Source: an optimization exercise on an open RTL-to-GDS flow (aim: small area, a short achievable clock period and few clock cycles). Production flows keep margins and buffers that such runs may drop. Function was checked by simulation only, so behaviour that the tests miss may differ from the original. The series may have gaps, and a smaller design here may also do less where the tests do not look.

<file path="design/flow/design.v">
module QUEEN(
    clk,
    rst_n,
    in_valid,
    col,
    row,
    in_valid_num,
    in_num,
    out_valid,
    out,
    );
input               clk, rst_n, in_valid,in_valid_num;
input       [3:0]   col,row;
input       [2:0]   in_num;
output reg          out_valid;
output reg  [3:0]   out;
parameter s_idle = 3'd0;
parameter s_input = 3'd1;
parameter s_cul = 3'd2;
parameter s_output = 3'd3;
parameter s_rst = 3'd4;
genvar NN;
genvar MM;
integer i;
wire [3:0] Row [11:0];
wire [3:0] Col [11:0];
wire [4:0] slash1[11:0][11:0];
wire [4:0] slash2[11:0][11:0];
assign Row[0] = 4'd0;
assign Row[1] = 4'd1;
assign Row[2] = 4'd2;
assign Row[3] = 4'd3;
assign Row[4] = 4'd4;
assign Row[5] = 4'd5;
assign Row[6] = 4'd6;
assign Row[7] = 4'd7;
assign Row[8] = 4'd8;
assign Row[9] = 4'd9;
assign Row[10] = 4'd10;
assign Row[11] = 4'd11;
assign Col[0] = 4'd0;
assign Col[1] = 4'd1;
assign Col[2] = 4'd2;
assign Col[3] = 4'd3;
assign Col[4] = 4'd4;
assign Col[5] = 4'd5;
assign Col[6] = 4'd6;
assign Col[7] = 4'd7;
assign Col[8] = 4'd8;
assign Col[9] = 4'd9;
assign Col[10] = 4'd10;
assign Col[11] = 4'd11;
assign slash1[0][0] = 5'd0;
assign slash1[0][1] = 5'd1;
assign slash1[1][0] = 5'd1;
assign slash1[0][2] = 5'd2;
assign slash1[1][1] = 5'd2;
assign slash1[2][0] = 5'd2;
assign slash1[0][3] = 5'd3;
assign slash1[2][1] = 5'd3;
assign slash1[1][2] = 5'd3;
assign slash1[3][0] = 5'd3;
assign slash1[0][4] = 5'd4;
assign slash1[1][3] = 5'd4;
assign slash1[2][2] = 5'd4;
assign slash1[3][1] = 5'd4;
assign slash1[4][0] = 5'd4;
assign slash1[0][5] = 5'd5;
assign slash1[1][4] = 5'd5;
assign slash1[2][3] = 5'd5;
assign slash1[3][2] = 5'd5;
assign slash1[4][1] = 5'd5;
assign slash1[5][0] = 5'd5;
assign slash1[0][6] = 5'd6;
assign slash1[1][5] = 5'd6;
assign slash1[2][4] = 5'd6;
assign slash1[3][3] = 5'd6;
assign slash1[4][2] = 5'd6;
assign slash1[5][1] = 5'd6;
assign slash1[6][0] = 5'd6;
assign slash1[0][7] = 5'd7;
assign slash1[1][6] = 5'd7;
assign slash1[2][5] = 5'd7;
assign slash1[3][4] = 5'd7;
assign slash1[4][3] = 5'd7;
assign slash1[5][2] = 5'd7;
assign slash1[6][1] = 5'd7;
assign slash1[7][0] = 5'd7;
assign slash1[0][8] = 5'd8;
assign slash1[1][7] = 5'd8;
assign slash1[2][6] = 5'd8;
assign slash1[3][5] = 5'd8;
assign slash1[4][4] = 5'd8;
assign slash1[5][3] = 5'd8;
assign slash1[6][2] = 5'd8;
assign slash1[7][1] = 5'd8;
assign slash1[8][0] = 5'd8;
assign slash1[0][9] = 5'd9;
assign slash1[1][8] = 5'd9;
assign slash1[2][7] = 5'd9;
assign slash1[3][6] = 5'd9;
assign slash1[4][5] = 5'd9;
assign slash1[5][4] = 5'd9;
assign slash1[6][3] = 5'd9;
assign slash1[7][2] = 5'd9;
assign slash1[8][1] = 5'd9;
assign slash1[9][0] = 5'd9;
assign slash1[0][10] = 5'd10;
assign slash1[1][9] = 5'd10;
assign slash1[2][8] = 5'd10;
assign slash1[3][7] = 5'd10;
assign slash1[4][6] = 5'd10;
assign slash1[5][5] = 5'd10;
assign slash1[6][4] = 5'd10;
assign slash1[7][3] = 5'd10;
assign slash1[8][2] = 5'd10;
assign slash1[9][1] = 5'd10;
assign slash1[10][0] = 5'd10;
assign slash1[0][11] = 5'd11;
assign slash1[1][10] = 5'd11;
assign slash1[2][9] = 5'd11;
assign slash1[3][8] = 5'd11;
assign slash1[4][7] = 5'd11;
assign slash1[5][6] = 5'd11;
assign slash1[6][5] = 5'd11;
assign slash1[7][4] = 5'd11;
assign slash1[8][3] = 5'd11;
assign slash1[9][2] = 5'd11;
assign slash1[10][1] = 5'd11;
assign slash1[11][0] = 5'd11;
assign slash1[1][11] = 5'd12;
assign slash1[2][10] = 5'd12;
assign slash1[3][9] = 5'd12;
assign slash1[4][8] = 5'd12;
assign slash1[5][7] = 5'd12;
assign slash1[6][6] = 5'd12;
assign slash1[7][5] = 5'd12;
assign slash1[8][4] = 5'd12;
assign slash1[9][3] = 5'd12;
assign slash1[10][2] = 5'd12;
assign slash1[11][1] = 5'd12;
assign slash1[2][11] = 5'd13;
assign slash1[3][10] = 5'd13;
assign slash1[4][9] = 5'd13;
assign slash1[5][8] = 5'd13;
assign slash1[6][7] = 5'd13;
assign slash1[7][6] = 5'd13;
assign slash1[8][5] = 5'd13;
assign slash1[9][4] = 5'd13;
assign slash1[10][3] = 5'd13;
assign slash1[11][2] = 5'd13;
assign slash1[3][11] = 5'd14;
assign slash1[4][10] = 5'd14;
assign slash1[5][9] = 5'd14;
assign slash1[6][8] = 5'd14;
assign slash1[7][7] = 5'd14;
assign slash1[8][6] = 5'd14;
assign slash1[9][5] = 5'd14;
assign slash1[10][4] = 5'd14;
assign slash1[11][3] = 5'd14;
assign slash1[4][11] = 5'd15;
assign slash1[5][10] = 5'd15;
assign slash1[6][9] = 5'd15;
assign slash1[7][8] = 5'd15;
assign slash1[8][7] = 5'd15;
assign slash1[9][6] = 5'd15;
assign slash1[10][5] = 5'd15;
assign slash1[11][4] = 5'd15;
assign slash1[5][11] = 5'd16;
assign slash1[6][10] = 5'd16;
assign slash1[7][9] = 5'd16;
assign slash1[8][8] = 5'd16;
assign slash1[9][7] = 5'd16;
assign slash1[10][6] = 5'd16;
assign slash1[11][5] = 5'd16;
assign slash1[6][11] = 5'd17;
assign slash1[7][10] = 5'd17;
assign slash1[8][9] = 5'd17;
assign slash1[9][8] = 5'd17;
assign slash1[10][7] = 5'd17;
assign slash1[11][6] = 5'd17;
assign slash1[7][11] = 5'd18;
assign slash1[8][10] = 5'd18;
assign slash1[9][9] = 5'd18;
assign slash1[10][8] = 5'd18;
assign slash1[11][7] = 5'd18;
assign slash1[8][11] = 5'd19;
assign slash1[9][10] = 5'd19;
assign slash1[10][9] = 5'd19;
assign slash1[11][8] = 5'd19;
assign slash1[9][11] = 5'd20;
assign slash1[10][10] = 5'd20;
assign slash1[11][9] = 5'd20;
assign slash1[10][11] = 5'd21;
assign slash1[11][10] = 5'd21;
assign slash1[11][11] = 5'd22;
assign slash2[0][11] = 5'd0;
assign slash2[0][10] = 5'd1;
assign slash2[1][11] = 5'd1;
assign slash2[0][9] = 5'd2;
assign slash2[1][10] = 5'd2;
assign slash2[2][11] = 5'd2;
assign slash2[0][8] = 5'd3;
assign slash2[1][9] = 5'd3;
assign slash2[2][10] = 5'd3;
assign slash2[3][11] = 5'd3;
assign slash2[0][7] = 5'd4;
assign slash2[1][8] = 5'd4;
assign slash2[2][9] = 5'd4;
assign slash2[3][10] = 5'd4;
assign slash2[4][11] = 5'd4;
assign slash2[0][6] = 5'd5;
assign slash2[1][7] = 5'd5;
assign slash2[2][8] = 5'd5;
assign slash2[3][9] = 5'd5;
assign slash2[4][10] = 5'd5;
assign slash2[5][11] = 5'd5;
assign slash2[0][5] = 5'd6;
assign slash2[1][6] = 5'd6;
assign slash2[2][7] = 5'd6;
assign slash2[3][8] = 5'd6;
assign slash2[4][9] = 5'd6;
assign slash2[5][10] = 5'd6;
assign slash2[6][11] = 5'd6;
assign slash2[0][4] = 5'd7;
assign slash2[1][5] = 5'd7;
assign slash2[2][6] = 5'd7;
assign slash2[3][7] = 5'd7;
assign slash2[4][8] = 5'd7;
assign slash2[5][9] = 5'd7;
assign slash2[6][10] = 5'd7;
assign slash2[7][11] = 5'd7;
assign slash2[0][3] = 5'd8;
assign slash2[1][4] = 5'd8;
assign slash2[2][5] = 5'd8;
assign slash2[3][6] = 5'd8;
assign slash2[4][7] = 5'd8;
assign slash2[5][8] = 5'd8;
assign slash2[6][9] = 5'd8;
assign slash2[7][10] = 5'd8;
assign slash2[8][11] = 5'd8;
assign slash2[0][2] = 5'd9;
assign slash2[1][3] = 5'd9;
assign slash2[2][4] = 5'd9;
assign slash2[3][5] = 5'd9;
assign slash2[4][6] = 5'd9;
assign slash2[5][7] = 5'd9;
assign slash2[6][8] = 5'd9;
assign slash2[7][9] = 5'd9;
assign slash2[8][10] = 5'd9;
assign slash2[9][11] = 5'd9;
assign slash2[0][1] = 5'd10;
assign slash2[1][2] = 5'd10;
assign slash2[2][3] = 5'd10;
assign slash2[3][4] = 5'd10;
assign slash2[4][5] = 5'd10;
assign slash2[5][6] = 5'd10;
assign slash2[6][7] = 5'd10;
assign slash2[7][8] = 5'd10;
assign slash2[8][9] = 5'd10;
assign slash2[9][10] = 5'd10;
assign slash2[10][11] = 5'd10;
assign slash2[0][0] = 5'd11;
assign slash2[1][1] = 5'd11;
assign slash2[2][2] = 5'd11;
assign slash2[3][3] = 5'd11;
assign slash2[4][4] = 5'd11;
assign slash2[5][5] = 5'd11;
assign slash2[6][6] = 5'd11;
assign slash2[7][7] = 5'd11;
assign slash2[8][8] = 5'd11;
assign slash2[9][9] = 5'd11;
assign slash2[10][10] = 5'd11;
assign slash2[11][11] = 5'd11;
assign slash2[1][0] = 5'd12;
assign slash2[2][1] = 5'd12;
assign slash2[3][2] = 5'd12;
assign slash2[4][3] = 5'd12;
assign slash2[5][4] = 5'd12;
assign slash2[6][5] = 5'd12;
assign slash2[7][6] = 5'd12;
assign slash2[8][7] = 5'd12;
assign slash2[9][8] = 5'd12;
assign slash2[10][9] = 5'd12;
assign slash2[11][10] = 5'd12;
assign slash2[2][0] = 5'd13;
assign slash2[3][1] = 5'd13;
assign slash2[4][2] = 5'd13;
assign slash2[5][3] = 5'd13;
assign slash2[6][4] = 5'd13;
assign slash2[7][5] = 5'd13;
assign slash2[8][6] = 5'd13;
assign slash2[9][7] = 5'd13;
assign slash2[10][8] = 5'd13;
assign slash2[11][9] = 5'd13;
assign slash2[3][0] = 5'd14;
assign slash2[4][1] = 5'd14;
assign slash2[5][2] = 5'd14;
assign slash2[6][3] = 5'd14;
assign slash2[7][4] = 5'd14;
assign slash2[8][5] = 5'd14;
assign slash2[9][6] = 5'd14;
assign slash2[10][7] = 5'd14;
assign slash2[11][8] = 5'd14;
assign slash2[4][0] = 5'd15;
assign slash2[5][1] = 5'd15;
assign slash2[6][2] = 5'd15;
assign slash2[7][3] = 5'd15;
assign slash2[8][4] = 5'd15;
assign slash2[9][5] = 5'd15;
assign slash2[10][6] = 5'd15;
assign slash2[11][7] = 5'd15;
assign slash2[5][0] = 5'd16;
assign slash2[6][1] = 5'd16;
assign slash2[7][2] = 5'd16;
assign slash2[8][3] = 5'd16;
assign slash2[9][4] = 5'd16;
assign slash2[10][5] = 5'd16;
assign slash2[11][6] = 5'd16;
assign slash2[6][0] = 5'd17;
assign slash2[7][1] = 5'd17;
assign slash2[8][2] = 5'd17;
assign slash2[9][3] = 5'd17;
assign slash2[10][4] = 5'd17;
assign slash2[11][5] = 5'd17;
assign slash2[7][0] = 5'd18;
assign slash2[8][1] = 5'd18;
assign slash2[9][2] = 5'd18;
assign slash2[10][3] = 5'd18;
assign slash2[11][4] = 5'd18;
assign slash2[8][0] = 5'd19;
assign slash2[9][1] = 5'd19;
assign slash2[10][2] = 5'd19;
assign slash2[11][3] = 5'd19;
assign slash2[9][0] = 5'd20;
assign slash2[10][1] = 5'd20;
assign slash2[11][2] = 5'd20;
assign slash2[10][0] = 5'd21;
assign slash2[11][1] = 5'd21;
assign slash2[11][0] = 5'd22;
reg [2:0] R_in_num;
reg [3:0] cnt; 
reg [3:0] Col_In [5:0];
reg [3:0] Row_In [5:0];
reg [3:0] Col_out[11:0];
reg [2:0] current_state;
reg [2:0] next_state;
wire able_[11:0][11:0];
reg [3:0]c_sel[11:0];
reg [4:0]slash1_sel[11:0];
reg [4:0]slash2_sel[11:0];
wire slash1_check_In_1[11:0][11:0];
wire slash1_check_In_2[11:0][11:0];
wire slash1_check_In_3[11:0][11:0];
wire slash1_check_In_4[11:0][11:0];
wire slash1_check_In_5[11:0][11:0];
wire slash1_check_In_6[11:0][11:0];
wire slash1_check_In[11:0][11:0];
wire slash1_check[11:0][11:0];
wire slash2_check_In_1[11:0][11:0];
wire slash2_check_In_2[11:0][11:0];
wire slash2_check_In_3[11:0][11:0];
wire slash2_check_In_4[11:0][11:0];
wire slash2_check_In_5[11:0][11:0];
wire slash2_check_In_6[11:0][11:0];
wire slash2_check_In[11:0][11:0];
wire slash2_check[11:0][11:0];
wire Mask_able[11:0][11:0];
wire stage1_able[11:0][10:0];
wire stage2_able[11:0][9:0];
wire stage3_able[11:0][8:0];
wire stage4_able[11:0][7:0];
wire stage5_able[11:0][6:0];
wire stage6_able[11:0][5:0];
wire stage7_able[11:0][4:0];
wire stage8_able[11:0][3:0];
wire stage9_able[11:0][2:0];
wire stage10_able[11:0][1:0];
wire stage11_able[11:0];
wire [3:0]c_ans[11:0];
wire able_1_slash1[11:0][10:0];
wire able_2_slash1[11:0][9:0];
wire able_3_slash1[11:0][8:0];
wire able_4_slash1[11:0][7:0];
wire able_5_slash1[11:0][6:0];
wire able_6_slash1[11:0][5:0];
wire able_7_slash1[11:0][4:0];
wire able_8_slash1[11:0][3:0];
wire able_9_slash1[11:0][2:0];
wire able_10_slash1[11:0][1:0];
wire able_11_slash1[11:0];
wire able_1_slash2[11:0][10:0];
wire able_2_slash2[11:0][9:0];
wire able_3_slash2[11:0][8:0];
wire able_4_slash2[11:0][7:0];
wire able_5_slash2[11:0][6:0];
wire able_6_slash2[11:0][5:0];
wire able_7_slash2[11:0][4:0];
wire able_8_slash2[11:0][3:0];
wire able_9_slash2[11:0][2:0];
wire able_10_slash2[11:0][1:0];
wire able_11_slash2[11:0];
wire able_row1[11:0][10:0];
wire able_row2[11:0][9:0];
wire able_row3[11:0][8:0];
wire able_row4[11:0][7:0];
wire able_row5[11:0][6:0];
wire able_row6[11:0][5:0];
wire able_row7[11:0][4:0];
wire able_row8[11:0][3:0];
wire able_row9[11:0][2:0];
wire able_row10[11:0][1:0];
wire able_row11[11:0];
wire [4:0] slash1_In[5:0];
wire [4:0] slash2_In[5:0];
wire r_in1[11:0];
wire r_in2[11:0];
wire r_in3[11:0];
wire r_in4[11:0];
wire r_in5[11:0];
wire r_in6[11:0];
wire c_in1[11:0];
wire c_in2[11:0];
wire c_in3[11:0];
wire c_in4[11:0];
wire c_in5[11:0];
wire c_in6[11:0];
wire r[11:0];
wire c[11:0];
wire [3:0]c_In[11:0];
reg [3:0]col_line[11:0];
reg [3:0]change_col;
reg [3:0]col_sel;
wire [4:0]s1_In[11:0];
wire [4:0]s2_In[11:0];
wire [4:0]s1_ans[11:0];
wire [4:0]s2_ans[11:0];
reg  [4:0]slash1_Ans_reg[11:0];
reg  [4:0]slash2_Ans_reg[11:0];
reg  [3:0]c_Ans_reg[11:0];
reg [3:0]row_sel[11:0];
reg [3:0]r_row_sel[11:0];
reg able_reg[11:0][11:0];
reg next_forword;
reg forword;
reg [11:0]loc_mask[11:0];
wire r_stage0[11:0];
wire slash1_check_stage0[11:0][10:0];
wire slash2_check_stage0[11:0][10:0];
wire col1_map[11:0][10:0];
reg able_reg1[11:0][10:0];
wire r_stage1[11:0];
wire slash1_check_stage1[11:0][9:0];
wire slash2_check_stage1[11:0][9:0];
wire col2_map[11:0][9:0];
reg able_reg2[11:0][9:0];
wire r_stage2[11:0];
wire slash1_check_stage2[11:0][8:0];
wire slash2_check_stage2[11:0][8:0];
wire col3_map[11:0][8:0];
reg able_reg3[11:0][8:0];
wire r_stage3[11:0];
wire slash1_check_stage3[11:0][7:0];
wire slash2_check_stage3[11:0][7:0];
wire col4_map[11:0][7:0];
reg able_reg4[11:0][7:0];
wire r_stage4[11:0];
wire slash1_check_stage4[11:0][6:0];
wire slash2_check_stage4[11:0][6:0];
wire col5_map[11:0][6:0];
reg able_reg5[11:0][6:0];
wire r_stage5[11:0];
wire slash1_check_stage5[11:0][5:0];
wire slash2_check_stage5[11:0][5:0];
wire col6_map[11:0][5:0];
reg able_reg6[11:0][5:0];
wire r_stage6[11:0];
wire slash1_check_stage6[11:0][4:0];
wire slash2_check_stage6[11:0][4:0];
wire col7_map[11:0][4:0];
reg able_reg7[11:0][4:0];
wire r_stage7[11:0];
wire slash1_check_stage7[11:0][3:0];
wire slash2_check_stage7[11:0][3:0];
wire col8_map[11:0][3:0];
reg able_reg8[11:0][3:0];
wire r_stage8[11:0];
wire slash1_check_stage8[11:0][2:0];
wire slash2_check_stage8[11:0][2:0];
wire col9_map[11:0][2:0];
reg able_reg9[11:0][2:0];
wire r_stage9[11:0];
wire slash1_check_stage9[11:0][1:0];
wire slash2_check_stage9[11:0][1:0];
wire col10_map[11:0][1:0];
reg able_reg10[11:0][1:0];
wire r_stage10[11:0];
wire slash1_check_stage10[11:0][0:0];
wire slash2_check_stage10[11:0][0:0];
wire col11_map[11:0][0:0];
reg able_reg11[11:0][0:0];
reg [3:0]next_col_sel;
reg in_rst;
wire [11:0]col_mask[11:0];
wire [2:0]check[11:0];
wire [11:0]Select_Mask[11:0];
wire T_S_L[11:0][11:0];
wire T_Select_Mask[11:0][11:0];
reg [15:0]spcnt;
always@(posedge clk or negedge rst_n)begin
	if(!rst_n)
        current_state <= s_idle;
    else
        current_state <= next_state;
end
always@(*)begin
	case(current_state)
		s_idle: if(in_valid) next_state = s_input;
				else next_state = s_idle;
		s_input:if (cnt == R_in_num) next_state = s_cul;
				else next_state = s_input;
		s_cul: if (col_sel == 4'd12) next_state = s_output;
				else next_state = s_cul;
		s_output:if (cnt == 4'd12) next_state = s_idle;
				else next_state = s_output;
		default: next_state = current_state;
	endcase 
end
always@(posedge clk or negedge rst_n)begin
	if(!rst_n)
        cnt <= 4'b0;
    else
		case(current_state)
			s_idle: cnt <= 4'd0;
			s_input: if(cnt == R_in_num) cnt <= 4'd0;
					else cnt <= cnt + 4'd1;
			s_cul:cnt <= 4'd0;
			s_output: if (cnt == 4'd12) cnt <= 4'd0;
					else cnt <= cnt + 4'd1;
			default: cnt <= cnt;
		endcase
end
always@(posedge clk or negedge rst_n)begin
	if(!rst_n)
        in_rst <= 1'b1;
    else
		case(current_state)
			s_idle: in_rst <= 4'd1;
			s_output: if (cnt == 4'd12) in_rst<= 1'd0;
					else in_rst<= 1'd1;			
			default: in_rst <= 4'd1;
		endcase
end
always@(posedge clk or negedge rst_n)begin
    if(!rst_n)
        R_in_num <= 3'b0;
    else
		case(current_state)
			s_idle: if(in_valid_num) R_in_num <= in_num;
					else R_in_num <= R_in_num;
			default: R_in_num <= R_in_num;
		endcase
end
always @(posedge clk or negedge rst_n) begin
    if(!rst_n )begin
        Col_In[0] <= 4'd15;
        Col_In[1] <= 4'd15;
        Col_In[2] <= 4'd15;
        Col_In[3] <= 4'd15;
		Col_In[4] <= 4'd15;
		Col_In[5] <= 4'd15;
    end
	else if (!in_rst) begin
		Col_In[0] <= 4'd15;
        Col_In[1] <= 4'd15;
        Col_In[2] <= 4'd15;
        Col_In[3] <= 4'd15;
		Col_In[4] <= 4'd15;
		Col_In[5] <= 4'd15;
	end
    else
		case(current_state)
			s_idle: if(in_valid)begin
						Col_In[0] <= col;
						Col_In[1] <= Col_In[0];
						Col_In[2] <= Col_In[1];
						Col_In[3] <= Col_In[2];
						Col_In[4] <= Col_In[3];
						Col_In[5] <= Col_In[4];
					end
					else begin 
						Col_In[0] <= Col_In[0];
						Col_In[1] <= Col_In[1];
						Col_In[2] <= Col_In[2];
						Col_In[3] <= Col_In[3];
						Col_In[4] <= Col_In[4];
						Col_In[5] <= Col_In[5];
					end
			s_input:if(in_valid)begin
						Col_In[0] <= col;
						Col_In[1] <= Col_In[0];
						Col_In[2] <= Col_In[1];
						Col_In[3] <= Col_In[2];
						Col_In[4] <= Col_In[3];
						Col_In[5] <= Col_In[4];
					end
					else begin 
						Col_In[0] <= Col_In[0];
						Col_In[1] <= Col_In[1];
						Col_In[2] <= Col_In[2];
						Col_In[3] <= Col_In[3];
						Col_In[4] <= Col_In[4];
						Col_In[5] <= Col_In[5];
					end
			default: begin 
						Col_In[0] <= Col_In[0];
						Col_In[1] <= Col_In[1];
						Col_In[2] <= Col_In[2];
						Col_In[3] <= Col_In[3];
						Col_In[4] <= Col_In[4];
						Col_In[5] <= Col_In[5];
					end
		endcase
end
always @(posedge clk or negedge rst_n) begin
    if(!rst_n)begin
        Row_In[0] <= 4'd15;
        Row_In[1] <= 4'd15;
        Row_In[2] <= 4'd15;
        Row_In[3] <= 4'd15;
		Row_In[4] <= 4'd15;
		Row_In[5] <= 4'd15;
    end   
	else if (!in_rst)begin
		Row_In[0] <= 4'd15;
        Row_In[1] <= 4'd15;
        Row_In[2] <= 4'd15;
        Row_In[3] <= 4'd15;
		Row_In[4] <= 4'd15;
		Row_In[5] <= 4'd15;
	end
    else
		case(current_state)
			s_idle: if(in_valid)begin
						Row_In[0] <= row;
						Row_In[1] <= Row_In[0];
						Row_In[2] <= Row_In[1];
						Row_In[3] <= Row_In[2];
						Row_In[4] <= Row_In[3];
						Row_In[5] <= Row_In[4];
					end
					else begin 
						Row_In[0] <= Row_In[0];
						Row_In[1] <= Row_In[1];
						Row_In[2] <= Row_In[2];
						Row_In[3] <= Row_In[3];
						Row_In[4] <= Row_In[4];
						Row_In[5] <= Row_In[5];
					end
			s_input:if(in_valid)begin
						Row_In[0] <= row;
						Row_In[1] <= Row_In[0];
						Row_In[2] <= Row_In[1];
						Row_In[3] <= Row_In[2];
						Row_In[4] <= Row_In[3];
						Row_In[5] <= Row_In[4];
					end
					else begin 
						Row_In[0] <= Row_In[0];
						Row_In[1] <= Row_In[1];
						Row_In[2] <= Row_In[2];
						Row_In[3] <= Row_In[3];
						Row_In[4] <= Row_In[4];
						Row_In[5] <= Row_In[5];
					end
			default: begin 
						Row_In[0] <= Row_In[0];
						Row_In[1] <= Row_In[1];
						Row_In[2] <= Row_In[2];
						Row_In[3] <= Row_In[3];
						Row_In[4] <= Row_In[4];
						Row_In[5] <= Row_In[5];
					end
		endcase
end
always@(posedge clk or negedge rst_n)begin
	if(!rst_n)begin
		out_valid <= 1'd0;
    end
	else if (!in_rst)
		out_valid <= 1'd0;
	else 	
	case(current_state)
		s_output : if (cnt == 4'd12) out_valid <= 1'd0;
			else out_valid <= 1'd1;
		default: out_valid <= 1'd0;
	endcase
end
reg [3:0]outdata[11:0];
always@(posedge clk or negedge rst_n)begin
	if(!rst_n)begin
		for (i = 0; i<12;i=i+1)
			outdata[i] <= 4'd15;
    end
	else if(!in_rst)begin
		for (i = 0; i<12;i=i+1)
			outdata[i] <= 4'd15;
    end
	else begin
		case(current_state)
		s_cul:
		for (i = 0; i<12;i=i+1)
			outdata[i] <= c_ans[i];
		default:
		for (i = 0; i<12;i=i+1)
			outdata[i] <= outdata[i] ;
		endcase
	end
end
always@(posedge clk or negedge rst_n)begin
	if (!rst_n)begin
		out <= 4'd0;
	end
	else if (!in_rst)begin
		out <= 4'd0;
	end
	else begin
		case(current_state)
			s_output : 
				case(cnt) 
					4'd0: out <= outdata[0];
					4'd1: out <= outdata[1];
					4'd2: out <= outdata[2];
					4'd3: out <= outdata[3];
					4'd4: out <= outdata[4];
					4'd5: out <= outdata[5];
					4'd6: out <= outdata[6];
					4'd7: out <= outdata[7];
					4'd8: out <= outdata[8];
					4'd9: out <= outdata[9];
					4'd10: out <= outdata[10];
					4'd11: out <= outdata[11];
					default:out <= 4'd0;
				endcase
			default: out <= 4'd0;
		endcase
	end
end
generate
for (NN=0 ; NN<12;NN=NN+1)begin
assign Select_Mask[0][NN] = able_[NN][0];
assign Select_Mask[1][NN] = col1_map[NN][0];
assign Select_Mask[2][NN] = col2_map[NN][0];
assign Select_Mask[3][NN] = col3_map[NN][0];
assign Select_Mask[4][NN] = col4_map[NN][0];
assign Select_Mask[5][NN] = col5_map[NN][0];
assign Select_Mask[6][NN] = col6_map[NN][0];
assign Select_Mask[7][NN] = col7_map[NN][0];
assign Select_Mask[8][NN] = col8_map[NN][0];
assign Select_Mask[9][NN] = col9_map[NN][0];
assign Select_Mask[10][NN] = col10_map[NN][0];
assign Select_Mask[11][NN] = col11_map[NN][0];
end 
endgenerate
generate
for (NN = 0;NN<12;NN=NN+1)begin
always@(*)begin
		case(current_state)
			s_cul:
			if (c[NN] == 1'd1)begin
				row_sel[NN]=4'd15;
			end
			else if (col_sel == Col[NN])begin
				if (T_Select_Mask[NN][0] == 1'b0)begin
					if (T_S_L[NN][0] == 1'd0)begin
						row_sel[NN] = 4'd0;
					end 
					else if (T_S_L[NN][1] == 1'd0)begin
						row_sel[NN] = 4'd1;
					end 
					else if (T_S_L[NN][2] == 1'd0)begin
						row_sel[NN] = 4'd2;
					end 
					else begin
						row_sel[NN] = 4'd3;
					end 
				end 
				else if (T_Select_Mask[NN][1] == 1'b0)begin
					if (T_S_L[NN][4] == 1'd0)begin
						row_sel[NN] = 4'd4;
					end 
					else if (T_S_L[NN][5] == 1'd0)begin
						row_sel[NN] = 4'd5;
					end 
					else if (T_S_L[NN][6] == 1'd0)begin
						row_sel[NN] = 4'd6; 
					end 
					else begin
						row_sel[NN] = 4'd7;
					end 
				end 
				else if (T_Select_Mask[NN][2] == 1'b0)begin
					if (T_S_L[NN][8] == 1'd0)begin
						row_sel[NN] = 4'd8;
					end 
					else if (T_S_L[NN][9] == 1'd0)begin
						row_sel[NN] = 4'd9;
					end 
					else if (T_S_L[NN][10] == 1'd0)begin
						row_sel[NN] = 4'd10;
					end 
					else begin
						row_sel[NN] = 4'd11;
					end 
				end 
				else 
					row_sel[NN] = 4'd12;
			end
			else begin
				row_sel[NN] =r_row_sel[NN];
			end
			default: row_sel[NN] = r_row_sel[NN];
		endcase
end
end
endgenerate
generate
for (NN=0;NN<12;NN=NN+1)begin
always@(posedge clk or negedge rst_n)begin
	if (!rst_n)begin
		r_row_sel[NN] <= 4'd15;
	end
	else if (!in_rst)begin
		r_row_sel[NN] <= 4'd15;
	end
	else begin
		case(current_state)
			s_cul:
			if (c[NN] == 1'd1)begin
				r_row_sel[NN]<=4'd15;
			end
			else if (col_sel == Col[NN])begin
				r_row_sel[NN] <= row_sel[NN];
			end
			else begin
				r_row_sel[NN] <= r_row_sel[NN];
			end
			default: r_row_sel[NN] <= r_row_sel[NN];
		endcase
	end
end
end
endgenerate
generate
for (MM=0; MM<12;MM=MM+1)begin
	for (NN=0; NN<12;NN=NN+1)begin
	assign T_S_L[NN][MM] = Select_Mask[NN][MM]|loc_mask[NN][MM];
	end
end
endgenerate
generate
for (NN=0; NN<12;NN=NN+1)begin
	assign T_Select_Mask[NN][0]= T_S_L[NN][0]&T_S_L[NN][1]&T_S_L[NN][2]&T_S_L[NN][3];
	assign T_Select_Mask[NN][1]= T_S_L[NN][4]&T_S_L[NN][5]&T_S_L[NN][6]&T_S_L[NN][7];
	assign T_Select_Mask[NN][2]= T_S_L[NN][8]&T_S_L[NN][9]&T_S_L[NN][10]&T_S_L[NN][11];
end
endgenerate
generate
for (NN=0; NN<12;NN=NN+1)begin
always@(posedge clk or negedge rst_n)begin
	if (!rst_n)begin
		slash1_sel[NN] <= 5'd31;
	end
	else if (!in_rst)begin
		slash1_sel[NN] <= 5'd31;
	end
	else begin
		case(current_state)
			s_cul:
			if (c[NN] == 1'd1)begin
				slash1_sel[NN]<=5'd31;
			end
			else if (col_sel == Col[NN])begin
				if (T_Select_Mask[NN][0] == 1'b0)begin
					if (T_S_L[NN][0] == 1'd0)begin
						slash1_sel[NN]<= slash1[0][NN]; 
					end 
					else if (T_S_L[NN][1] == 1'd0)begin
						slash1_sel[NN]<= slash1[1][NN]; 
					end 
					else if (T_S_L[NN][2] == 1'd0)begin
						slash1_sel[NN]<= slash1[2][NN]; 
					end 
					else begin
						slash1_sel[NN]<= slash1[3][NN]; 
					end 
				end 
				else if (T_Select_Mask[NN][1] == 1'b0)begin
					if (T_S_L[NN][4] == 1'd0)begin
						slash1_sel[NN]<= slash1[4][NN]; 
					end 
					else if (T_S_L[NN][5] == 1'd0)begin
						slash1_sel[NN]<= slash1[5][NN]; 
					end 
					else if (T_S_L[NN][6] == 1'd0)begin
						slash1_sel[NN]<= slash1[6][NN]; 
					end 
					else begin
						slash1_sel[NN]<= slash1[7][NN]; 
					end 
				end 
				else if (T_Select_Mask[NN][2] == 1'b0)begin
					if (T_S_L[NN][8] == 1'd0)begin
						slash1_sel[NN]<= slash1[8][NN]; 
					end 
					else if (T_S_L[NN][9] == 1'd0)begin
						slash1_sel[NN]<= slash1[9][NN]; 
					end 
					else if (T_S_L[NN][10] == 1'd0)begin
						slash1_sel[NN]<= slash1[10][NN]; 
					end 
					else begin
						slash1_sel[NN]<= slash1[11][NN]; 
					end 
				end 
				else 
					slash1_sel[NN]<= 5'd31; 
			end
			else begin
				slash1_sel[NN] <= slash1_sel[NN];
			end
			default: slash1_sel[NN] <= slash1_sel[NN];
		endcase
	end
end
end
endgenerate
generate
for (NN=0; NN<12;NN=NN+1)begin
always@(posedge clk or negedge rst_n)begin
	if (!rst_n )begin
		slash2_sel[NN] <= 5'd31;
	end
	else if (!in_rst)begin
		slash2_sel[NN] <= 5'd31;
	end
	else begin
		case(current_state)
			s_cul:
			if (c[NN] == 1'd1)begin
				slash2_sel[NN]<=5'd31;
			end
			else if (col_sel == Col[NN])begin
				if (T_Select_Mask[NN][0] == 1'b0)begin
					if (T_S_L[NN][0] == 1'd0)begin
						slash2_sel[NN]<= slash2[0][NN]; 
					end 
					else if (T_S_L[NN][1] == 1'd0)begin
						slash2_sel[NN]<= slash2[1][NN]; 
					end 
					else if (T_S_L[NN][2] == 1'd0)begin
						slash2_sel[NN]<= slash2[2][NN]; 
					end 
					else begin
						slash2_sel[NN]<= slash2[3][NN]; 
					end 
				end 
				else if (T_Select_Mask[NN][1] == 1'b0)begin
					if (T_S_L[NN][4] == 1'd0)begin
						slash2_sel[NN]<= slash2[4][NN]; 
					end 
					else if (T_S_L[NN][5] == 1'd0)begin
						slash2_sel[NN]<= slash2[5][NN]; 
					end 
					else if (T_S_L[NN][6] == 1'd0)begin
						slash2_sel[NN]<= slash2[6][NN]; 
					end 
					else begin
						slash2_sel[NN]<= slash2[7][NN]; 
					end 
				end 
				else if (T_Select_Mask[NN][2] == 1'b0)begin
					if (T_S_L[NN][8] == 1'd0)begin
						slash2_sel[NN]<= slash2[8][NN]; 
					end 
					else if (T_S_L[NN][9] == 1'd0)begin
						slash2_sel[NN]<= slash2[9][NN]; 
					end 
					else if (T_S_L[NN][10] == 1'd0)begin
						slash2_sel[NN]<= slash2[10][NN]; 
					end 
					else begin
						slash2_sel[NN]<= slash2[11][NN]; 
					end 
				end 
				else 
					slash2_sel[NN]<= 5'd31; 
			end
			else begin
				slash2_sel[NN] <= slash2_sel[NN];
			end
			default: slash2_sel[NN] <= slash2_sel[NN];
		endcase
	end
end
end
endgenerate
always@(posedge clk or negedge rst_n)begin
	if (!rst_n)begin
		col_sel <= 4'd15;
	end
	else if ( !in_rst)begin
		col_sel <= 4'd15;
	end
	else begin
		case(current_state)
			s_cul: col_sel <= next_col_sel;
			default col_sel <= col_sel ;
		endcase
	end
end
always@(*)begin
	case(col_sel)
	4'd0:begin
		next_col_sel = 4'd1;
	end
	4'd1:begin
		if(c[1]==1'd1)begin
			if (forword == 1'd0)
				next_col_sel = 4'd0;
			else 
				next_col_sel = 4'd2;
		end
		else if (row_sel[1] == 4'd12)
			next_col_sel = 4'd0;
		else 
			next_col_sel = 4'd2;
	end
	4'd2:begin
		if(c[2]==1'd1)begin
			if (forword == 1'd0)
				next_col_sel = 4'd1;
			else 
				next_col_sel = 4'd3;
		end
		else if (row_sel[2] == 4'd12)
			next_col_sel = 4'd1;
		else
			next_col_sel = 4'd3;
	end
	4'd3:begin
		if(c[3]==1'd1)begin
			if (forword == 1'd0)
				next_col_sel = 4'd2;
			else 
				next_col_sel = 4'd4;
		end
		else if (row_sel[3] == 4'd12)
			next_col_sel = 4'd2;
		else
			next_col_sel = 4'd4;
	end
	4'd4:begin
		if(c[4]==1'd1)begin
			if (forword == 1'd0)
				next_col_sel = 4'd3;
			else 
				next_col_sel = 4'd5;
		end
		else if (row_sel[4] == 4'd12)
			next_col_sel = 4'd3;
		else
			next_col_sel = 4'd5;
	end
	4'd5:begin
		if(c[5]==1'd1)begin
			if (forword == 1'd0)
				next_col_sel = 4'd4;
			else 
				next_col_sel = 4'd6;
		end
		else if (row_sel[5] == 4'd12)
			next_col_sel = 4'd4;
		else
			next_col_sel = 4'd6;
	end
	4'd6:begin
		if(c[6]==1'd1)begin
			if (forword == 1'd0)
				next_col_sel = 4'd5;
			else 
				next_col_sel = 4'd7;
		end
		else if (row_sel[6] == 4'd12)
			next_col_sel = 4'd5;
		else
			next_col_sel = 4'd7;
	end
	4'd7:begin
		if(c[7]==1'd1)begin
			if (forword == 1'd0)
				next_col_sel = 4'd6;
			else 
				next_col_sel = 4'd8;
		end
		else if (row_sel[7] == 4'd12)
			next_col_sel = 4'd6;
		else
			next_col_sel = 4'd8;
	end
	4'd8:begin
		if(c[8]==1'd1)begin
			if (forword == 1'd0)
				next_col_sel = 4'd7;
			else 
				next_col_sel = 4'd9;
		end
		else if (row_sel[8] == 4'd12)
			next_col_sel = 4'd7;
		else
			next_col_sel = 4'd9;
	end
	4'd9:begin
		if(c[9]==1'd1)begin
			if (forword == 1'd0)
				next_col_sel = 4'd8;
			else 
				next_col_sel = 4'd10;
		end
		else if (row_sel[9] == 4'd12)
			next_col_sel = 4'd8;
		else
			next_col_sel = 4'd10;
	end
	4'd10:begin
		if(c[10]==1'd1)begin
			if (forword == 1'd0)
				next_col_sel = 4'd9;
			else 
				next_col_sel = 4'd11;
		end
		else if (row_sel[10] == 4'd12)
			next_col_sel = 4'd9;
		else
			next_col_sel = 4'd11;
	end
	4'd11:begin
		if(c[11]==1'd1)begin
			if (forword == 1'd0)
				next_col_sel = 4'd12;
			else 
				next_col_sel = 4'd12;
		end
		else if (row_sel[11] == 4'd12)
			next_col_sel = 4'd10;
		else
			next_col_sel = 4'd12;
	end
	4'd15:begin
		next_col_sel = 4'd0;
	end
	default: next_col_sel = col_sel;
	endcase
end
always@(posedge clk or negedge rst_n)begin
	if (!rst_n )begin
		forword <= 1'd1;
	end
	else if (!in_rst)begin
		forword <= 1'd1;
	end
	else begin
		case(current_state)
			s_cul: forword <= next_forword;
			default: forword <= forword ;
		endcase
	end
end
always@(*)begin
	case(col_sel)
	4'd0:begin
		next_forword = 1'd1;
	end
	4'd1:begin
		if (c[1]==1'd1)
			next_forword = forword;
		else if (row_sel[1] == 4'd12)
			next_forword = 1'd0;
		else 
			next_forword = 1'd1;
	end
	4'd2:begin
		if (c[2]==1'd1)
			next_forword = forword;
		else if (row_sel[2] == 4'd12)
			next_forword = 1'd0;
		else
			next_forword = 1'd1;
	end
	4'd3:begin
		if (c[3]==1'd1)
			next_forword = forword;
		else if (row_sel[3] == 4'd12)
			next_forword = 1'd0;
		else 
			next_forword = 1'd1;
	end
	4'd4:begin
		if (c[4]==1'd1)
			next_forword = forword;
		else if (row_sel[4] == 4'd12)
			next_forword = 1'd0;
		else 
			next_forword = 1'd1;
	end
	4'd5:begin
		if (c[5]==1'd1)
			next_forword = forword;
		else if (row_sel[5] == 4'd12)
			next_forword = 1'd0;
		else 
			next_forword = 1'd1;
	end
	4'd6:begin
		if (c[6]==1'd1)
			next_forword = forword;
		else if (row_sel[6] == 4'd12)
			next_forword = 1'd0;
		else 
			next_forword = 1'd1;
	end
	4'd7:begin
		if (c[7]==1'd1)
			next_forword = forword;
		else if (row_sel[7] == 4'd12)
			next_forword = 1'd0;
		else 
			next_forword = 1'd1;
	end
	4'd8:begin
		if (c[8]==1'd1)
			next_forword = forword;
		else if (row_sel[8] == 4'd12)
			next_forword = 1'd0;
		else 
			next_forword = 1'd1;
	end
	4'd9:begin
		if (c[9]==1'd1)
			next_forword = forword;
		else if (row_sel[9] == 4'd12)
			next_forword = 1'd0;
		else 
			next_forword = 1'd1;
	end
	4'd10:begin
		if (c[10]==1'd1)
			next_forword = forword;
		else if (row_sel[10] == 4'd12)
			next_forword = 1'd0;
		else 
			next_forword = 1'd1;
	end
	4'd11:begin
		if (c[11]==1'd1)
			next_forword = forword;
		else if (row_sel[11] == 4'd12)
			next_forword = 1'd0;
		else 
			next_forword = 1'd1;
	end
	default: next_forword = forword;
	endcase
end
assign slash1_In[0] = Row_In[0] + Col_In[0];
assign slash1_In[1] = Row_In[1] + Col_In[1];
assign slash1_In[2] = Row_In[2] + Col_In[2];
assign slash1_In[3] = Row_In[3] + Col_In[3];
assign slash1_In[4] = Row_In[4] + Col_In[4];
assign slash1_In[5] = Row_In[5] + Col_In[5];
assign slash2_In[0] = (Row_In[0]==4'd15)? 5'd31:((5'd11 + {1'd0,Row_In[0]}) - {1'd0,Col_In[0]});
assign slash2_In[1] = (Row_In[1]==4'd15)? 5'd31:((5'd11 + {1'd0,Row_In[1]}) - {1'd0,Col_In[1]});
assign slash2_In[2] = (Row_In[2]==4'd15)? 5'd31:((5'd11 + {1'd0,Row_In[2]}) - {1'd0,Col_In[2]});
assign slash2_In[3] = (Row_In[3]==4'd15)? 5'd31:((5'd11 + {1'd0,Row_In[3]}) - {1'd0,Col_In[3]});
assign slash2_In[4] = (Row_In[4]==4'd15)? 5'd31:((5'd11 + {1'd0,Row_In[4]}) - {1'd0,Col_In[4]});
assign slash2_In[5] = (Row_In[5]==4'd15)? 5'd31:((5'd11 + {1'd0,Row_In[5]}) - {1'd0,Col_In[5]});
generate
for(MM=0;MM<12;MM=MM+1)begin
	assign c_in1[MM] = (Col_In[0] == Col[MM])? 1'd1:1'd0;
	assign c_in2[MM] = (Col_In[1] == Col[MM])? 1'd1:1'd0;
	assign c_in3[MM] = (Col_In[2] == Col[MM])? 1'd1:1'd0;
	assign c_in4[MM] = (Col_In[3] == Col[MM])? 1'd1:1'd0;
	assign c_in5[MM] = (Col_In[4] == Col[MM])? 1'd1:1'd0;
	assign c_in6[MM] = (Col_In[5] == Col[MM])? 1'd1:1'd0;
	assign c_In[MM] = ({4{c_in1[MM]}}&Row_In[0])|({4{c_in2[MM]}}&Row_In[1])|({4{c_in3[MM]}}&Row_In[2])|({4{c_in4[MM]}}&Row_In[3])|({4{c_in5[MM]}}&Row_In[4])|({4{c_in6[MM]}}&Row_In[5]);
	assign s1_In[MM] = ({5{c_in1[MM]}}&slash1_In[0])|({5{c_in2[MM]}}&slash1_In[1])|({5{c_in3[MM]}}&slash1_In[2])|({5{c_in4[MM]}}&slash1_In[3])|({5{c_in5[MM]}}&slash1_In[4])|({5{c_in6[MM]}}&slash1_In[5]);
	assign s2_In[MM] = ({5{c_in1[MM]}}&slash2_In[0])|({5{c_in2[MM]}}&slash2_In[1])|({5{c_in3[MM]}}&slash2_In[2])|({5{c_in4[MM]}}&slash2_In[3])|({5{c_in5[MM]}}&slash2_In[4])|({5{c_in6[MM]}}&slash2_In[5]);
	assign c[MM] = c_in1[MM]|c_in2[MM]|c_in3[MM]|c_in4[MM]|c_in5[MM]|c_in6[MM];
	assign c_ans[MM] = (c[MM] == 1'd1)? c_In[MM]:r_row_sel[MM];
	assign s1_ans[MM] = (c[MM] == 1'd1)? s1_In[MM]:slash1_sel[MM];
	assign s2_ans[MM] = (c[MM] == 1'd1)? s2_In[MM]:slash2_sel[MM];
end
endgenerate
generate
for(NN=0;NN<12;NN=NN+1)begin:Row_Check
	assign r_in1[NN] = (Row_In[0] == Row[NN])? 1'd1:1'd0;
	assign r_in2[NN] = (Row_In[1] == Row[NN])? 1'd1:1'd0;
	assign r_in3[NN] = (Row_In[2] == Row[NN])? 1'd1:1'd0;
	assign r_in4[NN] = (Row_In[3] == Row[NN])? 1'd1:1'd0;
	assign r_in5[NN] = (Row_In[4] == Row[NN])? 1'd1:1'd0;
	assign r_in6[NN] = (Row_In[5] == Row[NN])? 1'd1:1'd0;
	assign r[NN] = r_in1[NN]|r_in2[NN]|r_in3[NN]|r_in4[NN]|r_in5[NN]|r_in6[NN];
end
endgenerate
generate 
for (NN=0;NN<12;NN=NN+1) begin
always@(posedge clk or negedge rst_n)begin
	if(!rst_n)begin
		for (i=0;i<12;i=i+1)begin
			loc_mask[NN] <= 12'd0;
		end
    end
	else if(!in_rst)begin
		for (i=0;i<12;i=i+1)begin
			loc_mask[NN] <= 12'd0;
		end
    end
	else begin
		case(current_state)
		s_cul:
			case(r_row_sel[NN])
			4'd0:
				loc_mask[NN] <= 12'b0000_0000_0001;
			4'd1:
				loc_mask[NN] <= 12'b0000_0000_0011;
			4'd2:
				loc_mask[NN] <= 12'b0000_0000_0111;
			4'd3:
				loc_mask[NN] <= 12'b0000_0000_1111;
			4'd4:
				loc_mask[NN] <= 12'b0000_0001_1111;
			4'd5:
				loc_mask[NN] <= 12'b0000_0011_1111;
			4'd6:
				loc_mask[NN] <= 12'b0000_0111_1111;
			4'd7:
				loc_mask[NN] <= 12'b0000_1111_1111;
			4'd8:
				loc_mask[NN] <= 12'b0001_1111_1111;
			4'd9:
				loc_mask[NN] <= 12'b0011_1111_1111;
			4'd10:
				loc_mask[NN] <= 12'b0111_1111_1111;
			4'd11:
				loc_mask[NN] <= 12'b1111_1111_1111;
			4'd12:
				loc_mask[NN] <= 12'b0000_0000_0000;
			4'd15:
				loc_mask[NN] <= 12'b0000_0000_0000;
			default:loc_mask[NN]<=loc_mask[NN];
			endcase
		default:loc_mask[NN]<=loc_mask[NN];	
		endcase
	end
end
end
endgenerate
generate
for (NN=0;NN<12;NN=NN+1) begin: col_able
	for (MM=0;MM<12;MM=MM+1)begin: row_able
		assign slash1_check_In_1[NN][MM] = (slash1_In[0] == slash1[NN][MM])?1'd1:1'd0;
		assign slash1_check_In_2[NN][MM] = (slash1_In[1] == slash1[NN][MM])?1'd1:1'd0;
		assign slash1_check_In_3[NN][MM] = (slash1_In[2] == slash1[NN][MM])?1'd1:1'd0;
		assign slash1_check_In_4[NN][MM] = (slash1_In[3] == slash1[NN][MM])?1'd1:1'd0;
		assign slash1_check_In_5[NN][MM] = (slash1_In[4] == slash1[NN][MM])?1'd1:1'd0;
		assign slash1_check_In_6[NN][MM] = (slash1_In[5] == slash1[NN][MM])?1'd1:1'd0;
		assign slash1_check[NN][MM] = slash1_check_In_1[NN][MM]|slash1_check_In_2[NN][MM]|slash1_check_In_3[NN][MM]|slash1_check_In_4[NN][MM]|slash1_check_In_5[NN][MM]|slash1_check_In_6[NN][MM];
		assign slash2_check_In_1[NN][MM] = (slash2_In[0] == slash2[NN][MM])?1'd1:1'd0;
		assign slash2_check_In_2[NN][MM] = (slash2_In[1] == slash2[NN][MM])?1'd1:1'd0;
		assign slash2_check_In_3[NN][MM] = (slash2_In[2] == slash2[NN][MM])?1'd1:1'd0;
		assign slash2_check_In_4[NN][MM] = (slash2_In[3] == slash2[NN][MM])?1'd1:1'd0;
		assign slash2_check_In_5[NN][MM] = (slash2_In[4] == slash2[NN][MM])?1'd1:1'd0;
		assign slash2_check_In_6[NN][MM] = (slash2_In[5] == slash2[NN][MM])?1'd1:1'd0;
		assign slash2_check[NN][MM] = slash2_check_In_1[NN][MM]|slash2_check_In_2[NN][MM]|slash2_check_In_3[NN][MM]|slash2_check_In_4[NN][MM]|slash2_check_In_5[NN][MM]|slash2_check_In_6[NN][MM];
		assign able_[NN][MM] = slash1_check[NN][MM]|slash2_check[NN][MM]|r[NN]|c[MM];
	end
end
endgenerate
generate
for (NN=0;NN<12;NN=NN+1) begin
	for (MM=0;MM<12;MM=MM+1)begin
		always@(posedge clk or negedge rst_n)begin
			if(!rst_n)begin
				able_reg[NN][MM] <= 1'd0;
			end
			else if(!in_rst)begin
				able_reg[NN][MM] <= 1'd0;
			end
			else begin
				case(current_state)
				s_cul:
						able_reg[NN][MM] <= able_[NN][MM];
				default: able_reg[NN][MM] <= able_reg[NN][MM];
				endcase
			end
		end
	end
end
endgenerate
generate
for (MM=0;MM<12;MM=MM+1)begin :row_1
	assign r_stage0[MM] = (r_row_sel[0] == Row[MM])?1'd1:1'd0;
end
for (NN=0;NN<12;NN=NN+1) begin:col_1
	for (MM=0;MM<11;MM=MM+1)begin:col_1_0
		assign slash1_check_stage0[NN][MM] = (slash1_sel[0] == slash1[NN][MM+1])?1'd1:1'd0;
		assign slash2_check_stage0[NN][MM] = (slash2_sel[0] == slash2[NN][MM+1])?1'd1:1'd0;
		assign col1_map[NN][MM] = slash1_check_stage0[NN][MM]|slash2_check_stage0[NN][MM]|r_stage0[NN]|able_reg[NN][MM+1];
	end
end
for (NN=0;NN<12;NN=NN+1) begin
	for (MM=0;MM<11;MM=MM+1)begin
always@(posedge clk or negedge rst_n)begin
	if(!rst_n)begin
		able_reg1[NN][MM] <= 1'd0;
    end
	else if( !in_rst)begin
		able_reg1[NN][MM] <= 1'd0;
    end
	else begin
		case(current_state)
		s_cul:
			able_reg1[NN][MM] <= col1_map[NN][MM];
		default: able_reg1[NN][MM] <= able_reg1[NN][MM];
		endcase
	end
end
	end
end
endgenerate
generate
for (MM=0;MM<12;MM=MM+1)begin
	assign r_stage1[MM] = (r_row_sel[1] == Row[MM])?1'd1:1'd0;
end
endgenerate
generate
for (NN=0;NN<12;NN=NN+1) begin
	for (MM=0;MM<10;MM=MM+1)begin
		assign slash1_check_stage1[NN][MM] = (slash1_sel[1] == slash1[NN][MM+2])?1'd1:1'd0;
		assign slash2_check_stage1[NN][MM] = (slash2_sel[1] == slash2[NN][MM+2])?1'd1:1'd0;
		assign col2_map[NN][MM] = slash1_check_stage1[NN][MM]|slash2_check_stage1[NN][MM]|r_stage1[NN]|able_reg1[NN][MM+1];
	end
end
endgenerate
generate
for (NN=0;NN<12;NN=NN+1) begin
	for (MM=0;MM<10;MM=MM+1)begin
always@(posedge clk or negedge rst_n)begin
	if(!rst_n)begin
		able_reg2[NN][MM] <= 1'd0;
    end
	else if( !in_rst)begin
		able_reg2[NN][MM] <= 1'd0;
    end
	else begin
		case(current_state)
		s_cul:
			able_reg2[NN][MM] <= col2_map[NN][MM];
		default: able_reg2[NN][MM] <= able_reg2[NN][MM];
		endcase
	end
end
	end
end
endgenerate
generate
for (MM=0;MM<12;MM=MM+1)begin
	assign r_stage2[MM] = (r_row_sel[2] == Row[MM])?1'd1:1'd0;
end
endgenerate
generate
for (NN=0;NN<12;NN=NN+1) begin
	for (MM=0;MM<9;MM=MM+1)begin: row_able
		assign slash1_check_stage2[NN][MM] = (slash1_sel[2] == slash1[NN][MM+3])?1'd1:1'd0;
		assign slash2_check_stage2[NN][MM] = (slash2_sel[2] == slash2[NN][MM+3])?1'd1:1'd0;
		assign col3_map[NN][MM] = slash1_check_stage2[NN][MM]|slash2_check_stage2[NN][MM]|r_stage2[NN]|able_reg2[NN][MM+1];
	end
end
endgenerate
generate
for (NN=0;NN<12;NN=NN+1) begin
	for (MM=0;MM<9;MM=MM+1)begin
always@(posedge clk or negedge rst_n)begin
	if(!rst_n)begin
		able_reg3[NN][MM] <= 1'd0;
    end
	else if( !in_rst)begin
		able_reg3[NN][MM] <= 1'd0;
    end
	else begin
		case(current_state)
		s_cul:
			able_reg3[NN][MM] <= col3_map[NN][MM];
		default: able_reg3[NN][MM] <= able_reg3[NN][MM];
		endcase
	end
end
	end
end
endgenerate
generate
for (MM=0;MM<12;MM=MM+1)begin
	assign r_stage3[MM] = (r_row_sel[3] == Row[MM])?1'd1:1'd0;
end
endgenerate
generate
for (NN=0;NN<12;NN=NN+1) begin
	for (MM=0;MM<8;MM=MM+1)begin: row_able
		assign slash1_check_stage3[NN][MM] = (slash1_sel[3] == slash1[NN][MM+4])?1'd1:1'd0;
		assign slash2_check_stage3[NN][MM] = (slash2_sel[3] == slash2[NN][MM+4])?1'd1:1'd0;
		assign col4_map[NN][MM] = slash1_check_stage3[NN][MM]|slash2_check_stage3[NN][MM]|r_stage3[NN]|able_reg3[NN][MM+1];
	end
end
endgenerate
generate
for (NN=0;NN<12;NN=NN+1) begin
	for (MM=0;MM<8;MM=MM+1)begin
always@(posedge clk or negedge rst_n)begin
	if(!rst_n)begin
		able_reg4[NN][MM] <= 1'd0;
    end
	else if(!in_rst)begin
		able_reg4[NN][MM] <= 1'd0;
    end
	else begin
		case(current_state)
		s_cul:
			able_reg4[NN][MM] <= col4_map[NN][MM];
		default: able_reg4[NN][MM] <= able_reg4[NN][MM];
		endcase
	end
end
	end
end
endgenerate
generate
for (MM=0;MM<12;MM=MM+1)begin
	assign r_stage4[MM] = (r_row_sel[4] == Row[MM])?1'd1:1'd0;
end
endgenerate
generate
for (NN=0;NN<12;NN=NN+1) begin
	for (MM=0;MM<7;MM=MM+1)begin: row_able
		assign slash1_check_stage4[NN][MM] = (slash1_sel[4] == slash1[NN][MM+5])?1'd1:1'd0;
		assign slash2_check_stage4[NN][MM] = (slash2_sel[4] == slash2[NN][MM+5])?1'd1:1'd0;
		assign col5_map[NN][MM] = slash1_check_stage4[NN][MM]|slash2_check_stage4[NN][MM]|r_stage4[NN]|able_reg4[NN][MM+1];
	end
end
endgenerate
generate
for (NN=0;NN<12;NN=NN+1) begin
	for (MM=0;MM<7;MM=MM+1)begin
always@(posedge clk or negedge rst_n)begin
	if(!rst_n )begin
		able_reg5[NN][MM] <= 1'd0;
    end
	else if(!in_rst)begin
		able_reg5[NN][MM] <= 1'd0;
    end
	else begin
		case(current_state)
		s_cul:
			able_reg5[NN][MM] <= col5_map[NN][MM];
		default: able_reg5[NN][MM] <= able_reg5[NN][MM];
		endcase
	end
end
	end
end
endgenerate
generate
for (MM=0;MM<12;MM=MM+1)begin
	assign r_stage5[MM] = (r_row_sel[5] == Row[MM])?1'd1:1'd0;
end
endgenerate
generate
for (NN=0;NN<12;NN=NN+1) begin
	for (MM=0;MM<6;MM=MM+1)begin: row_able
		assign slash1_check_stage5[NN][MM] = (slash1_sel[5] == slash1[NN][MM+6])?1'd1:1'd0;
		assign slash2_check_stage5[NN][MM] = (slash2_sel[5] == slash2[NN][MM+6])?1'd1:1'd0;
		assign col6_map[NN][MM] = slash1_check_stage5[NN][MM]|slash2_check_stage5[NN][MM]|r_stage5[NN]|able_reg5[NN][MM+1];
	end
end
endgenerate
generate
for (NN=0;NN<12;NN=NN+1) begin
	for (MM=0;MM<6;MM=MM+1)begin
always@(posedge clk or negedge rst_n)begin
	if(!rst_n)begin
		able_reg6[NN][MM] <= 1'd0;
    end
	else if(!in_rst)begin
		able_reg6[NN][MM] <= 1'd0;
    end
	else begin
		case(current_state)
		s_cul:
			able_reg6[NN][MM] <= col6_map[NN][MM];
		default: able_reg6[NN][MM] <= able_reg6[NN][MM];
		endcase
	end
end
	end
end
endgenerate
generate
for (MM=0;MM<12;MM=MM+1)begin
	assign r_stage6[MM] = (r_row_sel[6] == Row[MM])?1'd1:1'd0;
end
endgenerate
generate
for (NN=0;NN<12;NN=NN+1) begin
	for (MM=0;MM<5;MM=MM+1)begin: row_able
		assign slash1_check_stage6[NN][MM] = (slash1_sel[6] == slash1[NN][MM+7])?1'd1:1'd0;
		assign slash2_check_stage6[NN][MM] = (slash2_sel[6] == slash2[NN][MM+7])?1'd1:1'd0;
		assign col7_map[NN][MM] = slash1_check_stage6[NN][MM]|slash2_check_stage6[NN][MM]|r_stage6[NN]|able_reg6[NN][MM+1];
	end
end
endgenerate
generate
for (NN=0;NN<12;NN=NN+1) begin
	for (MM=0;MM<5;MM=MM+1)begin
always@(posedge clk or negedge rst_n)begin
	if(!rst_n)begin
		able_reg7[NN][MM] <= 1'd0;
    end
	else if(!in_rst)begin
		able_reg7[NN][MM] <= 1'd0;
    end
	else begin
		case(current_state)
		s_cul:
			able_reg7[NN][MM] <= col7_map[NN][MM];
		default: able_reg7[NN][MM] <= able_reg7[NN][MM];
		endcase
	end
end
	end
end
endgenerate
generate
for (MM=0;MM<12;MM=MM+1)begin
	assign r_stage7[MM] = (r_row_sel[7] == Row[MM])?1'd1:1'd0;
end
endgenerate
generate
for (NN=0;NN<12;NN=NN+1) begin
	for (MM=0;MM<4;MM=MM+1)begin: row_able
		assign slash1_check_stage7[NN][MM] = (slash1_sel[7] == slash1[NN][MM+8])?1'd1:1'd0;
		assign slash2_check_stage7[NN][MM] = (slash2_sel[7] == slash2[NN][MM+8])?1'd1:1'd0;
		assign col8_map[NN][MM] = slash1_check_stage7[NN][MM]|slash2_check_stage7[NN][MM]|r_stage7[NN]|able_reg7[NN][MM+1];
	end
end
endgenerate
generate
for (NN=0;NN<12;NN=NN+1) begin
	for (MM=0;MM<4;MM=MM+1)begin
always@(posedge clk or negedge rst_n)begin
	if(!rst_n)begin
		able_reg8[NN][MM] <= 1'd0;
    end
	else if(!in_rst)begin
		able_reg8[NN][MM] <= 1'd0;
    end
	else begin
		case(current_state)
		s_cul:
			able_reg8[NN][MM] <= col8_map[NN][MM];
		default: able_reg8[NN][MM] <= able_reg8[NN][MM];
		endcase
	end
end
	end
end
endgenerate
generate
for (MM=0;MM<12;MM=MM+1)begin
	assign r_stage8[MM] = (r_row_sel[8] == Row[MM])?1'd1:1'd0;
end
endgenerate
generate
for (NN=0;NN<12;NN=NN+1) begin
	for (MM=0;MM<3;MM=MM+1)begin: row_able
		assign slash1_check_stage8[NN][MM] = (slash1_sel[8] == slash1[NN][MM+9])?1'd1:1'd0;
		assign slash2_check_stage8[NN][MM] = (slash2_sel[8] == slash2[NN][MM+9])?1'd1:1'd0;
		assign col9_map[NN][MM] = slash1_check_stage8[NN][MM]|slash2_check_stage8[NN][MM]|r_stage8[NN]|able_reg8[NN][MM+1];
	end
end
endgenerate
generate
for (NN=0;NN<12;NN=NN+1) begin
	for (MM=0;MM<3;MM=MM+1)begin
always@(posedge clk or negedge rst_n)begin
	if(!rst_n)begin
		able_reg9[NN][MM] <= 1'd0;
    end
	else if(!in_rst)begin
		able_reg9[NN][MM] <= 1'd0;
    end
	else begin
		case(current_state)
		s_cul:
			able_reg9[NN][MM] <= col9_map[NN][MM];
		default: able_reg9[NN][MM] <= able_reg9[NN][MM];
		endcase
	end
end
	end
end
endgenerate
generate
for (MM=0;MM<12;MM=MM+1)begin
	assign r_stage9[MM] = (r_row_sel[9] == Row[MM])?1'd1:1'd0;
end
endgenerate
generate
for (NN=0;NN<12;NN=NN+1) begin
	for (MM=0;MM<2;MM=MM+1)begin: row_able
		assign slash1_check_stage9[NN][MM] = (slash1_sel[9] == slash1[NN][MM+10])?1'd1:1'd0;
		assign slash2_check_stage9[NN][MM] = (slash2_sel[9] == slash2[NN][MM+10])?1'd1:1'd0;
		assign col10_map[NN][MM] = slash1_check_stage9[NN][MM]|slash2_check_stage9[NN][MM]|r_stage9[NN]|able_reg9[NN][MM+1];
	end
end
endgenerate
generate
for (NN=0;NN<12;NN=NN+1) begin
	for (MM=0;MM<2;MM=MM+1)begin
always@(posedge clk or negedge rst_n)begin
	if(!rst_n)begin
		able_reg10[NN][MM] <= 1'd0;
    end
	else if(!in_rst)begin
		able_reg10[NN][MM] <= 1'd0;
    end
	else begin
		case(current_state)
		s_cul:
			able_reg10[NN][MM] <= col10_map[NN][MM];
		default: able_reg10[NN][MM] <= able_reg10[NN][MM];
		endcase
	end
end
	end
end
endgenerate
generate
for (MM=0;MM<12;MM=MM+1)begin
	assign r_stage10[MM] = (r_row_sel[10] == Row[MM])?1'd1:1'd0;
end
endgenerate
generate
for (NN=0;NN<12;NN=NN+1) begin
	for (MM=0;MM<1;MM=MM+1)begin: row_able
		assign slash1_check_stage10[NN][MM] = (slash1_sel[10] == slash1[NN][MM+11])?1'd1:1'd0;
		assign slash2_check_stage10[NN][MM] = (slash2_sel[10] == slash2[NN][MM+11])?1'd1:1'd0;
		assign col11_map[NN][MM] = slash1_check_stage10[NN][MM]|slash2_check_stage10[NN][MM]|r_stage10[NN]|able_reg10[NN][MM+1];
	end
end
endgenerate
generate
for (NN=0;NN<12;NN=NN+1) begin
	for (MM=0;MM<1;MM=MM+1)begin
always@(posedge clk or negedge rst_n)begin
	if(!rst_n)begin
		able_reg11[NN][MM] <= 1'd0;
    end
	else if(!in_rst)begin
		able_reg11[NN][MM] <= 1'd0;
    end
	else begin
		case(current_state)
		s_cul:
			able_reg11[NN][MM] <= col11_map[NN][MM];
		default: able_reg11[NN][MM] <= able_reg11[NN][MM];
		endcase
	end
end
	end
end
endgenerate
endmodule 
</file>
<file path="design/flow/run.sh">
#!/bin/bash
# synth_recipe.tcl (not shown) runs the flow's synth.tcl, then flattens the netlist and writes it again
# the make line also repeats each setting of config.mk as NAME=value (left out here)
make -C /OpenROAD-flow-scripts/flow DESIGN_CONFIG=/design/flow/config.mk WORK_HOME=/design/flow/orfs CLKGATE_MAP_FILE= SYNTH_SCRIPT=/design/flow/synth_recipe.tcl finish
</file>
<file path="design/flow/config.mk">
export PLATFORM = sky130hd
export DESIGN_NAME = QUEEN
export DESIGN_NICKNAME = QUEEN
export VERILOG_FILES = /design/flow/design.v
export SDC_FILE = /design/flow/constraint.sdc
export NUM_CORES = 4
export LEC_CHECK = 0
export CAP_MARGIN = 20
export CORE_MARGIN = 2
export CORE_UTILIZATION = 40
export SLEW_MARGIN = 20
</file>
<file path="design/flow/constraint.sdc">
create_clock -name core_clock -period 6.0 [get_ports {clk}]
set_input_delay 1.2000 -clock core_clock [delete_from_list [all_inputs] [get_ports {clk}]]
set_output_delay 1.2000 -clock core_clock [all_outputs]
set_load 0.01 [all_outputs]
</file>
### Port wiring, run 1

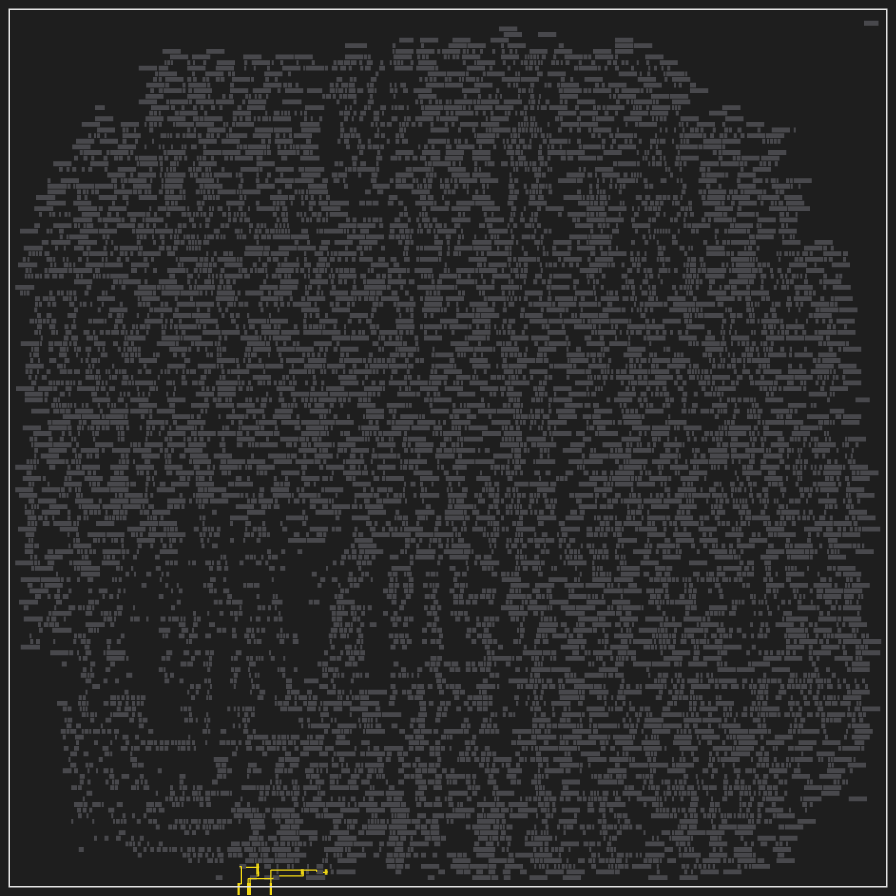
`col` -> yellow  # bits 4, direction input, end cells 4, buffers 4, wire 85.5 um
Ports: 20
Buffers on Ports: 19

### Selected gate families, run 1

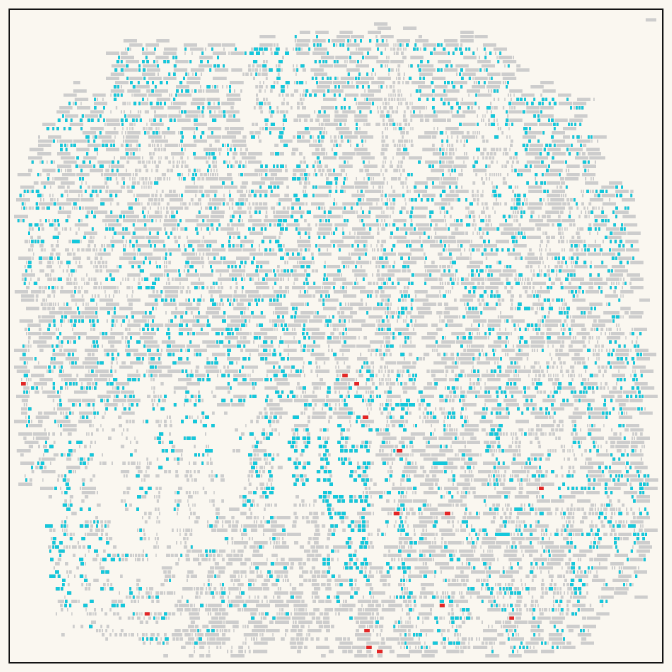
aoi and oai cells -> cyan  # cells 2533, where all over the die
mux cells -> red  # cells 14
Layout Cells excl Fill: 10499
commonest non-fill, non-tap cell in the layout: nor2_1

### Signal wires on met1, run 1

Scale bar: 100 um.
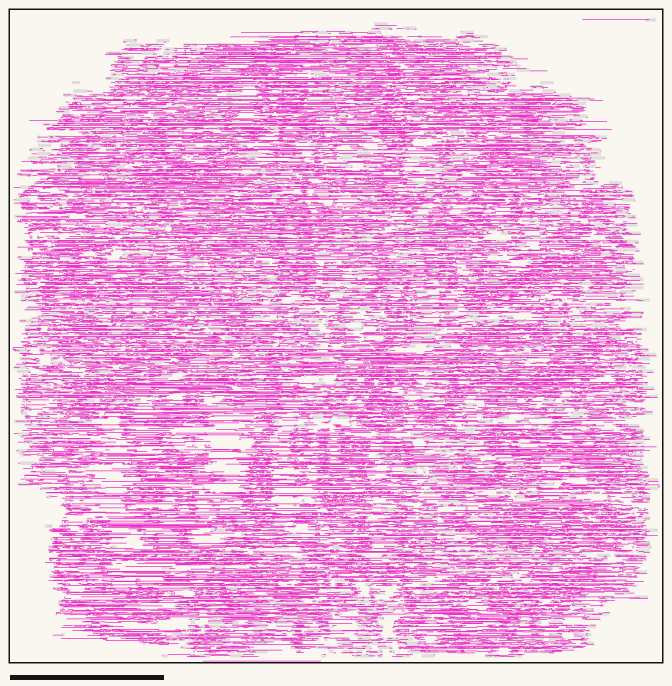
main direction = horizontal
longest straight run = 104 um
wire length on this layer = 136 mm
share of all routed wire = 40%
nets with wire on the layer = 7763
GR met1 Demand/Resource: 49.2%
WL final: 341000 um
vias after detailed routing: 72198

==> run 1: per-layer routing <==
metal | wire length, um | vias to the layer above
met3 | 34300 | 1059
met5 | 54 | -
met4 | 23500 | 8
li1 | - | 30589
met2 | 147000 | 4685
met1 | 136000 | 35857
==> run 1: worst max-delay path: stages, from the launching register on <==
cell	delay (ps)
dfstp_2	840
inv_1	190
ha_1	460
inv_1	130
ha_1	300
a21o_1	160
a21oi_1	310
xnor2_1	170
or4b_2	660
nand4_1	250
nor3_1	160
a21oi_1	320
nand2_1	250
o221ai_1	310
o22a_1	170
==> run 1: area by class of cell <==
cell class	instances	area share, %
multi-input cells	6373	48.0
flip-flops and latches	1208	39.2
clock buffers	203	5.39
well taps	2340	3.76
repair buffers	197	2.23
clock inverters	58	0.850
inverters	117	0.570
diodes	3	0.00964
==> run 1: worst paths after layout <==
check                                          startpoint                           end  slack [ps]
worst max-delay path             Row_In[4][2]$_DFFE_PN1P_  slash2_sel[0][0]$_DFFE_PN1P_        1270
worst min-delay path                                rst_n      able_reg5[2]$_DFFE_PN0N_         430
worst max register to register   Row_In[4][2]$_DFFE_PN1P_  slash2_sel[0][0]$_DFFE_PN1P_        1270
worst min register to register  outdata[6][0]$_DFFE_PN1N_     outdata[6][0]$_DFFE_PN1N_         480
max in group asynchronous                           rst_n              out[0]$_DFF_PN0_        4090
min in group core_clock         outdata[6][0]$_DFFE_PN1N_     outdata[6][0]$_DFFE_PN1N_         480
==> run 1: per-stage QoR <==
step | instances | utilization (%) | hold slack [ps]
global route | 10496 | 44.3 | 491
finish | 10499 | 44.3 | 434
floorplan | 8303 | - | 433
detailed placement | 10233 | 41.5 | 459
global placement | 10232 | 41.5 | 457
CTS | 10494 | 44.3 | 461
==> run 1: kinds of logic after synthesis <==
logic type | synth area share, %
AO/OA/AOI/OAI | 25.2
XOR/XNOR | 0.348
adder cells (fa/ha/maj) | 1.97
buffers and inverters | 3.98
flip-flops | 43.3
multiplexers | 0.213
AND/OR/NAND/NOR | 25.0
==> impl_metrics.env, run 1 <==
export IMPL_status="no timing/DRC/antenna violations"
export IMPL_postCtsHoldBufs=0
export IMPL_post_cts_buffers=0
export IMPL_synth_ff_type="dfrtp_1"
export IMPL_syn_to_final_growth_pct=10.5
export IMPL_period_needed_ps=4730
export IMPL_antenna_found_initial=7
export IMPL_slew_viol_final=0
export IMPL_yosysMostFrequentCell="nor2_1"
export IMPL_finalHoldViolCount=0
export IMPL_post_cts_resized=0
export IMPL_worst_ep_arrival_time_ps=5470
export IMPL_hpwlAfterDp_um=252000
export IMPL_layout_common_cells="nor2_1 (1145), dfrtp_1 (950), o21ai_0 (856)"
export IMPL_htree_levels=4
export IMPL_grt_pass1_wl_um=492000
export IMPL_tightest_slew_ps=1230
export IMPL_synth_common_cells="nor2_1 (1147), dfrtp_1 (950), o21ai_0 (856), nand2_1 (691), clkbuf_1 (506)"
export IMPL_grtUsageMet2_pct=54.8
export IMPL_clkTransAtPathRegs_ps=60
export IMPL_clock_latency_ps=820
export IMPL_multiInputGateArea_um2=37400
export IMPL_dpl_cell_area_um2=73000
export IMPL_dieArea_um2=180000
export IMPL_hold_class="primary input to asynchronous set/reset pin"
export IMPL_nets=8158
export IMPL_die_w_um=424
export IMPL_gp_congestion=1.02
export IMPL_cts_root_buf="clkbuf_16"
export IMPL_fin_ws_ps=1270
export IMPL_post_route_period_util_pct=78.8
export IMPL_worstSetupStartpointType="flop"
export IMPL_synth_fp_nets=8422
export IMPL_slew_headroom_pct=17.3
export IMPL_ys_seq_area_share_pct=43.3
export IMPL_finalSetupViolations=0
export IMPL_yosys_warnings=21
export IMPL_crit_fanout=20
Testbench counts for the RTL of run 1, summed over its fixed seeds: cycles 477,553.
--- run 2 (changed files replaced; the others as in run 1) ---
==> design/flow/design.v <==
module QUEEN(
    clk,
    rst_n,
    in_valid,
    col,
    row,
    in_valid_num,
    in_num,
    out_valid,
    out
);
input               clk, rst_n, in_valid, in_valid_num;
input       [3:0]   col, row;
input       [2:0]   in_num;
output reg          out_valid;
output reg  [3:0]   out;
localparam S_IDLE = 2'd0, S_IN = 2'd1, S_SRCH = 2'd2, S_OUT = 2'd3;
reg  [1:0]  state;
reg  [2:0]  left;             
reg  [11:0] given;
reg  [11:0] M [0:11];
reg  [11:0] c;                
reg  [11:0] n;                
integer i, j, k;
reg [11:0] q  [0:11];
reg [11:0] nx [0:11];
reg [11:0] more;
reg [11:0] R;
reg [22:0] D1, D2;
always @(*) begin
    for (j = 0; j < 12; j = j + 1) begin
        q[j][0] = M[j][0];
        for (i = 1; i < 12; i = i + 1)
            q[j][i] = M[j][i] & ~|(M[j] & ((12'd1 << i) - 12'd1));
        nx[j] = M[j] & ~q[j];
        more[j] = |nx[j];
    end
    R = 12'd0; D1 = 23'd0; D2 = 23'd0;
    for (j = 0; j < 12; j = j + 1)
        for (i = 0; i < 12; i = i + 1) begin
            R[i] = R[i] | q[j][i];
            D1[i + j] = D1[i + j] | q[j][i];
            D2[i - j + 11] = D2[i - j + 11] | q[j][i];
        end
end
reg [11:0] avc, avn;
reg [11:0] attk;
always @(*) begin
    avc = 12'hfff; avn = 12'hfff;
    for (k = 0; k < 12; k = k + 1) begin
        for (i = 0; i < 12; i = i + 1)
            attk[i] = R[i] | D1[i + k] | D2[i - k + 11];
        if (c[k]) avc = avc & ~attk;
        if (n[k]) avn = avn & ~attk;
    end
end
reg [11:0] dsel;
always @(*) begin
    dsel = 12'd0;
    for (k = 0; k < 12; k = k + 1)
        for (i = k + 1; i < 12; i = i + 1)
            if (c[k] & n[i]) dsel[i - k] = 1'b1;
end
reg [11:0] ok;
reg        okr;
always @(*) begin
    for (i = 0; i < 12; i = i + 1) begin
        okr = 1'b0;
        for (j = 0; j < 12; j = j + 1)
            if (j != i)
                okr = okr | (avn[j] & ~dsel[(j > i) ? (j - i) : (i - j)]);
        ok[i] = okr | ~|n;
    end
end
wire [11:0] cand = avc & ok;
wire        has  = |cand;
reg [11:0] nf  [0:11];
reg [11:0] nf2 [0:11];
reg [11:0] rest;
always @(*) begin
    for (i = 0; i < 12; i = i + 1) begin
        rest = ~given & ~((12'd2 << i) - 12'd1);
        nf[i]  = rest & ~(rest - 12'd1);
        rest = rest & ~nf[i];
        nf2[i] = rest & ~(rest - 12'd1);
    end
end
reg [11:0] given_nx;
reg [11:0] f1, f2, restf;
always @(*) begin
    restf = ~given_nx;
    f1 = restf & ~(restf - 12'd1);
    restf = restf & ~f1;
    f2 = restf & ~(restf - 12'd1);
end
reg [11:0] below, popv, jsel, above_j;
reg [11:0] c_pop, n_pop, n_adv;
always @(*) begin
    below = 12'd0;
    for (k = 0; k < 12; k = k + 1)
        for (i = 0; i < k; i = i + 1)
            if (c[k]) below[i] = 1'b1;
    popv = more & below & ~given;
    jsel = 12'd0;
    for (i = 0; i < 12; i = i + 1)
        if (popv[i]) jsel = 12'd1 << i;
    above_j = 12'd0;
    for (k = 0; k < 12; k = k + 1)
        for (i = k + 1; i < 12; i = i + 1)
            if (jsel[k]) above_j[i] = 1'b1;
    c_pop = 12'd0; n_pop = 12'd0; n_adv = 12'd0;
    for (k = 0; k < 12; k = k + 1) begin
        if (jsel[k]) begin c_pop = c_pop | nf[k]; n_pop = n_pop | nf2[k]; end
        if (n[k]) n_adv = n_adv | nf[k];
    end
end
reg [11:0] qo;
reg [3:0]  qenc;
always @(*) begin
    qo = 12'd0;
    for (k = 0; k < 12; k = k + 1)
        if (c[k]) qo = qo | q[k];
    qenc = 4'd0;
    for (i = 0; i < 12; i = i + 1)
        if (qo[i]) qenc = qenc | i[3:0];
end
wire [3:0] q0enc = {q[0][8]|q[0][9]|q[0][10]|q[0][11],
                    q[0][4]|q[0][5]|q[0][6]|q[0][7],
                    q[0][2]|q[0][3]|q[0][6]|q[0][7]|q[0][10]|q[0][11],
                    q[0][1]|q[0][3]|q[0][5]|q[0][7]|q[0][9]|q[0][11]};
wire [11:0] col_oh = 12'd1 << col;
wire [11:0] row_oh = 12'd1 << row;
wire        first  = (state == S_IDLE || state == S_IN) && in_valid && in_valid_num;
wire        take   = (state == S_IN) && in_valid;
always @(*) given_nx = first ? col_oh : (given | col_oh);
wire        last_in = first ? (in_num == 3'd1) : (left == 3'd1);
wire done = (state == S_SRCH) && has && ~|n;
always @(posedge clk or negedge rst_n) begin
    if (!rst_n) begin
        state <= S_IDLE;
        out_valid <= 1'b0;
        out <= 4'd0;
    end else begin
        case (state)
        S_IDLE: if (first) state <= (in_num == 3'd1) ? S_SRCH : S_IN;
        S_IN:   if (in_valid && last_in) state <= S_SRCH;
        S_SRCH: if (done) begin
                    state <= S_OUT;
                    out_valid <= 1'b1;
                    out <= q0enc;
                end
        S_OUT:  if (~|c) begin
                    state <= S_IDLE;
                    out_valid <= 1'b0;
                    out <= 4'd0;
                end else
                    out <= qenc;
        endcase
    end
end
always @(posedge clk) begin
    if (first || take) begin
        left <= first ? in_num - 3'd1 : left - 3'd1;
        given <= given_nx;
        c <= f1;
        n <= f2;
    end else if (state == S_SRCH) begin
        if (has) begin
            c <= done ? 12'd2 : n;
            n <= n_adv;
        end else begin
            c <= c_pop;
            n <= n_pop;
        end
    end else if (state == S_OUT)
        c <= {c[10:0], 1'b0};
end
genvar g;
generate
for (g = 0; g < 12; g = g + 1) begin : col_g
    always @(posedge clk) begin
        if (first)
            M[g] <= col_oh[g] ? row_oh : 12'd0;
        else if (take) begin
            if (col_oh[g]) M[g] <= row_oh;
        end else if (state == S_SRCH) begin
            if (has) begin
                if (c[g]) M[g] <= cand;
            end else if (jsel[g])
                M[g] <= nx[g];
            else if (above_j[g] & ~given[g])
                M[g] <= 12'd0;
        end
    end
end
endgenerate
endmodule
### Cell classes on the final placement, run 2

Fill, decap, tap and diode cells in gray.
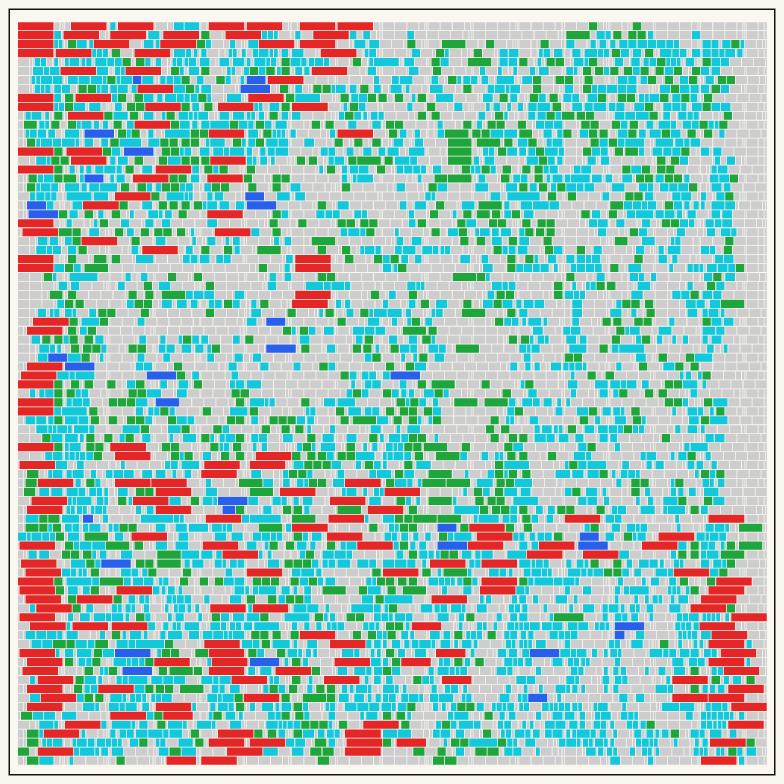
registers -> red  # cells 189, share of their area 20%
clock drivers and dummy loads -> blue  # cells 32, share of their area 2.3%
remaining logic cells -> cyan  # cells 2194, share of their area 52%
remaining buffers and delay cells -> green  # cells 858, share of their area 25%
Core ar.: 51400 um2
design area: 29200 um2
num rows: 83

### Final layout, run 2

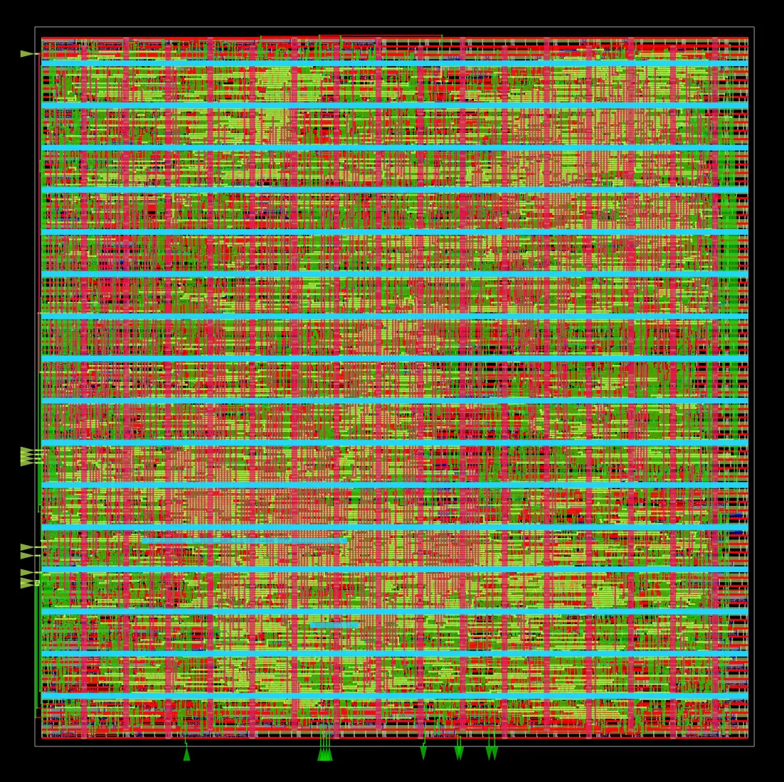
Die Area: 53800 um2
WL final: 146000 um
Layout Cells excl Fill: 3962

==> impl_metrics.env, run 2 <==
export IMPL_yosys_warnings=6
export IMPL_cp_depth=20
export IMPL_finalHoldViolCount=0
export IMPL_period_needed_ps=6060
export IMPL_finalSetupViolations=24
export IMPL_status="failed layout checks"
export IMPL_gp_congestion=1.14
export IMPL_slew_headroom_pct=13.0
export IMPL_critPathMaxStageDelay_ps=570
export IMPL_antenna_found_initial=9
export IMPL_yosysMostFrequentCell="nor2_1"
export IMPL_die_w_um=232
export IMPL_layout_commonest_cell="buf_4"
export IMPL_ys_seq_area_share_pct=27.1
export IMPL_syn_to_final_growth_pct=40.4
export IMPL_synth_common_cells="nor2_1 (189), nand2_1 (186), edfxtp_1 (182), clkbuf_1 (150), o21ai_0 (150)"
export IMPL_fin_ws_ps=-63.2
export IMPL_critPathSlowestCell="or4_4"
export IMPL_post_route_period_util_pct=101
export IMPL_so_violations="negative setup slack"
export IMPL_dpl_cell_area_um2=27300
export IMPL_layout_common_cells="buf_4 (771), nor2_1 (187), nand2_1 (186)"
export IMPL_post_route_util_pct=56.8
Testbench counts for the RTL of run 2, summed over its fixed seeds: cycles 150,352.
-- run 2: changes by cell type after synthesis, sizes merged, moves of 118 or more --
cell / change
dfstp: -258
nor3: -178
a22oi: -141
a21oi: -295
nand2b: -118
nor2: -960
o21ai: -695
edfxtp: +182
a31oi: -465
dfrtp: -943
nand2: -507
clkbuf: -358
-- run 2: cells by family after synthesis --
kind of cell | count (synthesis) | share of synthesized area (%)
XOR/XNOR | 17 | 0.716
AND/OR/NAND/NOR | 1128 | 30.6
flip-flops | 189 | 27.1
adder cells (fa/ha/maj) | 37 | 1.88
buffers and inverters | 321 | 6.43
multiplexers | 20 | 1.02
AO/OA/AOI/OAI | 912 | 32.2
-- run 2: per-layer routing --
| metal | GRT usage [%] | wire length [um] |
|---|---|---|
| met1 | 61.9 | 49800 |
| met2 | 73.3 | 56700 |
| met3 | 23.3 | 23000 |
| met4 | 43.4 | 16200 |
| met5 | 0 | 78 |
-- run 2: final timing paths --
path | slack, ps | end | start
setup / recovery | -60 | M[7][8]$_DFFE_PP_ | M[4][2]$_DFFE_PP_
hold / removal | 520 | out[2]$_DFFE_PN0P_ | out[2]$_DFFE_PN0P_
max in group asynchronous | 4700 | state[0]$_DFFE_PN0P_ | rst_n
hold reg to reg | 520 | out[2]$_DFFE_PN0P_ | out[2]$_DFFE_PN0P_
setup reg to reg | -60 | M[7][8]$_DFFE_PP_ | M[4][2]$_DFFE_PP_
min in group asynchronous | 980 | out[2]$_DFFE_PN0P_ | rst_n
-- run 2: timing repair --
item	CTS	global route
buffers inserted	11	51
pin swaps	5	40
gates resized for setup	47	106
cloned	1	1
endpoints found under the setup margin	274	281
-- run 2: area by class of cell --
class / count / area, um2 / share of cell area [%]
well taps: 680 / 851 / 2.91
multi-input cells: 2114 / 14500 / 49.8
repair buffers: 858 / 7200 / 24.7
clock buffers: 17 / 425 / 1.46
flip-flops and latches: 189 / 5640 / 19.3
inverters: 80 / 300 / 1.03
clock inverters: 15 / 233 / 0.797
diodes: 9 / 22.5 / 0.0771
-- run 2: worst register-to-register path, stage by stage, from the launching register on --
cell      delay [ps]
edfxtp_1         420
or4_4            570
buf_4            170
or3_4            380
nand4_1          110
buf_4            190
or2_4            150
buf_6            150
nor3_1            90
o2111a_1         270
and3_4           210
a222oi_1         510
nor4b_2          320
a31oi_2          180
buf_4            190
nor4_4           330
nand3_4          140
buf_12           180
or4_4            550
a32oi_4          430
buf_6            210
## Run 3: files that changed since run 2, shown whole
==> design/flow/design.v <==
module QUEEN(
    clk,
    rst_n,
    in_valid,
    col,
    row,
    in_valid_num,
    in_num,
    out_valid,
    out
);
input               clk, rst_n, in_valid, in_valid_num;
input       [3:0]   col, row;
input       [2:0]   in_num;
output reg          out_valid;
output reg  [3:0]   out;
localparam FC2 = 1;
localparam S_IDLE = 2'd0, S_IN = 2'd1, S_SRCH = 2'd2, S_OUT = 2'd3;
reg  [1:0]  state;
reg  [2:0]  left;             
reg  [11:0] given;
reg  [11:0] M [0:11];
reg  [11:0] c;                
reg  [11:0] n;                
reg  [11:0] n2;               
integer i, j, k;
function [11:0] lowbit;
    input [11:0] x;
    integer b;
    reg seen;
    begin
        seen = 1'b0;
        for (b = 0; b < 12; b = b + 1) begin
            lowbit[b] = x[b] & ~seen;
            seen = seen | x[b];
        end
    end
endfunction
reg [11:0] q  [0:11];
reg [11:0] nx [0:11];
reg [11:0] more;
reg [11:0] R;
reg [22:0] D1, D2;
always @(*) begin
    for (j = 0; j < 12; j = j + 1) begin
        q[j] = lowbit(M[j]);
        nx[j] = M[j] & ~q[j];
        more[j] = |nx[j];
    end
    R = 12'd0; D1 = 23'd0; D2 = 23'd0;
    for (j = 0; j < 12; j = j + 1)
        for (i = 0; i < 12; i = i + 1) begin
            R[i] = R[i] | q[j][i];
            D1[i + j] = D1[i + j] | q[j][i];
            D2[i - j + 11] = D2[i - j + 11] | q[j][i];
        end
end
reg [11:0] avc, avn, avn2;
reg [11:0] attk;
always @(*) begin
    avc = 12'hfff; avn = 12'hfff; avn2 = 12'hfff;
    for (k = 0; k < 12; k = k + 1) begin
        for (i = 0; i < 12; i = i + 1)
            attk[i] = R[i] | D1[i + k] | D2[i - k + 11];
        if (c[k]) avc = avc & ~attk;
        if (n[k]) avn = avn & ~attk;
        if (n2[k]) avn2 = avn2 & ~attk;
    end
end
reg [11:0] dsel, dsel2;
always @(*) begin
    dsel = 12'd0; dsel2 = 12'd0;
    for (k = 0; k < 12; k = k + 1)
        for (i = k + 1; i < 12; i = i + 1) begin
            if (c[k] & n[i]) dsel[i - k] = 1'b1;
            if (c[k] & n2[i]) dsel2[i - k] = 1'b1;
        end
end
reg [11:0] ok;
reg        okr, okr2;
always @(*) begin
    for (i = 0; i < 12; i = i + 1) begin
        okr = 1'b0; okr2 = 1'b0;
        for (j = 0; j < 12; j = j + 1)
            if (j != i) begin
                okr = okr | (avn[j] & ~dsel[(j > i) ? (j - i) : (i - j)]);
                okr2 = okr2 | (avn2[j] & ~dsel2[(j > i) ? (j - i) : (i - j)]);
            end
        ok[i] = (okr | ~|n) & (FC2 == 0 || okr2 || ~|n2);
    end
end
wire [11:0] cand = avc & ok;
wire        has  = |cand;
wire [11:0] free = ~given;
reg  [11:0] above_n, n_adv;
always @(*) begin
    above_n = 12'd0;
    for (i = 1; i < 12; i = i + 1)
        above_n[i] = above_n[i - 1] | n[i - 1];
    n_adv = lowbit(free & above_n & ~n2);
end
reg [11:0] below, popv, jsel, above_j, A, c_pop, n_pop, n2_pop;
reg        hi;
always @(*) begin
    below[11] = 1'b0;
    for (i = 10; i >= 0; i = i - 1)
        below[i] = below[i + 1] | c[i + 1];
    popv = more & below & free;
    hi = 1'b0;
    for (i = 11; i >= 0; i = i - 1) begin
        above_j[i] = ~hi & ~popv[i];
        jsel[i] = popv[i] & ~hi;
        hi = hi | popv[i];
    end
    A = free & above_j;
    c_pop = lowbit(A);
    n_pop = lowbit(A & ~c_pop);
    n2_pop = lowbit(A & ~c_pop & ~n_pop);
end
reg [11:0] qo;
reg [3:0]  qenc;
always @(*) begin
    qo = 12'd0;
    for (k = 0; k < 12; k = k + 1)
        if (c[k]) qo = qo | q[k];
    qenc = 4'd0;
    for (i = 0; i < 12; i = i + 1)
        if (qo[i]) qenc = qenc | i[3:0];
end
wire [3:0] q0enc = {q[0][8]|q[0][9]|q[0][10]|q[0][11],
                    q[0][4]|q[0][5]|q[0][6]|q[0][7],
                    q[0][2]|q[0][3]|q[0][6]|q[0][7]|q[0][10]|q[0][11],
                    q[0][1]|q[0][3]|q[0][5]|q[0][7]|q[0][9]|q[0][11]};
wire [11:0] col_oh = 12'd1 << col;
wire [11:0] row_oh = 12'd1 << row;
wire        first  = (state == S_IDLE || state == S_IN) && in_valid && in_valid_num;
wire        take   = (state == S_IN) && in_valid;
wire [11:0] given_nx = first ? col_oh : (given | col_oh);
wire [11:0] f1 = lowbit(~given_nx);
wire [11:0] f2 = lowbit(~given_nx & ~f1);
wire [11:0] f3 = lowbit(~given_nx & ~f1 & ~f2);
wire        last_in = first ? (in_num == 3'd1) : (left == 3'd1);
wire done = (state == S_SRCH) && has && ~|n;
always @(posedge clk or negedge rst_n) begin
    if (!rst_n) begin
        state <= S_IDLE;
        out_valid <= 1'b0;
        out <= 4'd0;
    end else begin
        case (state)
        S_IDLE: if (first) state <= (in_num == 3'd1) ? S_SRCH : S_IN;
        S_IN:   if (in_valid && last_in) state <= S_SRCH;
        S_SRCH: if (done) begin
                    state <= S_OUT;
                    out_valid <= 1'b1;
                    out <= q0enc;
                end
        S_OUT:  if (~|c) begin
                    state <= S_IDLE;
                    out_valid <= 1'b0;
                    out <= 4'd0;
                end else
                    out <= qenc;
        endcase
    end
end
always @(posedge clk) begin
    if (first || take) begin
        left <= first ? in_num - 3'd1 : left - 3'd1;
        given <= given_nx;
        c <= f1;
        n <= f2;
        n2 <= f3;
    end else if (state == S_SRCH) begin
        if (has) begin
            c <= done ? 12'd2 : n;
            n <= n2;
            n2 <= n_adv;
        end else begin
            c <= c_pop;
            n <= n_pop;
            n2 <= n2_pop;
        end
    end else if (state == S_OUT)
        c <= {c[10:0], 1'b0};
end
genvar g;
generate
for (g = 0; g < 12; g = g + 1) begin : col_g
    always @(posedge clk) begin
        if (first)
            M[g] <= col_oh[g] ? row_oh : 12'd0;
        else if (take) begin
            if (col_oh[g]) M[g] <= row_oh;
        end else if (state == S_SRCH) begin
            if (has) begin
                if (c[g]) M[g] <= cand;
            end else if (jsel[g])
                M[g] <= nx[g];
            else if (above_j[g] & free[g])
                M[g] <= 12'd0;
        end
    end
end
endgenerate
endmodule
### Signal wires on met1, run 3

Scale bar: 50 um.
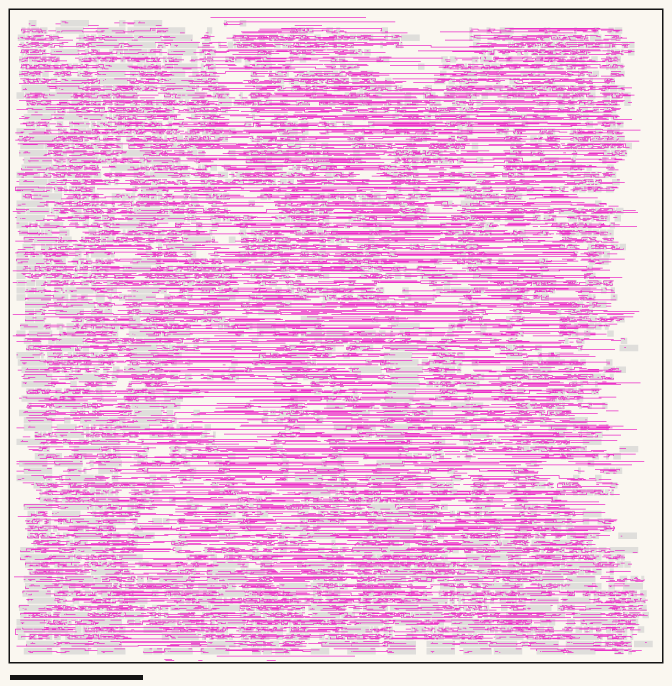
nets with wire on the layer = 3397
share of all routed wire = 35%
main direction = horizontal
longest straight run = 90.6 um
vias after detailed routing: 33462
GR met1 Demand/Resource: 66.8%
WL final: 167000 um

### Port wiring, run 3

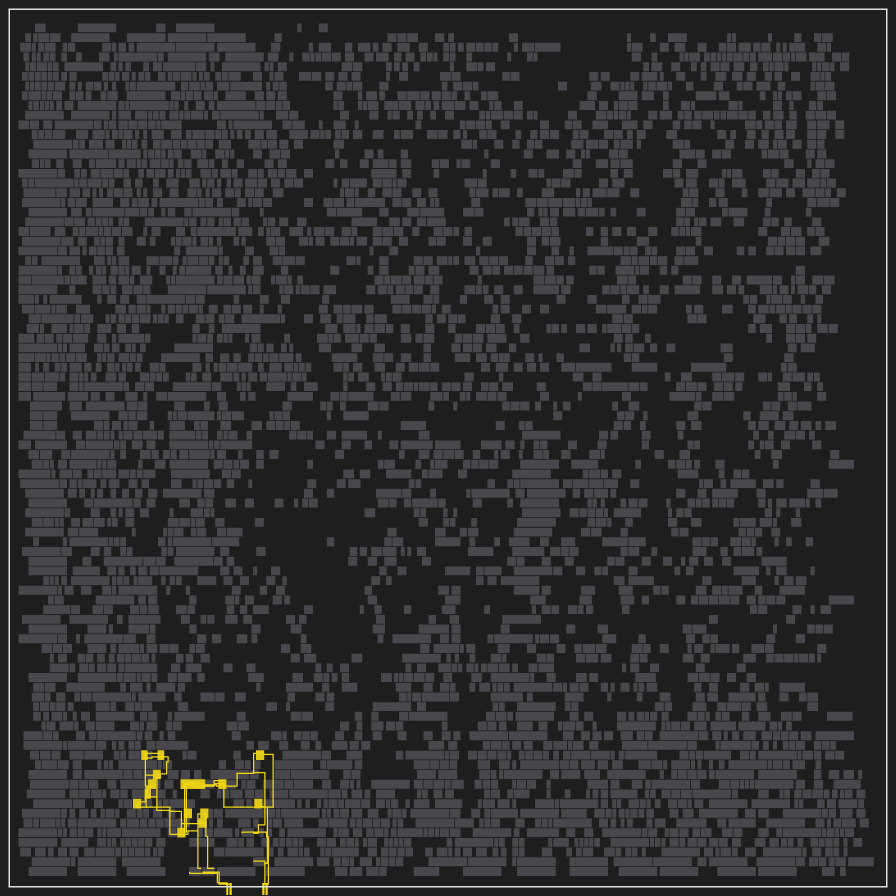
`col` -> yellow  # bits 4, direction input, end cells 16, buffers 4, wire 360 um

==> impl_metrics.env, run 3 <==
export IMPL_layout_common_cells="buf_4 (690), nand2_1 (246), o21ai_0 (199)"
export IMPL_seq_area_um2=5940
export IMPL_slew_headroom_pct=10.2
export IMPL_grt_pass1_wl_um=230000
export IMPL_reg2reg_slack_ps=-100
export IMPL_post_route_period_util_pct=102
export IMPL_placed_cells=4191
export IMPL_finalSetupViolations=84
export IMPL_gp_congestion=1.16
export IMPL_fin_ws_ps=-103
export IMPL_status="failed layout checks"
export IMPL_syn_to_final_growth_pct=31.6
export IMPL_ios=20
export IMPL_so_violations="negative setup slack"
export IMPL_multiInputGateArea_um2=16400
export IMPL_dpl_cell_area_um2=29100
export IMPL_final_cells=4283
export IMPL_wl_met1_um=59100
export IMPL_nets=3520
export IMPL_row_count=88
export IMPL_core_area_um2=57700
export IMPL_clkTransAtPathRegs_ps=100
Testbench counts for the RTL of run 3, summed over its fixed seeds: cycles 123,316.
==> run 3: cell types whose count changed after synthesis, moves of 17 or more <==
| cell | change |
|---|---|
| o21ai_0 | +53 |
| a222oi_1 | +30 |
| a221oi_1 | +24 |
| o31ai_1 | -53 |
| a22oi_1 | +47 |
| nand4_1 | +29 |
| nor3_1 | -29 |
| o22ai_1 | +18 |
| nand3_1 | +27 |
| o221ai_1 | -18 |
| a21oi_1 | +49 |
| a311o_1 | -31 |
| nand2_1 | +62 |
| nor4_4 | +17 |
==> run 3: final timing paths <==
path / from / to / cells after the start
min in group asynchronous: rst_n / state[1]$_DFFE_PN0P_ / 1
max in group asynchronous: rst_n / out_valid$_DFFE_PN0P_ / 1
hold / removal: out[1]$_DFFE_PN0P_ / out[1]$_DFFE_PN0P_ / 1
setup / recovery: M[5][2]$_DFFE_PP_ / M[8][2]$_DFFE_PP_ / 24
hold reg to reg: out[1]$_DFFE_PN0P_ / out[1]$_DFFE_PN0P_ / 1
setup reg to reg: M[5][2]$_DFFE_PP_ / M[8][2]$_DFFE_PP_ / 24
==> run 3: layer usage <==
layer,global-route usage [%],vias up
met5,0,-
met3,23.7,1006
met4,38.1,10
met2,72.8,3630
li1,-,13145
met1,66.8,15671
==> run 3: cells by family (layout without fill, tap and decap cells) <==
family,Yosys count,count (layout),synth area share [%]
and+or+nand+nor,1285,1286,31.6
AOI/OAI and AO/OA,1061,1061,32.6
buffers and inverters,372,889,7.16
DFF,199,199,25.4
adders and majority gates,35,35,1.58
muxes,22,22,0.979
xor gates and xnor gates,18,18,0.674
other,0,8,0
==> run 3: critical path: stages (launching register included) <==
cell and delay [ps]:
edfxtp_1 360, buf_4 160, nor4_4 40, buf_4 160, buf_4 130, and4_2 330, or4b_4 570, or2_4 320
or4_4 570, buf_4 180, a221oi_2 260, nand3_2 210, buf_4 220, buf_4 150, o221a_2 310, a41oi_2 190
buf_4 170, o21ai_0 160, and4_1 240, nand2_2 90, buf_12 160, buf_4 130, nor4_1 40, o32a_2 520
buf_12 190
==> run 3: area by class of cell <==
type                            instances  share of cell area, %
Clock buffer                           17                   1.38
Clock inverter                         15                  0.708
Multi-Input combinational cell       2422                   53.4
Timing Repair Buffer                  767                   21.0
Antenna cell                            8                 0.0651
Inverter                               90                   1.10
Sequential cell                       199                   19.3
Tap cell                              765                   3.11
--- run 4 (diff from run 3) ---
--- a/design/flow/design.v
+++ b/design/flow/design.v
@@ -23,2 +23,3 @@
 reg  [11:0] c;                
+reg  [11:0] act;              
 reg  [11:0] n;                
@@ -52,5 +53,5 @@
         for (i = 0; i < 12; i = i + 1) begin
-            R[i] = R[i] | q[j][i];
-            D1[i + j] = D1[i + j] | q[j][i];
-            D2[i - j + 11] = D2[i - j + 11] | q[j][i];
+            R[i] = R[i] | (q[j][i] & act[j]);
+            D1[i + j] = D1[i + j] | (q[j][i] & act[j]);
+            D2[i - j + 11] = D2[i - j + 11] | (q[j][i] & act[j]);
         end
@@ -101,9 +102,6 @@
 end
-reg [11:0] below, popv, jsel, above_j, A, c_pop, n_pop, n2_pop;
+reg [11:0] popv, jsel, above_j, A, c_pop, n_pop, n2_pop;
 reg        hi;
 always @(*) begin
-    below[11] = 1'b0;
-    for (i = 10; i >= 0; i = i - 1)
-        below[i] = below[i + 1] | c[i + 1];
-    popv = more & below & free;
+    popv = more & act & free;
     hi = 1'b0;
@@ -119,11 +117,7 @@
 end
-reg [11:0] qo;
 reg [3:0]  qenc;
 always @(*) begin
-    qo = 12'd0;
-    for (k = 0; k < 12; k = k + 1)
-        if (c[k]) qo = qo | q[k];
     qenc = 4'd0;
     for (i = 0; i < 12; i = i + 1)
-        if (qo[i]) qenc = qenc | i[3:0];
+        if (R[i]) qenc = qenc | i[3:0];
 end
@@ -157,3 +151,3 @@
                 end
-        S_OUT:  if (~|c) begin
+        S_OUT:  if (~|act) begin
                     state <= S_IDLE;
@@ -173,7 +167,9 @@
         n2 <= f3;
+        act <= given_nx;
     end else if (state == S_SRCH) begin
         if (has) begin
-            c <= done ? 12'd2 : n;
+            c <= n;
             n <= n2;
             n2 <= n_adv;
+            act <= done ? 12'd2 : (act | c);
         end else begin
@@ -182,5 +178,6 @@
             n2 <= n2_pop;
+            act <= given | ~above_j;
         end
     end else if (state == S_OUT)
-        c <= {c[10:0], 1'b0};
+        act <= {act[10:0], 1'b0};
 end
@@ -190,13 +187,9 @@
     always @(posedge clk) begin
-        if (first)
-            M[g] <= col_oh[g] ? row_oh : 12'd0;
-        else if (take) begin
+        if (first || take) begin
             if (col_oh[g]) M[g] <= row_oh;
         end else if (state == S_SRCH) begin
-            if (has) begin
-                if (c[g]) M[g] <= cand;
-            end else if (jsel[g])
+            if (c[g])
+                M[g] <= cand;
+            else if (jsel[g] & ~has)
                 M[g] <= nx[g];
-            else if (above_j[g] & free[g])
-                M[g] <= 12'd0;
         end
--- a/design/flow/config.mk
+++ b/design/flow/config.mk
@@ -7,2 +7,3 @@
 export LEC_CHECK = 0
+export ABC_AREA = 1
 export CAP_MARGIN = 20
@@ -10,2 +11,3 @@
 export CORE_UTILIZATION = 40
+export SETUP_SLACK_MARGIN = 0.15
 export SLEW_MARGIN = 20
### Signal wires on met1, run 4

Scale bar: 50 um.
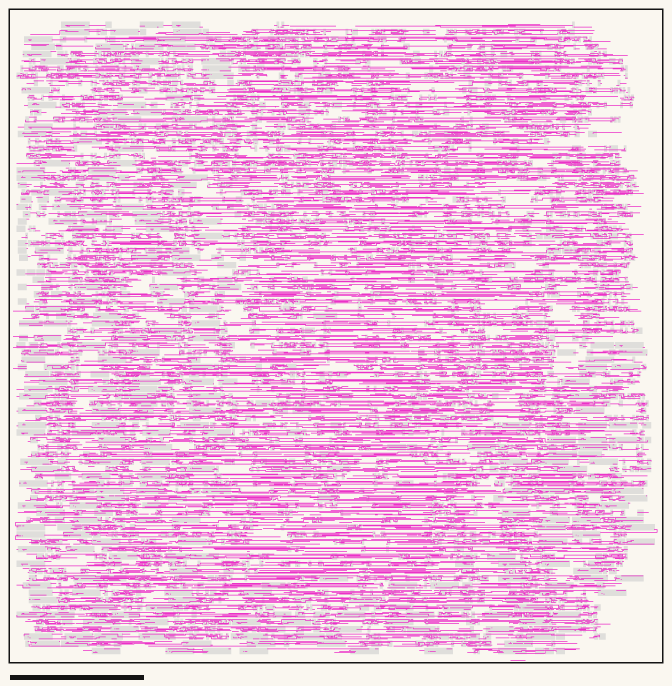
longest straight run = 89.5 um
nets with wire on the layer = 3562
share of all routed wire = 39%
WL final: 136000 um
GR met1 Demand/Resource: 59.8%
vias after detailed routing: 29035

### Selected gate families, run 4

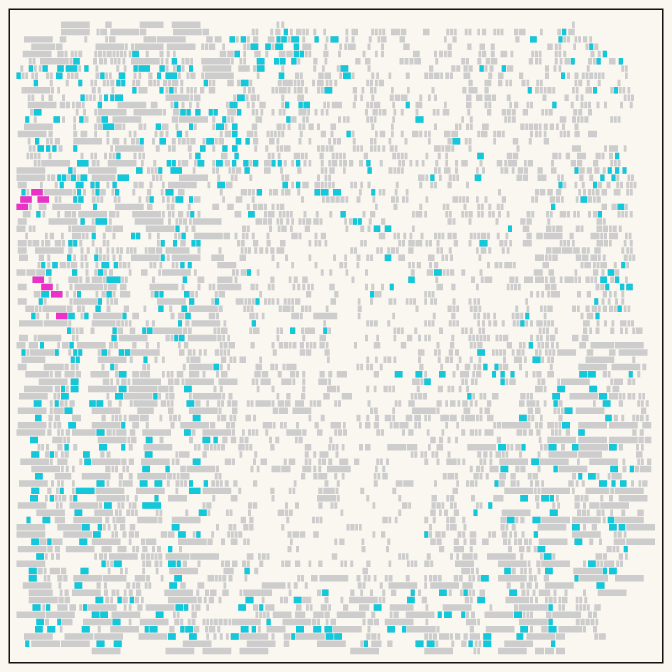
aoi and oai cells -> cyan  # cells 494, where all over the die
fa/ha/maj cells -> magenta  # cells 8
commonest non-fill, non-tap cell in the layout: nand2_1
multi-input combinational area share: 56.1%

==> impl_metrics.env, run 4 <==
export IMPL_status="no timing/DRC/antenna violations"
export IMPL_holdWs_ps=494
export IMPL_synthAdderAreaFrac_pct=0.436
export IMPL_crit_fanout=15
export IMPL_yosysMostFrequentCell="nand2_1"
export IMPL_synth_top_family_by_area="simple AND/OR/NAND/NOR gates"
export IMPL_min_path_cells=2
export IMPL_post_route_util_pct=45.7
export IMPL_clkTransAtPathRegs_ps=60
export IMPL_critPathLaunch="M[8][1]$_DFFE_PP_"
export IMPL_worstSetupStartpointType="flop"
export IMPL_core_area_um2=56600
export IMPL_synth_fp_nets=3635
export IMPL_worst_ep_arrival_time_ps=5930
export IMPL_nets=3725
export IMPL_synth_xor_area_share_pct=0.0763
export IMPL_ys_seq_area_share_pct=27.5
export IMPL_finalHoldViolCount=0
export IMPL_period_needed_ps=5650
export IMPL_dieArea_um2=59300
export IMPL_reg2reg_depth=25
export IMPL_row_count=87
export IMPL_layout_common_cells="nand2_1 (926), nor2_1 (486), nand3_1 (425)"
export IMPL_timing_rr_start="M[8][1]$_DFFE_PP_"
export IMPL_gp_congestion=1.11
export IMPL_tightest_slew_ps=1230
export IMPL_hpwlAfterDp_um=107000
export IMPL_finalSetupViolations=0
export IMPL_yosys_area_share_simple_pct=47.4
export IMPL_synth_common_cells="nand2_1 (927), nor2_1 (492), nand3_1 (428), inv_1 (383), edfxtp_1 (204)"
export IMPL_die_w_um=244
export IMPL_yosys_warnings=4
export IMPL_post_route_period_util_pct=94.2
export IMPL_clock_latency_ps=620
export IMPL_fin_ws_ps=350
export IMPL_synth_edf_count=204
export IMPL_final_cells=4477
export IMPL_antenna_found_initial=6
export IMPL_synth_compound_area_share_pct=14.8
export IMPL_htree_levels=1
export IMPL_placed_cells=4426
export IMPL_ios=20
export IMPL_grt_max_degree=40
export IMPL_cts_root_buf="clkbuf_16"
export IMPL_grt_pass1_wl_um=193000
export IMPL_portBuffers=19
Testbench counts for the RTL of run 4, summed over its fixed seeds: cycles 123,316.
run 4: final timing paths:
path                                       to  slack (ps)
setup / recovery            M[1][9]$_DFFE_PP_         350
hold / removal             out[1]$_DFFE_PN0P_         490
setup reg to reg            M[1][9]$_DFFE_PP_         350
min in group asynchronous  out[2]$_DFFE_PN0P_         900
max in group asynchronous  out[1]$_DFFE_PN0P_        4860
hold reg to reg            out[1]$_DFFE_PN0P_         490
run 4: per-layer routing:
metal  wire length, um  GRT usage, %
met1             53000          59.8
met4              8520          22.9
met2             55000          64.8
met3             19800          14.5
met5                83         0.817
run 4: stage by stage:
stage / cell area, um2
global placement: 25000
detailed placement: 25000
floorplan: 23000
global route: 25900
CTS: 25700
finish: 25900
run 4: repair_timing:
item	in CTS	in global routing
setup buffers	0	4
hold buffers	0	0
endpoints found under the setup margin	0	121
resized for setup	0	19
run 4: cell type report:
class,instances,area [um2],area share (%)
diodes,2,5.00,0.0193
clock buffers,39,709,2.74
clock inverters,6,43.8,0.169
inverters,416,1570,6.05
multi-input cells,2830,14500,56.1
flip-flops and latches,211,6300,24.3
well taps,756,946,3.66
repair buffers,217,1800,6.95
run 4: cell families after synthesis:
logic type / count (synthesis)
buffers and inverters: 571
and+or+nand+nor: 2313
muxes: 1
adders and majority gates: 8
xor gates and xnor gates: 2
DFF: 211
AOI/OAI and AO/OA: 506
run 4: critical path, stage by stage, from the launching register on:
cell	delay, ps
edfxtp_1	440
nor2_2	220
nand4_2	150
nor2_2	230
nand4_1	180
nor2_1	170
nand4_1	410
nand3_1	560
nor2_1	240
a21oi_1	300
nor2_4	120
nand2_2	130
nor2_1	50
nor3_1	260
nand2_1	150
nand3_2	140
nand2_1	70
nor2_2	120
buf_12	110
nand3_2	180
inv_2	130
buf_12	180
buf_4	200
a31oi_1	90
nor2_1	270
buf_12	190
--- run 5 (diff from run 4) ---
--- a/design/flow/design.v
+++ b/design/flow/design.v
@@ -58,6 +58,6 @@
 end
-reg [11:0] avc, avn, avn2;
+reg [11:0] avc, avn, avn2, rowok;
 reg [11:0] attk;
 always @(*) begin
-    avc = 12'hfff; avn = 12'hfff; avn2 = 12'hfff;
+    avc = 12'hfff; avn = 12'hfff; avn2 = 12'hfff; rowok = 12'd0;
     for (k = 0; k < 12; k = k + 1) begin
@@ -68,4 +68,6 @@
         if (n2[k]) avn2 = avn2 & ~attk;
-    end
-end
+        if (~act[k] & ~given[k]) rowok = rowok | ~attk;
+    end
+end
+wire dead = |(~R & ~rowok);
 reg [11:0] dsel, dsel2;
@@ -93,3 +95,3 @@
 wire [11:0] cand = avc & ok;
-wire        has  = |cand;
+wire        has  = |cand & ~dead;
 wire [11:0] free = ~given;
@@ -136,3 +138,4 @@
 wire        last_in = first ? (in_num == 3'd1) : (left == 3'd1);
-wire done = (state == S_SRCH) && has && ~|n;
+wire srch = (state == S_SRCH);
+wire done = srch && has && ~|n;
 always @(posedge clk or negedge rst_n) begin
@@ -183,2 +186,4 @@
 end
+wire [11:0] wsel = srch ? c : ((first || take) ? col_oh : 12'd0);
+wire [11:0] wbus = srch ? cand : row_oh;
 genvar g;
@@ -187,10 +192,6 @@
     always @(posedge clk) begin
-        if (first || take) begin
-            if (col_oh[g]) M[g] <= row_oh;
-        end else if (state == S_SRCH) begin
-            if (c[g])
-                M[g] <= cand;
-            else if (jsel[g] & ~has)
-                M[g] <= nx[g];
-        end
+        if (wsel[g])
+            M[g] <= wbus;
+        else if (srch & jsel[g] & ~has)
+            M[g] <= nx[g];
     end
--- a/design/flow/config.mk
+++ b/design/flow/config.mk
@@ -11,3 +11,3 @@
 export CORE_UTILIZATION = 40
-export SETUP_SLACK_MARGIN = 0.15
+export SETUP_SLACK_MARGIN = 1.0
 export SLEW_MARGIN = 20
### Port wiring, run 5

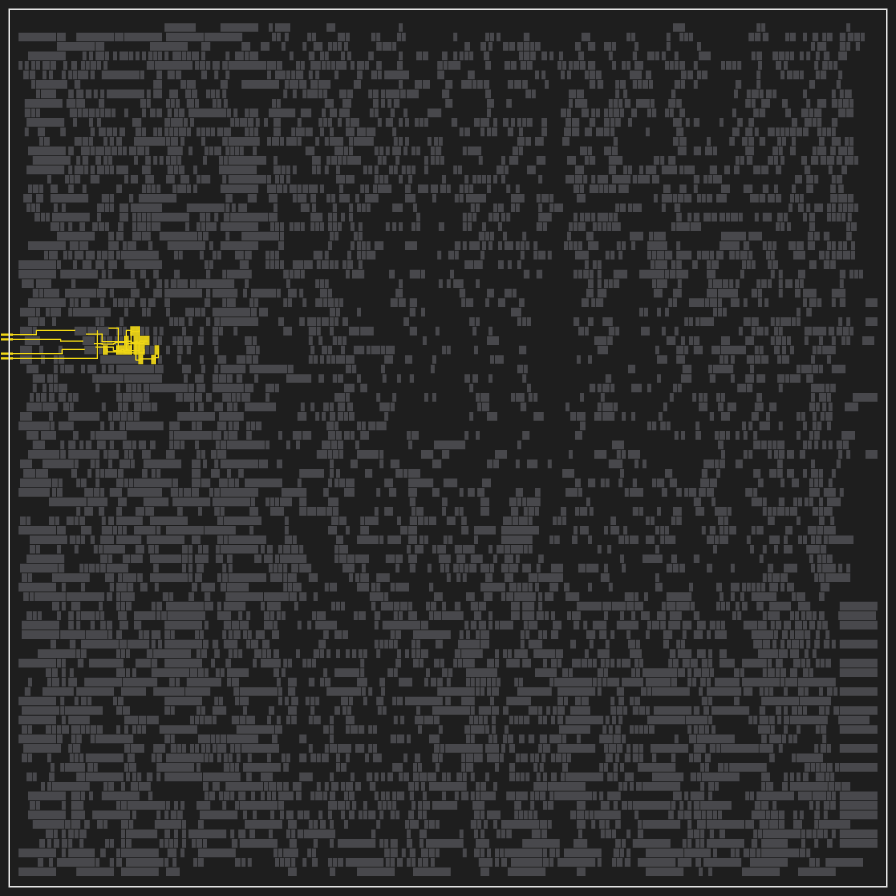
`col` -> yellow  # bits 4, direction input, end cells 15, buffers 4, wire 201 um

### Selected gate families, run 5

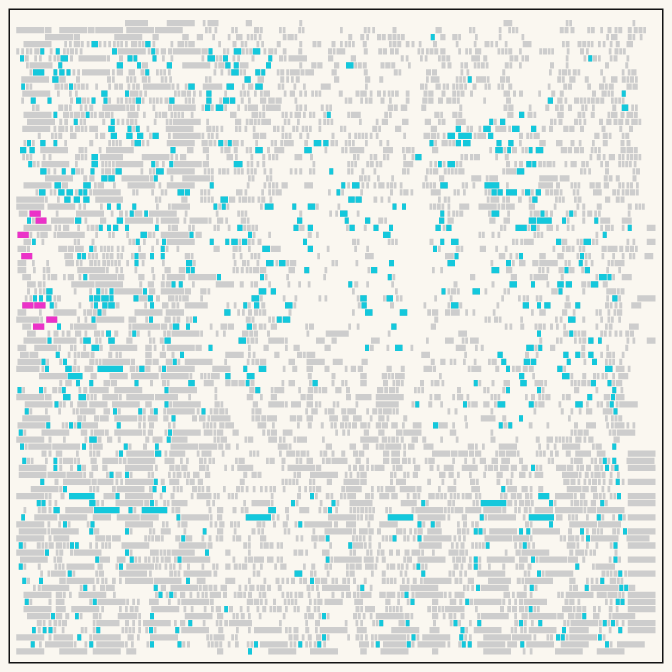
aoi and oai cells -> cyan  # cells 572, where all over the die
fa/ha/maj cells -> magenta  # cells 8, where west
multi-input combinational area share: 56.3%
Layout Cells excl Fill: 4992

==> impl_metrics.env, run 5 <==
export IMPL_status="no timing/DRC/antenna violations"
export IMPL_placed_cells=4816
export IMPL_path_common_cell="buf_4"
export IMPL_grt_max_degree=65
export IMPL_slew_headroom_pct=16.0
export IMPL_crit_fanout=10
export IMPL_hpwlAfterDp_um=117000
export IMPL_finalHoldViolCount=0
export IMPL_holdWs_ps=494
export IMPL_period_needed_ps=5070
export IMPL_critPathSlowestCell="clkinv_1"
export IMPL_timing_rr_start="act[2]$_DFFE_PP_"
export IMPL_grtUsageMet2_pct=65.8
export IMPL_cp_top_family="buffers and inverters"
export IMPL_vias=31912
export IMPL_highest_layer="met5"
export IMPL_ys_seq_area_share_pct=25.8
export IMPL_yosysMostFrequentCell="nand2_1"
export IMPL_yosys_area_share_simple_pct=48.6
export IMPL_die_w_um=251
export IMPL_row_count=90
export IMPL_cts_root_buf="clkbuf_16"
export IMPL_grt_pass1_wl_um=210000
export IMPL_grt_met3_usage_pct=15.9
export IMPL_wl_met1_um=57300
export IMPL_worstSetupStartpointType="flop"
export IMPL_post_route_period_util_pct=84.5
export IMPL_path_cells="buf_4 -> buf_4 -> nor2_1 -> clkinv_1 -> o22ai_1 -> nor3_1 -> o21ai_0 -> o32ai_1 -> buf_4 -> nor3_1 -> nand2_1 -> nor2_2 -> nand2_8 -> inv_4 -> buf_12 -> o41ai_4 -> buf_4 -> clkbuf_16"
export IMPL_nets=4211
export IMPL_synth_mux_area_fraction_pct=0.0819
export IMPL_ios=20
export IMPL_cp_depth=18
export IMPL_syn_to_final_growth_pct=20.1
export IMPL_wl_met3_um=22200
export IMPL_synth_common_cells="nand2_1 (1130), nor2_1 (529), inv_1 (468), nand3_1 (429), o21ai_0 (240)"
export IMPL_min_path_cells=2
export IMPL_tightest_slew_ps=1260
export IMPL_dieArea_um2=63100
Testbench counts for the RTL of run 5, summed over its fixed seeds: cycles 113,035.
==> run 5: cell count changes after synthesis, moves of 12 or more <==
cell | previous run | this run
o22ai_1 | 34 | 73
o21ai_0 | 126 | 240
nor3_1 | 69 | 55
nor2_1 | 492 | 529
o221ai_1 | 123 | 17
nor2_2 | 45 | 61
inv_1 | 383 | 468
nand2_1 | 927 | 1130
nand2_2 | 39 | 20
clkbuf_1 | 105 | 93
==> run 5: layout make-up <==
cell class                      count  area, um2
Multi-Input combinational cell   3140      16500
Timing Repair Buffer              306       2770
Clock buffer                       32        673
Fill cell                        6390      31000
Clock inverter                     14        186
Sequential cell                   211       6300
Tap cell                          782        978
Antenna cell                        4       10.0
Inverter                          503       1910
==> run 5: worst max path at each step <==
stage | startpoint | endpoint | slack, ps
6_report | act[2]$_DFFE_PP_ | M[7][6]$_DFFE_PP_ | 930
3_3_place_gp | act[11]$_DFFE_PP_ | act[2]$_DFFE_PP_ | 630
2_1_floorplan | M[0][0]$_SDFFCE_PN0P_ | M[7][0]$_SDFFCE_PN0P_ | 1770
5_1_grt | M[5][0]$_SDFFCE_PN0P_ | M[7][6]$_DFFE_PP_ | 940
4_1_cts | act[3]$_DFFE_PP_ | out_valid$_DFFE_PN0P_ | 990
3_5_place_dp | act[7]$_DFFE_PP_ | out_valid$_DFFE_PN0P_ | 590
==> run 5: cells by family (layout without fill, tap and decap cells) <==
kind of cell,count (synthesis),count (layout)
muxes,2,2
other,0,4
AOI/OAI and AO/OA,579,579
buffers and inverters,650,855
xor gates and xnor gates,2,2
adders and majority gates,8,8
DFF,211,211
and+or+nand+nor,2549,2549
==> run 5: repair_timing <==
action / 4_1_cts / 5_1_grt
resized for setup: 30 / 167
endpoints found under the hold margin: 0 / 0
pin swaps: 8 / 48
cloned: 0 / 3
buffers inserted: 31 / 92
setup endpoints to repair: 229 / 292
--- run 6 (diff from run 5) ---
--- a/design/flow/config.mk
+++ b/design/flow/config.mk
@@ -11,3 +11,3 @@
 export CORE_UTILIZATION = 40
-export SETUP_SLACK_MARGIN = 1.0
+export SETUP_SLACK_MARGIN = 0.6
 export SLEW_MARGIN = 20
### Signal wires on met1, run 6

Scale bar: 100 um.
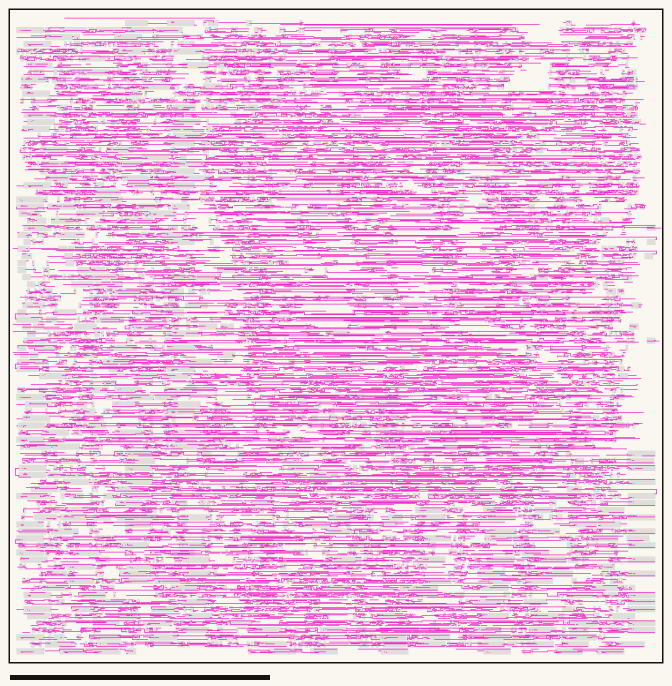
longest straight run = 99.8 um
main direction = horizontal
nets with wire on the layer = 3941
wire length on this layer = 57.4 mm
share of all routed wire = 39%
vias after detailed routing: 31268
GR met1 Demand/Resource: 60.7%
WL final: 149000 um

### Port wiring, run 6

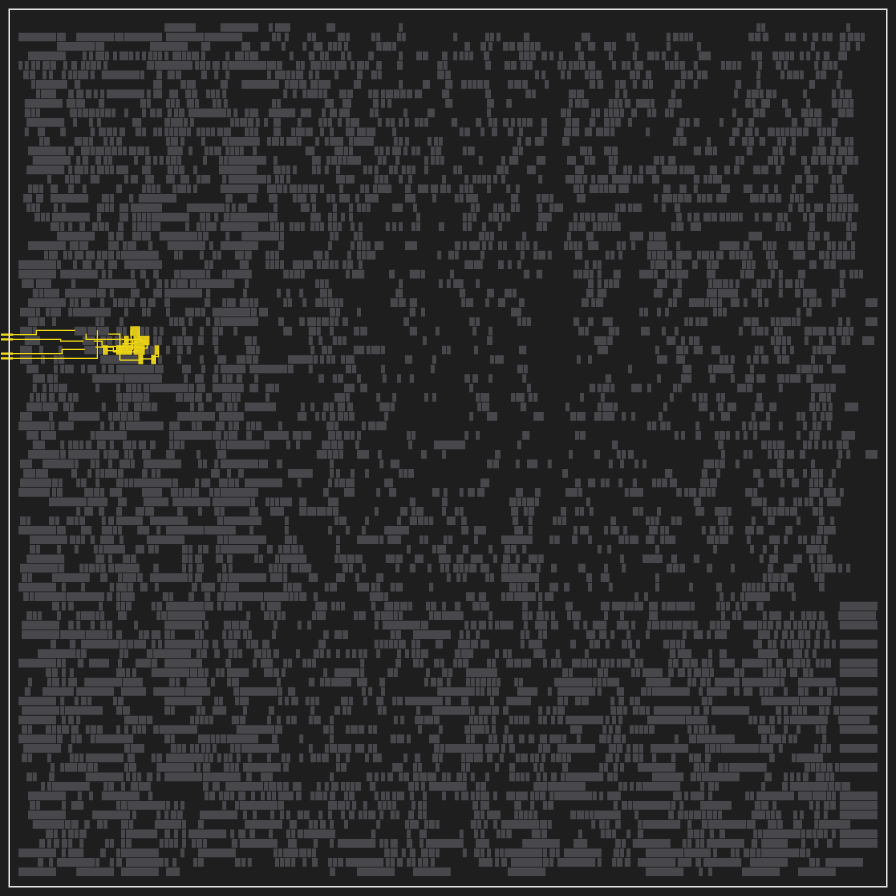
`col` -> yellow  # bits 4, direction input, end cells 15, buffers 4, wire 201 um

==> impl_metrics.env, run 6 <==
export IMPL_final_cells=4910
export IMPL_critPathSlowestCell="edfxtp_1"
export IMPL_placed_cells=4816
export IMPL_layout_commonest_cell="nand2_1"
export IMPL_path_common_cell="buf_4"
export IMPL_hold_end="out[2]$_DFFE_PN0P_"
export IMPL_dieArea_um2=63100
export IMPL_synth_common_cells="nand2_1 (1130), nor2_1 (529), inv_1 (468), nand3_1 (429), o21ai_0 (240)"
export IMPL_cts_root_buf="clkbuf_16"
export IMPL_dpl_cell_area_um2=26300
export IMPL_slew_headroom_pct=21.0
export IMPL_reg2reg_depth=21
export IMPL_row_count=90
export IMPL_hp_start="out[2]$_DFFE_PN0P_"
export IMPL_portBuffers=19
export IMPL_hpwlAfterDp_um=117000
export IMPL_top_usage_layer="met2"
export IMPL_grtUsageMet2_pct=65.7
export IMPL_grt_pass1_wl_um=209000
export IMPL_status="no timing/DRC/antenna violations"
export IMPL_path_cells="buf_4 -> nand2_1 -> nand2_1 -> nor3_1 -> nand4_1 -> inv_1 -> nand4_1 -> buf_4 -> o22ai_1 -> nor3_1 -> o21ai_0 -> o32ai_1 -> buf_4 -> nor3_1 -> nand2_1 -> nor2_1 -> nand2_4 -> inv_2 -> buf_12 -> o21ai_1 -> buf_4"
export IMPL_core_area_um2=60400
export IMPL_worst_path_buf_inv=7
export IMPL_yosys_warnings=4
export IMPL_ios=20
export IMPL_period_needed_ps=5260
export IMPL_final_cell_area_um2=27800
export IMPL_seq_area_um2=6300
export IMPL_grt_max_degree=65
[run 6: cell counts after synthesis]
Identical to the previous run, type by type.
[run 6: kinds of logic after synthesis]
kind of cell               after synthesis  synth area share [%]
buffers and inverters                  650                  10.5
AOI/OAI and AO/OA                      579                  14.6
muxes                                    2                0.0819
and+or+nand+nor                       2549                  48.6
DFF                                    211                  25.8
adders and majority gates                8                 0.410
xor gates and xnor gates                 2                0.0717
[run 6: final cells by class]
class / count / area share, %
Antenna cell: 7 / 0.0631
Clock buffer: 32 / 2.42
Clock inverter: 14 / 0.671
Inverter: 503 / 6.81
Multi-Input combinational cell: 3140 / 56.9
Sequential cell: 211 / 22.7
Tap cell: 782 / 3.52
Timing Repair Buffer: 221 / 6.96
[run 6: per-layer routing]
layer	wire [um]	share of wire [%]	vias to the layer above
li1	-	-	13728
met1	57400	39	14378
met2	59100	40	2550
met3	22100	15	610
met4	10200	6.9	2
met5	115	0.077	-
[run 6: worst max-delay path by stage]
stage | startpoint | to | slack, ps | depth (start not counted)
after floorplan | M[0][0]$_SDFFCE_PN0P_ | M[7][0]$_SDFFCE_PN0P_ | 1770 | 30
after global placement | act[11]$_DFFE_PP_ | act[2]$_DFFE_PP_ | 630 | 26
after detailed placement | act[7]$_DFFE_PP_ | out_valid$_DFFE_PN0P_ | 590 | 30
after CTS | act[1]$_DFFE_PP_ | out_valid$_DFFE_PN0P_ | 670 | 31
after global routing | M[3][0]$_SDFFCE_PN0P_ | M[7][1]$_DFFE_PP_ | 600 | 27
final | act[8]$_DFFE_PP_ | M[10][2]$_DFFE_PP_ | 740 | 21
[run 6: through the flow]
step	worst slack, ps	utilization, %	hold WS (ps)
floorplan	1770	-	513
global placement	630	43.6	489
detailed placement	595	43.7	480
CTS	673	45.1	501
global route	596	46.0	529
finish	740	46.0	495
[run 6: worst min-delay path: cells and delay by family, from the launching register on]
kind	cells	cell delay (ps)
AO/OA/AOI/OAI	1	60
flip-flops	1	340
AND/OR/NAND/NOR	1	50
[run 6: what timing repair did]
item                       CTS  global route
pin swaps                    0            10
setup endpoints to repair   18           227
resized for setup            1            36
setup buffers                0            41
--- run 7 (diff from run 6) ---
--- a/design/flow/design.v
+++ b/design/flow/design.v
@@ -24,4 +24,3 @@
 reg  [11:0] act;              
-reg  [11:0] n;                
-reg  [11:0] n2;               
+wire [11:0] n, n2;            
 integer i, j, k;
@@ -97,10 +96,11 @@
 wire [11:0] free = ~given;
-reg  [11:0] above_n, n_adv;
+reg  [11:0] above_c;
 always @(*) begin
-    above_n = 12'd0;
+    above_c = 12'd0;
     for (i = 1; i < 12; i = i + 1)
-        above_n[i] = above_n[i - 1] | n[i - 1];
-    n_adv = lowbit(free & above_n & ~n2);
+        above_c[i] = above_c[i - 1] | c[i - 1];
 end
-reg [11:0] popv, jsel, above_j, A, c_pop, n_pop, n2_pop;
+assign n  = lowbit(free & above_c);
+assign n2 = lowbit(free & above_c & ~n);
+reg [11:0] popv, jsel, above_j, A, c_pop;
 reg        hi;
@@ -116,4 +116,2 @@
     c_pop = lowbit(A);
-    n_pop = lowbit(A & ~c_pop);
-    n2_pop = lowbit(A & ~c_pop & ~n_pop);
 end
@@ -135,4 +133,2 @@
 wire [11:0] f1 = lowbit(~given_nx);
-wire [11:0] f2 = lowbit(~given_nx & ~f1);
-wire [11:0] f3 = lowbit(~given_nx & ~f1 & ~f2);
 wire        last_in = first ? (in_num == 3'd1) : (left == 3'd1);
@@ -168,4 +164,2 @@
         c <= f1;
-        n <= f2;
-        n2 <= f3;
         act <= given_nx;
@@ -174,4 +168,2 @@
             c <= n;
-            n <= n2;
-            n2 <= n_adv;
             act <= done ? 12'd2 : (act | c);
@@ -179,4 +171,2 @@
             c <= c_pop;
-            n <= n_pop;
-            n2 <= n2_pop;
             act <= given | ~above_j;
### Cell classes on the final placement, run 7

Fill, decap, tap and diode cells in gray.
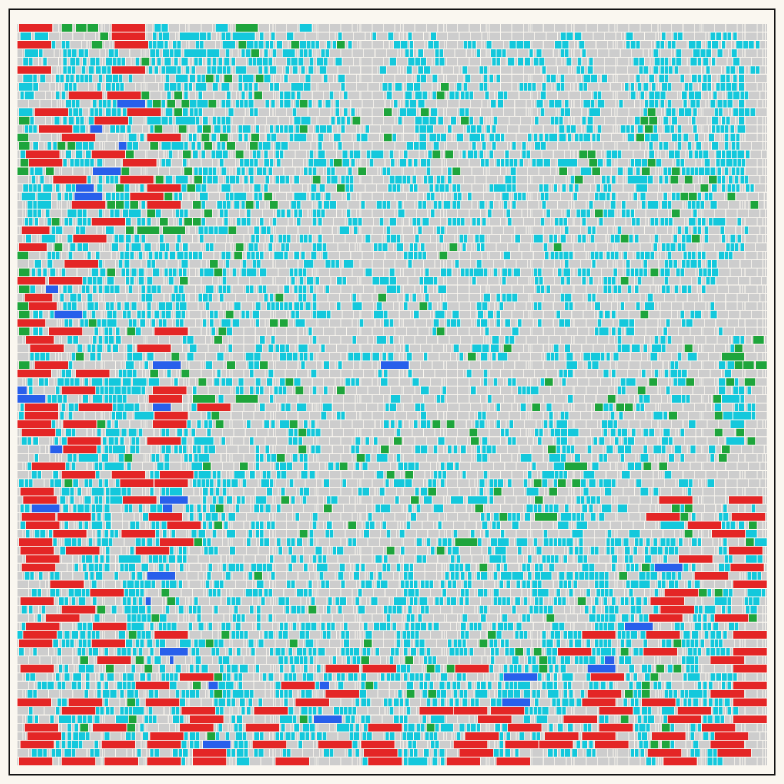
clock drivers and dummy loads -> blue  # cells 31, share of their area 2.2%
remaining logic cells -> cyan  # cells 3833, share of their area 67%
remaining buffers and delay cells -> green  # cells 290, share of their area 8.9%
registers -> red  # cells 190, share of their area 22%
final core utilization: 47.1%
design area: 27300 um2
sequential fraction of total cell area: 20.8%
Core ar.: 57900 um2

### Signal wires on met1, run 7

Scale bar: 50 um.
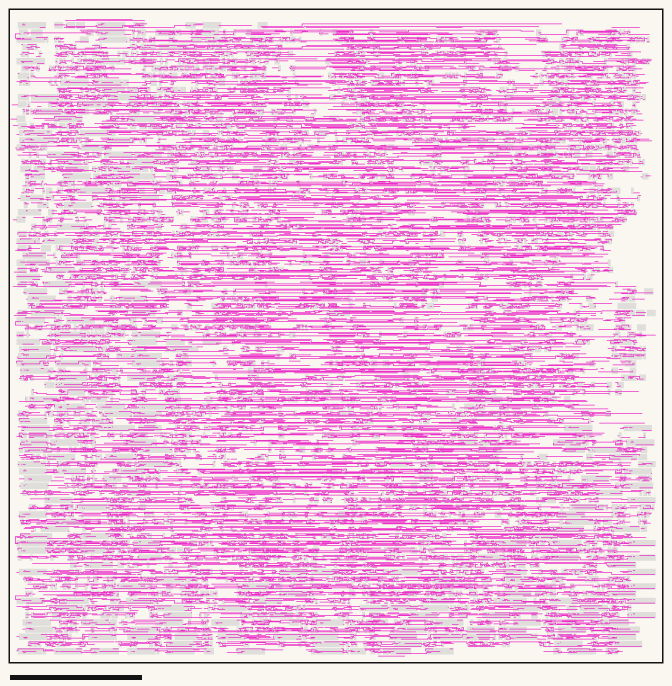
wire length on this layer = 57.1 mm
share of all routed wire = 38%
longest straight run = 117 um
main direction = horizontal
GR met1 Demand/Resource: 63.2%
vias after detailed routing: 32246
WL final: 151000 um

==> impl_metrics.env, run 7 <==
export IMPL_grt_max_degree=38
export IMPL_synth_fp_nets=4181
export IMPL_initialDrtViolationCount=5704
export IMPL_hold_class="flop to flop"
export IMPL_clkTransAtPathRegs_ps=80
export IMPL_critPathSlowestCell="nor3_1"
export IMPL_timing_rr_start="act[4]$_DFFE_PP_"
export IMPL_status="no timing/DRC/antenna violations"
export IMPL_path_common_cell="nand2_1"
export IMPL_reg2reg_depth=28
export IMPL_layout_common_cells="nand2_1 (1276), nor2_1 (621), inv_1 (501)"
export IMPL_crit_end="act[6]$_DFFE_PP_"
export IMPL_finalSetupViolations=0
export IMPL_postCtsHoldBufs=0
export IMPL_antenna_found_initial=4
export IMPL_die_w_um=246
export IMPL_nets=4355
export IMPL_ys_seq_area_share_pct=24.1
export IMPL_synth_ff_type="edfxtp_1"
export IMPL_synth_common_cells="nand2_1 (1291), nor2_1 (661), nand3_1 (508), inv_1 (503), o21ai_0 (220)"
export IMPL_yosysUniqueCellTypes=57
export IMPL_finalHoldViolCount=0
export IMPL_hpwlAfterDp_um=121000
export IMPL_final_cells=5113
export IMPL_period_needed_ps=5400
export IMPL_fillers=6334
export IMPL_worstSetupStartpointType="flop"
export IMPL_syn_to_final_growth_pct=16.0
export IMPL_dieArea_um2=60800
export IMPL_gp_congestion=1.17
export IMPL_slew_headroom_pct=18.1
export IMPL_seq_area_um2=5670
export IMPL_layout_commonest_cell="nand2_1"
export IMPL_dpl_cell_area_um2=25800
export IMPL_worst_ep_arrival_time_ps=5580
export IMPL_post_route_period_util_pct=90.0
export IMPL_yosysMostFrequentCell="nand2_1"
export IMPL_critPathLaunch="act[4]$_DFFE_PP_"
export IMPL_grt_pass1_vias=29176
export IMPL_clock_latency_ps=520
export IMPL_multiInputGateArea_um2=15700
export IMPL_yosys_warnings=4
export IMPL_tightest_slew_ps=1210
export IMPL_synth_edf_count=183
Testbench counts for the RTL of run 7, summed over its fixed seeds: cycles 113,035.
run 7: worst min-delay path by stage:
stage,startpoint,end,cells after the start
6_report,out_valid$_DFFE_PN0P_,out_valid$_DFFE_PN0P_,2
5_1_grt,out_valid$_DFFE_PN0P_,out_valid$_DFFE_PN0P_,2
4_1_cts,out_valid$_DFFE_PN0P_,out_valid$_DFFE_PN0P_,2
3_5_place_dp,out_valid$_DFFE_PN0P_,out_valid$_DFFE_PN0P_,2
3_3_place_gp,out_valid$_DFFE_PN0P_,out_valid$_DFFE_PN0P_,2
2_1_floorplan,state[1]$_DFFE_PN0P_,state[1]$_DFFE_PN0P_,2
run 7: repair_timing:
action / 4_1_cts / 5_1_grt
gates cloned: 0 / 0
setup endpoints to repair: 30 / 242
pin swaps: 1 / 20
gates resized for setup: 2 / 127
setup buffers: 3 / 42
run 7: final cells by class:
class | instances | area share, %
tap | 765 | 3.51
clock buffer | 18 | 1.57
sequential | 190 | 20.8
inverter | 536 | 7.41
multi-input combinational | 3297 | 57.6
clock inverter | 13 | 0.559
antenna | 4 | 0.0367
timing repair buffer | 290 | 8.57
run 7: logic make-up (layout without fill, tap and decap cells):
family / after synthesis / count (layout) / share of synthesized area (%)
and+or+nand+nor: 2823 / 2823 / 52.5
buffers and inverters: 671 / 857 / 11.4
AOI/OAI and AO/OA: 463 / 463 / 11.5
DFF: 190 / 190 / 24.1
adders and majority gates: 8 / 8 / 0.426
xor gates and xnor gates: 2 / 2 / 0.0745
muxes: 1 / 1 / 0.0426
other: 0 / 4 / 0
run 7: stage by stage:
stage	worst slack (ps)	hold slack [ps]
global placement	466	465
finish	598	484
CTS	635	486
global route	626	507
floorplan	1880	492
detailed placement	534	463
run 7: routing by layer:
| layer | global-route usage, % | share of wire, % |
|---|---|---|
| met1 | 63.2 | 38 |
| met2 | 68.4 | 39 |
| met3 | 17.5 | 15 |
| met4 | 29.3 | 7.5 |
| met5 | 0.735 | 0.11 |
run 7: worst max-delay path: cells and delay by family, from the launching register on:
family,cells,cell delay (ps)
flops,1,560
simple gates,24,3780
buf+inv,4,710
--- run 8 (diff from run 7) ---
--- a/design/flow/config.mk
+++ b/design/flow/config.mk
@@ -11,3 +11,3 @@
 export CORE_UTILIZATION = 40
-export SETUP_SLACK_MARGIN = 0.6
+export SETUP_SLACK_MARGIN = 0.8
 export SLEW_MARGIN = 20
### Signal wires on met1, run 8

Scale bar: 50 um.
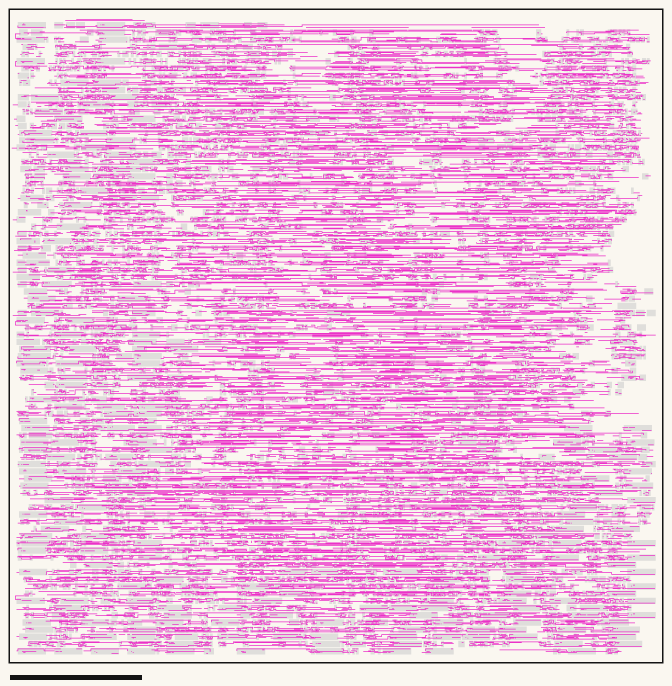
nets with wire on the layer = 4220
longest straight run = 121 um
wire length on this layer = 56.7 mm
vias after detailed routing: 32607
WL final: 151000 um
GR met1 Demand/Resource: 62.8%

### Port wiring, run 8

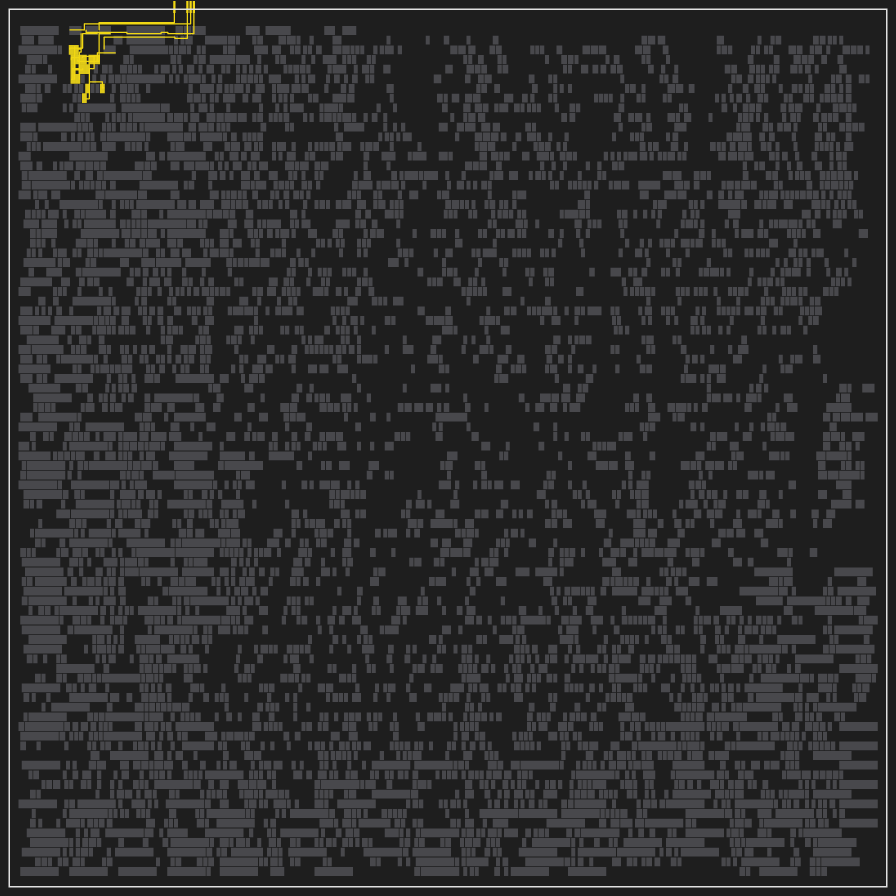
`col` -> yellow  # bits 4, direction input, end cells 15, buffers 4, wire 236 um

==> impl_metrics.env, run 8 <==
export IMPL_status="no timing/DRC/antenna violations"
export IMPL_worstSetupStartpointType="flop"
export IMPL_highest_layer="met5"
export IMPL_nets=4399
export IMPL_slew_viol_final=0
export IMPL_synth_common_cells="nand2_1 (1291), nor2_1 (661), nand3_1 (508), inv_1 (503), o21ai_0 (220)"
export IMPL_fillers=6301
export IMPL_grt_pass1_vias=29320
export IMPL_synth_mux_area_fraction_pct=0.0426
export IMPL_period_needed_ps=5210
export IMPL_synth_edf_count=183
export IMPL_yosysMostFrequentCell="nand2_1"
export IMPL_clock_latency_ps=510
export IMPL_multiInputGateArea_um2=15900
export IMPL_hold_class="flop to flop"
export IMPL_crit_fanout=10
export IMPL_holdWs_ps=489
export IMPL_wl_met3_um=23200
export IMPL_final_cell_area_um2=27800
export IMPL_synth_ff_type="edfxtp_1"
export IMPL_slew_headroom_pct=16.9
export IMPL_gp_congestion=1.17
export IMPL_ys_seq_area_share_pct=24.1
export IMPL_yosys_area_share_simple_pct=52.5
export IMPL_synth_compound_area_share_pct=11.5
export IMPL_ios=20
export IMPL_wl_met1_um=56700
export IMPL_htree_levels=4
export IMPL_clkTransAtPathRegs_ps=80
export IMPL_tightest_slew_ps=1230
export IMPL_cts_root_buf="clkbuf_16"
export IMPL_core_area_um2=57900
export IMPL_antenna_found_initial=2
export IMPL_layout_common_cells="nand2_1 (1272), nor2_1 (602), inv_1 (499)"
export IMPL_post_route_period_util_pct=86.8
export IMPL_synth_top_family_by_area="simple AND/OR/NAND/NOR gates"
export IMPL_yosysUniqueCellTypes=57
export IMPL_wl_met2_um=59700
export IMPL_dpl_cell_area_um2=25800
export IMPL_row_count=88
export IMPL_syn_to_final_growth_pct=18.3
export IMPL_finalSetupViolations=0
export IMPL_critPathSlowestCell="edfxtp_1"
export IMPL_worst_ep_arrival_time_ps=5380
export IMPL_reg2reg_slack_ps=790
export IMPL_finalHoldViolCount=0
export IMPL_layout_commonest_cell="nand2_1"
export IMPL_dieArea_um2=60800
export IMPL_initialDrtViolationCount=5342
==> run 8: cell counts after synthesis <==
Identical to the previous run, type by type.
==> run 8: worst paths after layout <==
kind,from,endpoint,cells after the start
max,act[9]$_DFFE_PP_,act[6]$_DFFE_PP_,28
min,out_valid$_DFFE_PN0P_,out_valid$_DFFE_PN0P_,2
max reg2reg,act[9]$_DFFE_PP_,act[6]$_DFFE_PP_,28
min reg2reg,out_valid$_DFFE_PN0P_,out_valid$_DFFE_PN0P_,2
max in group asynchronous,rst_n,out[2]$_DFFE_PN0P_,1
min in group asynchronous,rst_n,out[1]$_DFFE_PN0P_,1
==> run 8: cell type report <==
type	count	area share [%]
Antenna cell	2	0.0180
Clock inverter	13	0.549
Multi-Input combinational cell	3297	57.2
Inverter	536	7.31
Timing Repair Buffer	334	9.53
Clock buffer	18	1.54
Sequential cell	190	20.4
Tap cell	765	3.44
==> run 8: timing repair <==
item                       4_1_cts  5_1_grt
pin swaps                        4       31
buffers inserted                12       77
resized for setup               31      156
setup endpoints to repair      170      301
hold buffers                     0        0
==> run 8: kinds of logic (layout without fill, tap and decap cells) <==
| family | count (synthesis) | after routing |
|---|---|---|
| adder cells (fa/ha/maj) | 8 | 8 |
| multiplexers | 1 | 1 |
| AO/OA/AOI/OAI | 463 | 463 |
| flip-flops | 190 | 190 |
| AND/OR/NAND/NOR | 2823 | 2823 |
| other | 0 | 2 |
| buffers and inverters | 671 | 901 |
| XOR/XNOR | 2 | 2 |
==> run 8: metrics by stage <==
stage                     worst slack, ps  std cells
after floorplan                      1880       4158
after detailed placement              534       5033
after CTS                             807       5076
after global placement                466       5033
after global routing                  729       5153
final                                 790       5155
==> run 8: metal layers <==
layer  vias to the layer above  track usage [%]
met2                      2782             68.8
met4                         2             29.5
li1                      14152                -
met1                     15000             62.8
met5                         -             1.14
met3                       671             17.7
==> run 8: critical path, delay by kind of cell (launching register included) <==
kind / cells / cell delay, ps
buffers and inverters: 3 / 460
AND/OR/NAND/NOR: 25 / 3750
flip-flops: 1 / 620
--- run 9 (diff from run 8) ---
--- a/design/flow/design.v
+++ b/design/flow/design.v
@@ -24,3 +24,3 @@
 reg  [11:0] act;              
-wire [11:0] n, n2;            
+wire [11:0] n;                
 integer i, j, k;
@@ -57,6 +57,7 @@
 end
-reg [11:0] avc, avn, avn2, rowok;
+reg [11:0] avc, rowok;
 reg [11:0] attk;
+reg        colx;
 always @(*) begin
-    avc = 12'hfff; avn = 12'hfff; avn2 = 12'hfff; rowok = 12'd0;
+    avc = 12'hfff; rowok = 12'd0; colx = 1'b0;
     for (k = 0; k < 12; k = k + 1) begin
@@ -65,31 +66,10 @@
         if (c[k]) avc = avc & ~attk;
-        if (n[k]) avn = avn & ~attk;
-        if (n2[k]) avn2 = avn2 & ~attk;
-        if (~act[k] & ~given[k]) rowok = rowok | ~attk;
+        if (~act[k] & ~given[k]) begin
+            rowok = rowok | ~attk;
+            colx = colx | &attk;
+        end
     end
 end
-wire dead = |(~R & ~rowok);
-reg [11:0] dsel, dsel2;
-always @(*) begin
-    dsel = 12'd0; dsel2 = 12'd0;
-    for (k = 0; k < 12; k = k + 1)
-        for (i = k + 1; i < 12; i = i + 1) begin
-            if (c[k] & n[i]) dsel[i - k] = 1'b1;
-            if (c[k] & n2[i]) dsel2[i - k] = 1'b1;
-        end
-end
-reg [11:0] ok;
-reg        okr, okr2;
-always @(*) begin
-    for (i = 0; i < 12; i = i + 1) begin
-        okr = 1'b0; okr2 = 1'b0;
-        for (j = 0; j < 12; j = j + 1)
-            if (j != i) begin
-                okr = okr | (avn[j] & ~dsel[(j > i) ? (j - i) : (i - j)]);
-                okr2 = okr2 | (avn2[j] & ~dsel2[(j > i) ? (j - i) : (i - j)]);
-            end
-        ok[i] = (okr | ~|n) & (FC2 == 0 || okr2 || ~|n2);
-    end
-end
-wire [11:0] cand = avc & ok;
+wire dead = |(~R & ~rowok) | colx;
+wire [11:0] cand = avc;
 wire        has  = |cand & ~dead;
@@ -103,3 +83,2 @@
 assign n  = lowbit(free & above_c);
-assign n2 = lowbit(free & above_c & ~n);
 reg [11:0] popv, jsel, above_j, A, c_pop;
--- a/design/flow/config.mk
+++ b/design/flow/config.mk
@@ -11,3 +11,3 @@
 export CORE_UTILIZATION = 40
-export SETUP_SLACK_MARGIN = 0.8
+export SETUP_SLACK_MARGIN = 1.5
 export SLEW_MARGIN = 20
### Selected gate families, run 9

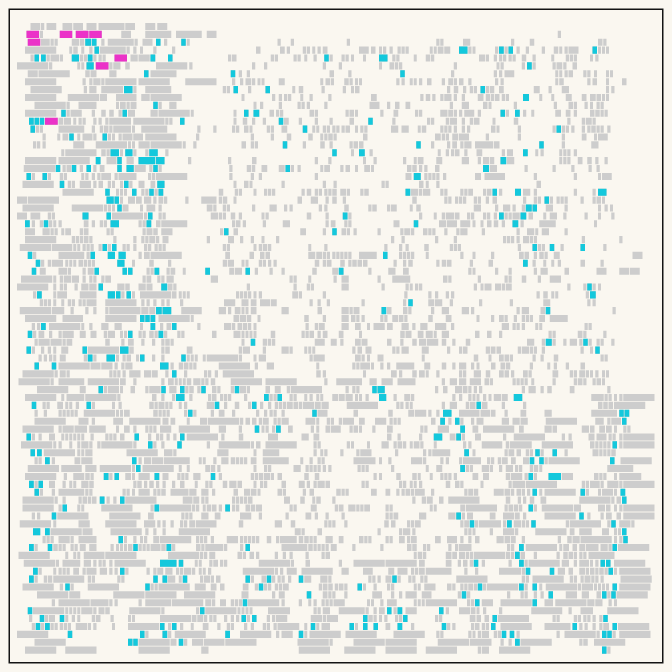
fa/ha/maj cells -> magenta  # cells 8, where north-west
aoi and oai cells -> cyan  # cells 321, where all over the die
multi-input combinational area share: 55.0%
Layout Cells excl Fill: 3859

### Signal wires on met1, run 9

Scale bar: 50 um.
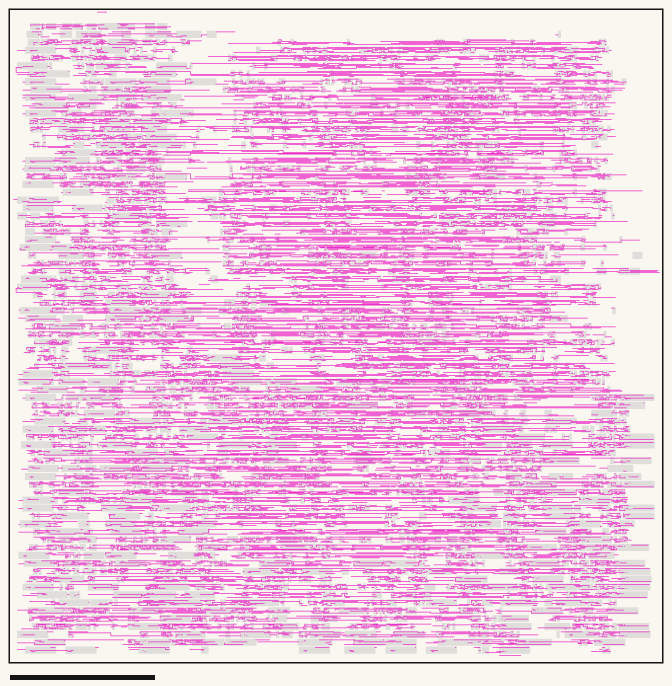
nets with wire on the layer = 3134
wire length on this layer = 43.3 mm
vias after detailed routing: 24760
WL final: 118000 um
GR met1 Demand/Resource: 57.6%

==> impl_metrics.env, run 9 <==
export IMPL_row_count=80
export IMPL_status="no timing/DRC/antenna violations"
export IMPL_hpwlAfterDp_um=90800
export IMPL_slew_viol_final=0
export IMPL_portBuffers=19
export IMPL_synth_compound_area_share_pct=9.13
export IMPL_clkTransAtPathRegs_ps=80
export IMPL_core_area_um2=47800
export IMPL_yosys_area_share_simple_pct=50.7
export IMPL_critPathMaxStageDelay_ps=460
export IMPL_finalSetupViolations=0
export IMPL_antenna_found_initial=8
export IMPL_period_needed_ps=4650
export IMPL_hold_class="flop to flop"
export IMPL_synth_top_family_by_area="simple AND/OR/NAND/NOR gates"
export IMPL_post_cts_buffers=28
export IMPL_ys_seq_area_share_pct=29.1
export IMPL_grt_max_degree=39
export IMPL_postCtsHoldBufs=0
export IMPL_dieArea_um2=50500
export IMPL_synth_ff_type="edfxtp_1"
export IMPL_synth_mux_area_fraction_pct=0.0514
export IMPL_synth_fp_nets=3154
export IMPL_yosysUniqueCellTypes=60
export IMPL_worst_ep_arrival_time_ps=4960
export IMPL_synth_common_cells="nand2_1 (911), nor2_1 (505), inv_1 (383), nand3_1 (334), o21ai_0 (187)"
export IMPL_ios=20
export IMPL_htree_levels=4
export IMPL_grt_pass1_wl_um=162000
export IMPL_yosysMostFrequentCell="nand2_1"
export IMPL_die_w_um=225
export IMPL_layout_common_cells="nand2_1 (895), nor2_1 (476), inv_1 (377)"
export IMPL_post_cts_resized=22
export IMPL_clock_latency_ps=510
export IMPL_nets=3251
export IMPL_cts_root_buf="clkbuf_16"
export IMPL_tightest_slew_ps=1090
Testbench counts for the RTL of run 9, summed over its fixed seeds: cycles 142,657.
[run 9: cell types whose count changed after synthesis, sizes merged, moves of 19 or more]
cell    before  now
inv        526  407
nand2     1302  938
a21oi       72   53
nand3      524  376
o22ai       49   12
nor2       727  572
clkbuf      84   52
o21ai      250  231
nand4      181  128
[run 9: path summary, 6_finish.rpt]
kind	start	end	slack, ps	depth (start not counted)
max	M[5][0]$_SDFFCE_PN0P_	act[5]$_DFFE_PP_	1350	29
min reg2reg	out_valid$_DFFE_PN0P_	out_valid$_DFFE_PN0P_	480	2
max reg2reg	M[5][0]$_SDFFCE_PN0P_	act[5]$_DFFE_PP_	1350	29
min	out_valid$_DFFE_PN0P_	out_valid$_DFFE_PN0P_	480	2
min in group asynchronous	rst_n	state[0]$_DFFE_PN0P_	950	1
max in group asynchronous	rst_n	out[3]$_DFFE_PN0P_	4810	1
[run 9: cells by family after synthesis]
family / Yosys count
and+or+nand+nor: 2102
buffers and inverters: 502
AOI/OAI and AO/OA: 326
DFF: 190
adders and majority gates: 8
xor gates and xnor gates: 2
muxes: 1
[run 9: layer usage]
metal / vias up / GRT usage, % / part of all wire, %
met5: - / 1.27 / 0.092
met4: 6 / 27.9 / 7.8
met3: 582 / 20.3 / 17
met2: 2245 / 64.0 / 39
met1: 11455 / 57.6 / 37
li1: 10472 / - / -
[run 9: cell type report]
type / instances / area share, %
multi-input combinational: 2440 / 55.0
sequential: 190 / 25.6
clock buffer: 18 / 1.94
timing repair buffer: 170 / 6.30
inverter: 409 / 7.12
clock inverter: 13 / 0.570
tap: 615 / 3.47
antenna: 4 / 0.0452
[run 9: critical path, delay by kind of cell, from the launching register on]
| family | cells | cell delay, ps |
|---|---|---|
| and+or+nand+nor | 23 | 3020 |
| AOI/OAI and AO/OA | 2 | 260 |
| buffers and inverters | 4 | 670 |
| DFF | 1 | 460 |
[run 9: stage by stage]
| stage | setup slack [ps] | cell area (um2) | hold slack, ps | std cells |
|---|---|---|---|---|
| after floorplan | 2420 | 19500 | 505 | 3131 |
| final | 1350 | 22200 | 483 | 3859 |
| after detailed placement | 797 | 20500 | 464 | 3748 |
| after CTS | 1500 | 21400 | 485 | 3807 |
| after global routing | 1440 | 22200 | 520 | 3857 |
| after global placement | 644 | 20500 | 468 | 3748 |
--- run 10 (diff from run 9) ---
--- a/design/flow/config.mk
+++ b/design/flow/config.mk
@@ -11,3 +11,3 @@
 export CORE_UTILIZATION = 40
-export SETUP_SLACK_MARGIN = 1.5
+export SETUP_SLACK_MARGIN = 1.8
 export SLEW_MARGIN = 20
### Final layout, run 10

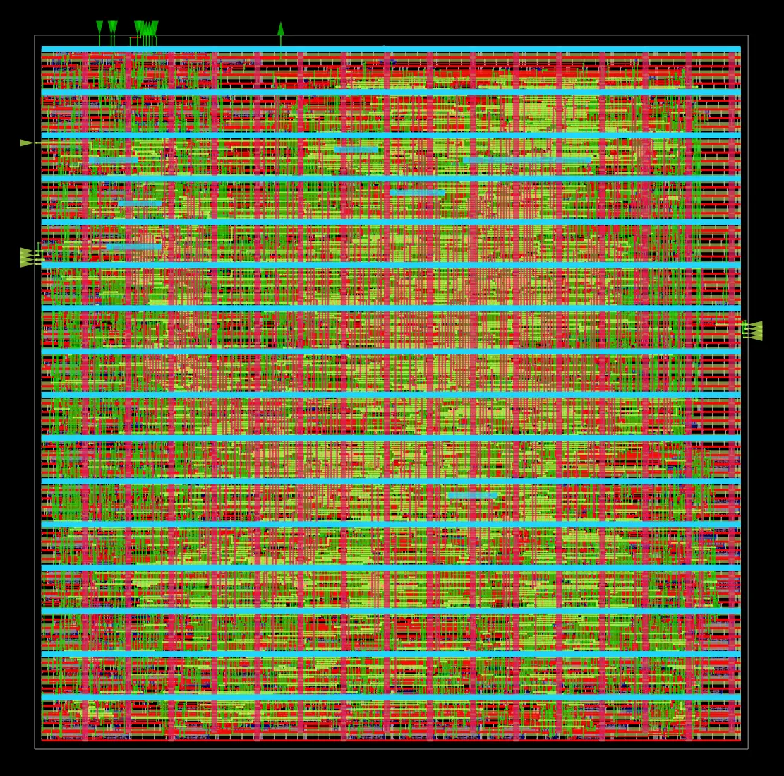
WL final: 120000 um
Die Area: 50500 um2
final core utilization: 50.6%
Layout Cells excl Fill: 3976
num rows: 80

### Port wiring, run 10

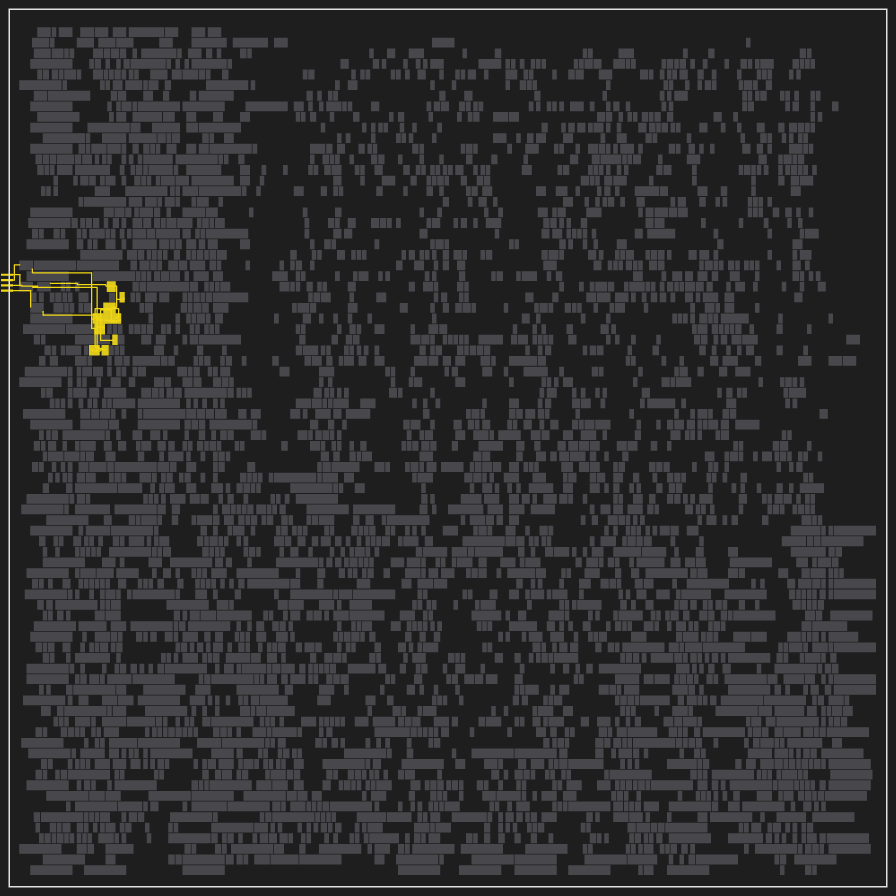
`col` -> yellow  # bits 4, direction input, end cells 15, buffers 4, wire 186 um

==> impl_metrics.env, run 10 <==
export IMPL_synth_common_cells="nand2_1 (911), nor2_1 (505), inv_1 (383), nand3_1 (334), o21ai_0 (187)"
export IMPL_yosysMostFrequentCell="nand2_1"
export IMPL_postCtsHoldBufs=0
export IMPL_status="no timing/DRC/antenna violations"
export IMPL_final_cell_area_um2=24200
export IMPL_ys_seq_area_share_pct=29.1
export IMPL_worstReg2RegEnd="M[1][6]$_DFFE_PP_"
export IMPL_grt_max_degree=39
export IMPL_worstSetupStartpointType="flop"
export IMPL_grt_met1_usage_pct=58.4
export IMPL_grtUsageMet2_pct=64.0
export IMPL_synth_edf_count=183
export IMPL_synth_ff_type="edfxtp_1"
export IMPL_seq_area_um2=5670
export IMPL_initialDrtViolationCount=4482
export IMPL_antenna_found_initial=10
export IMPL_slew_viol_final=0
export IMPL_ios=20
export IMPL_critPathSlowestCell="inv_1"
export IMPL_post_route_period_util_pct=71.1
export IMPL_top_usage_layer="met2"
export IMPL_synth_fp_nets=3154
export IMPL_hpwlAfterDp_um=90800
export IMPL_layout_common_cells="nand2_1 (856), nor2_1 (415), inv_1 (368)"
export IMPL_layout_commonest_cell="nand2_1"
export IMPL_placed_cells=3748
export IMPL_period_needed_ps=4260
export IMPL_path_cells="buf_4 -> nand3b_1 -> nand3_1 -> nor2_1 -> nand3_1 -> nor2_2 -> nand3_1 -> nor2_2 -> nand2_2 -> nor2_1 -> nand2_1 -> nand2_1 -> nand2_1 -> nor2_1 -> nand2_1 -> nor2_1 -> a32o_1 -> inv_1 -> o21ai_0"
export IMPL_cts_root_buf="clkbuf_16"
export IMPL_grt_met3_usage_pct=20.3
export IMPL_tightest_slew_ps=1080
export IMPL_fillers=4931
export IMPL_syn_to_final_growth_pct=24.4
export IMPL_core_area_um2=47800
export IMPL_reg2reg_depth=19
export IMPL_hold_class="flop to flop"
## run 10: through the flow
stage	util [%]	hold WS, ps
5_1_grt	50.6	520
2_1_floorplan	-	505
3_5_place_dp	42.9	464
4_1_cts	46.1	485
3_3_place_gp	42.9	468
6_report	50.6	485
## run 10: cell families (layout without fill, tap and decap cells)
| logic type | Yosys count | after routing | share of synthesized area [%] |
|---|---|---|---|
| xor gates and xnor gates | 2 | 2 | 0.0900 |
| AOI/OAI and AO/OA | 326 | 326 | 9.13 |
| buffers and inverters | 502 | 725 | 10.4 |
| other | 0 | 4 | 0 |
| and+or+nand+nor | 2102 | 2105 | 50.7 |
| DFF | 190 | 190 | 29.1 |
| muxes | 1 | 1 | 0.0514 |
| adders and majority gates | 8 | 8 | 0.514 |
## run 10: timing repair
action	in CTS	in global routing
gates cloned	1	4
buffers inserted	65	123
resized for setup	105	285
setup endpoints to repair	266	216
pin swaps	15	90
## run 10: critical path, delay by kind of cell (launching register included)
| kind | cells | cell delay, ps |
|---|---|---|
| buffers and inverters | 2 | 680 |
| AO/OA/AOI/OAI | 2 | 760 |
| flip-flops | 1 | 450 |
| AND/OR/NAND/NOR | 15 | 2180 |
## run 10: worst max-delay path by stage
stage | start | endpoint | slack (ps) | cells past startpoint
after floorplan | M[4][0]$_SDFFCE_PN0P_ | M[11][0]$_SDFFCE_PN0P_ | 2420 | 25
after global placement | act[7]$_DFFE_PP_ | M[0][9]$_DFFE_PP_ | 640 | 23
after detailed placement | act[1]$_DFFE_PP_ | M[0][7]$_DFFE_PP_ | 800 | 23
after CTS | M[2][0]$_SDFFCE_PN0P_ | act[5]$_DFFE_PP_ | 1800 | 30
after global routing | M[0][0]$_SDFFCE_PN0P_ | act[11]$_DFFE_PP_ | 1660 | 25
final | M[2][1]$_DFFE_PP_ | M[1][6]$_DFFE_PP_ | 1740 | 19
## run 10: cell type report
class,instances,area share (%)
Antenna cell,4,0.0413
Clock buffer,18,1.77
Clock inverter,13,0.522
Inverter,409,6.73
Multi-Input combinational cell,2442,54.2
Sequential cell,190,23.4
Tap cell,615,3.18
Timing Repair Buffer,285,10.2

==> gallery <==
Selected gate families.
picture 1
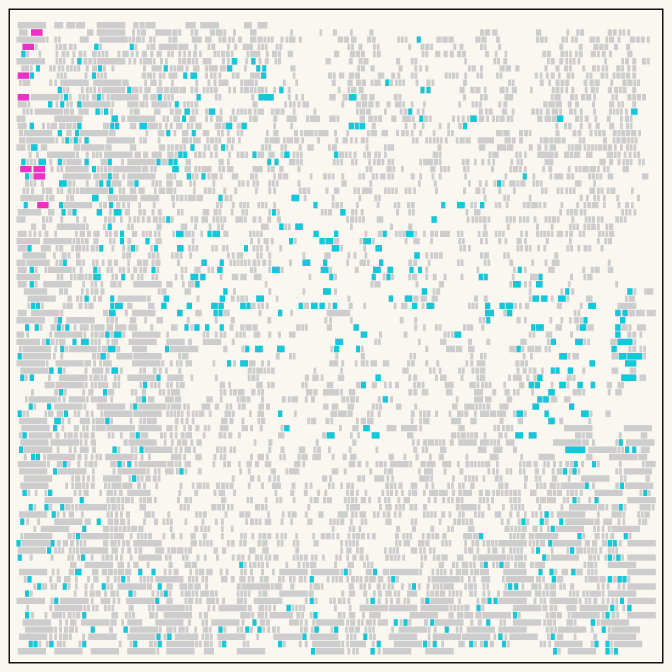
picture 2
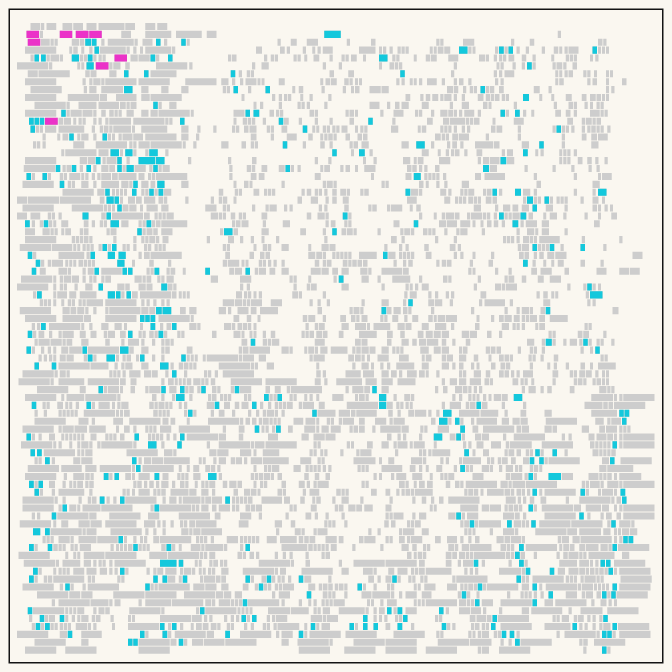
picture 3
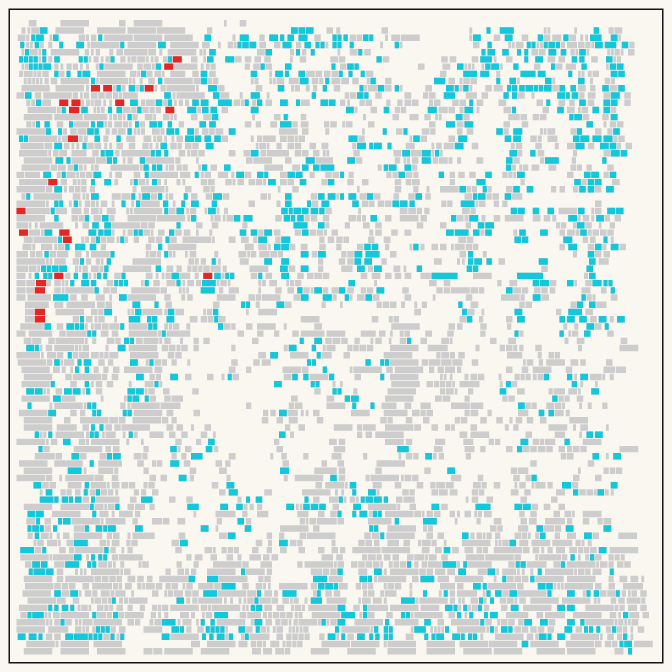
picture 4
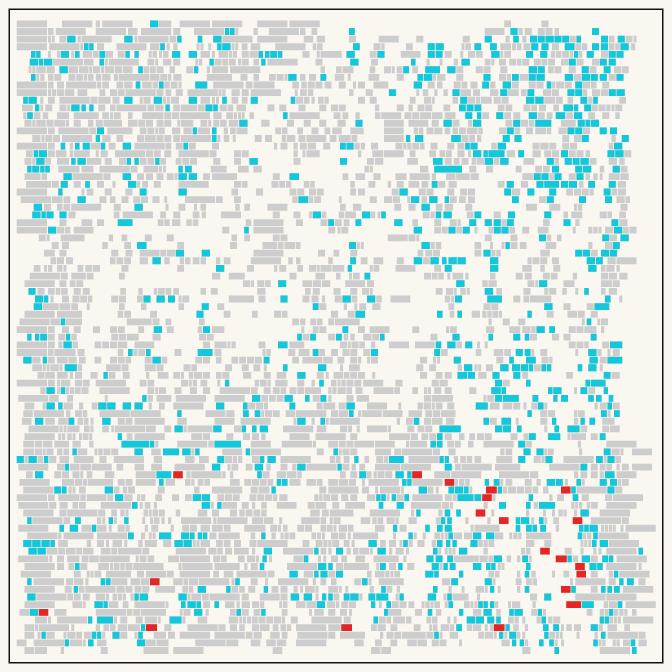
picture 5
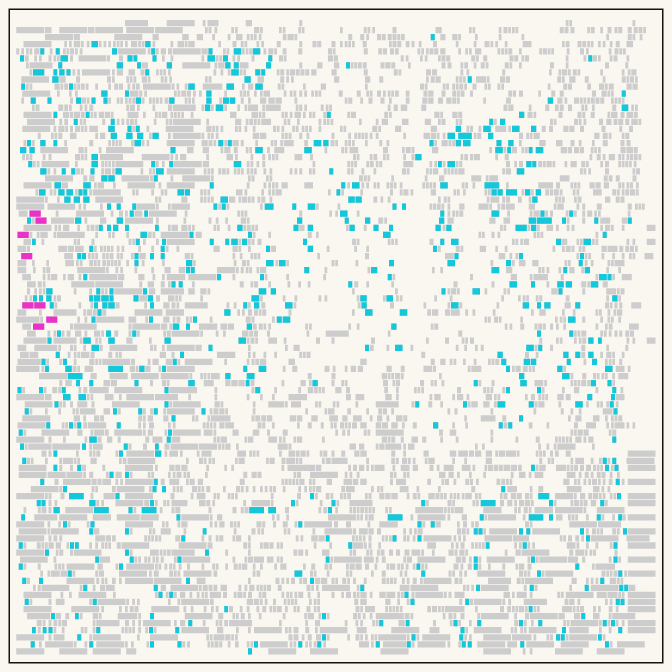
- run 2 = picture 4
- run 6 = picture 5
- run 10 = picture 2
- run 3 = picture 3
- run 8 = picture 1

Key to picture 3:
mux cells -> red  # cells 22, where north-west
aoi and oai cells -> cyan  # cells 961, where all over the die


==> notes/layouts.md <==
Pictures saved along the way, in no particular order.

Signal wires on met1.
Plate I
Scale bar: 100 um.
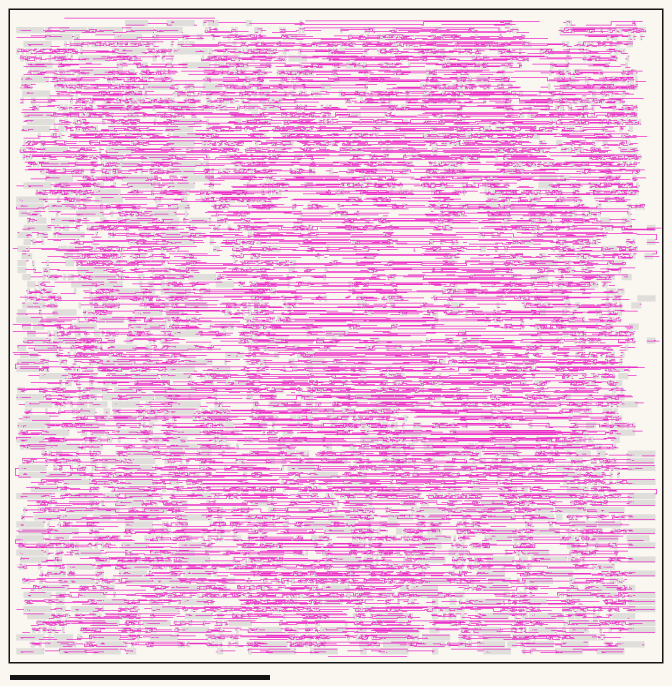
Plate II
Scale bar: 50 um.
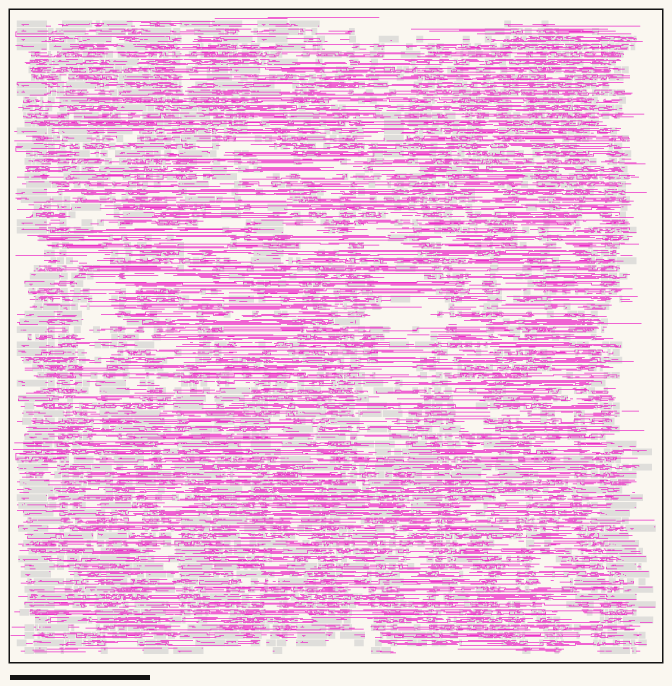
Plate I is run 5.
Plate II is run 2.
- largest die: Plate I

-- static timing again, ports no longer ideal --
The results above use ideal ports. As a check the final layouts listed here were re-extracted and re-timed, cells and wires unchanged. Step 1 assumes that a clkbuf_16 drives the clock port and a buf_2 every other input. Step 2 adds t to the input delays and takes it off the output delays; t is the mean of the earliest and latest rising clock arrival at the registers after step 1. Input paths then give back, and output paths get back, about the clock's delay inside the block. a / b / c = no drivers / after step 1 / after step 2; a / b = the first two.
run	shift t [ns]	slack for setup (ns)	worst setup path at the end	slew at the worst register clock pin (ns)	worst data-port slew with drivers (ns)
run 1	0.880	1.275 / 1.275 / 1.275	register to register	0.08 / 0.08	0.06
run 2	0.579	-0.063 / -0.063 / -0.063	register to register	0.10 / 0.10	0.06
run 3	0.573	-0.103 / -0.103 / -0.103	register to register	0.10 / 0.10	0.04
run 4	0.650	0.350 / 0.350 / 0.350	register to register	0.09 / 0.09	0.04
run 5	0.664	0.930 / 0.930 / 0.930	register to register	0.07 / 0.07	0.05
run 6	0.669	0.740 / 0.740 / 0.740	register to register	0.06 / 0.06	0.05
run 7	0.566	0.598 / 0.598 / 0.598	register to register	0.09 / 0.09	0.06
run 8	0.560	0.790 / 0.790 / 0.790	register to register	0.09 / 0.09	0.06
run 9	0.561	1.354 / 1.354 / 1.354	register to register	0.09 / 0.09	0.04
run 10	0.561	1.737 / 1.737 / 1.398	input to register	0.09 / 0.09	0.04
For run 10, which loses most, drivers alone change the setup slack by 0.000 ns; drivers and shift together by -0.339 ns.
